From an optimization exercise on the open Yosys and OpenROAD flow, aimed at small area, a short achievable clock period and few clock cycles per item; shortcuts taken in it are not production practice.
Where RTL was checked, it was by simulation tests only, not by an equivalence proof against the original.
The series may have gaps, and a smaller design here may also do less where the tests do not look.
For runs 4 to 9 and 11 to 14, only the layout was checked, not whether the RTL still works.
Power figures rest on the tool's default switching activity, not on a simulated workload.

## design/flow/config.mk

```make
export PLATFORM = sky130hd
export DESIGN_NAME = MyDesign
export DESIGN_NICKNAME = MyDesign
export VERILOG_FILES = /design/flow/design.v
export SDC_FILE = /design/flow/constraint.sdc
export NUM_CORES = 4
export LEC_CHECK = 0
export ABC_CLOCK_PERIOD_IN_PS = 3500
export CAP_MARGIN = 20
export CORE_MARGIN = 2
export CORE_UTILIZATION = 40
export CTS_CLUSTER_DIAMETER = 150
export CTS_CLUSTER_SIZE = 30
export SLEW_MARGIN = 20
```

## design/flow/constraint.sdc

```tcl
create_clock -name core_clock -period 11.0 [get_ports {clk}]
set_input_delay 2.2000 -clock core_clock [delete_from_list [all_inputs] [get_ports {clk}]]
set_output_delay 2.2000 -clock core_clock [all_outputs]
set_load 0.01 [all_outputs]
```

## design/flow/design.v

```verilog
module MyDesign(
    input logic reset_n,
    input logic clk,
    input logic dut_valid,
    output logic dut_ready,
    output logic dut__tb__sram_input_write_enable,
    output logic [16-1 : 0] dut__tb__sram_input_write_address,
    output logic [32-1 : 0] dut__tb__sram_input_write_data,
    output logic [16-1 : 0] dut__tb__sram_input_read_address,
    input logic [32-1 : 0] tb__dut__sram_input_read_data,
    output logic dut__tb__sram_weight_write_enable,
    output logic [16-1 : 0] dut__tb__sram_weight_write_address,
    output logic [32-1 : 0] dut__tb__sram_weight_write_data,
    output logic [16-1 : 0] dut__tb__sram_weight_read_address,
    input logic [32-1 : 0] tb__dut__sram_weight_read_data,
    output logic dut__tb__sram_result_write_enable,
    output logic [16-1 : 0] dut__tb__sram_result_write_address,
    output logic [32-1 : 0] dut__tb__sram_result_write_data,
    output logic [16-1 : 0] dut__tb__sram_result_read_address,
    input logic [32-1 : 0] tb__dut__sram_result_read_data,
    output logic dut__tb__sram_scratchpad_write_enable,
    output logic [16-1 : 0] dut__tb__sram_scratchpad_write_address,
    output logic [32-1 : 0] dut__tb__sram_scratchpad_write_data,
    output logic [16-1 : 0] dut__tb__sram_scratchpad_read_address,
    input logic [32-1 : 0] tb__dut__sram_scratchpad_read_data
);
  logic        w4_we, w4_sp, w4_fin, w4_spv, w4_rowend;
  logic        res_we, sp_we, w_spv, w_rowend, w_final;
  logic [11:0] res_wa;
  logic [9:0]  sp_wa, vt_row;
  logic        ready_r;
  logic        st_wait;       
  logic        st_dims;       
  logic        issuing;       
  logic [2:0]  ph;            
  logic [4:0]  k, c;
  logic [3:0]  r;
  logic [4:0]  kmax, cmax;
  logic [4:0]  dm1, em1;
  logic [3:0]  nm1;
  logic [10:0] a_addr, a_row;
  logic [11:0] b_addr, b_base;
  wire end_k  = (k == kmax);
  wire end_c  = (c == cmax);
  wire end_r  = (r == nm1);
  wire end_ph = end_k & end_c & end_r;
  wire [10:0] a_inc = a_addr + 11'd1;
  wire [11:0] b_inc = b_addr + 12'd1;
  always_ff @(posedge clk) begin
    if (!reset_n) begin
      ready_r <= 1'b1;
      st_wait <= 1'b0;
      st_dims <= 1'b0;
      issuing <= 1'b0;
    end else begin
      st_wait <= 1'b0;
      st_dims <= st_wait;
      if (ready_r && dut_valid) begin
        ready_r <= 1'b0;
        st_wait <= 1'b1;
      end
      if (st_dims)
        issuing <= 1'b1;
      else if (issuing && end_ph && ph == 3'd4)
        issuing <= 1'b0;
      if (w_final)
        ready_r <= 1'b1;
    end
  end
  always_ff @(posedge clk) begin
    if (ready_r) begin
      a_addr <= '0;
      b_addr <= '0;
    end else if (st_dims) begin
      nm1    <= tb__dut__sram_input_read_data[19:16] - 4'd1;
      dm1    <= tb__dut__sram_input_read_data[4:0] - 5'd1;
      em1    <= tb__dut__sram_weight_read_data[4:0] - 5'd1;
      kmax   <= tb__dut__sram_input_read_data[4:0] - 5'd1;
      cmax   <= tb__dut__sram_weight_read_data[4:0] - 5'd1;
      ph     <= 3'd0;
      k      <= '0;
      c      <= '0;
      r      <= '0;
      a_addr <= 11'd1;
      a_row  <= 11'd1;
      b_addr <= 12'd1;
      b_base <= 12'd1;
    end else if (issuing) begin
      if (!end_k) begin
        k      <= k + 5'd1;
        a_addr <= a_inc;
        b_addr <= b_inc;
      end else begin
        k <= '0;
        if (!end_c) begin
          c      <= c + 5'd1;
          a_addr <= a_row;
          b_addr <= b_inc;
        end else begin
          c <= '0;
          if (!end_r) begin
            r      <= r + 4'd1;
            a_addr <= a_inc;
            a_row  <= a_inc;
            b_addr <= b_base;
          end else begin
            r  <= '0;
            ph <= ph + 3'd1;
            case (ph)
              3'd0, 3'd1: begin             
                a_addr <= 11'd1;
                a_row  <= 11'd1;
                b_addr <= b_inc;
                b_base <= b_inc;
              end
              3'd2: begin                   
                a_addr <= '0;
                a_row  <= '0;
                b_addr <= '0;
                b_base <= '0;
                kmax   <= em1;
                cmax   <= {1'b0, nm1};
              end
              default: begin                
                a_addr <= a_inc + {a_inc[9:0], 1'b0};
                a_row  <= a_inc + {a_inc[9:0], 1'b0};
                b_addr <= b_inc;
                b_base <= b_inc;
                kmax   <= {1'b0, nm1};
                cmax   <= em1;
              end
            endcase
          end
        end
      end
    end
  end
  logic       t1_v, t2_v, t3_v;
  logic       t1_src;
  logic       t1_first, t2_first, t3_first;
  logic       t1_last, t2_last, t3_last;
  logic       t1_rowend, t2_rowend, t3_rowend;
  logic       t1_spk, t2_spk, t3_spk;        
  logic       t1_spv, t2_spv, t3_spv;        
  logic       t1_fin, t2_fin, t3_fin;
  always_ff @(posedge clk) begin
    if (!reset_n) begin
      t1_v <= 1'b0; t2_v <= 1'b0; t3_v <= 1'b0;
    end else begin
      t1_v <= issuing; t2_v <= t1_v; t3_v <= t2_v;
    end
  end
  always_ff @(posedge clk) begin
    t1_src    <= (ph == 3'd3) || (ph == 3'd4);
    t1_first  <= (k == 5'd0);
    t1_last   <= end_k;
    t1_rowend <= end_c;
    t1_spk    <= (ph == 3'd1);
    t1_spv    <= (ph == 3'd2);
    t1_fin    <= end_ph && (ph == 3'd4);
    t2_first  <= t1_first;  t3_first  <= t2_first;
    t2_last   <= t1_last;   t3_last   <= t2_last;
    t2_rowend <= t1_rowend; t3_rowend <= t2_rowend;
    t2_spk    <= t1_spk;    t3_spk    <= t2_spk;
    t2_spv    <= t1_spv;    t3_spv    <= t2_spv;
    t2_fin    <= t1_fin;    t3_fin    <= t2_fin;
  end
  logic [31:0] op_a;
  logic [15:0] bt_one, bt_two, bt_neg;
  wire  [31:0] in_b = t1_src ? tb__dut__sram_scratchpad_read_data : tb__dut__sram_weight_read_data;
  always_ff @(posedge clk) begin
    op_a <= t1_src ? tb__dut__sram_result_read_data : tb__dut__sram_input_read_data;
    for (int i = 0; i < 16; i++) begin
      logic [2:0] bits;
      bits      = {in_b[2*i+1], in_b[2*i], (i == 0) ? 1'b0 : in_b[2*i-1]};
      bt_one[i] <= bits[1] ^ bits[0];
      bt_two[i] <= (bits == 3'b100) || (bits == 3'b011);
      bt_neg[i] <= bits[2];
    end
  end
  logic [31:0] r0, r1, r2, r3;
  booth_tree u_booth (
    .op_a(op_a), .one(bt_one), .two(bt_two), .neg(bt_neg),
    .r0(r0), .r1(r1), .r2(r2), .r3(r3)
  );
  logic [31:0] p0, p1, p2, p3;
  always_ff @(posedge clk) begin
    p0 <= r0;
    p1 <= r1;
    p2 <= r2;
    p3 <= r3;
  end
  logic [31:0] acc_s, acc_c, y0, y1;
  csa_tree u_csa (
    .x0(p0), .x1(p1), .x2(p2), .x3(p3),
    .x4(t3_first ? 32'd0 : acc_s), .x5(t3_first ? 32'd0 : acc_c),
    .y0(y0), .y1(y1)
  );
  always_ff @(posedge clk) begin
    acc_s <= y0;
    acc_c <= y1;
  end
  logic [31:0] wdata;
  always_ff @(posedge clk)
    wdata <= acc_s + acc_c;
  always_ff @(posedge clk) begin
    if (!reset_n) begin
      w4_we   <= 1'b0;
      w4_sp   <= 1'b0;
      w4_fin  <= 1'b0;
      res_we  <= 1'b0;
      sp_we   <= 1'b0;
      w_final <= 1'b0;
    end else begin
      w4_we   <= t3_v & t3_last;
      w4_sp   <= t3_v & t3_last & (t3_spk | t3_spv);
      w4_fin  <= t3_v & t3_last & t3_fin;
      res_we  <= w4_we;
      sp_we   <= w4_sp;
      w_final <= w4_fin;
    end
  end
  always_ff @(posedge clk) begin
    w4_spv    <= t3_spv;
    w4_rowend <= t3_rowend;
    w_spv     <= w4_spv;
    w_rowend  <= w4_rowend;
  end
  always_ff @(posedge clk) begin
    if (st_dims) begin
      res_wa <= '0;
      sp_wa  <= '0;
    end else if (res_we) begin
      res_wa <= res_wa + 12'd1;
      if (sp_we) begin
        if (!w_spv) begin
          sp_wa  <= sp_wa + 10'd1;
          vt_row <= sp_wa + 10'd1;
        end else if (w_rowend) begin
          sp_wa  <= vt_row + 10'd1;
          vt_row <= vt_row + 10'd1;
        end else begin
          sp_wa  <= sp_wa + {6'd0, nm1} + 10'd1;
        end
      end
    end
  end
  assign dut_ready = ready_r;
  assign dut__tb__sram_input_write_enable   = 1'b0;
  assign dut__tb__sram_input_write_address  = '0;
  assign dut__tb__sram_input_write_data     = '0;
  assign dut__tb__sram_weight_write_enable  = 1'b0;
  assign dut__tb__sram_weight_write_address = '0;
  assign dut__tb__sram_weight_write_data    = '0;
  assign dut__tb__sram_input_read_address      = {5'd0, a_addr};
  assign dut__tb__sram_result_read_address     = {5'd0, a_addr};
  assign dut__tb__sram_weight_read_address     = {4'd0, b_addr};
  assign dut__tb__sram_scratchpad_read_address = {4'd0, b_addr};
  assign dut__tb__sram_result_write_enable      = res_we;
  assign dut__tb__sram_result_write_address     = {4'd0, res_wa};
  assign dut__tb__sram_result_write_data        = wdata;
  assign dut__tb__sram_scratchpad_write_enable  = sp_we;
  assign dut__tb__sram_scratchpad_write_address = {6'd0, sp_wa};
  assign dut__tb__sram_scratchpad_write_data    = wdata;
endmodule
module booth_tree (
  input  logic [31:0] op_a,
  input  logic [15:0] one, two, neg,
  output logic [31:0] r0,
  output logic [31:0] r1,
  output logic [31:0] r2,
  output logic [31:0] r3
);
  wire pp_0_0 = (one[0] & op_a[0]) ^ neg[0];
  wire pp_0_1 = ((one[0] & op_a[1]) | (two[0] & op_a[0])) ^ neg[0];
  wire pp_0_2 = ((one[0] & op_a[2]) | (two[0] & op_a[1])) ^ neg[0];
  wire pp_0_3 = ((one[0] & op_a[3]) | (two[0] & op_a[2])) ^ neg[0];
  wire pp_0_4 = ((one[0] & op_a[4]) | (two[0] & op_a[3])) ^ neg[0];
  wire pp_0_5 = ((one[0] & op_a[5]) | (two[0] & op_a[4])) ^ neg[0];
  wire pp_0_6 = ((one[0] & op_a[6]) | (two[0] & op_a[5])) ^ neg[0];
  wire pp_0_7 = ((one[0] & op_a[7]) | (two[0] & op_a[6])) ^ neg[0];
  wire pp_0_8 = ((one[0] & op_a[8]) | (two[0] & op_a[7])) ^ neg[0];
  wire pp_0_9 = ((one[0] & op_a[9]) | (two[0] & op_a[8])) ^ neg[0];
  wire pp_0_10 = ((one[0] & op_a[10]) | (two[0] & op_a[9])) ^ neg[0];
  wire pp_0_11 = ((one[0] & op_a[11]) | (two[0] & op_a[10])) ^ neg[0];
  wire pp_0_12 = ((one[0] & op_a[12]) | (two[0] & op_a[11])) ^ neg[0];
  wire pp_0_13 = ((one[0] & op_a[13]) | (two[0] & op_a[12])) ^ neg[0];
  wire pp_0_14 = ((one[0] & op_a[14]) | (two[0] & op_a[13])) ^ neg[0];
  wire pp_0_15 = ((one[0] & op_a[15]) | (two[0] & op_a[14])) ^ neg[0];
  wire pp_0_16 = ((one[0] & op_a[16]) | (two[0] & op_a[15])) ^ neg[0];
  wire pp_0_17 = ((one[0] & op_a[17]) | (two[0] & op_a[16])) ^ neg[0];
  wire pp_0_18 = ((one[0] & op_a[18]) | (two[0] & op_a[17])) ^ neg[0];
  wire pp_0_19 = ((one[0] & op_a[19]) | (two[0] & op_a[18])) ^ neg[0];
  wire pp_0_20 = ((one[0] & op_a[20]) | (two[0] & op_a[19])) ^ neg[0];
  wire pp_0_21 = ((one[0] & op_a[21]) | (two[0] & op_a[20])) ^ neg[0];
  wire pp_0_22 = ((one[0] & op_a[22]) | (two[0] & op_a[21])) ^ neg[0];
  wire pp_0_23 = ((one[0] & op_a[23]) | (two[0] & op_a[22])) ^ neg[0];
  wire pp_0_24 = ((one[0] & op_a[24]) | (two[0] & op_a[23])) ^ neg[0];
  wire pp_0_25 = ((one[0] & op_a[25]) | (two[0] & op_a[24])) ^ neg[0];
  wire pp_0_26 = ((one[0] & op_a[26]) | (two[0] & op_a[25])) ^ neg[0];
  wire pp_0_27 = ((one[0] & op_a[27]) | (two[0] & op_a[26])) ^ neg[0];
  wire pp_0_28 = ((one[0] & op_a[28]) | (two[0] & op_a[27])) ^ neg[0];
  wire pp_0_29 = ((one[0] & op_a[29]) | (two[0] & op_a[28])) ^ neg[0];
  wire pp_0_30 = ((one[0] & op_a[30]) | (two[0] & op_a[29])) ^ neg[0];
  wire pp_0_31 = ((one[0] & op_a[31]) | (two[0] & op_a[30])) ^ neg[0];
  wire pp_1_0 = (one[1] & op_a[0]) ^ neg[1];
  wire pp_1_1 = ((one[1] & op_a[1]) | (two[1] & op_a[0])) ^ neg[1];
  wire pp_1_2 = ((one[1] & op_a[2]) | (two[1] & op_a[1])) ^ neg[1];
  wire pp_1_3 = ((one[1] & op_a[3]) | (two[1] & op_a[2])) ^ neg[1];
  wire pp_1_4 = ((one[1] & op_a[4]) | (two[1] & op_a[3])) ^ neg[1];
  wire pp_1_5 = ((one[1] & op_a[5]) | (two[1] & op_a[4])) ^ neg[1];
  wire pp_1_6 = ((one[1] & op_a[6]) | (two[1] & op_a[5])) ^ neg[1];
  wire pp_1_7 = ((one[1] & op_a[7]) | (two[1] & op_a[6])) ^ neg[1];
  wire pp_1_8 = ((one[1] & op_a[8]) | (two[1] & op_a[7])) ^ neg[1];
  wire pp_1_9 = ((one[1] & op_a[9]) | (two[1] & op_a[8])) ^ neg[1];
  wire pp_1_10 = ((one[1] & op_a[10]) | (two[1] & op_a[9])) ^ neg[1];
  wire pp_1_11 = ((one[1] & op_a[11]) | (two[1] & op_a[10])) ^ neg[1];
  wire pp_1_12 = ((one[1] & op_a[12]) | (two[1] & op_a[11])) ^ neg[1];
  wire pp_1_13 = ((one[1] & op_a[13]) | (two[1] & op_a[12])) ^ neg[1];
  wire pp_1_14 = ((one[1] & op_a[14]) | (two[1] & op_a[13])) ^ neg[1];
  wire pp_1_15 = ((one[1] & op_a[15]) | (two[1] & op_a[14])) ^ neg[1];
  wire pp_1_16 = ((one[1] & op_a[16]) | (two[1] & op_a[15])) ^ neg[1];
  wire pp_1_17 = ((one[1] & op_a[17]) | (two[1] & op_a[16])) ^ neg[1];
  wire pp_1_18 = ((one[1] & op_a[18]) | (two[1] & op_a[17])) ^ neg[1];
  wire pp_1_19 = ((one[1] & op_a[19]) | (two[1] & op_a[18])) ^ neg[1];
  wire pp_1_20 = ((one[1] & op_a[20]) | (two[1] & op_a[19])) ^ neg[1];
  wire pp_1_21 = ((one[1] & op_a[21]) | (two[1] & op_a[20])) ^ neg[1];
  wire pp_1_22 = ((one[1] & op_a[22]) | (two[1] & op_a[21])) ^ neg[1];
  wire pp_1_23 = ((one[1] & op_a[23]) | (two[1] & op_a[22])) ^ neg[1];
  wire pp_1_24 = ((one[1] & op_a[24]) | (two[1] & op_a[23])) ^ neg[1];
  wire pp_1_25 = ((one[1] & op_a[25]) | (two[1] & op_a[24])) ^ neg[1];
  wire pp_1_26 = ((one[1] & op_a[26]) | (two[1] & op_a[25])) ^ neg[1];
  wire pp_1_27 = ((one[1] & op_a[27]) | (two[1] & op_a[26])) ^ neg[1];
  wire pp_1_28 = ((one[1] & op_a[28]) | (two[1] & op_a[27])) ^ neg[1];
  wire pp_1_29 = ((one[1] & op_a[29]) | (two[1] & op_a[28])) ^ neg[1];
  wire pp_2_0 = (one[2] & op_a[0]) ^ neg[2];
  wire pp_2_1 = ((one[2] & op_a[1]) | (two[2] & op_a[0])) ^ neg[2];
  wire pp_2_2 = ((one[2] & op_a[2]) | (two[2] & op_a[1])) ^ neg[2];
  wire pp_2_3 = ((one[2] & op_a[3]) | (two[2] & op_a[2])) ^ neg[2];
  wire pp_2_4 = ((one[2] & op_a[4]) | (two[2] & op_a[3])) ^ neg[2];
  wire pp_2_5 = ((one[2] & op_a[5]) | (two[2] & op_a[4])) ^ neg[2];
  wire pp_2_6 = ((one[2] & op_a[6]) | (two[2] & op_a[5])) ^ neg[2];
  wire pp_2_7 = ((one[2] & op_a[7]) | (two[2] & op_a[6])) ^ neg[2];
  wire pp_2_8 = ((one[2] & op_a[8]) | (two[2] & op_a[7])) ^ neg[2];
  wire pp_2_9 = ((one[2] & op_a[9]) | (two[2] & op_a[8])) ^ neg[2];
  wire pp_2_10 = ((one[2] & op_a[10]) | (two[2] & op_a[9])) ^ neg[2];
  wire pp_2_11 = ((one[2] & op_a[11]) | (two[2] & op_a[10])) ^ neg[2];
  wire pp_2_12 = ((one[2] & op_a[12]) | (two[2] & op_a[11])) ^ neg[2];
  wire pp_2_13 = ((one[2] & op_a[13]) | (two[2] & op_a[12])) ^ neg[2];
  wire pp_2_14 = ((one[2] & op_a[14]) | (two[2] & op_a[13])) ^ neg[2];
  wire pp_2_15 = ((one[2] & op_a[15]) | (two[2] & op_a[14])) ^ neg[2];
  wire pp_2_16 = ((one[2] & op_a[16]) | (two[2] & op_a[15])) ^ neg[2];
  wire pp_2_17 = ((one[2] & op_a[17]) | (two[2] & op_a[16])) ^ neg[2];
  wire pp_2_18 = ((one[2] & op_a[18]) | (two[2] & op_a[17])) ^ neg[2];
  wire pp_2_19 = ((one[2] & op_a[19]) | (two[2] & op_a[18])) ^ neg[2];
  wire pp_2_20 = ((one[2] & op_a[20]) | (two[2] & op_a[19])) ^ neg[2];
  wire pp_2_21 = ((one[2] & op_a[21]) | (two[2] & op_a[20])) ^ neg[2];
  wire pp_2_22 = ((one[2] & op_a[22]) | (two[2] & op_a[21])) ^ neg[2];
  wire pp_2_23 = ((one[2] & op_a[23]) | (two[2] & op_a[22])) ^ neg[2];
  wire pp_2_24 = ((one[2] & op_a[24]) | (two[2] & op_a[23])) ^ neg[2];
  wire pp_2_25 = ((one[2] & op_a[25]) | (two[2] & op_a[24])) ^ neg[2];
  wire pp_2_26 = ((one[2] & op_a[26]) | (two[2] & op_a[25])) ^ neg[2];
  wire pp_2_27 = ((one[2] & op_a[27]) | (two[2] & op_a[26])) ^ neg[2];
  wire pp_3_0 = (one[3] & op_a[0]) ^ neg[3];
  wire pp_3_1 = ((one[3] & op_a[1]) | (two[3] & op_a[0])) ^ neg[3];
  wire pp_3_2 = ((one[3] & op_a[2]) | (two[3] & op_a[1])) ^ neg[3];
  wire pp_3_3 = ((one[3] & op_a[3]) | (two[3] & op_a[2])) ^ neg[3];
  wire pp_3_4 = ((one[3] & op_a[4]) | (two[3] & op_a[3])) ^ neg[3];
  wire pp_3_5 = ((one[3] & op_a[5]) | (two[3] & op_a[4])) ^ neg[3];
  wire pp_3_6 = ((one[3] & op_a[6]) | (two[3] & op_a[5])) ^ neg[3];
  wire pp_3_7 = ((one[3] & op_a[7]) | (two[3] & op_a[6])) ^ neg[3];
  wire pp_3_8 = ((one[3] & op_a[8]) | (two[3] & op_a[7])) ^ neg[3];
  wire pp_3_9 = ((one[3] & op_a[9]) | (two[3] & op_a[8])) ^ neg[3];
  wire pp_3_10 = ((one[3] & op_a[10]) | (two[3] & op_a[9])) ^ neg[3];
  wire pp_3_11 = ((one[3] & op_a[11]) | (two[3] & op_a[10])) ^ neg[3];
  wire pp_3_12 = ((one[3] & op_a[12]) | (two[3] & op_a[11])) ^ neg[3];
  wire pp_3_13 = ((one[3] & op_a[13]) | (two[3] & op_a[12])) ^ neg[3];
  wire pp_3_14 = ((one[3] & op_a[14]) | (two[3] & op_a[13])) ^ neg[3];
  wire pp_3_15 = ((one[3] & op_a[15]) | (two[3] & op_a[14])) ^ neg[3];
  wire pp_3_16 = ((one[3] & op_a[16]) | (two[3] & op_a[15])) ^ neg[3];
  wire pp_3_17 = ((one[3] & op_a[17]) | (two[3] & op_a[16])) ^ neg[3];
  wire pp_3_18 = ((one[3] & op_a[18]) | (two[3] & op_a[17])) ^ neg[3];
  wire pp_3_19 = ((one[3] & op_a[19]) | (two[3] & op_a[18])) ^ neg[3];
  wire pp_3_20 = ((one[3] & op_a[20]) | (two[3] & op_a[19])) ^ neg[3];
  wire pp_3_21 = ((one[3] & op_a[21]) | (two[3] & op_a[20])) ^ neg[3];
  wire pp_3_22 = ((one[3] & op_a[22]) | (two[3] & op_a[21])) ^ neg[3];
  wire pp_3_23 = ((one[3] & op_a[23]) | (two[3] & op_a[22])) ^ neg[3];
  wire pp_3_24 = ((one[3] & op_a[24]) | (two[3] & op_a[23])) ^ neg[3];
  wire pp_3_25 = ((one[3] & op_a[25]) | (two[3] & op_a[24])) ^ neg[3];
  wire pp_4_0 = (one[4] & op_a[0]) ^ neg[4];
  wire pp_4_1 = ((one[4] & op_a[1]) | (two[4] & op_a[0])) ^ neg[4];
  wire pp_4_2 = ((one[4] & op_a[2]) | (two[4] & op_a[1])) ^ neg[4];
  wire pp_4_3 = ((one[4] & op_a[3]) | (two[4] & op_a[2])) ^ neg[4];
  wire pp_4_4 = ((one[4] & op_a[4]) | (two[4] & op_a[3])) ^ neg[4];
  wire pp_4_5 = ((one[4] & op_a[5]) | (two[4] & op_a[4])) ^ neg[4];
  wire pp_4_6 = ((one[4] & op_a[6]) | (two[4] & op_a[5])) ^ neg[4];
  wire pp_4_7 = ((one[4] & op_a[7]) | (two[4] & op_a[6])) ^ neg[4];
  wire pp_4_8 = ((one[4] & op_a[8]) | (two[4] & op_a[7])) ^ neg[4];
  wire pp_4_9 = ((one[4] & op_a[9]) | (two[4] & op_a[8])) ^ neg[4];
  wire pp_4_10 = ((one[4] & op_a[10]) | (two[4] & op_a[9])) ^ neg[4];
  wire pp_4_11 = ((one[4] & op_a[11]) | (two[4] & op_a[10])) ^ neg[4];
  wire pp_4_12 = ((one[4] & op_a[12]) | (two[4] & op_a[11])) ^ neg[4];
  wire pp_4_13 = ((one[4] & op_a[13]) | (two[4] & op_a[12])) ^ neg[4];
  wire pp_4_14 = ((one[4] & op_a[14]) | (two[4] & op_a[13])) ^ neg[4];
  wire pp_4_15 = ((one[4] & op_a[15]) | (two[4] & op_a[14])) ^ neg[4];
  wire pp_4_16 = ((one[4] & op_a[16]) | (two[4] & op_a[15])) ^ neg[4];
  wire pp_4_17 = ((one[4] & op_a[17]) | (two[4] & op_a[16])) ^ neg[4];
  wire pp_4_18 = ((one[4] & op_a[18]) | (two[4] & op_a[17])) ^ neg[4];
  wire pp_4_19 = ((one[4] & op_a[19]) | (two[4] & op_a[18])) ^ neg[4];
  wire pp_4_20 = ((one[4] & op_a[20]) | (two[4] & op_a[19])) ^ neg[4];
  wire pp_4_21 = ((one[4] & op_a[21]) | (two[4] & op_a[20])) ^ neg[4];
  wire pp_4_22 = ((one[4] & op_a[22]) | (two[4] & op_a[21])) ^ neg[4];
  wire pp_4_23 = ((one[4] & op_a[23]) | (two[4] & op_a[22])) ^ neg[4];
  wire pp_5_0 = (one[5] & op_a[0]) ^ neg[5];
  wire pp_5_1 = ((one[5] & op_a[1]) | (two[5] & op_a[0])) ^ neg[5];
  wire pp_5_2 = ((one[5] & op_a[2]) | (two[5] & op_a[1])) ^ neg[5];
  wire pp_5_3 = ((one[5] & op_a[3]) | (two[5] & op_a[2])) ^ neg[5];
  wire pp_5_4 = ((one[5] & op_a[4]) | (two[5] & op_a[3])) ^ neg[5];
  wire pp_5_5 = ((one[5] & op_a[5]) | (two[5] & op_a[4])) ^ neg[5];
  wire pp_5_6 = ((one[5] & op_a[6]) | (two[5] & op_a[5])) ^ neg[5];
  wire pp_5_7 = ((one[5] & op_a[7]) | (two[5] & op_a[6])) ^ neg[5];
  wire pp_5_8 = ((one[5] & op_a[8]) | (two[5] & op_a[7])) ^ neg[5];
  wire pp_5_9 = ((one[5] & op_a[9]) | (two[5] & op_a[8])) ^ neg[5];
  wire pp_5_10 = ((one[5] & op_a[10]) | (two[5] & op_a[9])) ^ neg[5];
  wire pp_5_11 = ((one[5] & op_a[11]) | (two[5] & op_a[10])) ^ neg[5];
  wire pp_5_12 = ((one[5] & op_a[12]) | (two[5] & op_a[11])) ^ neg[5];
  wire pp_5_13 = ((one[5] & op_a[13]) | (two[5] & op_a[12])) ^ neg[5];
  wire pp_5_14 = ((one[5] & op_a[14]) | (two[5] & op_a[13])) ^ neg[5];
  wire pp_5_15 = ((one[5] & op_a[15]) | (two[5] & op_a[14])) ^ neg[5];
  wire pp_5_16 = ((one[5] & op_a[16]) | (two[5] & op_a[15])) ^ neg[5];
  wire pp_5_17 = ((one[5] & op_a[17]) | (two[5] & op_a[16])) ^ neg[5];
  wire pp_5_18 = ((one[5] & op_a[18]) | (two[5] & op_a[17])) ^ neg[5];
  wire pp_5_19 = ((one[5] & op_a[19]) | (two[5] & op_a[18])) ^ neg[5];
  wire pp_5_20 = ((one[5] & op_a[20]) | (two[5] & op_a[19])) ^ neg[5];
  wire pp_5_21 = ((one[5] & op_a[21]) | (two[5] & op_a[20])) ^ neg[5];
  wire pp_6_0 = (one[6] & op_a[0]) ^ neg[6];
  wire pp_6_1 = ((one[6] & op_a[1]) | (two[6] & op_a[0])) ^ neg[6];
  wire pp_6_2 = ((one[6] & op_a[2]) | (two[6] & op_a[1])) ^ neg[6];
  wire pp_6_3 = ((one[6] & op_a[3]) | (two[6] & op_a[2])) ^ neg[6];
  wire pp_6_4 = ((one[6] & op_a[4]) | (two[6] & op_a[3])) ^ neg[6];
  wire pp_6_5 = ((one[6] & op_a[5]) | (two[6] & op_a[4])) ^ neg[6];
  wire pp_6_6 = ((one[6] & op_a[6]) | (two[6] & op_a[5])) ^ neg[6];
  wire pp_6_7 = ((one[6] & op_a[7]) | (two[6] & op_a[6])) ^ neg[6];
  wire pp_6_8 = ((one[6] & op_a[8]) | (two[6] & op_a[7])) ^ neg[6];
  wire pp_6_9 = ((one[6] & op_a[9]) | (two[6] & op_a[8])) ^ neg[6];
  wire pp_6_10 = ((one[6] & op_a[10]) | (two[6] & op_a[9])) ^ neg[6];
  wire pp_6_11 = ((one[6] & op_a[11]) | (two[6] & op_a[10])) ^ neg[6];
  wire pp_6_12 = ((one[6] & op_a[12]) | (two[6] & op_a[11])) ^ neg[6];
  wire pp_6_13 = ((one[6] & op_a[13]) | (two[6] & op_a[12])) ^ neg[6];
  wire pp_6_14 = ((one[6] & op_a[14]) | (two[6] & op_a[13])) ^ neg[6];
  wire pp_6_15 = ((one[6] & op_a[15]) | (two[6] & op_a[14])) ^ neg[6];
  wire pp_6_16 = ((one[6] & op_a[16]) | (two[6] & op_a[15])) ^ neg[6];
  wire pp_6_17 = ((one[6] & op_a[17]) | (two[6] & op_a[16])) ^ neg[6];
  wire pp_6_18 = ((one[6] & op_a[18]) | (two[6] & op_a[17])) ^ neg[6];
  wire pp_6_19 = ((one[6] & op_a[19]) | (two[6] & op_a[18])) ^ neg[6];
  wire pp_7_0 = (one[7] & op_a[0]) ^ neg[7];
  wire pp_7_1 = ((one[7] & op_a[1]) | (two[7] & op_a[0])) ^ neg[7];
  wire pp_7_2 = ((one[7] & op_a[2]) | (two[7] & op_a[1])) ^ neg[7];
  wire pp_7_3 = ((one[7] & op_a[3]) | (two[7] & op_a[2])) ^ neg[7];
  wire pp_7_4 = ((one[7] & op_a[4]) | (two[7] & op_a[3])) ^ neg[7];
  wire pp_7_5 = ((one[7] & op_a[5]) | (two[7] & op_a[4])) ^ neg[7];
  wire pp_7_6 = ((one[7] & op_a[6]) | (two[7] & op_a[5])) ^ neg[7];
  wire pp_7_7 = ((one[7] & op_a[7]) | (two[7] & op_a[6])) ^ neg[7];
  wire pp_7_8 = ((one[7] & op_a[8]) | (two[7] & op_a[7])) ^ neg[7];
  wire pp_7_9 = ((one[7] & op_a[9]) | (two[7] & op_a[8])) ^ neg[7];
  wire pp_7_10 = ((one[7] & op_a[10]) | (two[7] & op_a[9])) ^ neg[7];
  wire pp_7_11 = ((one[7] & op_a[11]) | (two[7] & op_a[10])) ^ neg[7];
  wire pp_7_12 = ((one[7] & op_a[12]) | (two[7] & op_a[11])) ^ neg[7];
  wire pp_7_13 = ((one[7] & op_a[13]) | (two[7] & op_a[12])) ^ neg[7];
  wire pp_7_14 = ((one[7] & op_a[14]) | (two[7] & op_a[13])) ^ neg[7];
  wire pp_7_15 = ((one[7] & op_a[15]) | (two[7] & op_a[14])) ^ neg[7];
  wire pp_7_16 = ((one[7] & op_a[16]) | (two[7] & op_a[15])) ^ neg[7];
  wire pp_7_17 = ((one[7] & op_a[17]) | (two[7] & op_a[16])) ^ neg[7];
  wire pp_8_0 = (one[8] & op_a[0]) ^ neg[8];
  wire pp_8_1 = ((one[8] & op_a[1]) | (two[8] & op_a[0])) ^ neg[8];
  wire pp_8_2 = ((one[8] & op_a[2]) | (two[8] & op_a[1])) ^ neg[8];
  wire pp_8_3 = ((one[8] & op_a[3]) | (two[8] & op_a[2])) ^ neg[8];
  wire pp_8_4 = ((one[8] & op_a[4]) | (two[8] & op_a[3])) ^ neg[8];
  wire pp_8_5 = ((one[8] & op_a[5]) | (two[8] & op_a[4])) ^ neg[8];
  wire pp_8_6 = ((one[8] & op_a[6]) | (two[8] & op_a[5])) ^ neg[8];
  wire pp_8_7 = ((one[8] & op_a[7]) | (two[8] & op_a[6])) ^ neg[8];
  wire pp_8_8 = ((one[8] & op_a[8]) | (two[8] & op_a[7])) ^ neg[8];
  wire pp_8_9 = ((one[8] & op_a[9]) | (two[8] & op_a[8])) ^ neg[8];
  wire pp_8_10 = ((one[8] & op_a[10]) | (two[8] & op_a[9])) ^ neg[8];
  wire pp_8_11 = ((one[8] & op_a[11]) | (two[8] & op_a[10])) ^ neg[8];
  wire pp_8_12 = ((one[8] & op_a[12]) | (two[8] & op_a[11])) ^ neg[8];
  wire pp_8_13 = ((one[8] & op_a[13]) | (two[8] & op_a[12])) ^ neg[8];
  wire pp_8_14 = ((one[8] & op_a[14]) | (two[8] & op_a[13])) ^ neg[8];
  wire pp_8_15 = ((one[8] & op_a[15]) | (two[8] & op_a[14])) ^ neg[8];
  wire pp_9_0 = (one[9] & op_a[0]) ^ neg[9];
  wire pp_9_1 = ((one[9] & op_a[1]) | (two[9] & op_a[0])) ^ neg[9];
  wire pp_9_2 = ((one[9] & op_a[2]) | (two[9] & op_a[1])) ^ neg[9];
  wire pp_9_3 = ((one[9] & op_a[3]) | (two[9] & op_a[2])) ^ neg[9];
  wire pp_9_4 = ((one[9] & op_a[4]) | (two[9] & op_a[3])) ^ neg[9];
  wire pp_9_5 = ((one[9] & op_a[5]) | (two[9] & op_a[4])) ^ neg[9];
  wire pp_9_6 = ((one[9] & op_a[6]) | (two[9] & op_a[5])) ^ neg[9];
  wire pp_9_7 = ((one[9] & op_a[7]) | (two[9] & op_a[6])) ^ neg[9];
  wire pp_9_8 = ((one[9] & op_a[8]) | (two[9] & op_a[7])) ^ neg[9];
  wire pp_9_9 = ((one[9] & op_a[9]) | (two[9] & op_a[8])) ^ neg[9];
  wire pp_9_10 = ((one[9] & op_a[10]) | (two[9] & op_a[9])) ^ neg[9];
  wire pp_9_11 = ((one[9] & op_a[11]) | (two[9] & op_a[10])) ^ neg[9];
  wire pp_9_12 = ((one[9] & op_a[12]) | (two[9] & op_a[11])) ^ neg[9];
  wire pp_9_13 = ((one[9] & op_a[13]) | (two[9] & op_a[12])) ^ neg[9];
  wire pp_10_0 = (one[10] & op_a[0]) ^ neg[10];
  wire pp_10_1 = ((one[10] & op_a[1]) | (two[10] & op_a[0])) ^ neg[10];
  wire pp_10_2 = ((one[10] & op_a[2]) | (two[10] & op_a[1])) ^ neg[10];
  wire pp_10_3 = ((one[10] & op_a[3]) | (two[10] & op_a[2])) ^ neg[10];
  wire pp_10_4 = ((one[10] & op_a[4]) | (two[10] & op_a[3])) ^ neg[10];
  wire pp_10_5 = ((one[10] & op_a[5]) | (two[10] & op_a[4])) ^ neg[10];
  wire pp_10_6 = ((one[10] & op_a[6]) | (two[10] & op_a[5])) ^ neg[10];
  wire pp_10_7 = ((one[10] & op_a[7]) | (two[10] & op_a[6])) ^ neg[10];
  wire pp_10_8 = ((one[10] & op_a[8]) | (two[10] & op_a[7])) ^ neg[10];
  wire pp_10_9 = ((one[10] & op_a[9]) | (two[10] & op_a[8])) ^ neg[10];
  wire pp_10_10 = ((one[10] & op_a[10]) | (two[10] & op_a[9])) ^ neg[10];
  wire pp_10_11 = ((one[10] & op_a[11]) | (two[10] & op_a[10])) ^ neg[10];
  wire pp_11_0 = (one[11] & op_a[0]) ^ neg[11];
  wire pp_11_1 = ((one[11] & op_a[1]) | (two[11] & op_a[0])) ^ neg[11];
  wire pp_11_2 = ((one[11] & op_a[2]) | (two[11] & op_a[1])) ^ neg[11];
  wire pp_11_3 = ((one[11] & op_a[3]) | (two[11] & op_a[2])) ^ neg[11];
  wire pp_11_4 = ((one[11] & op_a[4]) | (two[11] & op_a[3])) ^ neg[11];
  wire pp_11_5 = ((one[11] & op_a[5]) | (two[11] & op_a[4])) ^ neg[11];
  wire pp_11_6 = ((one[11] & op_a[6]) | (two[11] & op_a[5])) ^ neg[11];
  wire pp_11_7 = ((one[11] & op_a[7]) | (two[11] & op_a[6])) ^ neg[11];
  wire pp_11_8 = ((one[11] & op_a[8]) | (two[11] & op_a[7])) ^ neg[11];
  wire pp_11_9 = ((one[11] & op_a[9]) | (two[11] & op_a[8])) ^ neg[11];
  wire pp_12_0 = (one[12] & op_a[0]) ^ neg[12];
  wire pp_12_1 = ((one[12] & op_a[1]) | (two[12] & op_a[0])) ^ neg[12];
  wire pp_12_2 = ((one[12] & op_a[2]) | (two[12] & op_a[1])) ^ neg[12];
  wire pp_12_3 = ((one[12] & op_a[3]) | (two[12] & op_a[2])) ^ neg[12];
  wire pp_12_4 = ((one[12] & op_a[4]) | (two[12] & op_a[3])) ^ neg[12];
  wire pp_12_5 = ((one[12] & op_a[5]) | (two[12] & op_a[4])) ^ neg[12];
  wire pp_12_6 = ((one[12] & op_a[6]) | (two[12] & op_a[5])) ^ neg[12];
  wire pp_12_7 = ((one[12] & op_a[7]) | (two[12] & op_a[6])) ^ neg[12];
  wire pp_13_0 = (one[13] & op_a[0]) ^ neg[13];
  wire pp_13_1 = ((one[13] & op_a[1]) | (two[13] & op_a[0])) ^ neg[13];
  wire pp_13_2 = ((one[13] & op_a[2]) | (two[13] & op_a[1])) ^ neg[13];
  wire pp_13_3 = ((one[13] & op_a[3]) | (two[13] & op_a[2])) ^ neg[13];
  wire pp_13_4 = ((one[13] & op_a[4]) | (two[13] & op_a[3])) ^ neg[13];
  wire pp_13_5 = ((one[13] & op_a[5]) | (two[13] & op_a[4])) ^ neg[13];
  wire pp_14_0 = (one[14] & op_a[0]) ^ neg[14];
  wire pp_14_1 = ((one[14] & op_a[1]) | (two[14] & op_a[0])) ^ neg[14];
  wire pp_14_2 = ((one[14] & op_a[2]) | (two[14] & op_a[1])) ^ neg[14];
  wire pp_14_3 = ((one[14] & op_a[3]) | (two[14] & op_a[2])) ^ neg[14];
  wire pp_15_0 = (one[15] & op_a[0]) ^ neg[15];
  wire pp_15_1 = ((one[15] & op_a[1]) | (two[15] & op_a[0])) ^ neg[15];
  wire s0 = pp_0_24 ^ pp_1_22;
  wire c0 = pp_0_24 & pp_1_22;
  wire s1 = pp_0_25 ^ pp_1_23;
  wire c1 = pp_0_25 & pp_1_23;
  wire s2 = pp_0_26 ^ pp_1_24 ^ pp_2_22;
  wire c2 = (pp_0_26 & pp_1_24) | (pp_0_26 & pp_2_22) | (pp_1_24 & pp_2_22);
  wire s3 = pp_3_20 ^ pp_4_18;
  wire c3 = pp_3_20 & pp_4_18;
  wire s4 = pp_0_27 ^ pp_1_25 ^ pp_2_23;
  wire c4 = (pp_0_27 & pp_1_25) | (pp_0_27 & pp_2_23) | (pp_1_25 & pp_2_23);
  wire s5 = pp_3_21 ^ pp_4_19;
  wire c5 = pp_3_21 & pp_4_19;
  wire s6 = pp_0_28 ^ pp_1_26 ^ pp_2_24;
  wire c6 = (pp_0_28 & pp_1_26) | (pp_0_28 & pp_2_24) | (pp_1_26 & pp_2_24);
  wire s7 = pp_3_22 ^ pp_4_20 ^ pp_5_18;
  wire c7 = (pp_3_22 & pp_4_20) | (pp_3_22 & pp_5_18) | (pp_4_20 & pp_5_18);
  wire s8 = pp_6_16 ^ pp_7_14;
  wire c8 = pp_6_16 & pp_7_14;
  wire s9 = pp_0_29 ^ pp_1_27 ^ pp_2_25;
  wire c9 = (pp_0_29 & pp_1_27) | (pp_0_29 & pp_2_25) | (pp_1_27 & pp_2_25);
  wire s10 = pp_3_23 ^ pp_4_21 ^ pp_5_19;
  wire c10 = (pp_3_23 & pp_4_21) | (pp_3_23 & pp_5_19) | (pp_4_21 & pp_5_19);
  wire s11 = pp_6_17 ^ pp_7_15;
  wire c11 = pp_6_17 & pp_7_15;
  wire s12 = pp_0_30 ^ pp_1_28 ^ pp_2_26;
  wire c12 = (pp_0_30 & pp_1_28) | (pp_0_30 & pp_2_26) | (pp_1_28 & pp_2_26);
  wire s13 = pp_3_24 ^ pp_4_22 ^ pp_5_20;
  wire c13 = (pp_3_24 & pp_4_22) | (pp_3_24 & pp_5_20) | (pp_4_22 & pp_5_20);
  wire s14 = pp_6_18 ^ pp_7_16 ^ pp_8_14;
  wire c14 = (pp_6_18 & pp_7_16) | (pp_6_18 & pp_8_14) | (pp_7_16 & pp_8_14);
  wire s15 = pp_9_12 ^ pp_10_10;
  wire c15 = pp_9_12 & pp_10_10;
  wire s16 = pp_0_31 ^ pp_1_29 ^ pp_2_27;
  wire s17 = pp_3_25 ^ pp_4_23 ^ pp_5_21;
  wire s18 = pp_6_19 ^ pp_7_17 ^ pp_8_15;
  wire s19 = pp_9_13 ^ pp_10_11;
  wire s20 = pp_0_16 ^ pp_1_14;
  wire c20 = pp_0_16 & pp_1_14;
  wire s21 = pp_0_17 ^ pp_1_15;
  wire c21 = pp_0_17 & pp_1_15;
  wire s22 = pp_0_18 ^ pp_1_16 ^ pp_2_14;
  wire c22 = (pp_0_18 & pp_1_16) | (pp_0_18 & pp_2_14) | (pp_1_16 & pp_2_14);
  wire s23 = pp_3_12 ^ pp_4_10;
  wire c23 = pp_3_12 & pp_4_10;
  wire s24 = pp_0_19 ^ pp_1_17 ^ pp_2_15;
  wire c24 = (pp_0_19 & pp_1_17) | (pp_0_19 & pp_2_15) | (pp_1_17 & pp_2_15);
  wire s25 = pp_3_13 ^ pp_4_11;
  wire c25 = pp_3_13 & pp_4_11;
  wire s26 = pp_0_20 ^ pp_1_18 ^ pp_2_16;
  wire c26 = (pp_0_20 & pp_1_18) | (pp_0_20 & pp_2_16) | (pp_1_18 & pp_2_16);
  wire s27 = pp_3_14 ^ pp_4_12 ^ pp_5_10;
  wire c27 = (pp_3_14 & pp_4_12) | (pp_3_14 & pp_5_10) | (pp_4_12 & pp_5_10);
  wire s28 = pp_6_8 ^ pp_7_6;
  wire c28 = pp_6_8 & pp_7_6;
  wire s29 = pp_0_21 ^ pp_1_19 ^ pp_2_17;
  wire c29 = (pp_0_21 & pp_1_19) | (pp_0_21 & pp_2_17) | (pp_1_19 & pp_2_17);
  wire s30 = pp_3_15 ^ pp_4_13 ^ pp_5_11;
  wire c30 = (pp_3_15 & pp_4_13) | (pp_3_15 & pp_5_11) | (pp_4_13 & pp_5_11);
  wire s31 = pp_6_9 ^ pp_7_7;
  wire c31 = pp_6_9 & pp_7_7;
  wire s32 = pp_0_22 ^ pp_1_20 ^ pp_2_18;
  wire c32 = (pp_0_22 & pp_1_20) | (pp_0_22 & pp_2_18) | (pp_1_20 & pp_2_18);
  wire s33 = pp_3_16 ^ pp_4_14 ^ pp_5_12;
  wire c33 = (pp_3_16 & pp_4_14) | (pp_3_16 & pp_5_12) | (pp_4_14 & pp_5_12);
  wire s34 = pp_6_10 ^ pp_7_8 ^ pp_8_6;
  wire c34 = (pp_6_10 & pp_7_8) | (pp_6_10 & pp_8_6) | (pp_7_8 & pp_8_6);
  wire s35 = pp_9_4 ^ pp_10_2;
  wire c35 = pp_9_4 & pp_10_2;
  wire s36 = pp_0_23 ^ pp_1_21 ^ pp_2_19;
  wire c36 = (pp_0_23 & pp_1_21) | (pp_0_23 & pp_2_19) | (pp_1_21 & pp_2_19);
  wire s37 = pp_3_17 ^ pp_4_15 ^ pp_5_13;
  wire c37 = (pp_3_17 & pp_4_15) | (pp_3_17 & pp_5_13) | (pp_4_15 & pp_5_13);
  wire s38 = pp_6_11 ^ pp_7_9 ^ pp_8_7;
  wire c38 = (pp_6_11 & pp_7_9) | (pp_6_11 & pp_8_7) | (pp_7_9 & pp_8_7);
  wire s39 = pp_9_5 ^ pp_10_3;
  wire c39 = pp_9_5 & pp_10_3;
  wire s40 = s0 ^ pp_2_20 ^ pp_3_18;
  wire c40 = (s0 & pp_2_20) | (s0 & pp_3_18) | (pp_2_20 & pp_3_18);
  wire s41 = pp_4_16 ^ pp_5_14 ^ pp_6_12;
  wire c41 = (pp_4_16 & pp_5_14) | (pp_4_16 & pp_6_12) | (pp_5_14 & pp_6_12);
  wire s42 = pp_7_10 ^ pp_8_8 ^ pp_9_6;
  wire c42 = (pp_7_10 & pp_8_8) | (pp_7_10 & pp_9_6) | (pp_8_8 & pp_9_6);
  wire s43 = pp_10_4 ^ pp_11_2 ^ pp_12_0;
  wire c43 = (pp_10_4 & pp_11_2) | (pp_10_4 & pp_12_0) | (pp_11_2 & pp_12_0);
  wire s44 = s1 ^ pp_2_21 ^ pp_3_19;
  wire c44 = (s1 & pp_2_21) | (s1 & pp_3_19) | (pp_2_21 & pp_3_19);
  wire s45 = pp_4_17 ^ pp_5_15 ^ pp_6_13;
  wire c45 = (pp_4_17 & pp_5_15) | (pp_4_17 & pp_6_13) | (pp_5_15 & pp_6_13);
  wire s46 = pp_7_11 ^ pp_8_9 ^ pp_9_7;
  wire c46 = (pp_7_11 & pp_8_9) | (pp_7_11 & pp_9_7) | (pp_8_9 & pp_9_7);
  wire s47 = pp_10_5 ^ pp_11_3 ^ pp_12_1;
  wire c47 = (pp_10_5 & pp_11_3) | (pp_10_5 & pp_12_1) | (pp_11_3 & pp_12_1);
  wire s48 = s2 ^ s3 ^ pp_5_16;
  wire c48 = (s2 & s3) | (s2 & pp_5_16) | (s3 & pp_5_16);
  wire s49 = pp_6_14 ^ pp_7_12 ^ pp_8_10;
  wire c49 = (pp_6_14 & pp_7_12) | (pp_6_14 & pp_8_10) | (pp_7_12 & pp_8_10);
  wire s50 = pp_9_8 ^ pp_10_6 ^ pp_11_4;
  wire c50 = (pp_9_8 & pp_10_6) | (pp_9_8 & pp_11_4) | (pp_10_6 & pp_11_4);
  wire s51 = pp_12_2 ^ pp_13_0 ^ neg[13];
  wire c51 = (pp_12_2 & pp_13_0) | (pp_12_2 & neg[13]) | (pp_13_0 & neg[13]);
  wire s52 = s4 ^ s5 ^ pp_5_17;
  wire c52 = (s4 & s5) | (s4 & pp_5_17) | (s5 & pp_5_17);
  wire s53 = pp_6_15 ^ pp_7_13 ^ pp_8_11;
  wire c53 = (pp_6_15 & pp_7_13) | (pp_6_15 & pp_8_11) | (pp_7_13 & pp_8_11);
  wire s54 = pp_9_9 ^ pp_10_7 ^ pp_11_5;
  wire c54 = (pp_9_9 & pp_10_7) | (pp_9_9 & pp_11_5) | (pp_10_7 & pp_11_5);
  wire s55 = pp_12_3 ^ pp_13_1 ^ c2;
  wire c55 = (pp_12_3 & pp_13_1) | (pp_12_3 & c2) | (pp_13_1 & c2);
  wire s56 = s6 ^ s7 ^ s8;
  wire c56 = (s6 & s7) | (s6 & s8) | (s7 & s8);
  wire s57 = pp_8_12 ^ pp_9_10 ^ pp_10_8;
  wire c57 = (pp_8_12 & pp_9_10) | (pp_8_12 & pp_10_8) | (pp_9_10 & pp_10_8);
  wire s58 = pp_11_6 ^ pp_12_4 ^ pp_13_2;
  wire c58 = (pp_11_6 & pp_12_4) | (pp_11_6 & pp_13_2) | (pp_12_4 & pp_13_2);
  wire s59 = pp_14_0 ^ neg[14] ^ c4;
  wire c59 = (pp_14_0 & neg[14]) | (pp_14_0 & c4) | (neg[14] & c4);
  wire s60 = s9 ^ s10 ^ s11;
  wire c60 = (s9 & s10) | (s9 & s11) | (s10 & s11);
  wire s61 = pp_8_13 ^ pp_9_11 ^ pp_10_9;
  wire c61 = (pp_8_13 & pp_9_11) | (pp_8_13 & pp_10_9) | (pp_9_11 & pp_10_9);
  wire s62 = pp_11_7 ^ pp_12_5 ^ pp_13_3;
  wire c62 = (pp_11_7 & pp_12_5) | (pp_11_7 & pp_13_3) | (pp_12_5 & pp_13_3);
  wire s63 = pp_14_1 ^ c6 ^ c7;
  wire c63 = (pp_14_1 & c6) | (pp_14_1 & c7) | (c6 & c7);
  wire s64 = s12 ^ s13 ^ s14;
  wire c64 = (s12 & s13) | (s12 & s14) | (s13 & s14);
  wire s65 = s15 ^ pp_11_8 ^ pp_12_6;
  wire c65 = (s15 & pp_11_8) | (s15 & pp_12_6) | (pp_11_8 & pp_12_6);
  wire s66 = pp_13_4 ^ pp_14_2 ^ pp_15_0;
  wire c66 = (pp_13_4 & pp_14_2) | (pp_13_4 & pp_15_0) | (pp_14_2 & pp_15_0);
  wire s67 = neg[15] ^ c9 ^ c10;
  wire c67 = (neg[15] & c9) | (neg[15] & c10) | (c9 & c10);
  wire s68 = s16 ^ s17 ^ s18;
  wire s69 = s19 ^ pp_11_9 ^ pp_12_7;
  wire s70 = pp_13_5 ^ pp_14_3 ^ pp_15_1;
  wire s71 = c12 ^ c13 ^ c14;
  wire s72 = pp_0_10 ^ pp_1_8;
  wire c72 = pp_0_10 & pp_1_8;
  wire s73 = pp_0_11 ^ pp_1_9;
  wire c73 = pp_0_11 & pp_1_9;
  wire s74 = pp_0_12 ^ pp_1_10 ^ pp_2_8;
  wire c74 = (pp_0_12 & pp_1_10) | (pp_0_12 & pp_2_8) | (pp_1_10 & pp_2_8);
  wire s75 = pp_3_6 ^ pp_4_4;
  wire c75 = pp_3_6 & pp_4_4;
  wire s76 = pp_0_13 ^ pp_1_11 ^ pp_2_9;
  wire c76 = (pp_0_13 & pp_1_11) | (pp_0_13 & pp_2_9) | (pp_1_11 & pp_2_9);
  wire s77 = pp_3_7 ^ pp_4_5;
  wire c77 = pp_3_7 & pp_4_5;
  wire s78 = pp_0_14 ^ pp_1_12 ^ pp_2_10;
  wire c78 = (pp_0_14 & pp_1_12) | (pp_0_14 & pp_2_10) | (pp_1_12 & pp_2_10);
  wire s79 = pp_3_8 ^ pp_4_6 ^ pp_5_4;
  wire c79 = (pp_3_8 & pp_4_6) | (pp_3_8 & pp_5_4) | (pp_4_6 & pp_5_4);
  wire s80 = pp_6_2 ^ pp_7_0;
  wire c80 = pp_6_2 & pp_7_0;
  wire s81 = pp_0_15 ^ pp_1_13 ^ pp_2_11;
  wire c81 = (pp_0_15 & pp_1_13) | (pp_0_15 & pp_2_11) | (pp_1_13 & pp_2_11);
  wire s82 = pp_3_9 ^ pp_4_7 ^ pp_5_5;
  wire c82 = (pp_3_9 & pp_4_7) | (pp_3_9 & pp_5_5) | (pp_4_7 & pp_5_5);
  wire s83 = pp_6_3 ^ pp_7_1;
  wire c83 = pp_6_3 & pp_7_1;
  wire s84 = s20 ^ pp_2_12 ^ pp_3_10;
  wire c84 = (s20 & pp_2_12) | (s20 & pp_3_10) | (pp_2_12 & pp_3_10);
  wire s85 = pp_4_8 ^ pp_5_6 ^ pp_6_4;
  wire c85 = (pp_4_8 & pp_5_6) | (pp_4_8 & pp_6_4) | (pp_5_6 & pp_6_4);
  wire s86 = pp_7_2 ^ pp_8_0 ^ neg[8];
  wire c86 = (pp_7_2 & pp_8_0) | (pp_7_2 & neg[8]) | (pp_8_0 & neg[8]);
  wire s87 = s21 ^ pp_2_13 ^ pp_3_11;
  wire c87 = (s21 & pp_2_13) | (s21 & pp_3_11) | (pp_2_13 & pp_3_11);
  wire s88 = pp_4_9 ^ pp_5_7 ^ pp_6_5;
  wire c88 = (pp_4_9 & pp_5_7) | (pp_4_9 & pp_6_5) | (pp_5_7 & pp_6_5);
  wire s89 = pp_7_3 ^ pp_8_1 ^ c20;
  wire c89 = (pp_7_3 & pp_8_1) | (pp_7_3 & c20) | (pp_8_1 & c20);
  wire s90 = s22 ^ s23 ^ pp_5_8;
  wire c90 = (s22 & s23) | (s22 & pp_5_8) | (s23 & pp_5_8);
  wire s91 = pp_6_6 ^ pp_7_4 ^ pp_8_2;
  wire c91 = (pp_6_6 & pp_7_4) | (pp_6_6 & pp_8_2) | (pp_7_4 & pp_8_2);
  wire s92 = pp_9_0 ^ neg[9] ^ c21;
  wire c92 = (pp_9_0 & neg[9]) | (pp_9_0 & c21) | (neg[9] & c21);
  wire s93 = s24 ^ s25 ^ pp_5_9;
  wire c93 = (s24 & s25) | (s24 & pp_5_9) | (s25 & pp_5_9);
  wire s94 = pp_6_7 ^ pp_7_5 ^ pp_8_3;
  wire c94 = (pp_6_7 & pp_7_5) | (pp_6_7 & pp_8_3) | (pp_7_5 & pp_8_3);
  wire s95 = pp_9_1 ^ c22 ^ c23;
  wire c95 = (pp_9_1 & c22) | (pp_9_1 & c23) | (c22 & c23);
  wire s96 = s26 ^ s27 ^ s28;
  wire c96 = (s26 & s27) | (s26 & s28) | (s27 & s28);
  wire s97 = pp_8_4 ^ pp_9_2 ^ pp_10_0;
  wire c97 = (pp_8_4 & pp_9_2) | (pp_8_4 & pp_10_0) | (pp_9_2 & pp_10_0);
  wire s98 = neg[10] ^ c24 ^ c25;
  wire c98 = (neg[10] & c24) | (neg[10] & c25) | (c24 & c25);
  wire s99 = s29 ^ s30 ^ s31;
  wire c99 = (s29 & s30) | (s29 & s31) | (s30 & s31);
  wire s100 = pp_8_5 ^ pp_9_3 ^ pp_10_1;
  wire c100 = (pp_8_5 & pp_9_3) | (pp_8_5 & pp_10_1) | (pp_9_3 & pp_10_1);
  wire s101 = c26 ^ c27 ^ c28;
  wire c101 = (c26 & c27) | (c26 & c28) | (c27 & c28);
  wire s102 = s32 ^ s33 ^ s34;
  wire c102 = (s32 & s33) | (s32 & s34) | (s33 & s34);
  wire s103 = s35 ^ pp_11_0 ^ neg[11];
  wire c103 = (s35 & pp_11_0) | (s35 & neg[11]) | (pp_11_0 & neg[11]);
  wire s104 = c29 ^ c30 ^ c31;
  wire c104 = (c29 & c30) | (c29 & c31) | (c30 & c31);
  wire s105 = s36 ^ s37 ^ s38;
  wire c105 = (s36 & s37) | (s36 & s38) | (s37 & s38);
  wire s106 = s39 ^ pp_11_1 ^ c32;
  wire c106 = (s39 & pp_11_1) | (s39 & c32) | (pp_11_1 & c32);
  wire s107 = c33 ^ c34 ^ c35;
  wire c107 = (c33 & c34) | (c33 & c35) | (c34 & c35);
  wire s108 = s40 ^ s41 ^ s42;
  wire c108 = (s40 & s41) | (s40 & s42) | (s41 & s42);
  wire s109 = s43 ^ neg[12] ^ c36;
  wire c109 = (s43 & neg[12]) | (s43 & c36) | (neg[12] & c36);
  wire s110 = c37 ^ c38 ^ c39;
  wire c110 = (c37 & c38) | (c37 & c39) | (c38 & c39);
  wire s111 = s44 ^ s45 ^ s46;
  wire c111 = (s44 & s45) | (s44 & s46) | (s45 & s46);
  wire s112 = s47 ^ c0 ^ c40;
  wire c112 = (s47 & c0) | (s47 & c40) | (c0 & c40);
  wire s113 = c41 ^ c42 ^ c43;
  wire c113 = (c41 & c42) | (c41 & c43) | (c42 & c43);
  wire s114 = s48 ^ s49 ^ s50;
  wire c114 = (s48 & s49) | (s48 & s50) | (s49 & s50);
  wire s115 = s51 ^ c1 ^ c44;
  wire c115 = (s51 & c1) | (s51 & c44) | (c1 & c44);
  wire s116 = c45 ^ c46 ^ c47;
  wire c116 = (c45 & c46) | (c45 & c47) | (c46 & c47);
  wire s117 = s52 ^ s53 ^ s54;
  wire c117 = (s52 & s53) | (s52 & s54) | (s53 & s54);
  wire s118 = s55 ^ c3 ^ c48;
  wire c118 = (s55 & c3) | (s55 & c48) | (c3 & c48);
  wire s119 = c49 ^ c50 ^ c51;
  wire c119 = (c49 & c50) | (c49 & c51) | (c50 & c51);
  wire s120 = s56 ^ s57 ^ s58;
  wire c120 = (s56 & s57) | (s56 & s58) | (s57 & s58);
  wire s121 = s59 ^ c5 ^ c52;
  wire c121 = (s59 & c5) | (s59 & c52) | (c5 & c52);
  wire s122 = c53 ^ c54 ^ c55;
  wire c122 = (c53 & c54) | (c53 & c55) | (c54 & c55);
  wire s123 = s60 ^ s61 ^ s62;
  wire c123 = (s60 & s61) | (s60 & s62) | (s61 & s62);
  wire s124 = s63 ^ c8 ^ c56;
  wire c124 = (s63 & c8) | (s63 & c56) | (c8 & c56);
  wire s125 = c57 ^ c58 ^ c59;
  wire c125 = (c57 & c58) | (c57 & c59) | (c58 & c59);
  wire s126 = s64 ^ s65 ^ s66;
  wire c126 = (s64 & s65) | (s64 & s66) | (s65 & s66);
  wire s127 = s67 ^ c11 ^ c60;
  wire c127 = (s67 & c11) | (s67 & c60) | (c11 & c60);
  wire s128 = c61 ^ c62 ^ c63;
  wire c128 = (c61 & c62) | (c61 & c63) | (c62 & c63);
  wire s129 = s68 ^ s69 ^ s70;
  wire s130 = s71 ^ c15 ^ c64;
  wire s131 = c65 ^ c66 ^ c67;
  wire s132 = pp_0_6 ^ pp_1_4;
  wire c132 = pp_0_6 & pp_1_4;
  wire s133 = pp_0_7 ^ pp_1_5;
  wire c133 = pp_0_7 & pp_1_5;
  wire s134 = pp_0_8 ^ pp_1_6 ^ pp_2_4;
  wire c134 = (pp_0_8 & pp_1_6) | (pp_0_8 & pp_2_4) | (pp_1_6 & pp_2_4);
  wire s135 = pp_3_2 ^ pp_4_0;
  wire c135 = pp_3_2 & pp_4_0;
  wire s136 = pp_0_9 ^ pp_1_7 ^ pp_2_5;
  wire c136 = (pp_0_9 & pp_1_7) | (pp_0_9 & pp_2_5) | (pp_1_7 & pp_2_5);
  wire s137 = pp_3_3 ^ pp_4_1;
  wire c137 = pp_3_3 & pp_4_1;
  wire s138 = s72 ^ pp_2_6 ^ pp_3_4;
  wire c138 = (s72 & pp_2_6) | (s72 & pp_3_4) | (pp_2_6 & pp_3_4);
  wire s139 = pp_4_2 ^ pp_5_0 ^ neg[5];
  wire c139 = (pp_4_2 & pp_5_0) | (pp_4_2 & neg[5]) | (pp_5_0 & neg[5]);
  wire s140 = s73 ^ pp_2_7 ^ pp_3_5;
  wire c140 = (s73 & pp_2_7) | (s73 & pp_3_5) | (pp_2_7 & pp_3_5);
  wire s141 = pp_4_3 ^ pp_5_1 ^ c72;
  wire c141 = (pp_4_3 & pp_5_1) | (pp_4_3 & c72) | (pp_5_1 & c72);
  wire s142 = s74 ^ s75 ^ pp_5_2;
  wire c142 = (s74 & s75) | (s74 & pp_5_2) | (s75 & pp_5_2);
  wire s143 = pp_6_0 ^ neg[6] ^ c73;
  wire c143 = (pp_6_0 & neg[6]) | (pp_6_0 & c73) | (neg[6] & c73);
  wire s144 = s76 ^ s77 ^ pp_5_3;
  wire c144 = (s76 & s77) | (s76 & pp_5_3) | (s77 & pp_5_3);
  wire s145 = pp_6_1 ^ c74 ^ c75;
  wire c145 = (pp_6_1 & c74) | (pp_6_1 & c75) | (c74 & c75);
  wire s146 = s78 ^ s79 ^ s80;
  wire c146 = (s78 & s79) | (s78 & s80) | (s79 & s80);
  wire s147 = neg[7] ^ c76 ^ c77;
  wire c147 = (neg[7] & c76) | (neg[7] & c77) | (c76 & c77);
  wire s148 = s81 ^ s82 ^ s83;
  wire c148 = (s81 & s82) | (s81 & s83) | (s82 & s83);
  wire s149 = c78 ^ c79 ^ c80;
  wire c149 = (c78 & c79) | (c78 & c80) | (c79 & c80);
  wire s150 = s84 ^ s85 ^ s86;
  wire c150 = (s84 & s85) | (s84 & s86) | (s85 & s86);
  wire s151 = c81 ^ c82 ^ c83;
  wire c151 = (c81 & c82) | (c81 & c83) | (c82 & c83);
  wire s152 = s87 ^ s88 ^ s89;
  wire c152 = (s87 & s88) | (s87 & s89) | (s88 & s89);
  wire s153 = c84 ^ c85 ^ c86;
  wire c153 = (c84 & c85) | (c84 & c86) | (c85 & c86);
  wire s154 = s90 ^ s91 ^ s92;
  wire c154 = (s90 & s91) | (s90 & s92) | (s91 & s92);
  wire s155 = c87 ^ c88 ^ c89;
  wire c155 = (c87 & c88) | (c87 & c89) | (c88 & c89);
  wire s156 = s93 ^ s94 ^ s95;
  wire c156 = (s93 & s94) | (s93 & s95) | (s94 & s95);
  wire s157 = c90 ^ c91 ^ c92;
  wire c157 = (c90 & c91) | (c90 & c92) | (c91 & c92);
  wire s158 = s96 ^ s97 ^ s98;
  wire c158 = (s96 & s97) | (s96 & s98) | (s97 & s98);
  wire s159 = c93 ^ c94 ^ c95;
  wire c159 = (c93 & c94) | (c93 & c95) | (c94 & c95);
  wire s160 = s99 ^ s100 ^ s101;
  wire c160 = (s99 & s100) | (s99 & s101) | (s100 & s101);
  wire s161 = c96 ^ c97 ^ c98;
  wire c161 = (c96 & c97) | (c96 & c98) | (c97 & c98);
  wire s162 = s102 ^ s103 ^ s104;
  wire c162 = (s102 & s103) | (s102 & s104) | (s103 & s104);
  wire s163 = c99 ^ c100 ^ c101;
  wire c163 = (c99 & c100) | (c99 & c101) | (c100 & c101);
  wire s164 = s105 ^ s106 ^ s107;
  wire c164 = (s105 & s106) | (s105 & s107) | (s106 & s107);
  wire s165 = c102 ^ c103 ^ c104;
  wire c165 = (c102 & c103) | (c102 & c104) | (c103 & c104);
  wire s166 = s108 ^ s109 ^ s110;
  wire c166 = (s108 & s109) | (s108 & s110) | (s109 & s110);
  wire s167 = c105 ^ c106 ^ c107;
  wire c167 = (c105 & c106) | (c105 & c107) | (c106 & c107);
  wire s168 = s111 ^ s112 ^ s113;
  wire c168 = (s111 & s112) | (s111 & s113) | (s112 & s113);
  wire s169 = c108 ^ c109 ^ c110;
  wire c169 = (c108 & c109) | (c108 & c110) | (c109 & c110);
  wire s170 = s114 ^ s115 ^ s116;
  wire c170 = (s114 & s115) | (s114 & s116) | (s115 & s116);
  wire s171 = c111 ^ c112 ^ c113;
  wire c171 = (c111 & c112) | (c111 & c113) | (c112 & c113);
  wire s172 = s117 ^ s118 ^ s119;
  wire c172 = (s117 & s118) | (s117 & s119) | (s118 & s119);
  wire s173 = c114 ^ c115 ^ c116;
  wire c173 = (c114 & c115) | (c114 & c116) | (c115 & c116);
  wire s174 = s120 ^ s121 ^ s122;
  wire c174 = (s120 & s121) | (s120 & s122) | (s121 & s122);
  wire s175 = c117 ^ c118 ^ c119;
  wire c175 = (c117 & c118) | (c117 & c119) | (c118 & c119);
  wire s176 = s123 ^ s124 ^ s125;
  wire c176 = (s123 & s124) | (s123 & s125) | (s124 & s125);
  wire s177 = c120 ^ c121 ^ c122;
  wire c177 = (c120 & c121) | (c120 & c122) | (c121 & c122);
  wire s178 = s126 ^ s127 ^ s128;
  wire c178 = (s126 & s127) | (s126 & s128) | (s127 & s128);
  wire s179 = c123 ^ c124 ^ c125;
  wire c179 = (c123 & c124) | (c123 & c125) | (c124 & c125);
  wire s180 = s129 ^ s130 ^ s131;
  wire s181 = c126 ^ c127 ^ c128;
  assign r0 = {s180, s178, s176, s174, s172, s170, s168, s166, s164, s162, s160, s158, s156, s154, s152, s150, s148, s146, s144, s142, s140, s138, s136, s134, s133, s132, pp_0_5, pp_0_4, pp_0_3, pp_0_2, pp_0_1, pp_0_0};
  assign r1 = {s181, s179, s177, s175, s173, s171, s169, s167, s165, s163, s161, s159, s157, s155, s153, s151, s149, s147, s145, s143, s141, s139, s137, s135, pp_2_3, pp_2_2, pp_1_3, pp_1_2, pp_1_1, pp_1_0, 1'b0, neg[0]};
  assign r2 = {c178, c176, c174, c172, c170, c168, c166, c164, c162, c160, c158, c156, c154, c152, c150, c148, c146, c144, c142, c140, c138, c136, c134, neg[4], pp_3_1, pp_3_0, pp_2_1, pp_2_0, 1'b0, neg[1], 1'b0, 1'b0};
  assign r3 = {c179, c177, c175, c173, c171, c169, c167, c165, c163, c161, c159, c157, c155, c153, c151, c149, c147, c145, c143, c141, c139, c137, c135, c133, c132, neg[3], 1'b0, neg[2], 1'b0, 1'b0, 1'b0, 1'b0};
endmodule
module csa_tree (
  input  logic [31:0] x0,
  input  logic [31:0] x1,
  input  logic [31:0] x2,
  input  logic [31:0] x3,
  input  logic [31:0] x4,
  input  logic [31:0] x5,
  output logic [31:0] y0,
  output logic [31:0] y1
);
  wire s0 = x0[0] ^ x1[0] ^ x2[0];
  wire c0 = (x0[0] & x1[0]) | (x0[0] & x2[0]) | (x1[0] & x2[0]);
  wire s1 = x0[1] ^ x1[1] ^ x2[1];
  wire c1 = (x0[1] & x1[1]) | (x0[1] & x2[1]) | (x1[1] & x2[1]);
  wire s2 = x3[1] ^ x4[1];
  wire c2 = x3[1] & x4[1];
  wire s3 = x0[2] ^ x1[2] ^ x2[2];
  wire c3 = (x0[2] & x1[2]) | (x0[2] & x2[2]) | (x1[2] & x2[2]);
  wire s4 = x3[2] ^ x4[2] ^ x5[2];
  wire c4 = (x3[2] & x4[2]) | (x3[2] & x5[2]) | (x4[2] & x5[2]);
  wire s5 = x0[3] ^ x1[3] ^ x2[3];
  wire c5 = (x0[3] & x1[3]) | (x0[3] & x2[3]) | (x1[3] & x2[3]);
  wire s6 = x3[3] ^ x4[3] ^ x5[3];
  wire c6 = (x3[3] & x4[3]) | (x3[3] & x5[3]) | (x4[3] & x5[3]);
  wire s7 = x0[4] ^ x1[4] ^ x2[4];
  wire c7 = (x0[4] & x1[4]) | (x0[4] & x2[4]) | (x1[4] & x2[4]);
  wire s8 = x3[4] ^ x4[4] ^ x5[4];
  wire c8 = (x3[4] & x4[4]) | (x3[4] & x5[4]) | (x4[4] & x5[4]);
  wire s9 = x0[5] ^ x1[5] ^ x2[5];
  wire c9 = (x0[5] & x1[5]) | (x0[5] & x2[5]) | (x1[5] & x2[5]);
  wire s10 = x3[5] ^ x4[5] ^ x5[5];
  wire c10 = (x3[5] & x4[5]) | (x3[5] & x5[5]) | (x4[5] & x5[5]);
  wire s11 = x0[6] ^ x1[6] ^ x2[6];
  wire c11 = (x0[6] & x1[6]) | (x0[6] & x2[6]) | (x1[6] & x2[6]);
  wire s12 = x3[6] ^ x4[6] ^ x5[6];
  wire c12 = (x3[6] & x4[6]) | (x3[6] & x5[6]) | (x4[6] & x5[6]);
  wire s13 = x0[7] ^ x1[7] ^ x2[7];
  wire c13 = (x0[7] & x1[7]) | (x0[7] & x2[7]) | (x1[7] & x2[7]);
  wire s14 = x3[7] ^ x4[7] ^ x5[7];
  wire c14 = (x3[7] & x4[7]) | (x3[7] & x5[7]) | (x4[7] & x5[7]);
  wire s15 = x0[8] ^ x1[8] ^ x2[8];
  wire c15 = (x0[8] & x1[8]) | (x0[8] & x2[8]) | (x1[8] & x2[8]);
  wire s16 = x3[8] ^ x4[8] ^ x5[8];
  wire c16 = (x3[8] & x4[8]) | (x3[8] & x5[8]) | (x4[8] & x5[8]);
  wire s17 = x0[9] ^ x1[9] ^ x2[9];
  wire c17 = (x0[9] & x1[9]) | (x0[9] & x2[9]) | (x1[9] & x2[9]);
  wire s18 = x3[9] ^ x4[9] ^ x5[9];
  wire c18 = (x3[9] & x4[9]) | (x3[9] & x5[9]) | (x4[9] & x5[9]);
  wire s19 = x0[10] ^ x1[10] ^ x2[10];
  wire c19 = (x0[10] & x1[10]) | (x0[10] & x2[10]) | (x1[10] & x2[10]);
  wire s20 = x3[10] ^ x4[10] ^ x5[10];
  wire c20 = (x3[10] & x4[10]) | (x3[10] & x5[10]) | (x4[10] & x5[10]);
  wire s21 = x0[11] ^ x1[11] ^ x2[11];
  wire c21 = (x0[11] & x1[11]) | (x0[11] & x2[11]) | (x1[11] & x2[11]);
  wire s22 = x3[11] ^ x4[11] ^ x5[11];
  wire c22 = (x3[11] & x4[11]) | (x3[11] & x5[11]) | (x4[11] & x5[11]);
  wire s23 = x0[12] ^ x1[12] ^ x2[12];
  wire c23 = (x0[12] & x1[12]) | (x0[12] & x2[12]) | (x1[12] & x2[12]);
  wire s24 = x3[12] ^ x4[12] ^ x5[12];
  wire c24 = (x3[12] & x4[12]) | (x3[12] & x5[12]) | (x4[12] & x5[12]);
  wire s25 = x0[13] ^ x1[13] ^ x2[13];
  wire c25 = (x0[13] & x1[13]) | (x0[13] & x2[13]) | (x1[13] & x2[13]);
  wire s26 = x3[13] ^ x4[13] ^ x5[13];
  wire c26 = (x3[13] & x4[13]) | (x3[13] & x5[13]) | (x4[13] & x5[13]);
  wire s27 = x0[14] ^ x1[14] ^ x2[14];
  wire c27 = (x0[14] & x1[14]) | (x0[14] & x2[14]) | (x1[14] & x2[14]);
  wire s28 = x3[14] ^ x4[14] ^ x5[14];
  wire c28 = (x3[14] & x4[14]) | (x3[14] & x5[14]) | (x4[14] & x5[14]);
  wire s29 = x0[15] ^ x1[15] ^ x2[15];
  wire c29 = (x0[15] & x1[15]) | (x0[15] & x2[15]) | (x1[15] & x2[15]);
  wire s30 = x3[15] ^ x4[15] ^ x5[15];
  wire c30 = (x3[15] & x4[15]) | (x3[15] & x5[15]) | (x4[15] & x5[15]);
  wire s31 = x0[16] ^ x1[16] ^ x2[16];
  wire c31 = (x0[16] & x1[16]) | (x0[16] & x2[16]) | (x1[16] & x2[16]);
  wire s32 = x3[16] ^ x4[16] ^ x5[16];
  wire c32 = (x3[16] & x4[16]) | (x3[16] & x5[16]) | (x4[16] & x5[16]);
  wire s33 = x0[17] ^ x1[17] ^ x2[17];
  wire c33 = (x0[17] & x1[17]) | (x0[17] & x2[17]) | (x1[17] & x2[17]);
  wire s34 = x3[17] ^ x4[17] ^ x5[17];
  wire c34 = (x3[17] & x4[17]) | (x3[17] & x5[17]) | (x4[17] & x5[17]);
  wire s35 = x0[18] ^ x1[18] ^ x2[18];
  wire c35 = (x0[18] & x1[18]) | (x0[18] & x2[18]) | (x1[18] & x2[18]);
  wire s36 = x3[18] ^ x4[18] ^ x5[18];
  wire c36 = (x3[18] & x4[18]) | (x3[18] & x5[18]) | (x4[18] & x5[18]);
  wire s37 = x0[19] ^ x1[19] ^ x2[19];
  wire c37 = (x0[19] & x1[19]) | (x0[19] & x2[19]) | (x1[19] & x2[19]);
  wire s38 = x3[19] ^ x4[19] ^ x5[19];
  wire c38 = (x3[19] & x4[19]) | (x3[19] & x5[19]) | (x4[19] & x5[19]);
  wire s39 = x0[20] ^ x1[20] ^ x2[20];
  wire c39 = (x0[20] & x1[20]) | (x0[20] & x2[20]) | (x1[20] & x2[20]);
  wire s40 = x3[20] ^ x4[20] ^ x5[20];
  wire c40 = (x3[20] & x4[20]) | (x3[20] & x5[20]) | (x4[20] & x5[20]);
  wire s41 = x0[21] ^ x1[21] ^ x2[21];
  wire c41 = (x0[21] & x1[21]) | (x0[21] & x2[21]) | (x1[21] & x2[21]);
  wire s42 = x3[21] ^ x4[21] ^ x5[21];
  wire c42 = (x3[21] & x4[21]) | (x3[21] & x5[21]) | (x4[21] & x5[21]);
  wire s43 = x0[22] ^ x1[22] ^ x2[22];
  wire c43 = (x0[22] & x1[22]) | (x0[22] & x2[22]) | (x1[22] & x2[22]);
  wire s44 = x3[22] ^ x4[22] ^ x5[22];
  wire c44 = (x3[22] & x4[22]) | (x3[22] & x5[22]) | (x4[22] & x5[22]);
  wire s45 = x0[23] ^ x1[23] ^ x2[23];
  wire c45 = (x0[23] & x1[23]) | (x0[23] & x2[23]) | (x1[23] & x2[23]);
  wire s46 = x3[23] ^ x4[23] ^ x5[23];
  wire c46 = (x3[23] & x4[23]) | (x3[23] & x5[23]) | (x4[23] & x5[23]);
  wire s47 = x0[24] ^ x1[24] ^ x2[24];
  wire c47 = (x0[24] & x1[24]) | (x0[24] & x2[24]) | (x1[24] & x2[24]);
  wire s48 = x3[24] ^ x4[24] ^ x5[24];
  wire c48 = (x3[24] & x4[24]) | (x3[24] & x5[24]) | (x4[24] & x5[24]);
  wire s49 = x0[25] ^ x1[25] ^ x2[25];
  wire c49 = (x0[25] & x1[25]) | (x0[25] & x2[25]) | (x1[25] & x2[25]);
  wire s50 = x3[25] ^ x4[25] ^ x5[25];
  wire c50 = (x3[25] & x4[25]) | (x3[25] & x5[25]) | (x4[25] & x5[25]);
  wire s51 = x0[26] ^ x1[26] ^ x2[26];
  wire c51 = (x0[26] & x1[26]) | (x0[26] & x2[26]) | (x1[26] & x2[26]);
  wire s52 = x3[26] ^ x4[26] ^ x5[26];
  wire c52 = (x3[26] & x4[26]) | (x3[26] & x5[26]) | (x4[26] & x5[26]);
  wire s53 = x0[27] ^ x1[27] ^ x2[27];
  wire c53 = (x0[27] & x1[27]) | (x0[27] & x2[27]) | (x1[27] & x2[27]);
  wire s54 = x3[27] ^ x4[27] ^ x5[27];
  wire c54 = (x3[27] & x4[27]) | (x3[27] & x5[27]) | (x4[27] & x5[27]);
  wire s55 = x0[28] ^ x1[28] ^ x2[28];
  wire c55 = (x0[28] & x1[28]) | (x0[28] & x2[28]) | (x1[28] & x2[28]);
  wire s56 = x3[28] ^ x4[28] ^ x5[28];
  wire c56 = (x3[28] & x4[28]) | (x3[28] & x5[28]) | (x4[28] & x5[28]);
  wire s57 = x0[29] ^ x1[29] ^ x2[29];
  wire c57 = (x0[29] & x1[29]) | (x0[29] & x2[29]) | (x1[29] & x2[29]);
  wire s58 = x3[29] ^ x4[29] ^ x5[29];
  wire c58 = (x3[29] & x4[29]) | (x3[29] & x5[29]) | (x4[29] & x5[29]);
  wire s59 = x0[30] ^ x1[30] ^ x2[30];
  wire c59 = (x0[30] & x1[30]) | (x0[30] & x2[30]) | (x1[30] & x2[30]);
  wire s60 = x3[30] ^ x4[30] ^ x5[30];
  wire c60 = (x3[30] & x4[30]) | (x3[30] & x5[30]) | (x4[30] & x5[30]);
  wire s61 = x0[31] ^ x1[31] ^ x2[31];
  wire s62 = x3[31] ^ x4[31] ^ x5[31];
  wire s63 = s0 ^ x3[0];
  wire c63 = s0 & x3[0];
  wire s64 = s1 ^ s2 ^ x5[1];
  wire c64 = (s1 & s2) | (s1 & x5[1]) | (s2 & x5[1]);
  wire s65 = s3 ^ s4 ^ c1;
  wire c65 = (s3 & s4) | (s3 & c1) | (s4 & c1);
  wire s66 = s5 ^ s6 ^ c3;
  wire c66 = (s5 & s6) | (s5 & c3) | (s6 & c3);
  wire s67 = s7 ^ s8 ^ c5;
  wire c67 = (s7 & s8) | (s7 & c5) | (s8 & c5);
  wire s68 = s9 ^ s10 ^ c7;
  wire c68 = (s9 & s10) | (s9 & c7) | (s10 & c7);
  wire s69 = s11 ^ s12 ^ c9;
  wire c69 = (s11 & s12) | (s11 & c9) | (s12 & c9);
  wire s70 = s13 ^ s14 ^ c11;
  wire c70 = (s13 & s14) | (s13 & c11) | (s14 & c11);
  wire s71 = s15 ^ s16 ^ c13;
  wire c71 = (s15 & s16) | (s15 & c13) | (s16 & c13);
  wire s72 = s17 ^ s18 ^ c15;
  wire c72 = (s17 & s18) | (s17 & c15) | (s18 & c15);
  wire s73 = s19 ^ s20 ^ c17;
  wire c73 = (s19 & s20) | (s19 & c17) | (s20 & c17);
  wire s74 = s21 ^ s22 ^ c19;
  wire c74 = (s21 & s22) | (s21 & c19) | (s22 & c19);
  wire s75 = s23 ^ s24 ^ c21;
  wire c75 = (s23 & s24) | (s23 & c21) | (s24 & c21);
  wire s76 = s25 ^ s26 ^ c23;
  wire c76 = (s25 & s26) | (s25 & c23) | (s26 & c23);
  wire s77 = s27 ^ s28 ^ c25;
  wire c77 = (s27 & s28) | (s27 & c25) | (s28 & c25);
  wire s78 = s29 ^ s30 ^ c27;
  wire c78 = (s29 & s30) | (s29 & c27) | (s30 & c27);
  wire s79 = s31 ^ s32 ^ c29;
  wire c79 = (s31 & s32) | (s31 & c29) | (s32 & c29);
  wire s80 = s33 ^ s34 ^ c31;
  wire c80 = (s33 & s34) | (s33 & c31) | (s34 & c31);
  wire s81 = s35 ^ s36 ^ c33;
  wire c81 = (s35 & s36) | (s35 & c33) | (s36 & c33);
  wire s82 = s37 ^ s38 ^ c35;
  wire c82 = (s37 & s38) | (s37 & c35) | (s38 & c35);
  wire s83 = s39 ^ s40 ^ c37;
  wire c83 = (s39 & s40) | (s39 & c37) | (s40 & c37);
  wire s84 = s41 ^ s42 ^ c39;
  wire c84 = (s41 & s42) | (s41 & c39) | (s42 & c39);
  wire s85 = s43 ^ s44 ^ c41;
  wire c85 = (s43 & s44) | (s43 & c41) | (s44 & c41);
  wire s86 = s45 ^ s46 ^ c43;
  wire c86 = (s45 & s46) | (s45 & c43) | (s46 & c43);
  wire s87 = s47 ^ s48 ^ c45;
  wire c87 = (s47 & s48) | (s47 & c45) | (s48 & c45);
  wire s88 = s49 ^ s50 ^ c47;
  wire c88 = (s49 & s50) | (s49 & c47) | (s50 & c47);
  wire s89 = s51 ^ s52 ^ c49;
  wire c89 = (s51 & s52) | (s51 & c49) | (s52 & c49);
  wire s90 = s53 ^ s54 ^ c51;
  wire c90 = (s53 & s54) | (s53 & c51) | (s54 & c51);
  wire s91 = s55 ^ s56 ^ c53;
  wire c91 = (s55 & s56) | (s55 & c53) | (s56 & c53);
  wire s92 = s57 ^ s58 ^ c55;
  wire c92 = (s57 & s58) | (s57 & c55) | (s58 & c55);
  wire s93 = s59 ^ s60 ^ c57;
  wire c93 = (s59 & s60) | (s59 & c57) | (s60 & c57);
  wire s94 = s61 ^ s62 ^ c59;
  wire s95 = s63 ^ x4[0];
  wire c95 = s63 & x4[0];
  wire s96 = s64 ^ c0 ^ c63;
  wire c96 = (s64 & c0) | (s64 & c63) | (c0 & c63);
  wire s97 = s65 ^ c2 ^ c64;
  wire c97 = (s65 & c2) | (s65 & c64) | (c2 & c64);
  wire s98 = s66 ^ c4 ^ c65;
  wire c98 = (s66 & c4) | (s66 & c65) | (c4 & c65);
  wire s99 = s67 ^ c6 ^ c66;
  wire c99 = (s67 & c6) | (s67 & c66) | (c6 & c66);
  wire s100 = s68 ^ c8 ^ c67;
  wire c100 = (s68 & c8) | (s68 & c67) | (c8 & c67);
  wire s101 = s69 ^ c10 ^ c68;
  wire c101 = (s69 & c10) | (s69 & c68) | (c10 & c68);
  wire s102 = s70 ^ c12 ^ c69;
  wire c102 = (s70 & c12) | (s70 & c69) | (c12 & c69);
  wire s103 = s71 ^ c14 ^ c70;
  wire c103 = (s71 & c14) | (s71 & c70) | (c14 & c70);
  wire s104 = s72 ^ c16 ^ c71;
  wire c104 = (s72 & c16) | (s72 & c71) | (c16 & c71);
  wire s105 = s73 ^ c18 ^ c72;
  wire c105 = (s73 & c18) | (s73 & c72) | (c18 & c72);
  wire s106 = s74 ^ c20 ^ c73;
  wire c106 = (s74 & c20) | (s74 & c73) | (c20 & c73);
  wire s107 = s75 ^ c22 ^ c74;
  wire c107 = (s75 & c22) | (s75 & c74) | (c22 & c74);
  wire s108 = s76 ^ c24 ^ c75;
  wire c108 = (s76 & c24) | (s76 & c75) | (c24 & c75);
  wire s109 = s77 ^ c26 ^ c76;
  wire c109 = (s77 & c26) | (s77 & c76) | (c26 & c76);
  wire s110 = s78 ^ c28 ^ c77;
  wire c110 = (s78 & c28) | (s78 & c77) | (c28 & c77);
  wire s111 = s79 ^ c30 ^ c78;
  wire c111 = (s79 & c30) | (s79 & c78) | (c30 & c78);
  wire s112 = s80 ^ c32 ^ c79;
  wire c112 = (s80 & c32) | (s80 & c79) | (c32 & c79);
  wire s113 = s81 ^ c34 ^ c80;
  wire c113 = (s81 & c34) | (s81 & c80) | (c34 & c80);
  wire s114 = s82 ^ c36 ^ c81;
  wire c114 = (s82 & c36) | (s82 & c81) | (c36 & c81);
  wire s115 = s83 ^ c38 ^ c82;
  wire c115 = (s83 & c38) | (s83 & c82) | (c38 & c82);
  wire s116 = s84 ^ c40 ^ c83;
  wire c116 = (s84 & c40) | (s84 & c83) | (c40 & c83);
  wire s117 = s85 ^ c42 ^ c84;
  wire c117 = (s85 & c42) | (s85 & c84) | (c42 & c84);
  wire s118 = s86 ^ c44 ^ c85;
  wire c118 = (s86 & c44) | (s86 & c85) | (c44 & c85);
  wire s119 = s87 ^ c46 ^ c86;
  wire c119 = (s87 & c46) | (s87 & c86) | (c46 & c86);
  wire s120 = s88 ^ c48 ^ c87;
  wire c120 = (s88 & c48) | (s88 & c87) | (c48 & c87);
  wire s121 = s89 ^ c50 ^ c88;
  wire c121 = (s89 & c50) | (s89 & c88) | (c50 & c88);
  wire s122 = s90 ^ c52 ^ c89;
  wire c122 = (s90 & c52) | (s90 & c89) | (c52 & c89);
  wire s123 = s91 ^ c54 ^ c90;
  wire c123 = (s91 & c54) | (s91 & c90) | (c54 & c90);
  wire s124 = s92 ^ c56 ^ c91;
  wire c124 = (s92 & c56) | (s92 & c91) | (c56 & c91);
  wire s125 = s93 ^ c58 ^ c92;
  wire c125 = (s93 & c58) | (s93 & c92) | (c58 & c92);
  wire s126 = s94 ^ c60 ^ c93;
  assign y0 = {s126, s125, s124, s123, s122, s121, s120, s119, s118, s117, s116, s115, s114, s113, s112, s111, s110, s109, s108, s107, s106, s105, s104, s103, s102, s101, s100, s99, s98, s97, s96, s95};
  assign y1 = {c125, c124, c123, c122, c121, c120, c119, c118, c117, c116, c115, c114, c113, c112, c111, c110, c109, c108, c107, c106, c105, c104, c103, c102, c101, c100, c99, c98, c97, c96, c95, x5[0]};
endmodule
```

## design/flow/flow/run.sh

```bash
#!/bin/bash
set -euo pipefail
bash standard.sh SETUP_SLACK_MARGIN=7.5 "BUFFER_PORTS_ARGS=-buffer_cell sky130_fd_sc_hd__buf_1" finish > standard.log 2>&1
```

## design/flow/standard.sh

```bash
#!/bin/bash
# synth_recipe.tcl (not shown) runs the flow's synth.tcl, then flattens the netlist and writes it again
# the make line also repeats each setting of config.mk as NAME=value (left out here)
make -C /OpenROAD-flow-scripts/flow DESIGN_CONFIG=/design/flow/config.mk WORK_HOME=/design/flow/orfs CLKGATE_MAP_FILE= SYNTH_SCRIPT=/design/flow/synth_recipe.tcl "${@:-finish}"
```

Fig. 1: run 1, port wiring
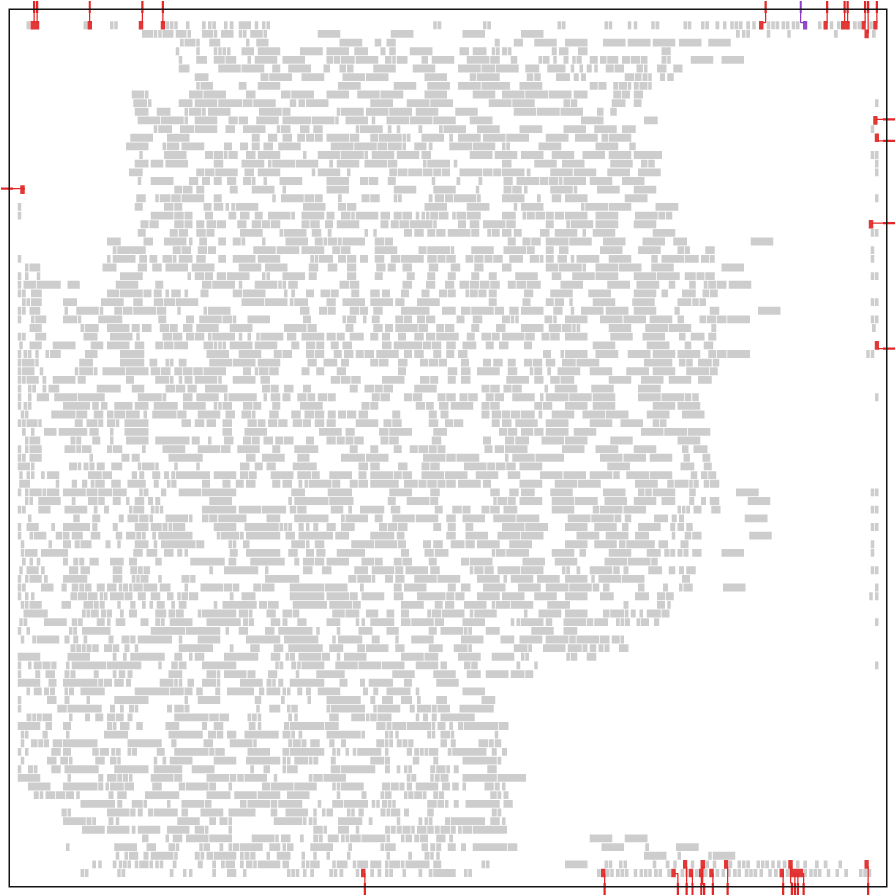
legend:
  `dut__tb__sram_weight_write_enable`:
    colour: purple
    direction: output
    edge: north
    end_cells: 1
    buffers: 0
    wire: 5.40 µm
  `dut__tb__sram_weight_write_data`:
    colour: red
    direction: output
    edge: 15 south, 12 north, 4 east, 1 west
    end_cells: 32
    buffers: 0
    wire: 132 µm

Fig. 2: run 1, cell classes on the final placement
Fill, decap, tap and diode cells in grey.
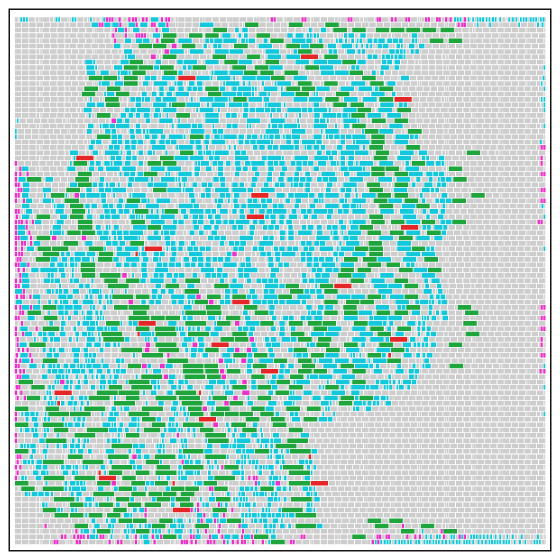
legend:
  sequential cells:
    colour: green
    cells: 444
    share_of_their_area: 32%
  remaining buffers and delay cells:
    colour: magenta
    cells: 301
    share_of_their_area: 4.3%
  combinational and other logic:
    colour: cyan
    cells: 2185
    share_of_their_area: 62%
  clock drivers and dummy loads:
    colour: red
    cells: 27
    share_of_their_area: 1.7%

Fig. 3: run 1, worst path highlighted
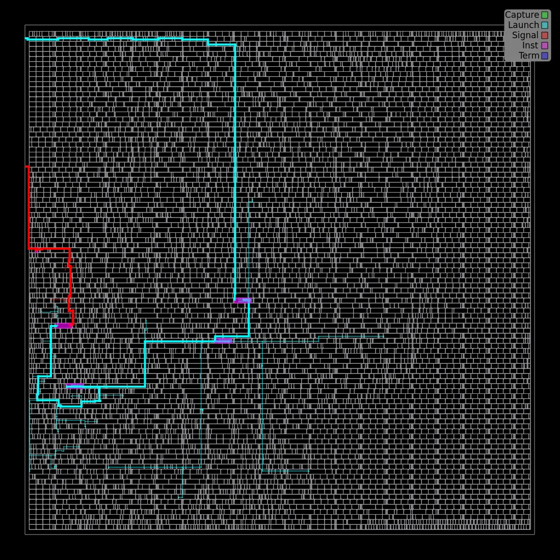
Post-Layout Cell Count: 3918
Setup TNS: 0 ns
Worst Slack Setup Final: 7.53 ns

Fig. 4: run 1, clock distribution
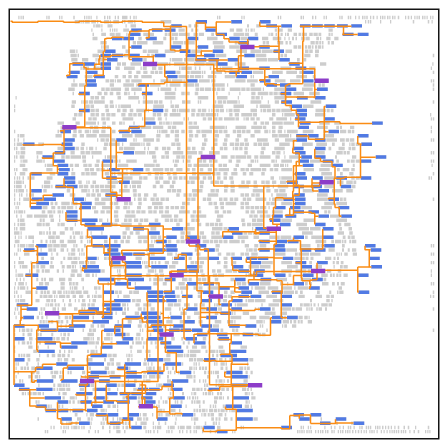
legend:
  flip-flops:
    colour: blue
    count: 444
  clock drivers:
    colour: purple
    count: 18
  clock wires:
    colour: orange
    length: 5370 µm
routed clock nets: 19

## run 1: final timing paths
path | from | endpoint | slack (ns) | cells after the start
worst max-delay path | a_addr[0] | dut__tb__sram_input_read_address[0] | 7.53 | 1
worst min-delay path | w4_rowend | w_rowend | 0.33 | 0
worst max register to register | bt_one[7] | p0[30] | 7.57 | 7
worst min register to register | w4_rowend | w_rowend | 0.33 | 0
## run 1: flip-flops by register name (all words and copies together), names as in the netlist, 10 cells and up
name and cells:
a_addr 11, acc_s 32, p0 32, wdata 32, vt_row 10, bt_neg 16, p1 31, a_row 11
p3 27, res_wa 12, bt_one 16, bt_two 16, sp_wa 10, b_addr 12, op_a 32, acc_c 31
b_base 12, p2 29
## run 1: per-layer routing
| layer | track usage, % | share of wire [%] | vias up |
|---|---|---|---|
| li1 | - | - | 9459 |
| met1 | 26.1 | 45 | 9634 |
| met2 | 30.2 | 47 | 649 |
| met3 | 2.05 | 5.7 | 81 |
| met4 | 5.41 | 2.8 | 0 |
| met5 | 0 | 0 | - |
==> reports/metrics.csv, run 1 <==
metric,value,unit
pre_cts_slack,7.04,ns
drive_gt1_share,6.09,%
clk_latency,0.57,ns
htreeDepth,1,
synth_top_area_share,25.5,%
fill_cells,6996,
cts.clk_slew.worst_paths,0.12,ns
post-place-cells,3888,
synth_cells,2879,
clock_buffers,25,
arrival,1.27,ns
io_pins,392,
grt_pass1_wl,111000,µm
root_buffer,clkbuf_16,
inverters_excl_clock,206,
final_common_cell,dfxtp_1,
diodes,2,
dominant_cells,multi-input combinational cells,
setup_violations,0,
initial_core_util,40.4,%
hp-class,flop to flop,
nFlopsAndLatches,444,
critical_path_required,8.80,ns
synth_adder_area_share,22.2,%
multi_input_gates,1979,
seq_share,31.2,%
grt_usage,18.6,%
multi_input_area,0.0175,mm²
synthFlopType,dfxtp_1,
synth-edff-count,69,
power_density,229,mW/mm²
yosysTopAreaCell,dfxtp_1,
grt_max_degree,68,
skew,0.0171,ns
synth_cell_types,75,
cp_top_family,flip-flops,
post_cts_buffers,1,
final_cell_area,0.0309,mm²
clk_path_buf_depth,3,
synth-compound-area-share,12.2,%
drtIter0Drc,1406,
ir_drop,0.000162,V
p_sw,2.84,mW
clk_share,1.64,%
critPathCaptureType,primary output,
synth-simple-area-share,7.69,%
dp_hpwl,52400,µm
slew_viol_final,0,
overflow,0,
seqCellArea,0.00965,mm²
holdBufCountCts,0,
cts_tree,done,
ant_nets,0,
vias,19800,
ys_seq_elements,444,
power.leakage,12.4,nW
drt-pass1-iter-count,6,
synth.most_common_cell,dfxtp_1,
status,finished clean,
worst_slew_pin_slew,0.988,ns
post-route-min-period,3.47,ns
buffer_area_share,4.10,%
rsz0062_at_grt,true,
dpl-instance-area,0.0303,mm²
maxPowerGroup,combinational cells,
final_nets,3452,
fp.dieH,275,µm
max_freq,288,MHz
grt_pass1_vias,19200,
critPathLaunchType,flop,
critical_path_class,flop to primary output,
wirelength,70500,µm
Testbench counts for the RTL of run 1, summed over its fixed seeds: cycles 307,812, items 48.
==> run 2, diff against run 1 <==
--- a/design/flow/config.mk
+++ b/design/flow/config.mk
@@ -9,6 +9,4 @@
 export CAP_MARGIN = 20
 export CORE_MARGIN = 2
-export CORE_UTILIZATION = 40
-export CTS_CLUSTER_DIAMETER = 150
-export CTS_CLUSTER_SIZE = 30
+export CORE_UTILIZATION = 65
 export SLEW_MARGIN = 20
Fig. 5: run 2, port wiring
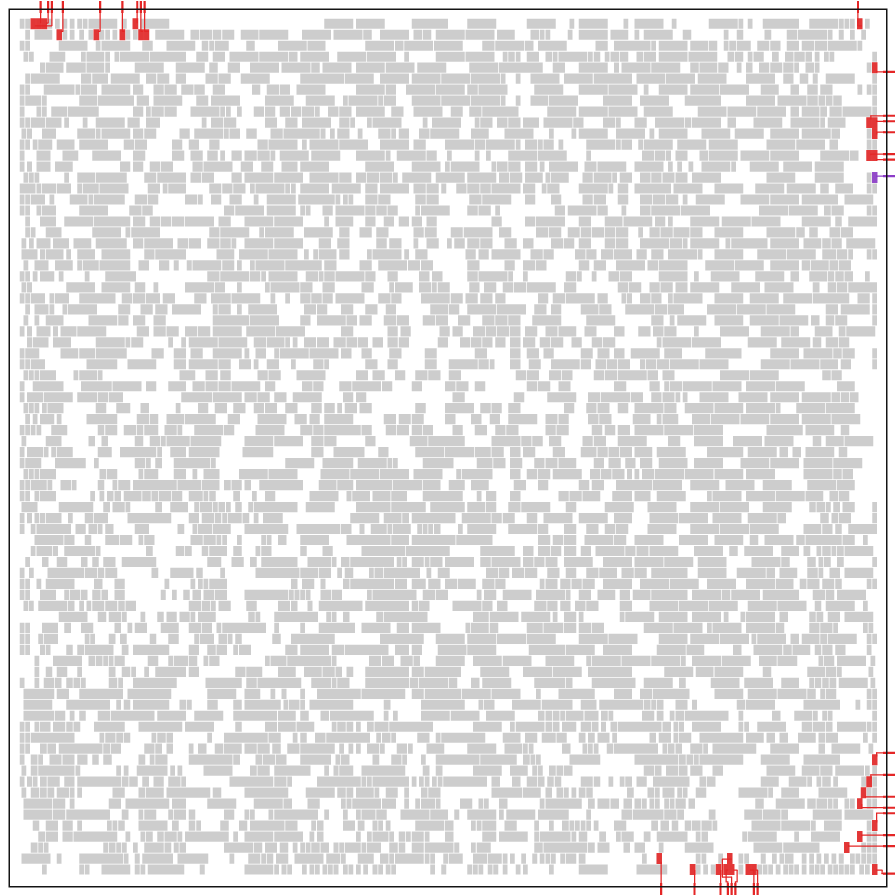
legend:
  `dut__tb__sram_weight_write_enable`:
    colour: purple
    direction: output
    edge: east
    end_cells: 1
    buffers: 0
    wire: 2.20 µm
  `dut__tb__sram_weight_write_data`:
    colour: red
    direction: output
    edge: 14 east, 10 north, 8 south
    end_cells: 32
    buffers: 0
    wire: 149 µm

Fig. 6: run 2, clock distribution
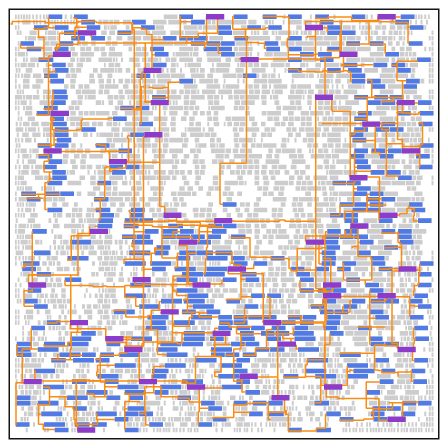
legend:
  clock wires:
    colour: orange
    length: 5840 µm
  flip-flops:
    colour: blue
    count: 444
  clock drivers:
    colour: purple
    count: 49
routed clock nets: 50

==> reports/metrics.csv, run 2 <==
metric,value,unit,change
synth_cells,2879,,unchanged
root_buffer,clkbuf_16,,unchanged
critPathCaptureType,primary output,,unchanged
fin_setup_tns,0,ns,unchanged
synth-edff-count,69,,unchanged
clk_path_buf_depth,3,,unchanged
fill_cells,3491,,was 6996
yosysTopAreaCell,dfxtp_1,,unchanged
initial_core_util,65.4,%,was 40.4%
reg2reg_depth,12,,was 7
power.leakage,13.0,nW,was 12.4 nW
power_density,256,mW/mm²,was 229 mW/mm²
grt_pass1_vias,21100,,was 19200
dpl-instance-area,0.0298,mm²,was 0.0303 mm²
synthFlopType,dfxtp_1,,unchanged
endpoint,dut__tb__sram_input_read_address[0],,unchanged
ys_seq_elements,444,,unchanged
setup_ws,7.53,ns,about the same
arrival,1.27,ns,about the same
worst-path-stages,1,,unchanged
cts.clk_slew.worst_paths,0.07,ns,was 0.12 ns
swShare,38.1,%,was 40.1%
fp.dieH,217,µm,was 275 µm
cts_tree,done,,unchanged
ir_drop,0.000205,V,was 0.000162 V
cts_sinks,444,,unchanged
holdBufCountCts,0,,unchanged
final_common_cell,dfxtp_1,,unchanged
ant_nets,0,,unchanged
reg2reg_to,a_row[10],,was p0[30]
critical_path_class,flop to primary output,,unchanged
overflow,0,,unchanged
io_pins,392,,unchanged
coreArea,0.0451,mm²,was 0.0730 mm²
status,finished clean,,unchanged
rsz0062_at_grt,true,,unchanged
crit_start,a_addr[0],,unchanged
grt_max_degree,67,,was 68
cp_top_family,flip-flops,,unchanged
fin_cells,3614,,was 3918
maxPowerGroup,combinational cells,,unchanged
dp_hpwl,52000,µm,was 52400 µm
post-place-cells,3522,,was 3888
synth_cell_types,75,,unchanged
synth_top_area_share,25.5,%,unchanged
wirelength,72300,µm,was 70500 µm
post_cts_buffers,1,,unchanged
holdPathStages,0,,unchanged
reg2reg_slack,7.62,ns,was 7.57 ns
drtIter0Drc,1967,,was 1406
setup_violations,0,,unchanged
drt-pass1-iter-count,7,,was 6
critPathLaunchType,flop,,unchanged
hold_end,t3_spk,,was w_rowend
skew,0.0337,ns,was 0.0171 ns
post-route-min-period,3.47,ns,about the same
htreeDepth,2,,was 1
crit-reg2reg-launch,a_addr[0],,was bt_one[7]
max_freq,288,MHz,about the same
pg_seq,2.44,mW,was 2.43 mW
final_cell_area,0.0318,mm²,was 0.0309 mm²
drive_gt1_share,8.03,%,was 6.09%
seqPwrFrac,30.0,%,was 34.3%
grt_pass1_wl,114000,µm,was 111000 µm
diodes,0,,was 2
final_nets,3477,,was 3452
path_max_fanout,16,,unchanged
vias,21000,,was 19800
min_from,t2_spk,,was w4_rowend
slew_viol_final,0,,unchanged
p_sw,3.10,mW,was 2.84 mW
run 2: cell counts after synthesis:
No cell type changed its count.
run 2: kinds of logic (layout without fill, tap and decap cells):
family | count (synthesis) | after routing | share of synthesized area (%)
multiplexers | 94 | 94 | 3.41
other | 1 | 126 | 0.0127
XOR/XNOR | 411 | 411 | 12.2
adder cells (fa/ha/maj) | 372 | 372 | 22.2
buffers and inverters | 581 | 591 | 9.77
AND/OR/NAND/NOR | 457 | 457 | 7.69
flip-flops | 444 | 444 | 32.5
AO/OA/AOI/OAI | 519 | 519 | 12.2
run 2: cell type report:
| type | instances | area, µm² | area share, % |
|---|---|---|---|
| clock buffer | 71 | 1480 | 4.67 |
| clock inverter | 19 | 274 | 0.863 |
| inverter | 206 | 773 | 2.43 |
| multi-input combinational | 1979 | 17600 | 55.3 |
| sequential | 444 | 9660 | 30.4 |
| tap | 600 | 751 | 2.36 |
| timing repair buffer | 295 | 1260 | 3.95 |
run 2: routing by layer:
metal	vias up	track usage [%]	part of all wire, %
met5	-	0	0
li1	9547	-	-
met1	10300	42.3	42
met2	1003	49.1	46
met4	0	11.4	3.7
met3	158	5.70	8.2
==> run 3, diff against run 2 <==
--- a/design/flow/config.mk
+++ b/design/flow/config.mk
@@ -6,7 +6,9 @@
 export NUM_CORES = 4
 export LEC_CHECK = 0
-export ABC_CLOCK_PERIOD_IN_PS = 3500
+export ABC_AREA = 1
 export CAP_MARGIN = 20
 export CORE_MARGIN = 2
-export CORE_UTILIZATION = 65
+export CORE_UTILIZATION = 40
+export CTS_CLUSTER_DIAMETER = 100
+export CTS_CLUSTER_SIZE = 20
 export SLEW_MARGIN = 20
Fig. 7: run 3, CTS result over the die
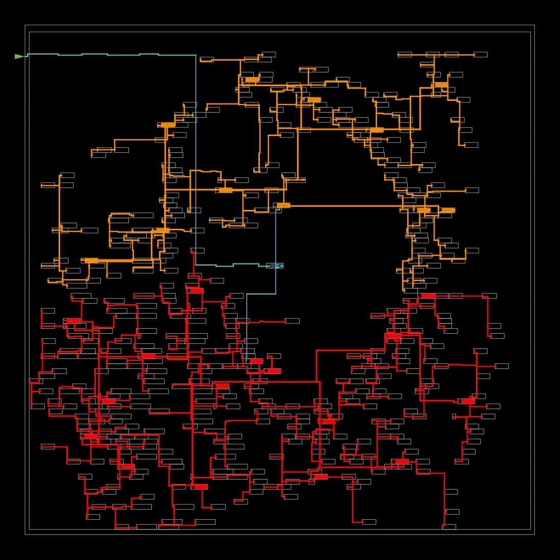
CTS Buf Count: 28
htree depth: 1

Fig. 8: run 3, metal 3
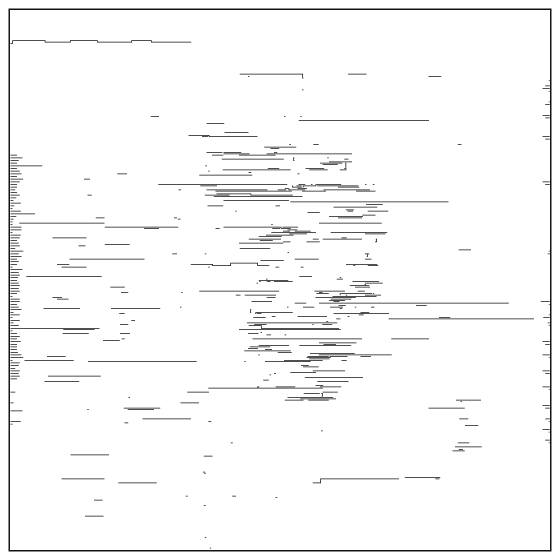
nets with wire on the layer: 297
main direction: horizontal
longest straight run: 96.6 µm
share of all routed wire: 5.4%
wire length on this layer: 4050 µm

==> reports/metrics.csv, run 3 <==
metric,value,unit,change
status,finished clean,,unchanged
synth-compound-area-share,10.9,%,was 12.2%
multi_input_area,0.0167,mm²,was 0.0176 mm²
drt-pass1-iter-count,16,,was 7
reg2reg_to,p0[30],,was a_row[10]
cts.clk_slew.worst_paths,0.09,ns,was 0.07 ns
grt_util_met3,2.05,%,was 5.70%
synthFlopType,dfxtp_1,,unchanged
met2_usage,33.1,%,was 49.1%
critical_path_class,flop to primary output,,unchanged
dpl-instance-area,0.0304,mm²,was 0.0298 mm²
critPathLaunchType,flop,,unchanged
synth_cells,3251,,was 2879
fill_cells,7272,,was 3491
muxShareOfSynthArea,1.07,%,was 3.41%
critPathCaptureType,primary output,,unchanged
post-route-min-period,3.45,ns,was 3.47 ns
path_max_fanout,9,,was 16
grt-busiest-layer,met2,,unchanged
arrival,1.25,ns,was 1.27 ns
yosysTopAreaCell,dfxtp_1,,unchanged
final_cell_area,0.0316,mm²,was 0.0318 mm²
drive_gt1_share,6.73,%,was 8.03%
synth_top_area_share,25.4,%,was 25.5%
post-place-cells,4292,,was 3522
grt_max_degree,66,,was 67
initial_core_util,40.4,%,was 65.4%
holdBufCountCts,0,,unchanged
skew,0.0502,ns,was 0.0337 ns
cp_top_family,flip-flops,,unchanged
worst-path-stages,1,,unchanged
synth_xor_area_share,11.3,%,was 12.2%
final_common_cell,inv_1,,was dfxtp_1
endpoint,dut__tb__sram_result_read_address[0],,was dut__tb__sram_input_read_address[0]
worst_slew_pin_slew,0.990,ns,was 1.02 ns
crit-reg2reg-launch,bt_neg[8],,was a_addr[0]
wl_met2,36000,µm,was 33200 µm
fin_cells,4365,,was 3614
grt_usage,19.4,%,was 30.8%
coreArea,0.0731,mm²,was 0.0451 mm²
cts_tree,done,,unchanged
fp.dieH,276,µm,was 217 µm
crit_start,a_addr[0],,unchanged
fin_setup_tns,0,ns,unchanged
rsz0062_at_grt,true,,unchanged
clk_path_buf_depth,3,,unchanged
cts_sinks,444,,unchanged
clk_latency,0.63,ns,was 0.61 ns
ys_seq_elements,444,,unchanged
max_freq,290,MHz,was 288 MHz
-- run 3: how the worst min path moves through the flow --
stage	startpoint	to	slack [ns]	cells past startpoint
after floorplan	t1_fin	t2_fin	0.31	0
after global placement	t2_spv	t3_spv	0.31	0
after detailed placement	t1_first	t2_first	0.31	0
after CTS	t2_rowend	t3_rowend	0.32	0
after global routing	t2_rowend	t3_rowend	0.32	0
final	t2_rowend	t3_rowend	0.32	0
-- run 3: timing repair --
| action | in CTS | in global routing |
|---|---|---|
| gates cloned | 5 | 2 |
| endpoints found under the hold margin | 0 | 0 |
| resized for setup | 42 | 25 |
| buffers inserted | 7 | 9 |
| endpoints found under the setup margin | 58 | 23 |
-- run 3: final cells by class --
class,count,share of cell area (%)
diodes,3,0.0238
clock buffers,38,2.43
clock inverters,8,0.313
inverters,480,5.93
multi-input cells,2124,52.8
flip-flops and latches,444,30.5
well taps,959,3.80
repair buffers,302,4.07
repair inverters,7,0.111
-- run 3: report_power, final --
part           internal, mW  switching [mW]  total (mW)
registers              2.14           0.224        2.36
logic                  1.55            2.10        3.64
clock network         0.502           0.594        1.10
total                  4.19            2.92        7.10
==> run 4, diff against run 3 <==
--- a/design/flow/design.v
+++ b/design/flow/design.v
@@ -69,5 +69,5 @@
   end
   always_ff @(posedge clk) begin
-    if (ready_r) begin
+    if (ready_r || st_wait) begin
       a_addr <= '0;
       b_addr <= '0;
@@ -86,5 +86,5 @@
       b_addr <= 12'd1;
       b_base <= 12'd1;
-    end else if (issuing) begin
+    end else begin
       if (!end_k) begin
         k      <= k + 5'd1;
--- a/design/flow/config.mk
+++ b/design/flow/config.mk
@@ -6,5 +6,5 @@
 export NUM_CORES = 4
 export LEC_CHECK = 0
-export ABC_AREA = 1
+export ABC_CLOCK_PERIOD_IN_PS = 3500
 export CAP_MARGIN = 20
 export CORE_MARGIN = 2
Fig. 9: run 4, clock distribution
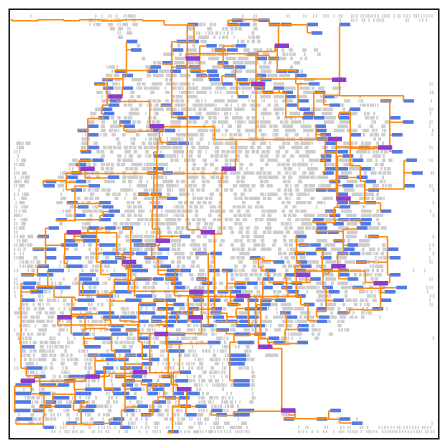
legend:
  flip-flops:
    colour: blue
    count: 444
  clock drivers:
    colour: purple
    count: 29
  clock wires:
    colour: orange
    length: 5860 µm
flops lie: widely spread

Fig. 10: run 4, cell classes on the final placement
Fill, decap, tap and diode cells in grey.
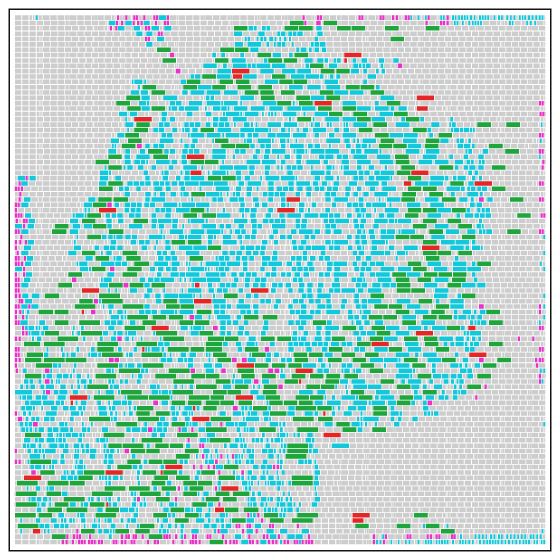
legend:
  remaining buffers and delay cells:
    colour: magenta
    cells: 304
    share_of_their_area: 4.3%
  sequential cells:
    colour: green
    cells: 444
    share_of_their_area: 32%
  clock drivers and dummy loads:
    colour: red
    cells: 48
    share_of_their_area: 3.0%
  combinational and other logic:
    colour: cyan
    cells: 2139
    share_of_their_area: 60%

==> reports/metrics.csv, run 4 <==
metric,value,unit,change
io_pins,392,,unchanged
intPower,4.48,mW,was 4.19 mW
grt_usage,18.5,%,was 19.4%
setup_violations,0,,unchanged
drt-pass1-iter-count,6,,was 16
final_nets,3420,,was 3889
hold_end,t3_last,,was t3_rowend
grt_pass1_vias,19100,,was 20700
vias,19400,,was 21200
drive_gt1_share,6.92,%,was 6.73%
dp_hpwl,51600,µm,was 57100 µm
max_freq,291,MHz,was 290 MHz
fin_setup_tns,0,ns,unchanged
post-route-min-period,3.44,ns,was 3.45 ns
slew_viol_final,0,,unchanged
grt_max_degree,63,,was 66
pre_cts_slack,7.15,ns,was 7.22 ns
maxPowerGroup,combinational cells,,unchanged
min_from,t2_last,,was t2_rowend
path_max_fanout,13,,was 9
wirelength,70000,µm,was 74700 µm
use_met1,25.8,%,about the same
power.leakage,12.5,nW,was 14.0 nW
met2_usage,30.2,%,was 33.1%
cts_buffers,29,,was 28
worst_slew_pin_slew,1.15,ns,was 0.990 ns
synth-edff-count,69,,unchanged
status,finished clean,,unchanged
pg_seq,2.45,mW,was 2.36 mW
dpl-instance-area,0.0301,mm²,was 0.0304 mm²
endpoint,dut__tb__sram_input_read_address[3],,was dut__tb__sram_result_read_address[0]
yosysTopAreaCell,dfxtp_1,,unchanged
ant_nets,0,,unchanged
drtIter0Drc,1353,,was 1483
holdBufCountCts,0,,unchanged
cts_sinks,444,,unchanged
crit-reg2reg-launch,bt_two[8],,was bt_neg[8]
ir_drop,0.000139,V,was 0.000132 V
final_common_cell,dfxtp_1,,was inv_1
cp_top_family,flip-flops,,unchanged
post_cts_buffers,0,,was 7
critPathLaunchType,flop,,unchanged
initial_core_util,40.3,%,was 40.4%
grt_pass1_wl,111000,µm,was 116000 µm
p_sw,2.97,mW,was 2.92 mW
p_comb_share,52.1,%,was 51.3%
grt_util_met3,2.14,%,was 2.05%
synth.most_common_cell,dfxtp_1,,was inv_1
skew,0.0194,ns,was 0.0502 ns
fp.dieH,275,µm,was 276 µm
ys_seq_elements,444,,unchanged
hp-class,flop to flop,,unchanged
reg2reg_to,p0[30],,unchanged
postCtsResizedCells,44,,was 42
[run 4: cell types whose count changed after synthesis, moves of 182 or more]
cell and delta:
inv_1 -255, xnor2_1 +220, xor2_1 -182, a22oi_1 +272, nand2_1 -272, o22ai_1 -254
[run 4: cell type report]
class	instances	area (µm²)	share of cell area, %
clock buffers	39	783	2.51
diodes	1	2.50	0.00801
inverters	188	707	2.26
multi-input cells	1951	17400	55.9
clock inverters	9	115	0.369
repair buffers	304	1290	4.14
flip-flops and latches	444	9690	31.0
well taps	959	1200	3.84
[run 4: kinds of logic after synthesis]
kind of cell	share of synthesized area, %
buffers and inverters	9.58
AOI/OAI and AO/OA	12.0
DFF	32.7
and+or+nand+nor	7.47
xor gates and xnor gates	12.5
adders and majority gates	22.3
muxes	3.39
other	0.0128
[run 4: per-layer routing]
| layer | vias up | part of all wire (%) |
|---|---|---|
| li1 | 9325 | - |
| met1 | 9431 | 45 |
| met2 | 577 | 47 |
| met3 | 101 | 5.1 |
| met4 | 0 | 2.6 |
| met5 | - | 0 |
==> run 5, diff against run 4 <==
--- a/design/flow/config.mk
+++ b/design/flow/config.mk
@@ -6,5 +6,5 @@
 export NUM_CORES = 4
 export LEC_CHECK = 0
-export ABC_CLOCK_PERIOD_IN_PS = 3500
+export ABC_CLOCK_PERIOD_IN_PS = 2800
 export CAP_MARGIN = 20
 export CORE_MARGIN = 2
Fig. 11: run 5, metal 3
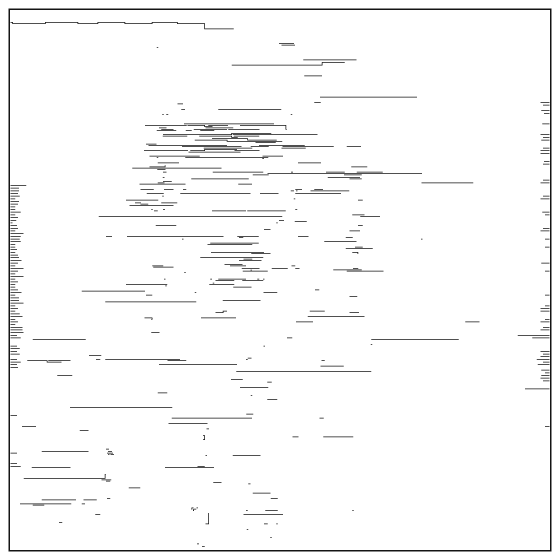
wire length on this layer: 3570 µm
main direction: horizontal

Fig. 12: run 5, CTS result over the die
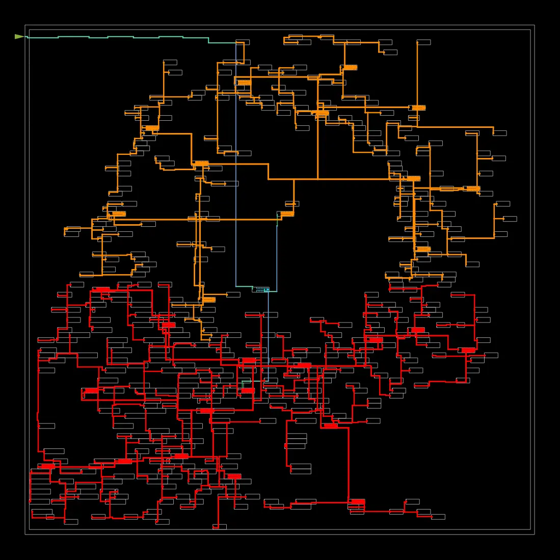
root buffer cell: clkbuf_16
Seq cells: 444
CTS Buf Count: 29

==> reports/metrics.csv, run 5 <==
metric,value,unit,change
status,finished clean,,unchanged
comb-power,3.88,mW,about the same
worst_slew_pin_slew,1.15,ns,unchanged
endpoint,dut__tb__sram_input_read_address[3],,unchanged
grt_pass1_wl,111000,µm,unchanged
reg2reg_slack,7.57,ns,about the same
power_density,239,mW/mm²,unchanged
clk_path_buf_depth,3,,unchanged
initial_core_util,40.3,%,unchanged
drt-pass1-iter-count,6,,unchanged
swShare,39.9,%,unchanged
cts_sinks,444,,unchanged
final_cell_area,0.0312,mm²,unchanged
pre_cts_slack,7.15,ns,unchanged
hp-class,flop to flop,,unchanged
synth_cell_types,81,,unchanged
hold_end,t3_last,,unchanged
drive_gt1_share,6.92,%,unchanged
wirelength,70000,µm,unchanged
critPathCaptureType,primary output,,unchanged
final_common_cell,dfxtp_1,,unchanged
final_nets,3420,,unchanged
grt_max_degree,63,,unchanged
post-route-min-period,3.44,ns,unchanged
p_clk,1.12,mW,about the same
power.leakage,12.5,nW,unchanged
crit_start,a_addr[3],,unchanged
seqPwrFrac,32.9,%,about the same
skew,0.0194,ns,unchanged
yosysTopAreaCell,dfxtp_1,,unchanged
holdPathStages,0,,unchanged
synth.most_common_cell,dfxtp_1,,unchanged
postCtsResizedCells,44,,unchanged
grt_usage,18.5,%,unchanged
synth_cells,2835,,unchanged
rsz0062_at_grt,true,,unchanged
ys_seq_elements,444,,unchanged
intPower,4.48,mW,unchanged
fin_cells,3895,,unchanged
synthFlopType,dfxtp_1,,unchanged
critical_path_class,flop to primary output,,unchanged
fin_setup_tns,0,ns,unchanged
post_cts_buffers,0,,unchanged
critical_path_required,8.80,ns,about the same
drtIter0Drc,1353,,unchanged
max_freq,291,MHz,unchanged
vias,19400,,unchanged
pg_seq,2.45,mW,about the same
cp_top_family,flip-flops,,unchanged
io_pins,392,,unchanged
ant_nets,0,,unchanged
worst-path-stages,1,,unchanged
clk_latency,0.63,ns,about the same
path_max_fanout,13,,unchanged
reg2reg_depth,7,,unchanged
setup_violations,0,,unchanged
holdBufCountCts,0,,unchanged
fill_cells,7065,,unchanged
slew_viol_final,0,,unchanged
==> run 5: cell families (layout without fill, tap and decap cells) <==
family / Yosys count / in the layout / synth area share (%)
DFF: 444 / 444 / 32.7
other: 1 / 127 / 0.0128
buffers and inverters: 565 / 540 / 9.58
adders and majority gates: 372 / 372 / 22.3
muxes: 93 / 93 / 3.39
AOI/OAI and AO/OA: 502 / 502 / 12.0
and+or+nand+nor: 439 / 439 / 7.47
xor gates and xnor gates: 419 / 419 / 12.5
==> run 5: per-layer routing <==
metal  GRT usage (%)  vias up  wire [µm]
met5               0        -          0
met1            25.8     9431      31600
met2            30.2      577      33000
li1                -     9325          -
met3            2.14      101       3570
met4            5.51        0       1830
==> run 5: cell type report <==
| type | instances | area [µm²] | share of cell area [%] |
|---|---|---|---|
| clock inverters | 9 | 115 | 0.369 |
| repair buffers | 304 | 1290 | 4.14 |
| clock buffers | 39 | 783 | 2.51 |
| multi-input cells | 1951 | 17400 | 55.9 |
| flip-flops and latches | 444 | 9690 | 31.0 |
| well taps | 959 | 1200 | 3.84 |
| diodes | 1 | 2.50 | 0.00801 |
| inverters | 188 | 707 | 2.26 |
==> run 6, diff against run 5 <==
==> design/flow/flow/run.sh (replaced) <==
#!/bin/bash
set -euo pipefail
bash standard.sh SETUP_SLACK_MARGIN=7.3 "BUFFER_PORTS_ARGS=-buffer_cell sky130_fd_sc_hd__buf_1" finish > standard.log 2>&1
--- a/design/flow/config.mk
+++ b/design/flow/config.mk
@@ -6,5 +6,5 @@
 export NUM_CORES = 4
 export LEC_CHECK = 0
-export ABC_CLOCK_PERIOD_IN_PS = 2800
+export ABC_CLOCK_PERIOD_IN_PS = 3500
 export CAP_MARGIN = 20
 export CORE_MARGIN = 2
Fig. 13: run 6, clock distribution
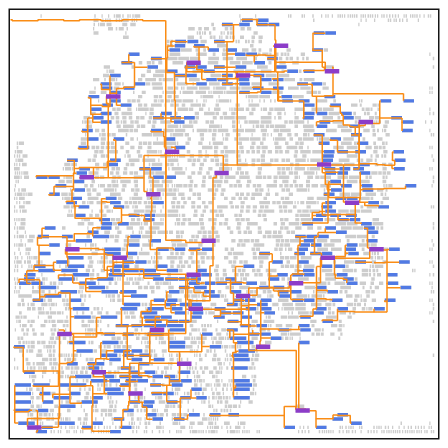
legend:
  flip-flops:
    colour: blue
    count: 444
  clock wires:
    colour: orange
    length: 5780 µm
  clock drivers:
    colour: purple
    count: 29
routed clock nets: 30

Fig. 14: run 6, cell classes on the final placement
Fill, decap, tap and diode cells in grey.
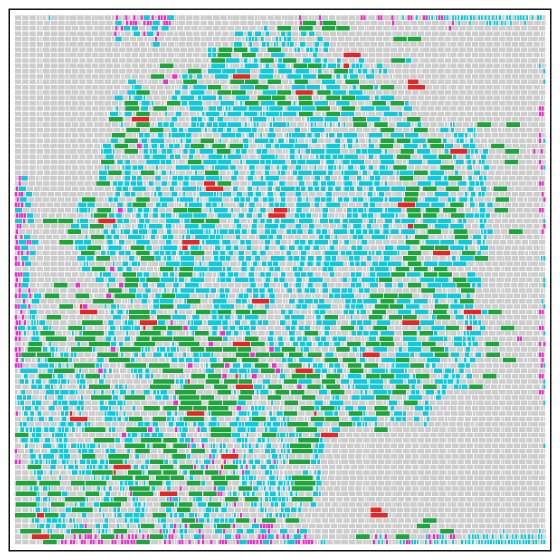
legend:
  clock drivers and dummy loads:
    colour: red
    cells: 46
    share_of_their_area: 2.9%
  combinational and other logic:
    colour: cyan
    cells: 2139
    share_of_their_area: 61%
  sequential cells:
    colour: green
    cells: 444
    share_of_their_area: 32%
  remaining buffers and delay cells:
    colour: magenta
    cells: 292
    share_of_their_area: 4.0%

==> reports/metrics.csv, run 6 <==
metric,value,unit,change
status,finished clean,,unchanged
hp-class,flop to flop,,unchanged
clk_latency,0.62,ns,was 0.63 ns
final_common_cell,dfxtp_1,,unchanged
vias,19300,,was 19400
use_met1,25.3,%,was 25.8%
overflow,0,,unchanged
top_layer_used,met4,,unchanged
ir_drop,0.000134,V,was 0.000139 V
fp.dieH,275,µm,unchanged
drt-pass1-iter-count,6,,unchanged
setup_ws,7.36,ns,was 7.56 ns
cts_tree,done,,unchanged
met2_usage,29.6,%,was 30.2%
initial_core_util,40.3,%,unchanged
io_pins,392,,unchanged
synth_cells,2835,,unchanged
skew,0.0367,ns,was 0.0194 ns
synth_top_area_share,25.6,%,unchanged
grt_max_degree,63,,unchanged
root_buffer,clkbuf_16,,unchanged
synth_cell_types,81,,unchanged
path_max_fanout,13,,unchanged
power.leakage,12.4,nW,was 12.5 nW
synth-edff-count,69,,unchanged
critPathLaunchType,flop,,unchanged
pre_cts_slack,7.14,ns,was 7.15 ns
coreArea,0.0727,mm²,unchanged
cts.clk_slew.worst_paths,0.10,ns,about the same
htreeDepth,1,,unchanged
grt_usage,18.4,%,was 18.5%
ys_seq_elements,444,,unchanged
drive_gt1_share,4.79,%,was 6.92%
post-place-cells,3834,,was 3833
arrival,1.44,ns,was 1.24 ns
fin_cells,3883,,was 3895
cp_top_family,flip-flops,,unchanged
cts_buffers,29,,unchanged
fin_setup_tns,0,ns,unchanged
grt_pass1_wl,109000,µm,was 111000 µm
worst_slew_pin_slew,1.06,ns,was 1.15 ns
max_freq,274,MHz,was 291 MHz
post_cts_buffers,0,,unchanged
setup_violations,0,,unchanged
postCtsResizedCells,4,,was 44
[run 6: cell counts after synthesis]
No cell type changed its count.
[run 6: cells by family (layout without fill, tap and decap cells)]
family          Yosys count  in the layout  share of synthesized area [%]
simple gates            439            439                           7.47
fa+ha+maj               372            372                           22.3
buf+inv                 565            526                           9.58
other cells               1            129                         0.0128
xor+xnor                419            419                           12.5
mux                      93             93                           3.39
flops                   444            444                           32.7
compound gates          502            502                           12.0
[run 6: where the power goes]
group | switching [mW] | internal, mW | total (mW)
sequential | 0.290 | 2.16 | 2.45
clock | 0.605 | 0.501 | 1.11
combinational | 2.05 | 1.77 | 3.81
[run 6: final timing paths]
kind,start,cells past startpoint,slack [ns],end
worst min register to register,t1_last,0,0.33,t2_last
worst max-delay path,a_addr[3],1,7.36,dut__tb__sram_input_read_address[3]
worst max register to register,bt_two[6],7,7.44,p0[30]
worst min-delay path,t1_last,0,0.33,t2_last
[run 6: cell type report]
cell class	count	area [µm²]
Fill cell	6987	41700
Multi-Input combinational cell	1951	17400
Sequential cell	444	9610
Tap cell	959	1200
Timing Repair Buffer	292	1200
Clock buffer	37	756
Inverter	188	707
Clock inverter	9	115
Antenna cell	3	7.51
==> run 7, diff against run 6 <==
==> design/flow/flow/run.sh (replaced) <==
#!/bin/bash
set -euo pipefail
bash standard.sh SETUP_SLACK_MARGIN=7.5 "BUFFER_PORTS_ARGS=-buffer_cell sky130_fd_sc_hd__buf_1" \
  "CTS_ARGS=-sink_clustering_enable -repair_clock_nets -sink_clustering_size 20 -sink_clustering_max_diameter 100 -dont_use_dummy_load" \
  finish > standard.log 2>&1
Fig. 15: run 7, clock distribution
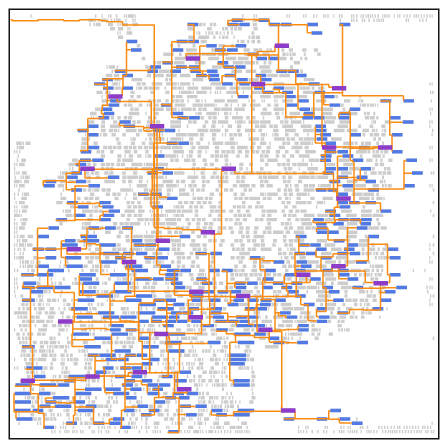
legend:
  clock drivers:
    colour: purple
    count: 29
  clock wires:
    colour: orange
    length: 5790 µm
  flip-flops:
    colour: blue
    count: 444
flops lie: widely spread
routed clock nets: 30

Fig. 16: run 7, worst path highlighted
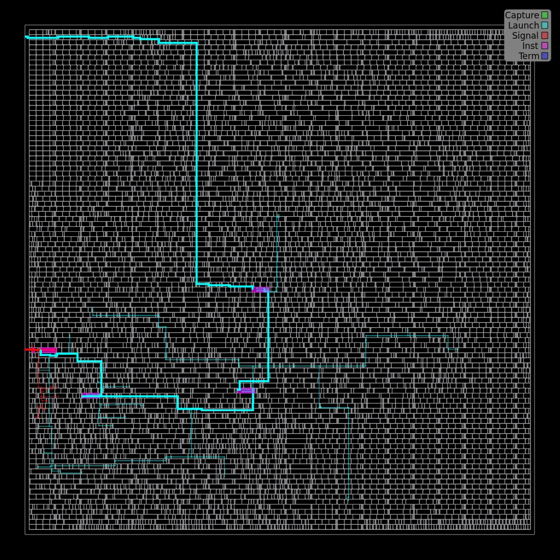
fin crit period: 3.44 ns
Post-Layout Cell Count: 3876
fin util: 42.7%
Worst Slack Setup Final: 7.56 ns

==> reports/metrics.csv, run 7 <==
metric,value,unit,change
cts_tree,done,,unchanged
min_from,t2_last,,was t1_last
muxShareOfSynthArea,3.39,%,unchanged
relSlewSlack,24.4,%,was 29.3%
gp_congestion,0.833,,was 0.821
cts_sinks,444,,unchanged
critical_path_required,8.80,ns,about the same
clk_path_buf_depth,3,,unchanged
dieArea,0.0754,mm²,unchanged
holdBufCountCts,0,,unchanged
fp.dieH,275,µm,unchanged
die_w,275,µm,unchanged
reg2reg_slack,7.57,ns,was 7.44 ns
worst-path-stages,1,,unchanged
grt_pass1_vias,19100,,was 18900
multi_input_area,0.0174,mm²,about the same
slew_viol_final,0,,unchanged
fin_setup_tns,0,ns,unchanged
ir_drop,0.000132,V,was 0.000134 V
critPathLaunchType,flop,,unchanged
pre_cts_slack,7.15,ns,was 7.14 ns
ys_seq_area_share,32.7,%,unchanged
dp_hpwl,51600,µm,was 51400 µm
drive_gt1_share,6.58,%,was 4.79%
synth_adder_area_share,22.3,%,unchanged
endpoint,dut__tb__sram_input_read_address[3],,unchanged
coreArea,0.0727,mm²,unchanged
wl_per_cell,18.1,µm,was 17.9 µm
routed_via_density,5.00,,was 4.98
root_buffer,clkbuf_16,,unchanged
ys_seq_elements,444,,unchanged
m1WireLength,31700,µm,was 31200 µm
final_cell_area,0.0311,mm²,was 0.0310 mm²
io_pins,392,,unchanged
critical_path_class,flop to primary output,,unchanged
max_freq,291,MHz,was 274 MHz
synth_cells,2835,,unchanged
crit_start,a_addr[3],,unchanged
htreeDepth,1,,unchanged
rsz0062_at_grt,true,,unchanged
status,finished clean,,unchanged
final_nets,3420,,was 3408
final_cell_mix,"318 x dfxtp_1, 275 x a22oi_1, 262 x xnor2_1",,"was 357 x dfxtp_1, 275 x a22oi_1, 265 x buf_1"
seqCellArea,0.00968,mm²,was 0.00961 mm²
synth-edff-count,69,,unchanged
post-place-cells,3833,,was 3834
grt_pass1_wl,110000,µm,was 109000 µm
route.met3.wl,3390,µm,was 3950 µm
wirelength,70000,µm,was 69500 µm
hp-class,flop to flop,,unchanged
synth.most_common_cell,dfxtp_1,,unchanged
grt_usage,18.5,%,was 18.4%
hold_end,t3_last,,was t2_last
critPathCaptureType,primary output,,unchanged
skew,0.0581,ns,was 0.0367 ns
reg2reg_depth,7,,unchanged
maxCapViolations,0,,unchanged
power.leakage,12.4,nW,about the same
ant_nets,0,,unchanged
final_common_cell,dfxtp_1,,unchanged
setup_violations,0,,unchanged
cp_top_family,flip-flops,,unchanged
finalCritPeriodShare,31.3,%,was 33.1%
total_power,7.35,mW,was 7.37 mW
synth_cell_types,81,,unchanged
clk_latency,0.62,ns,about the same
top_layer_used,met4,,unchanged
drt-pass1-iter-count,5,,was 6
wl_met2,33000,µm,was 32200 µm
synth-compound-area-share,12.0,%,unchanged
port_buffers,265,,unchanged
cts_buffers,29,,unchanged
crit-reg2reg-launch,bt_two[8],,was bt_two[6]
worst_slew_pin_slew,1.13,ns,was 1.06 ns
cts.clk_slew.worst_paths,0.10,ns,about the same
synth_area_leaders,"dfxtp_1 26%, fa_1 17%, xnor2_1 8.0%",,unchanged
yosysTopAreaCell,dfxtp_1,,unchanged
overflow,0,,unchanged
rows,99,,unchanged
synthFlopType,dfxtp_1,,unchanged
vias,19400,,was 19300
arrival,1.24,ns,was 1.44 ns
initial_core_util,40.3,%,unchanged
cp_cell_sequence,buf_1,,unchanged
synth-simple-area-share,7.47,%,unchanged
holdPathStages,0,,unchanged
power_density,236,mW/mm²,was 238 mW/mm²
synth_top_family_by_area,adder cells,,unchanged
path_max_fanout,13,,unchanged
grt_max_degree,63,,unchanged
synth_xor_area_share,12.5,%,unchanged
reg2reg_to,p0[30],,unchanged
synth_top_area_share,25.6,%,unchanged
fill_cells,7070,,was 6987
antenna_found_initial,0,,was 2
dpl-instance-area,0.0301,mm²,about the same
critPathBufInv,1,,unchanged
drtIter0Drc,1394,,was 1328
run 7: cell counts after synthesis:
Identical to the previous run, type by type.
run 7: cell type report:
cell class	count	share of cell area (%)
diodes	1	0.00805
clock buffers	29	2.34
inverters	188	2.28
multi-input cells	1951	56.1
flip-flops and latches	444	31.2
well taps	959	3.86
repair buffers	304	4.21
run 7: power breakdown:
group          total, mW  internal [mW]  switching [mW]
Clock               1.01          0.464           0.549
Combinational       3.88           1.81            2.08
Sequential          2.45           2.16           0.289
run 7: per-layer routing:
metal / GRT usage [%] / vias up
met5: 0 / -
met4: 5.68 / 0
met3: 2.11 / 97
met2: 30.2 / 569
met1: 25.8 / 9416
li1: - / 9306
run 7: cells by family (layout without fill, tap and decap cells):
group | Yosys count | count (layout)
other | 1 | 127
AOI/OAI and AO/OA | 502 | 502
DFF | 444 | 444
buffers and inverters | 565 | 521
adders and majority gates | 372 | 372
xor gates and xnor gates | 419 | 419
and+or+nand+nor | 439 | 439
muxes | 93 | 93
run 7: timing repair:
item                       CTS  global route
buffers inserted             1            12
gates resized for setup     41            39
pin swaps                    1             8
setup endpoints to repair   60            33
==> run 8, diff against run 7 <==
==> design/flow/flow/run.sh (replaced) <==
#!/bin/bash
set -euo pipefail
bash standard.sh SETUP_SLACK_MARGIN=7.7 "BUFFER_PORTS_ARGS=-buffer_cell sky130_fd_sc_hd__buf_1" \
  "CTS_ARGS=-sink_clustering_enable -repair_clock_nets -sink_clustering_size 20 -sink_clustering_max_diameter 100 -dont_use_dummy_load" \
  finish > standard.log 2>&1
Fig. 17: run 8, CTS result over the die
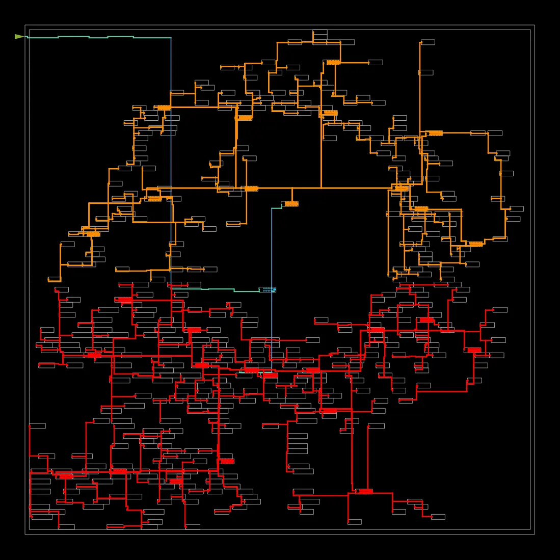
Clock Sinks: 444

Fig. 18: run 8, worst path highlighted
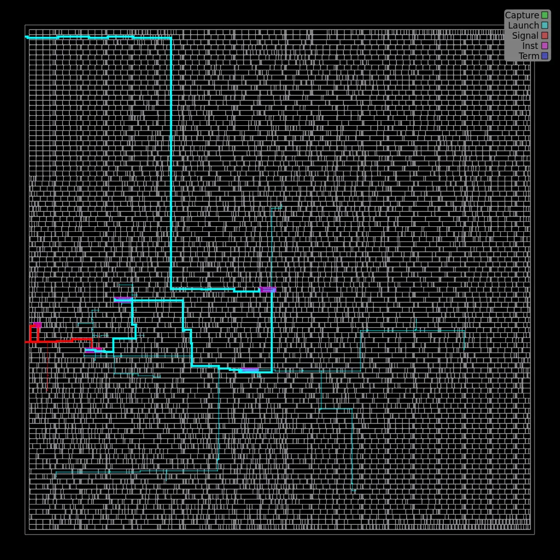
Worst Slack Setup Final: 7.66 ns
fin crit period: 3.34 ns
fin util: 44.7%
Post-Layout Cell Count: 3936

==> reports/metrics.csv, run 8 <==
metric,value,unit,change
grt_pass1_vias,19800,,was 19100
critical_path_class,flop to primary output,,unchanged
total_power,7.41,mW,was 7.35 mW
rsz0062_at_grt,true,,unchanged
taps,959,,unchanged
p_comb_share,53.3,%,was 52.9%
clk_share,2.23,%,was 2.34%
power_density,228,mW/mm²,was 236 mW/mm²
ys_seq_area_share,32.7,%,unchanged
routed_via_density,5.03,,was 5.00
top_layer_used,met4,,unchanged
fill_cells,6903,,was 7070
final_cell_mix,"270 x a22oi_1, 268 x dfxtp_1, 261 x xnor2_1",,"was 318 x dfxtp_1, 275 x a22oi_1, 262 x xnor2_1"
synth_cell_types,81,,unchanged
seq_share,30.3,%,was 31.2%
gp_congestion,0.826,,was 0.833
synth-edff-count,69,,unchanged
critPathLaunchType,flop,,unchanged
ys_seq_elements,444,,unchanged
buffers,365,,was 304
multi_input_area,0.0175,mm²,was 0.0174 mm²
diodes,0,,was 1
use_met1,25.5,%,was 25.8%
path_max_fanout,6,,was 13
synth_top_area_share,25.6,%,unchanged
rows,99,,unchanged
swShare,39.3,%,was 39.7%
multi_input_area_share,53.9,%,was 56.1%
drive_gt1_share,14.6,%,was 6.58%
grt_max_degree,70,,was 63
io_pins,392,,unchanged
multi_input_gates,1951,,unchanged
seqPwrFrac,33.1,%,was 33.4%
dieArea,0.0754,mm²,unchanged
slew_viol_final,0,,unchanged
power.leakage,13.3,nW,was 12.4 nW
yosysTopAreaCell,dfxtp_1,,unchanged
maxCapViolations,0,,unchanged
synth_cells,2835,,unchanged
clock_buffers,29,,unchanged
critPathCaptureType,primary output,,unchanged
arrival,1.14,ns,was 1.24 ns
postCtsResizedCells,317,,was 41
cp_top_family,flip-flops,,unchanged
synth.most_common_cell,dfxtp_1,,unchanged
ant_nets,0,,unchanged
drtIter0Drc,1233,,was 1394
coreArea,0.0727,mm²,unchanged
grt_pass1_wl,113000,µm,was 110000 µm
fin_setup_tns,0,ns,unchanged
pre_cts_slack,7.15,ns,about the same
cp_cell_sequence,buf_6,,was buf_1
wirelength,71600,µm,was 70000 µm
grt_usage,18.9,%,was 18.5%
drt-pass1-iter-count,6,,was 5
met2_usage,31.5,%,was 30.2%
p_sw,2.91,mW,about the same
post_cts_buffers,62,,was 1
nFlopsAndLatches,444,,unchanged
dp_hpwl,51500,µm,was 51600 µm
vias,19800,,was 19400
antenna_found_initial,1,,was 0
hp-class,flop to flop,,unchanged
max_freq,299,MHz,was 291 MHz
overflow,0,,unchanged
dpl-instance-area,0.0301,mm²,about the same
synth_area_leaders,"dfxtp_1 26%, fa_1 17%, xnor2_1 8.0%",,unchanged
final_cell_area,0.0325,mm²,was 0.0311 mm²
m1WireLength,31600,µm,was 31700 µm
finalCritPeriodShare,30.4,%,was 31.3%
route.met3.wl,3810,µm,was 3390 µm
clk_path_buf_depth,3,,unchanged
critical_path_required,8.80,ns,about the same
status,finished clean,,unchanged
worst_slew_pin_slew,1.06,ns,was 1.13 ns
inverters_excl_clock,188,,unchanged
grt-busiest-layer,met2,,unchanged
clk_latency,0.61,ns,was 0.62 ns
wl_per_cell,18.2,µm,was 18.1 µm
htreeDepth,1,,unchanged
critPathBufInv,1,,unchanged
cts_buffers,29,,unchanged
holdBufCountCts,0,,unchanged
final_nets,3481,,was 3420
root_buffer,clkbuf_16,,unchanged
final_common_cell,a22oi_1,,was dfxtp_1
seqCellArea,0.00984,mm²,was 0.00968 mm²
fp.dieH,275,µm,unchanged
setup_violations,0,,unchanged
[run 8: cell count changes in the layout (fill, tap and decap cells not counted), moves of 12 or more]
cell and change:
clkbuf_2 +15, dfxtp_4 +38, buf_2 +27, dfxtp_1 -50, buf_1 -120, buf_6 +78, dfxtp_2 +12, buf_4 +53
[run 8: power by group through the flow]
stage | Clock (mW) | Sequential, mW | Combinational (mW)
global route | 1.10 | 2.51 | 4.64
global placement | 0 | 2.48 | 3.81
CTS | 1.05 | 2.45 | 4.03
floorplan | 0 | 2.39 | 3.08
detailed placement | 0 | 2.49 | 3.93
finish | 1.01 | 2.45 | 3.95
[run 8: final timing paths]
kind / cells after the start / slack [ns] / to / startpoint
hold reg to reg: 0 / 0.33 / w_spv / w4_spv
setup / recovery: 1 / 7.66 / dut__tb__sram_result_read_address[0] / a_addr[0]
setup reg to reg: 12 / 7.74 / wdata[31] / acc_s[1]
hold / removal: 0 / 0.33 / w_spv / w4_spv
[run 8: cells by family after synthesis]
kind of cell | synth area share (%)
buffers and inverters | 9.58
AOI/OAI and AO/OA | 12.0
DFF | 32.7
and+or+nand+nor | 7.47
xor gates and xnor gates | 12.5
adders and majority gates | 22.3
muxes | 3.39
other | 0.0128
==> run 9, diff against run 8 <==
==> design/flow/flow/run.sh (replaced) <==
#!/bin/bash
set -euo pipefail
bash standard.sh SETUP_SLACK_MARGIN=8.0 "BUFFER_PORTS_ARGS=-buffer_cell sky130_fd_sc_hd__buf_1" \
  "CTS_ARGS=-sink_clustering_enable -repair_clock_nets -sink_clustering_size 20 -sink_clustering_max_diameter 100 -dont_use_dummy_load" \
  finish > standard.log 2>&1
Fig. 19: run 9, CTS result over the die
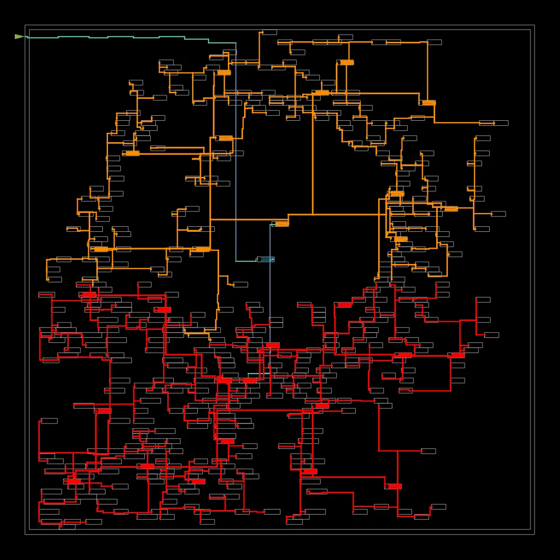

Fig. 20: run 9, worst path highlighted
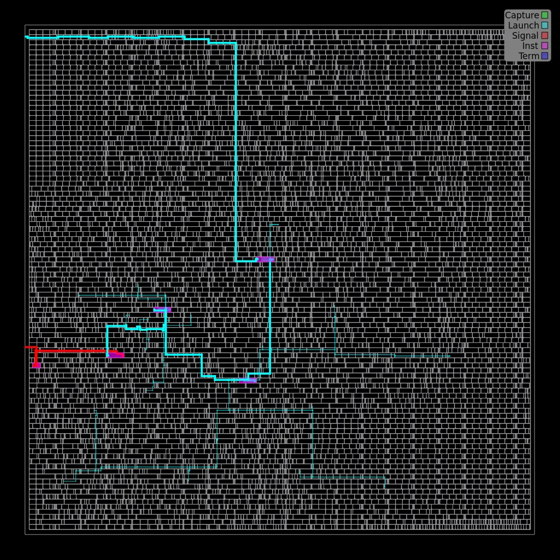
fin util: 46.9%
Worst Slack Setup Final: 7.66 ns
Post-Layout Cell Count: 3985
fin crit period: 3.34 ns

==> reports/metrics.csv, run 9 <==
metric,value,unit,change
synthFlopType,dfxtp_1,,unchanged
grt_pass1_vias,20000,,was 19800
ant_nets,0,,unchanged
multi_input_area,0.0180,mm²,was 0.0175 mm²
status,finished clean,,unchanged
ys_seq_area_share,32.7,%,unchanged
multi_input_gates,1951,,unchanged
port_buffers,265,,unchanged
fill_cells,6723,,was 6903
taps,959,,unchanged
grt_max_degree,63,,was 70
critPathCaptureType,primary output,,unchanged
holdBufCountCts,0,,unchanged
synth_cell_types,81,,unchanged
dominant_cells,multi-input combinational cells,,unchanged
synth_top_area_share,25.6,%,unchanged
postCtsResizedCells,493,,was 317
power.leakage,13.9,nW,was 13.3 nW
clock_buffers,29,,unchanged
seqPwrFrac,32.2,%,was 33.1%
power_density,225,mW/mm²,was 228 mW/mm²
fp.dieH,275,µm,unchanged
synth_cells,2835,,unchanged
clk_share,2.13,%,was 2.23%
pg_seq,2.47,mW,was 2.45 mW
post_cts_buffers,74,,was 62
finalCritPeriodShare,30.4,%,about the same
cp_cell_sequence,buf_6,,unchanged
drive_gt1_share,20.1,%,was 14.6%
synth.most_common_cell,dfxtp_1,,unchanged
cp_top_family,flip-flops,,unchanged
htreeDepth,1,,unchanged
synth_area_leaders,"dfxtp_1 26%, fa_1 17%, xnor2_1 8.0%",,unchanged
m1WireLength,32400,µm,was 31600 µm
ys_seq_elements,444,,unchanged
fin_setup_tns,0,ns,unchanged
io_pins,392,,unchanged
cts_buffers,29,,unchanged
intPower,4.69,mW,was 4.50 mW
grt_usage,19.3,%,was 18.9%
use_met1,26.7,%,was 25.5%
maxPowerGroup,combinational cells,,unchanged
grt_util_met3,1.89,%,was 2.43%
synth-edff-count,69,,unchanged
swShare,38.8,%,was 39.3%
multi_input_area_share,52.9,%,was 53.9%
clk_path_buf_depth,3,,unchanged
top_layer_used,met4,,unchanged
overflow,0,,unchanged
routed_via_density,5.08,,was 5.03
critical_path_class,flop to primary output,,unchanged
==> run 9: cell counts after synthesis <==
Identical to the previous run, type by type.
==> run 9: cells by family after synthesis <==
logic type      share of synthesized area (%)
buf+inv                                  9.58
compound gates                           12.0
flops                                    32.7
simple gates                             7.47
xor+xnor                                 12.5
fa+ha+maj                                22.3
mux                                      3.39
other cells                            0.0128
==> run 9: stage by stage <==
step | worst slack (ns) | std cells | instance area [µm²] | util, % | hold slack [ns]
after floorplan | 7.96 | 2960 | 30200 | - | 0.310
after global placement | 7.28 | 3840 | 30300 | 41.7 | 0.310
after detailed placement | 7.21 | 3840 | 30300 | 41.7 | 0.312
after CTS | 7.63 | 3949 | 33300 | 45.8 | 0.327
after global routing | 7.60 | 3984 | 34100 | 46.9 | 0.335
final | 7.66 | 3985 | 34100 | 46.9 | 0.329
==> run 9: worst paths after layout <==
check,start,end,slack [ns],cells past startpoint
worst max-delay path,a_addr[0],dut__tb__sram_result_read_address[0],7.66,1
worst min-delay path,t2_spk,t3_spk,0.33,0
worst max register to register,a_addr[3],a_row[9],7.76,13
worst min register to register,t2_spk,t3_spk,0.33,0
==> run 10, diff against run 9 <==
--- a/design/flow/design.v
+++ b/design/flow/design.v
@@ -69,5 +69,5 @@
   end
   always_ff @(posedge clk) begin
-    if (ready_r || st_wait) begin
+    if (ready_r) begin
       a_addr <= '0;
       b_addr <= '0;
@@ -86,5 +86,5 @@
       b_addr <= 12'd1;
       b_base <= 12'd1;
-    end else begin
+    end else if (issuing) begin
       if (!end_k) begin
         k      <= k + 5'd1;
==> design/flow/flow/run.sh (replaced) <==
#!/bin/bash
set -euo pipefail
bash standard.sh SETUP_SLACK_MARGIN=7.5 "BUFFER_PORTS_ARGS=-buffer_cell sky130_fd_sc_hd__buf_1" finish > standard.log 2>&1
Fig. 21: run 10, cell classes on the final placement
Fill, decap, tap and diode cells in grey.
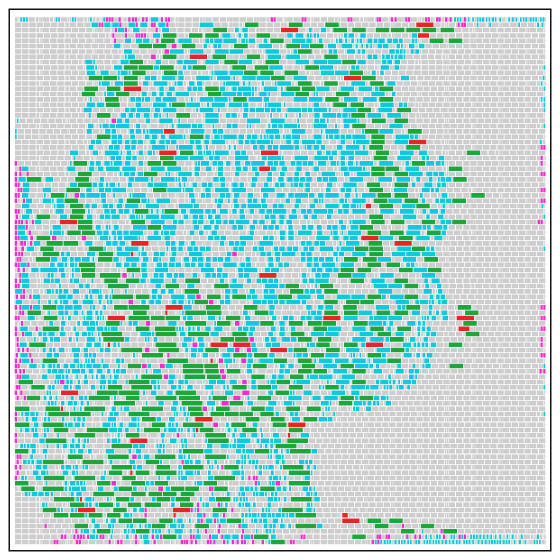
legend:
  clock drivers and dummy loads:
    colour: red
    cells: 44
    share_of_their_area: 2.7%
  combinational and other logic:
    colour: cyan
    cells: 2185
    share_of_their_area: 61%
  remaining buffers and delay cells:
    colour: magenta
    cells: 302
    share_of_their_area: 4.3%
  sequential cells:
    colour: green
    cells: 444
    share_of_their_area: 32%

Fig. 22: run 10, CTS result over the die
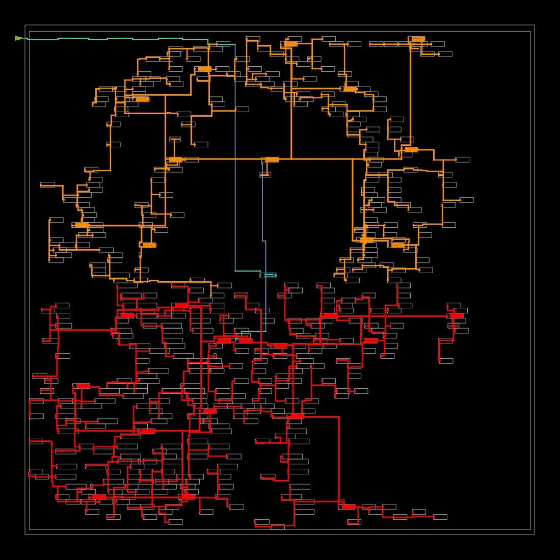
CTS Buf Count: 28

==> reports/metrics.csv, run 10 <==
metric,value,unit,change
status,finished clean,,unchanged
drive_gt1_share,6.86,%,was 20.1%
setup_ws,7.54,ns,was 7.66 ns
wl_met2,32800,µm,was 34800 µm
arrival,1.26,ns,was 1.14 ns
gp_congestion,0.874,,was 0.824
top_layer_used,met4,,unchanged
final_cell_area,0.0313,mm²,was 0.0341 mm²
relSlewSlack,33.2,%,was 40.1%
swShare,39.8,%,was 38.8%
use_met1,26.0,%,was 26.7%
synth-simple-area-share,7.69,%,was 7.47%
rsz0062_at_grt,true,,unchanged
routed_via_density,5.06,,was 5.08
drtIter0Drc,1275,,was 1322
port_buffers,265,,unchanged
dp_hpwl,52400,µm,was 50800 µm
root_buffer,clkbuf_16,,unchanged
fin_setup_tns,0,ns,unchanged
cts_tree,done,,unchanged
p_comb_share,52.2,%,was 54.5%
fill_cells,6966,,was 6723
hold_end,t3_first,,was t3_spk
met2_usage,30.1,%,was 31.7%
synth_adder_area_share,22.2,%,was 22.3%
wl_per_cell,18.0,µm,was 18.3 µm
initial_core_util,40.4,%,was 40.3%
synth.most_common_cell,dfxtp_1,,unchanged
power.leakage,12.5,nW,was 13.9 nW
postCtsResizedCells,39,,was 493
ant_nets,0,,unchanged
min_from,t2_first,,was t2_spk
dieArea,0.0759,mm²,was 0.0754 mm²
ir_drop,0.000143,V,was 0.000138 V
m1WireLength,31600,µm,was 32400 µm
final_common_cell,dfxtp_1,,was xnor2_1
holdPathStages,0,,unchanged
multi_input_area,0.0175,mm²,was 0.0180 mm²
critical_path_required,8.80,ns,about the same
power_density,234,mW/mm²,was 225 mW/mm²
synth_xor_area_share,12.2,%,was 12.5%
cp_top_family,flip-flops,,unchanged
synth_cells,2879,,was 2835
pre_cts_slack,7.04,ns,was 7.21 ns
intPower,4.40,mW,was 4.69 mW
fp.dieH,275,µm,about the same
cts.clk_slew.worst_paths,0.09,ns,about the same
reg2reg_to,p0[30],,was a_row[9]
grt_usage,18.6,%,was 19.3%
synth-edff-count,69,,unchanged
die_w,275,µm,about the same
antenna_found_initial,2,,was 0
post-route-min-period,3.46,ns,was 3.34 ns
critPathCaptureType,primary output,,unchanged
synthFlopType,dfxtp_1,,unchanged
reg2reg_depth,7,,was 13
crit-reg2reg-launch,bt_one[7],,was a_addr[3]
critPathBufInv,1,,unchanged
cp_cell_sequence,buf_2,,was buf_6
critical_path_class,flop to primary output,,unchanged
final_nets,3463,,was 3529
wirelength,70800,µm,was 73100 µm
ys_seq_area_share,32.5,%,was 32.7%
max_freq,289,MHz,was 299 MHz
maxCapViolations,0,,unchanged
critPathLaunchType,flop,,unchanged
worst_slew_pin_slew,1.00,ns,was 0.898 ns
path_max_fanout,16,,was 5
route.met3.wl,4170,µm,was 3690 µm
grt_pass1_vias,19300,,was 20000
clk_path_buf_depth,3,,unchanged
final_util,42.9,%,was 46.9%
whs,0.330,ns,was 0.329 ns
synth_top_family_by_area,adder cells,,unchanged
rows,99,,unchanged
grt_pass1_wl,112000,µm,was 115000 µm
coreArea,0.0730,mm²,was 0.0727 mm²
finalCritPeriodShare,31.5,%,was 30.4%
synth_top_area_share,25.5,%,was 25.6%
clk_latency,0.61,ns,was 0.62 ns
io_pins,392,,unchanged
post-place-cells,3888,,was 3840
fin_cells,3936,,was 3985
skew,0.0301,ns,was 0.0723 ns
holdBufCountCts,0,,unchanged
setup_violations,0,,unchanged
grt_util_met3,2.25,%,was 1.89%
total_power,7.31,mW,was 7.67 mW
reg2reg_slack,7.61,ns,was 7.76 ns
muxShareOfSynthArea,3.41,%,was 3.39%
drt-pass1-iter-count,7,,was 6
post_cts_buffers,2,,was 74
seqPwrFrac,33.2,%,was 32.2%
p_sw,2.91,mW,was 2.98 mW
htreeDepth,1,,unchanged
hp-class,flop to flop,,unchanged
synth_area_leaders,"dfxtp_1 25%, fa_1 17%, xnor2_1 8.0%",,"was dfxtp_1 26%, fa_1 17%, xnor2_1 8.0%"
clkPwrFrac,14.6,%,was 13.3%
seqCellArea,0.00966,mm²,was 0.00987 mm²
slew_viol_final,0,,unchanged
ys_seq_elements,444,,unchanged
grt_max_degree,68,,was 63
final_cell_mix,"325 x dfxtp_1, 271 x a22oi_1, 268 x xnor2_1",,"was 251 x xnor2_1, 249 x a22oi_1, 249 x dfxtp_1"
dpl-instance-area,0.0303,mm²,about the same
Testbench counts for the RTL of run 10, summed over its fixed seeds: cycles 307,812, items 48.
run 10: cell type report:
type / instances / area share, %
multi-input cells: 1979 / 56.0
flip-flops and latches: 444 / 30.9
repair buffers: 302 / 4.12
well taps: 959 / 3.84
inverters: 206 / 2.48
clock buffers: 38 / 2.36
clock inverters: 6 / 0.264
diodes: 2 / 0.0160
run 10: logic make-up after synthesis:
family                   count (synthesis)
other                                    1
buffers and inverters                  581
multiplexers                            94
AO/OA/AOI/OAI                          519
AND/OR/NAND/NOR                        457
adder cells (fa/ha/maj)                372
flip-flops                             444
XOR/XNOR                               411
run 10: worst max path at each step:
stage,startpoint,end,depth (start not counted)
floorplan,bt_neg[3],p0[28],8
global placement,k[0],kmax[0],9
detailed placement,k[0],kmax[0],9
CTS,sp_wa[6],dut__tb__sram_scratchpad_write_address[6],1
global route,a_addr[0],dut__tb__sram_input_read_address[0],1
finish,a_addr[0],dut__tb__sram_input_read_address[0],1
run 10: power groups by stage:
stage | clock, mW | combinational, mW | sequential, mW
floorplan | 0 | 3.05 | 2.39
global placement | 0 | 3.82 | 2.47
detailed placement | 0 | 3.92 | 2.47
CTS | 1.10 | 3.94 | 2.43
global route | 1.16 | 4.55 | 2.48
finish | 1.07 | 3.81 | 2.43
==> run 11: too many edits to list; what changed since run 10 <==
design/flow/design.v: 1164 -> 1164 lines; modules unchanged: 1
  MyDesign: edited, 265 -> 265 lines
  booth_tree: edited, 636 -> 636 lines
==> module MyDesign as of run 11 <==
module MyDesign(
    input logic reset_n,
    input logic clk,
    input logic dut_valid,
    output logic dut_ready,
    output logic dut__tb__sram_input_write_enable,
    output logic [16-1 : 0] dut__tb__sram_input_write_address,
    output logic [32-1 : 0] dut__tb__sram_input_write_data,
    output logic [16-1 : 0] dut__tb__sram_input_read_address,
    input logic [32-1 : 0] tb__dut__sram_input_read_data,
    output logic dut__tb__sram_weight_write_enable,
    output logic [16-1 : 0] dut__tb__sram_weight_write_address,
    output logic [32-1 : 0] dut__tb__sram_weight_write_data,
    output logic [16-1 : 0] dut__tb__sram_weight_read_address,
    input logic [32-1 : 0] tb__dut__sram_weight_read_data,
    output logic dut__tb__sram_result_write_enable,
    output logic [16-1 : 0] dut__tb__sram_result_write_address,
    output logic [32-1 : 0] dut__tb__sram_result_write_data,
    output logic [16-1 : 0] dut__tb__sram_result_read_address,
    input logic [32-1 : 0] tb__dut__sram_result_read_data,
    output logic dut__tb__sram_scratchpad_write_enable,
    output logic [16-1 : 0] dut__tb__sram_scratchpad_write_address,
    output logic [32-1 : 0] dut__tb__sram_scratchpad_write_data,
    output logic [16-1 : 0] dut__tb__sram_scratchpad_read_address,
    input logic [32-1 : 0] tb__dut__sram_scratchpad_read_data
);
  logic        w4_we, w4_sp, w4_fin, w4_spv, w4_rowend;
  logic        res_we, sp_we, w_spv, w_rowend, w_final;
  logic [11:0] res_wa;
  logic [9:0]  sp_wa, vt_row;
  logic        ready_r;
  logic        st_wait;       
  logic        st_dims;       
  logic        issuing;       
  logic [2:0]  ph;            
  logic [4:0]  k, c;
  logic [3:0]  r;
  logic [4:0]  kmax, cmax;
  logic [4:0]  dm1, em1;
  logic [3:0]  nm1;
  logic [10:0] a_addr, a_row;
  logic [11:0] b_addr, b_base;
  wire end_k  = (k == kmax);
  wire end_c  = (c == cmax);
  wire end_r  = (r == nm1);
  wire end_ph = end_k & end_c & end_r;
  wire [10:0] a_inc = a_addr + 11'd1;
  wire [11:0] b_inc = b_addr + 12'd1;
  always_ff @(posedge clk) begin
    if (!reset_n) begin
      ready_r <= 1'b1;
      st_wait <= 1'b0;
      st_dims <= 1'b0;
      issuing <= 1'b0;
    end else begin
      st_wait <= 1'b0;
      st_dims <= st_wait;
      if (ready_r && dut_valid) begin
        ready_r <= 1'b0;
        st_wait <= 1'b1;
      end
      if (st_dims)
        issuing <= 1'b1;
      else if (issuing && end_ph && ph == 3'd4)
        issuing <= 1'b0;
      if (w_final)
        ready_r <= 1'b1;
    end
  end
  always_ff @(posedge clk) begin
    if (ready_r || st_wait) begin
      a_addr <= '0;
      b_addr <= '0;
    end else if (st_dims) begin
      nm1    <= tb__dut__sram_input_read_data[19:16] - 4'd1;
      dm1    <= tb__dut__sram_input_read_data[4:0] - 5'd1;
      em1    <= tb__dut__sram_weight_read_data[4:0] - 5'd1;
      kmax   <= tb__dut__sram_input_read_data[4:0] - 5'd1;
      cmax   <= tb__dut__sram_weight_read_data[4:0] - 5'd1;
      ph     <= 3'd0;
      k      <= '0;
      c      <= '0;
      r      <= '0;
      a_addr <= 11'd1;
      a_row  <= 11'd1;
      b_addr <= 12'd1;
      b_base <= 12'd1;
    end else begin
      if (!end_k) begin
        k      <= k + 5'd1;
        a_addr <= a_inc;
        b_addr <= b_inc;
      end else begin
        k <= '0;
        if (!end_c) begin
          c      <= c + 5'd1;
          a_addr <= a_row;
          b_addr <= b_inc;
        end else begin
          c <= '0;
          if (!end_r) begin
            r      <= r + 4'd1;
            a_addr <= a_inc;
            a_row  <= a_inc;
            b_addr <= b_base;
          end else begin
            r  <= '0;
            ph <= ph + 3'd1;
            case (ph)
              3'd0, 3'd1: begin             
                a_addr <= 11'd1;
                a_row  <= 11'd1;
                b_addr <= b_inc;
                b_base <= b_inc;
              end
              3'd2: begin                   
                a_addr <= '0;
                a_row  <= '0;
                b_addr <= '0;
                b_base <= '0;
                kmax   <= em1;
                cmax   <= {1'b0, nm1};
              end
              default: begin                
                a_addr <= a_inc + {a_inc[9:0], 1'b0};
                a_row  <= a_inc + {a_inc[9:0], 1'b0};
                b_addr <= b_inc;
                b_base <= b_inc;
                kmax   <= {1'b0, nm1};
                cmax   <= em1;
              end
            endcase
          end
        end
      end
    end
  end
  logic       t1_v, t2_v, t3_v;
  logic       t1_src;
  logic       t1_first, t2_first, t3_first;
  logic       t1_last, t2_last, t3_last;
  logic       t1_rowend, t2_rowend, t3_rowend;
  logic       t1_spk, t2_spk, t3_spk;        
  logic       t1_spv, t2_spv, t3_spv;        
  logic       t1_fin, t2_fin, t3_fin;
  always_ff @(posedge clk) begin
    if (!reset_n) begin
      t1_v <= 1'b0; t2_v <= 1'b0; t3_v <= 1'b0;
    end else begin
      t1_v <= issuing; t2_v <= t1_v; t3_v <= t2_v;
    end
  end
  always_ff @(posedge clk) begin
    t1_src    <= (ph == 3'd3) || (ph == 3'd4);
    t1_first  <= (k == 5'd0);
    t1_last   <= end_k;
    t1_rowend <= end_c;
    t1_spk    <= (ph == 3'd1);
    t1_spv    <= (ph == 3'd2);
    t1_fin    <= end_ph && (ph == 3'd4);
    t2_first  <= t1_first;  t3_first  <= t2_first;
    t2_last   <= t1_last;   t3_last   <= t2_last;
    t2_rowend <= t1_rowend; t3_rowend <= t2_rowend;
    t2_spk    <= t1_spk;    t3_spk    <= t2_spk;
    t2_spv    <= t1_spv;    t3_spv    <= t2_spv;
    t2_fin    <= t1_fin;    t3_fin    <= t2_fin;
  end
  logic [31:0] op_a;
  logic [15:0] bt_one, bt_two, bt_neg;
  wire  [31:0] in_b = t1_src ? tb__dut__sram_scratchpad_read_data : tb__dut__sram_weight_read_data;
  always_ff @(posedge clk) begin
    op_a <= t1_src ? tb__dut__sram_result_read_data : tb__dut__sram_input_read_data;
    for (int i = 0; i < 16; i++) begin
      logic [2:0] bits;
      bits      = {in_b[2*i+1], in_b[2*i], (i == 0) ? 1'b0 : in_b[2*i-1]};
      bt_one[i] <= bits[1] ^ bits[0];
      bt_two[i] <= (bits == 3'b100) || (bits == 3'b011);
      bt_neg[i] <= bits[2];
    end
  end
  logic [31:0] r0, r1, r2, r3;
  booth_tree u_booth (
    .op_a(op_a), .one(bt_one), .two(bt_two), .neg(bt_neg),
    .r0(r0), .r1(r1), .r2(r2), .r3(r3)
  );
  logic [31:0] p0, p1, p2, p3;
  always_ff @(posedge clk) begin
    p0 <= r0;
    p1 <= r1;
    p2 <= r2;
    p3 <= r3;
  end
  logic [31:0] acc_s, acc_c, y0, y1;
  csa_tree u_csa (
    .x0(p0), .x1(p1), .x2(p2), .x3(p3),
    .x4(t3_first ? 32'd0 : acc_s), .x5(t3_first ? 32'd0 : acc_c),
    .y0(y0), .y1(y1)
  );
  always_ff @(posedge clk) begin
    acc_s <= y0;
    acc_c <= y1;
  end
  logic [31:0] wdata;
  always_ff @(posedge clk)
    wdata <= acc_s + acc_c;
  always_ff @(posedge clk) begin
    if (!reset_n) begin
      w4_we   <= 1'b0;
      w4_sp   <= 1'b0;
      w4_fin  <= 1'b0;
      res_we  <= 1'b0;
      sp_we   <= 1'b0;
      w_final <= 1'b0;
    end else begin
      w4_we   <= t3_v & t3_last;
      w4_sp   <= t3_v & t3_last & (t3_spk | t3_spv);
      w4_fin  <= t3_v & t3_last & t3_fin;
      res_we  <= w4_we;
      sp_we   <= w4_sp;
      w_final <= w4_fin;
    end
  end
  always_ff @(posedge clk) begin
    w4_spv    <= t3_spv;
    w4_rowend <= t3_rowend;
    w_spv     <= w4_spv;
    w_rowend  <= w4_rowend;
  end
  always_ff @(posedge clk) begin
    if (st_dims) begin
      res_wa <= '0;
      sp_wa  <= '0;
    end else if (res_we) begin
      res_wa <= res_wa + 12'd1;
      if (sp_we) begin
        if (!w_spv) begin
          sp_wa  <= sp_wa + 10'd1;
          vt_row <= sp_wa + 10'd1;
        end else if (w_rowend) begin
          sp_wa  <= vt_row + 10'd1;
          vt_row <= vt_row + 10'd1;
        end else begin
          sp_wa  <= sp_wa + {6'd0, nm1} + 10'd1;
        end
      end
    end
  end
  assign dut_ready = ready_r;
  assign dut__tb__sram_input_write_enable   = 1'b0;
  assign dut__tb__sram_input_write_address  = '0;
  assign dut__tb__sram_input_write_data     = '0;
  assign dut__tb__sram_weight_write_enable  = 1'b0;
  assign dut__tb__sram_weight_write_address = '0;
  assign dut__tb__sram_weight_write_data    = '0;
  assign dut__tb__sram_input_read_address      = {5'd0, a_addr};
  assign dut__tb__sram_result_read_address     = {5'd0, a_addr};
  assign dut__tb__sram_weight_read_address     = {4'd0, b_addr};
  assign dut__tb__sram_scratchpad_read_address = {4'd0, b_addr};
  assign dut__tb__sram_result_write_enable      = res_we;
  assign dut__tb__sram_result_write_address     = {4'd0, res_wa};
  assign dut__tb__sram_result_write_data        = wdata;
  assign dut__tb__sram_scratchpad_write_enable  = sp_we;
  assign dut__tb__sram_scratchpad_write_address = {6'd0, sp_wa};
  assign dut__tb__sram_scratchpad_write_data    = wdata;
endmodule
Fig. 23: run 11, metal 3
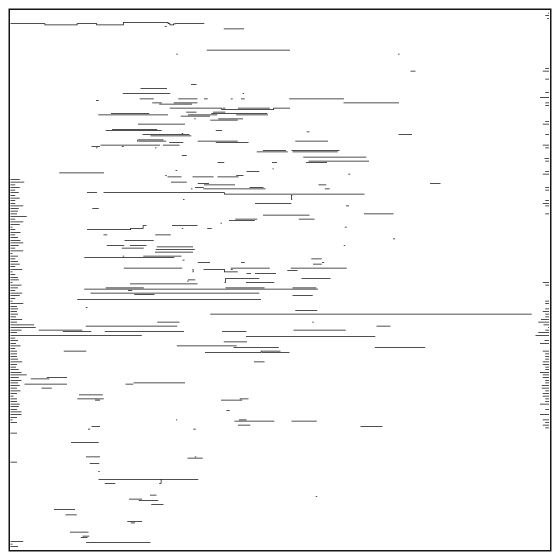
wire length on this layer: 3730 µm
nets with wire on the layer: 288
main direction: horizontal
longest straight run: 165 µm

Fig. 24: run 11, CTS result over the die
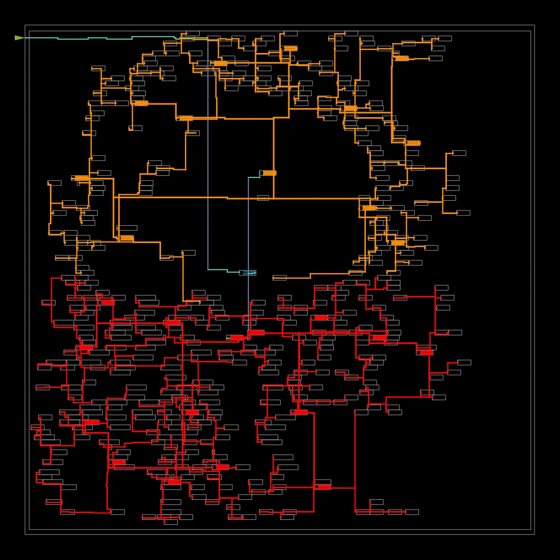

==> reports/metrics.csv, run 11 <==
metric,value,unit,change
skew,0.0210,ns,was 0.0301 ns
whs,0.326,ns,was 0.330 ns
synth_cell_types,75,,unchanged
maxCapViolations,0,,unchanged
fill_cells,7182,,was 6966
intPower,4.77,mW,was 4.40 mW
coreArea,0.0744,mm²,was 0.0730 mm²
min_from,t2_first,,unchanged
setup_violations,0,,unchanged
synth_top_area_share,25.0,%,was 25.5%
power.leakage,12.0,nW,was 12.5 nW
top_layer_used,met5,,was met4
htreeDepth,1,,unchanged
rows,100,,was 99
routed_via_density,5.04,,was 5.06
port_buffers,265,,unchanged
cp_cell_sequence,buf_1,,was buf_2
drtIter0Drc,1209,,was 1275
wl_met2,33000,µm,was 32800 µm
clkPwrFrac,14.3,%,was 14.6%
met2_usage,29.8,%,was 30.1%
critPathCaptureType,primary output,,unchanged
dieArea,0.0773,mm²,was 0.0759 mm²
clk_path_buf_depth,3,,unchanged
power_density,248,mW/mm²,was 234 mW/mm²
crit-reg2reg-launch,k[3],,was bt_one[7]
pre_cts_slack,7.43,ns,was 7.04 ns
ant_nets,0,,unchanged
maxPowerGroup,combinational cells,,unchanged
grt_pass1_vias,20100,,was 19300
critical_path_class,flop to primary output,,unchanged
cp_top_family,flip-flops,,unchanged
wirelength,71500,µm,was 70800 µm
diodes,0,,was 2
gp_congestion,0.832,,was 0.874
swShare,39.5,%,was 39.8%
final_common_cell,xnor2_1,,was dfxtp_1
arrival,1.25,ns,was 1.26 ns
p_clk,1.13,mW,was 1.07 mW
path_max_fanout,8,,was 16
reg2reg_depth,8,,was 7
p_sw,3.11,mW,was 2.91 mW
critical_path_required,8.80,ns,about the same
crit_start,sp_wa[2],,was a_addr[0]
drt-pass1-iter-count,6,,was 7
post_cts_buffers,0,,was 2
critPathLaunchType,flop,,unchanged
synth-edff-count,69,,unchanged
hp-class,flop to flop,,unchanged
seqPwrFrac,30.9,%,was 33.2%
grt_max_degree,79,,was 68
comb-power,4.32,mW,was 3.81 mW
grt_pass1_wl,114000,µm,was 112000 µm
status,finished clean,,unchanged
worst_slew_pin_slew,1.12,ns,was 1.00 ns
cts_sinks,444,,unchanged
vias,20800,,was 19900
rsz0062_at_grt,true,,unchanged
cts_buffers,28,,unchanged
ys_seq_area_share,31.9,%,was 32.5%
dp_hpwl,53000,µm,was 52400 µm
yosysTopAreaCell,dfxtp_1,,unchanged
holdPathStages,0,,unchanged
m1WireLength,33100,µm,was 31600 µm
ys_seq_elements,444,,unchanged
drive_gt1_share,6.00,%,was 6.86%
antenna_found_initial,1,,was 2
final_nets,3502,,was 3463
grt_usage,18.3,%,was 18.6%
reg2reg_slack,7.76,ns,was 7.61 ns
post-route-min-period,3.45,ns,was 3.46 ns
ir_drop,0.000126,V,was 0.000143 V
clk_latency,0.60,ns,was 0.61 ns
p_comb_share,54.8,%,was 52.2%
max_freq,290,MHz,was 289 MHz
use_met1,25.7,%,was 26.0%
worst-path-stages,1,,unchanged
fin_setup_tns,0,ns,unchanged
slew_viol_final,0,,unchanged
die_w,278,µm,was 275 µm
relSlewSlack,25.4,%,was 33.2%
cts.clk_slew.worst_paths,0.09,ns,about the same
## run 11: changes by cell type after synthesis, sizes merged, moves of 21 or more
cell	change
nor2	+21
clkbuf	-42
nand2	+37
maj3	+105
xor2	-27
fa	-136
buf	+35
inv	-109
xnor2	+298
## run 11: cell families after synthesis
kind of cell | count (synthesis) | share of synthesized area, %
flip-flops | 444 | 31.9
other | 1 | 0.0125
AO/OA/AOI/OAI | 525 | 12.0
multiplexers | 93 | 3.31
XOR/XNOR | 686 | 20.3
buffers and inverters | 464 | 8.33
adder cells (fa/ha/maj) | 341 | 16.2
AND/OR/NAND/NOR | 496 | 7.96
## run 11: through the flow
step	instance area [µm²]	power, mW	instances
finish	31800	7.89	4121
global route	31800	8.72	4121
CTS	31800	8.04	4121
detailed placement	30900	6.88	4075
global placement	30900	6.81	4075
floorplan	30500	5.97	3175
## run 11: final cells by class
class                      count  area, µm²  area share (%)
multi-input combinational   2267      18500            58.1
clock inverter                 7        129           0.405
inverter                      96        360            1.13
clock buffer                  39        763            2.40
sequential                   444       9640            30.3
timing repair buffer         299       1250            3.94
tap                          969       1210            3.81
## run 11: repair_timing
action	CTS	global route
hold endpoints to repair	0	0
gates resized for setup	21	15
endpoints found under the setup margin	29	29
==> run 12, diff against run 11 <==
--- a/design/flow/config.mk
+++ b/design/flow/config.mk
@@ -10,5 +10,5 @@
 export CORE_MARGIN = 2
 export CORE_UTILIZATION = 40
-export CTS_CLUSTER_DIAMETER = 100
-export CTS_CLUSTER_SIZE = 20
+export CTS_CLUSTER_DIAMETER = 60
+export CTS_CLUSTER_SIZE = 40
 export SLEW_MARGIN = 20
Fig. 25: run 12, clock distribution
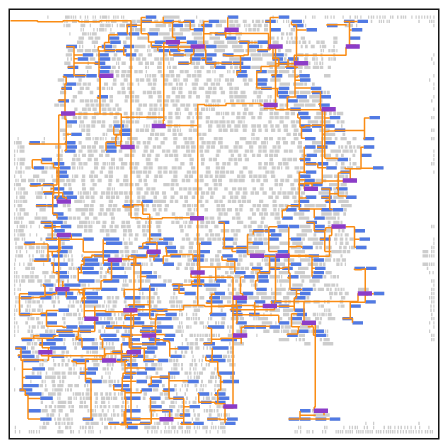
legend:
  flip-flops:
    colour: blue
    count: 444
  clock wires:
    colour: orange
    length: 5590 µm
  clock drivers:
    colour: purple
    count: 38
flops lie: widely spread
routed clock nets: 39

Fig. 26: run 12, CTS result over the die
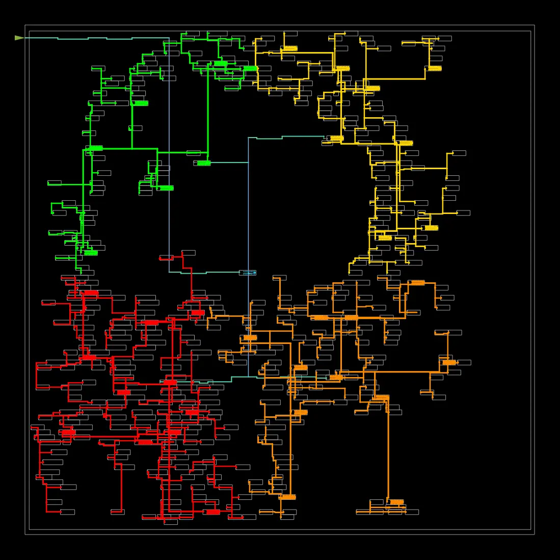
htree depth: 2
CTS Buf Count: 38

==> reports/metrics.csv, run 12 <==
metric,value,unit,change
final_common_cell,xnor2_1,,unchanged
synth-edff-count,69,,unchanged
worst-path-stages,1,,unchanged
antenna_found_initial,1,,unchanged
synth_area_leaders,"dfxtp_1 25%, xnor2_1 16%, fa_1 7.6%",,unchanged
diodes,0,,unchanged
maxCapViolations,0,,unchanged
max_freq,289,MHz,was 290 MHz
clk_share,4.47,%,was 2.80%
setup_ws,7.53,ns,was 7.55 ns
wl_per_cell,17.2,µm,was 17.4 µm
clock_buffers,39,,unchanged
critical_path_required,8.80,ns,about the same
cp_top_family,flip-flops,,unchanged
grt-busiest-layer,met2,,unchanged
taps,969,,unchanged
setup_violations,0,,unchanged
wl_met2,32600,µm,was 33000 µm
pre_cts_slack,7.43,ns,unchanged
grt_pass1_wl,114000,µm,about the same
rsz0062_at_grt,true,,unchanged
routed_via_density,5.03,,was 5.04
crit_start,sp_wa[2],,unchanged
coreArea,0.0744,mm²,unchanged
synth.most_common_cell,xnor2_1,,unchanged
dominant_cells,multi-input combinational cells,,unchanged
root_buffer,clkbuf_16,,unchanged
dp_hpwl,53000,µm,unchanged
post_cts_buffers,0,,unchanged
min_from,t1_last,,was t2_first
critPathBufInv,1,,unchanged
drtIter0Drc,1294,,was 1209
cts.clk_slew.worst_paths,0.10,ns,was 0.09 ns
reg2reg_slack,7.78,ns,was 7.76 ns
seq_share,29.7,%,was 30.3%
fill_cells,7144,,was 7182
holdPathStages,0,,unchanged
grt_usage,18.4,%,was 18.3%
power.leakage,12.2,nW,was 12.0 nW
seqCellArea,0.00963,mm²,was 0.00964 mm²
initial_core_util,40.3,%,unchanged
wirelength,71400,µm,was 71500 µm
cts_tree,done,,unchanged
ant_nets,0,,unchanged
finalCritPeriodShare,31.5,%,was 31.3%
multi_input_area,0.0185,mm²,unchanged
buffers,299,,unchanged
synth_cells,3050,,unchanged
reg2reg_to,b_base[1],,was b_base[0]
post-route-min-period,3.47,ns,was 3.45 ns
drt-pass1-iter-count,5,,was 6
gp_congestion,0.832,,unchanged
rows,100,,unchanged
relSlewSlack,27.5,%,was 25.4%
endpoint,dut__tb__sram_scratchpad_write_address[2],,unchanged
grt_max_degree,79,,unchanged
critical_path_class,flop to primary output,,unchanged
grt_util_met3,2.75,%,was 2.16%
critPathLaunchType,flop,,unchanged
m1WireLength,32900,µm,was 33100 µm
status,finished clean,,unchanged
cts_sinks,444,,unchanged
dieArea,0.0773,mm²,unchanged
final_cell_mix,"563 x xnor2_1, 345 x dfxtp_1, 271 x a22oi_1",,"was 563 x xnor2_1, 344 x dfxtp_1, 271 x a22oi_1"
die_w,278,µm,unchanged
drive_gt1_share,6.93,%,was 6.00%
yosysTopAreaCell,dfxtp_1,,unchanged
nFlopsAndLatches,444,,unchanged
hp-class,flop to flop,,unchanged
grt_pass1_vias,20100,,about the same
skew,0.0494,ns,was 0.0210 ns
clk_latency,0.60,ns,about the same
synth_cell_types,75,,unchanged
multi_input_gates,2267,,unchanged
run 12: timing repair:
item	CTS	global route
setup endpoints to repair	26	33
cloned	0	0
gates resized for setup	18	16
run 12: report_power, final:
| group | internal (mW) | total [mW] | leakage [nW] | switching [mW] |
|---|---|---|---|---|
| clock | 0.744 | 1.52 | 0.695 | 0.777 |
| sequential | 2.16 | 2.44 | 3.77 | 0.278 |
| combinational | 2.07 | 4.32 | 7.75 | 2.24 |
run 12: kinds of logic after synthesis:
family,Yosys count,share of synthesized area [%]
xor+xnor,686,20.3
compound gates,525,12.0
simple gates,496,7.96
buf+inv,464,8.33
flops,444,31.9
fa+ha+maj,341,16.2
mux,93,3.31
other cells,1,0.0125
run 12: through the flow:
step / instance area, µm² / hold slack [ns] / std cells / utilization [%] / power [mW]
after global routing: 32400 / 0.324 / 4144 / 43.5 / 9.12
after CTS: 32300 / 0.324 / 4144 / 43.4 / 8.43
after global placement: 30900 / 0.310 / 4075 / 41.5 / 6.81
after detailed placement: 30900 / 0.312 / 4075 / 41.5 / 6.88
after floorplan: 30500 / 0.310 / 3175 / - / 5.97
final: 32400 / 0.325 / 4144 / 43.5 / 8.28
==> run 13, diff against run 12 <==
==> design/flow/flow/run.sh (replaced) <==
#!/bin/bash
set -euo pipefail
bash standard.sh SETUP_SLACK_MARGIN=7.5 "BUFFER_PORTS_ARGS=-buffer_cell sky130_fd_sc_hd__buf_1" \
  "CTS_ARGS=-sink_clustering_enable -repair_clock_nets -sink_clustering_size 20 -sink_clustering_max_diameter 100 -dont_use_dummy_load" \
  finish > standard.log 2>&1
--- a/design/flow/config.mk
+++ b/design/flow/config.mk
@@ -10,5 +10,5 @@
 export CORE_MARGIN = 2
 export CORE_UTILIZATION = 40
-export CTS_CLUSTER_DIAMETER = 60
-export CTS_CLUSTER_SIZE = 40
+export CTS_CLUSTER_DIAMETER = 100
+export CTS_CLUSTER_SIZE = 20
 export SLEW_MARGIN = 20
Fig. 27: run 13, CTS result over the die
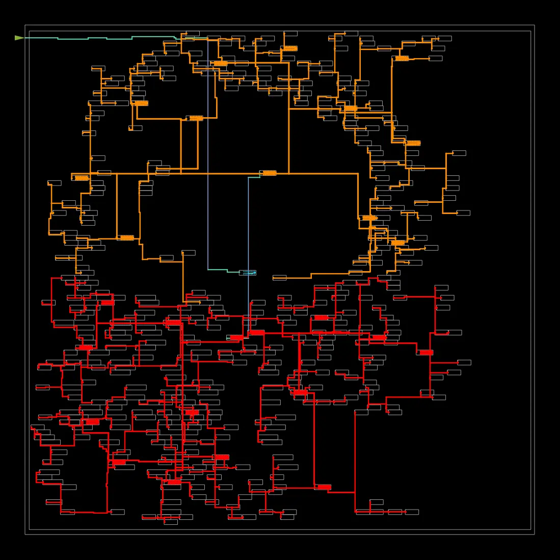
htree depth: 1
CTS Buf Count: 28

Fig. 28: run 13, cell classes on the final placement
Fill, decap, tap and diode cells in grey.
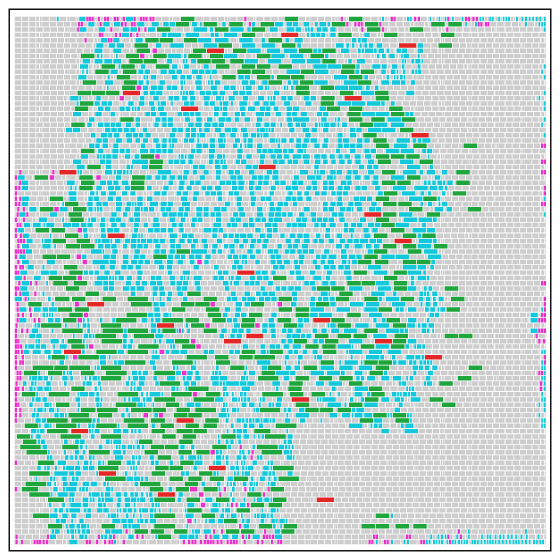
legend:
  remaining buffers and delay cells:
    colour: magenta
    cells: 299
    share_of_their_area: 4.1%
  sequential cells:
    colour: green
    cells: 444
    share_of_their_area: 32%
  clock drivers:
    colour: red
    cells: 28
    share_of_their_area: 2.3%
  combinational and other logic:
    colour: cyan
    cells: 2363
    share_of_their_area: 62%

==> reports/metrics.csv, run 13 <==
metric,value,unit,change
final_util,42.5,%,was 43.5%
synth_adder_area_share,16.2,%,unchanged
synth_top_family_by_area,XOR/XNOR gates,,unchanged
grt-busiest-layer,met2,,unchanged
arrival,1.24,ns,was 1.27 ns
cts_sinks,444,,unchanged
port_buffers,265,,unchanged
ir_drop,0.000116,V,was 0.000147 V
slew_viol_final,0,,unchanged
synth_top_area_share,25.0,%,unchanged
power.leakage,11.9,nW,was 12.2 nW
drt-pass1-iter-count,6,,was 5
io_pins,392,,unchanged
hold_violations,0,,unchanged
critPathLaunchType,flop,,unchanged
dpl-instance-area,0.0309,mm²,unchanged
final_cell_mix,"563 x xnor2_1, 345 x dfxtp_1, 271 x a22oi_1",,unchanged
finalCritPeriodShare,31.3,%,was 31.5%
ant_nets,0,,unchanged
pre_cts_slack,7.43,ns,unchanged
dieArea,0.0773,mm²,unchanged
routed_via_density,5.05,,was 5.03
post-route-min-period,3.44,ns,was 3.47 ns
ys_seq_elements,444,,unchanged
cp_cell_sequence,buf_1,,unchanged
drive_gt1_share,5.74,%,was 6.93%
top_layer_used,met5,,unchanged
grt_pass1_vias,20100,,about the same
m1WireLength,32900,µm,about the same
synthFlopType,dfxtp_1,,unchanged
vias,20700,,was 20900
rows,100,,unchanged
path_max_fanout,8,,unchanged
clk_latency,0.59,ns,was 0.60 ns
final_cell_area,0.0316,mm²,was 0.0324 mm²
hp-class,flop to flop,,unchanged
fin_setup_tns,0,ns,unchanged
worst_slew_pin_slew,1.13,ns,was 1.09 ns
synth_xor_area_share,20.3,%,unchanged
root_buffer,clkbuf_16,,unchanged
initial_core_util,40.3,%,unchanged
critical_path_required,8.80,ns,about the same
die_w,278,µm,unchanged
rsz0062_at_grt,true,,unchanged
synth_cells,3050,,unchanged
status,finished clean,,unchanged
synth_area_leaders,"dfxtp_1 25%, xnor2_1 16%, fa_1 7.6%",,unchanged
fin_cells,4103,,was 4144
setup_ws,7.56,ns,was 7.53 ns
wirelength,71400,µm,about the same
skew,0.0581,ns,was 0.0494 ns
synth.most_common_cell,xnor2_1,,unchanged
yosysTopAreaCell,dfxtp_1,,unchanged
max_freq,290,MHz,was 289 MHz
met2_usage,29.8,%,was 29.5%
fp.dieH,278,µm,unchanged
clk_path_buf_depth,3,,unchanged
synth-edff-count,69,,unchanged
holdBufCountCts,0,,unchanged
grt_max_degree,79,,unchanged
synth-compound-area-share,12.0,%,unchanged
diodes,0,,unchanged
grt_pass1_wl,114000,µm,about the same
antenna_found_initial,1,,unchanged
post-place-cells,4075,,unchanged
coreArea,0.0744,mm²,unchanged
grt_usage,18.3,%,was 18.4%
synth_cell_types,75,,unchanged
maxCapViolations,0,,unchanged
setup_violations,0,,unchanged
dp_hpwl,53000,µm,unchanged
critPathBufInv,1,,unchanged
drtIter0Drc,1213,,was 1294
[run 13: cell counts after synthesis]
Identical to the previous run, type by type.
[run 13: path summary, 6_finish.rpt]
path	startpoint	endpoint	slack, ns	depth (start not counted)
worst max-delay path	sp_wa[2]	dut__tb__sram_scratchpad_write_address[2]	7.56	1
worst min-delay path	t1_last	t2_last	0.33	0
worst max register to register	k[3]	b_base[9]	7.79	8
worst min register to register	t1_last	t2_last	0.33	0
[run 13: power breakdown]
part,switching (mW),internal [mW]
Sequential,0.277,2.16
Clock,0.536,0.449
Combinational,2.25,2.07
Total,3.06,4.68
[run 13: cell type report]
cell class                      instances  area (µm²)
Clock buffer                           28         701
Tap cell                              969        1210
Fill cell                            7200       42800
Inverter                               96         360
Multi-Input combinational cell       2267       18500
Timing Repair Buffer                  299        1250
Sequential cell                       444        9630
[run 13: logic make-up after synthesis]
| logic type | after synthesis |
|---|---|
| xor+xnor | 686 |
| compound gates | 525 |
| simple gates | 496 |
| buf+inv | 464 |
| flops | 444 |
| fa+ha+maj | 341 |
| mux | 93 |
| other cells | 1 |
[run 13: what timing repair did]
action | CTS | global route
setup endpoints to repair | 26 | 31
hold endpoints to repair | 0 | 0
resized for setup | 18 | 17
==> run 14, diff against run 13 <==
--- a/design/flow/design.v
+++ b/design/flow/design.v
@@ -41,4 +41,6 @@
   logic [10:0] a_addr, a_row;
   logic [11:0] b_addr, b_base;
+  logic [10:0] a_out;         
+  logic [11:0] b_out;         
   wire end_k  = (k == kmax);
   wire end_c  = (c == cmax);
@@ -47,4 +49,5 @@
   wire [10:0] a_inc = a_addr + 11'd1;
   wire [11:0] b_inc = b_addr + 12'd1;
+  wire [10:0] z_base = a_inc + {a_inc[9:0], 1'b0};
   always_ff @(posedge clk) begin
     if (!reset_n) begin
@@ -72,5 +75,9 @@
       a_addr <= '0;
       b_addr <= '0;
+      a_out  <= '0;
+      b_out  <= '0;
     end else if (st_dims) begin
+      a_out  <= 11'd1;
+      b_out  <= 12'd1;
       nm1    <= tb__dut__sram_input_read_data[19:16] - 4'd1;
       dm1    <= tb__dut__sram_input_read_data[4:0] - 5'd1;
@@ -91,4 +98,6 @@
         a_addr <= a_inc;
         b_addr <= b_inc;
+        a_out  <= a_out + 11'd1;
+        b_out  <= b_out + 12'd1;
       end else begin
         k <= '0;
@@ -97,4 +106,6 @@
           a_addr <= a_row;
           b_addr <= b_inc;
+          a_out  <= a_row;
+          b_out  <= b_out + 12'd1;
         end else begin
           c <= '0;
@@ -104,4 +115,6 @@
             a_row  <= a_inc;
             b_addr <= b_base;
+            a_out  <= a_out + 11'd1;
+            b_out  <= b_base;
           end else begin
             r  <= '0;
@@ -113,4 +126,6 @@
                 b_addr <= b_inc;
                 b_base <= b_inc;
+                a_out  <= 11'd1;
+                b_out  <= b_out + 12'd1;
               end
               3'd2: begin                   
@@ -119,12 +134,16 @@
                 b_addr <= '0;
                 b_base <= '0;
+                a_out  <= '0;
+                b_out  <= '0;
                 kmax   <= em1;
                 cmax   <= {1'b0, nm1};
               end
               default: begin                
-                a_addr <= a_inc + {a_inc[9:0], 1'b0};
-                a_row  <= a_inc + {a_inc[9:0], 1'b0};
+                a_addr <= z_base;
+                a_row  <= z_base;
                 b_addr <= b_inc;
                 b_base <= b_inc;
+                a_out  <= z_base;
+                b_out  <= b_out + 12'd1;
                 kmax   <= {1'b0, nm1};
                 cmax   <= em1;
@@ -253,8 +272,8 @@
   assign dut__tb__sram_weight_write_address = '0;
   assign dut__tb__sram_weight_write_data    = '0;
-  assign dut__tb__sram_input_read_address      = {5'd0, a_addr};
-  assign dut__tb__sram_result_read_address     = {5'd0, a_addr};
-  assign dut__tb__sram_weight_read_address     = {4'd0, b_addr};
-  assign dut__tb__sram_scratchpad_read_address = {4'd0, b_addr};
+  assign dut__tb__sram_input_read_address      = {5'd0, a_out};
+  assign dut__tb__sram_result_read_address     = {5'd0, a_out};
+  assign dut__tb__sram_weight_read_address     = {4'd0, b_out};
+  assign dut__tb__sram_scratchpad_read_address = {4'd0, b_out};
   assign dut__tb__sram_result_write_enable      = res_we;
   assign dut__tb__sram_result_write_address     = {4'd0, res_wa};
==> design/flow/flow/run.sh (replaced) <==
#!/bin/bash
set -euo pipefail
bash standard.sh SETUP_SLACK_MARGIN=7.5 "BUFFER_PORTS_ARGS=-buffer_cell sky130_fd_sc_hd__buf_1" finish > standard.log 2>&1
Fig. 29: run 14, port wiring
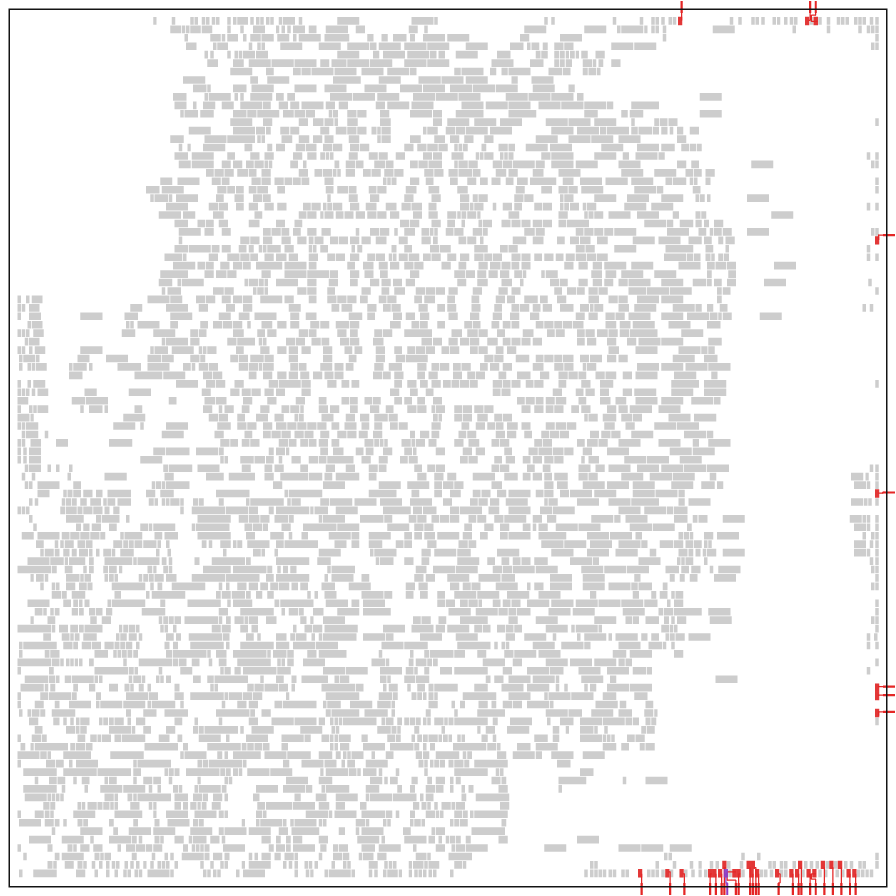
legend:
  `dut__tb__sram_weight_write_enable`:
    colour: purple
    direction: output
    edge: south
    end_cells: 1
    buffers: 0
    wire: 4.50 µm
  `dut__tb__sram_weight_write_data`:
    colour: red
    direction: output
    edge: 24 south, 5 east, 3 north
    end_cells: 32
    buffers: 0
    wire: 140 µm

Fig. 30: run 14, CTS result over the die
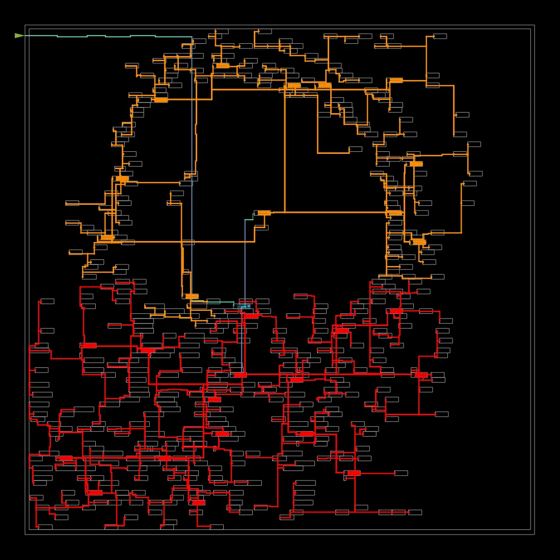
Clock Sinks: 467
CTS Buf Count: 29

==> reports/metrics.csv, run 14 <==
metric,value,unit,change
p_comb_share,54.3,%,was 55.8%
critical_path_class,flop to primary output,,unchanged
route.met3.wl,3620,µm,was 3700 µm
intPower,4.83,mW,was 4.68 mW
diodes,0,,unchanged
routed_via_density,5.01,,was 5.05
clk_latency,0.62,ns,was 0.59 ns
cts_tree,done,,unchanged
worst-path-stages,1,,unchanged
whs,0.324,ns,was 0.329 ns
reg2reg_to,a_out[9],,was b_base[9]
comb-power,4.31,mW,was 4.32 mW
path_max_fanout,7,,was 8
m1WireLength,34000,µm,was 32900 µm
drt-pass1-iter-count,5,,was 6
gp_congestion,0.852,,was 0.832
drtIter0Drc,1341,,was 1213
reg2reg_slack,7.65,ns,was 7.79 ns
die_w,282,µm,was 278 µm
finalCritPeriodShare,31.3,%,about the same
critPathLaunchType,flop,,unchanged
status,finished clean,,unchanged
holdPathStages,0,,unchanged
post-route-min-period,3.44,ns,about the same
synth_cell_types,70,,was 75
wl_per_cell,17.3,µm,was 17.4 µm
ys_seq_area_share,32.4,%,was 31.9%
coreArea,0.0771,mm²,was 0.0744 mm²
yosysTopAreaCell,dfxtp_1,,unchanged
top_layer_used,met5,,unchanged
pre_cts_slack,7.00,ns,was 7.43 ns
fin_cells,4325,,was 4103
maxCapViolations,0,,unchanged
clkPwrFrac,14.1,%,was 12.7%
slew_viol_final,0,,unchanged
cp_top_family,flip-flops,,unchanged
fin_setup_tns,0,ns,unchanged
final_cell_mix,"575 x xnor2_1, 369 x dfxtp_1, 268 x a22oi_1",,"was 563 x xnor2_1, 345 x dfxtp_1, 271 x a22oi_1"
wirelength,74900,µm,was 71400 µm
swShare,39.2,%,was 39.6%
ant_nets,0,,unchanged
endpoint,dut__tb__sram_scratchpad_write_address[0],,was dut__tb__sram_scratchpad_write_address[2]
port_buffers,265,,unchanged
fp.dieH,282,µm,was 278 µm
dieArea,0.0797,mm²,was 0.0773 mm²
met2_usage,30.9,%,was 29.8%
dp_hpwl,55600,µm,was 53000 µm
crit_start,sp_wa[0],,was sp_wa[2]
final_nets,3637,,was 3502
reg2reg_depth,13,,was 8
grt_util_met3,2.27,%,was 2.11%
arrival,1.24,ns,about the same
fill_cells,7564,,was 7200
hp-class,flop to flop,,unchanged
synth.most_common_cell,xnor2_1,,unchanged
run 14: cell count changes after synthesis, sizes merged, moves of 5 or more:
cell / before / now
xnor2: 566 / 577
a22oi: 276 / 271
buf: 263 / 271
nand2: 129 / 167
a21oi: 84 / 122
a211oi: 14 / 19
xor2: 116 / 123
nand3: 42 / 53
dfxtp: 375 / 398
nor2: 148 / 155
run 14: per-stage QoR:
step                      power [mW]  utilization, %
after floorplan                 6.03               -
after global placement          6.84            41.4
after detailed placement        6.94            41.4
after CTS                       8.09            42.6
after global routing            8.78            42.7
final                           7.94            42.7
run 14: layout make-up:
cell class	count	area [µm²]	share of cell area [%]
Inverter	96	360	1.10
Timing Repair Buffer	306	1300	3.97
Sequential cell	467	10100	30.7
Clock buffer	41	781	2.37
Clock inverter	6	78.8	0.240
Multi-Input combinational cell	2369	19000	57.7
Tap cell	1040	1300	3.96
run 14: logic make-up after synthesis:
family	Yosys count	share of synthesized area, %
compound gates	551	12.0
xor+xnor	705	20.2
fa+ha+maj	343	15.8
buf+inv	469	8.12
flops	467	32.4
mux	91	3.14
other cells	1	0.0121
simple gates	553	8.36

## afterwards: timing with drivers on the ports
Ports are ideal in the flow. The routed layouts listed here were re-timed in OpenROAD.
Step 1 assumes that a clkbuf_16 drives the clock port and a buf_2 every other input.
Step 2 moves the port delays by t, midway between the first and last clock arrival at a register: inputs arrive t later, outputs are due t later. That takes back most of the time a late clock gives input paths.
Three values: no drivers, after step 1, after step 2; two values: the first two.
| run | t (ns) | setup slack, ns | hold slack, ns |
|---|---|---|---|
| run 1 | 0.627 | 7.527 / 7.461 / 7.469 | 0.328 / 0.328 / 0.328 |
| run 2 | 0.659 | 7.531 / 7.470 / 7.380 | 0.325 / 0.325 / 0.325 |
| run 3 | 0.668 | 7.548 / 7.485 / 7.329 | 0.318 / 0.318 / 0.318 |
| run 4 | 0.683 | 7.558 / 7.492 / 7.461 | 0.331 / 0.331 / 0.331 |
| run 5 | 0.683 | 7.558 / 7.492 / 7.461 | 0.331 / 0.331 / 0.331 |
| run 6 | 0.676 | 7.355 / 7.289 / 7.432 | 0.327 / 0.327 / 0.327 |
| run 7 | 0.656 | 7.561 / 7.497 / 7.482 | 0.330 / 0.330 / 0.330 |
| run 8 | 0.633 | 7.660 / 7.595 / 7.452 | 0.328 / 0.328 / 0.328 |
| run 9 | 0.651 | 7.657 / 7.594 / 7.492 | 0.329 / 0.329 / 0.329 |
| run 10 | 0.663 | 7.538 / 7.472 / 7.460 | 0.330 / 0.330 / 0.330 |
| run 11 | 0.657 | 7.553 / 7.490 / 7.494 | 0.326 / 0.326 / 0.326 |
| run 12 | 0.639 | 7.535 / 7.469 / 7.492 | 0.325 / 0.325 / 0.325 |
| run 13 | 0.631 | 7.555 / 7.490 / 7.480 | 0.329 / 0.329 / 0.329 |
| run 14 | 0.667 | 7.561 / 7.494 / 7.424 | 0.324 / 0.324 / 0.324 |
After both steps setup and hold are still met in every run listed. The setup slack of run 3, which loses most, moves by -0.063 ns with the drivers and by -0.219 ns with both steps.
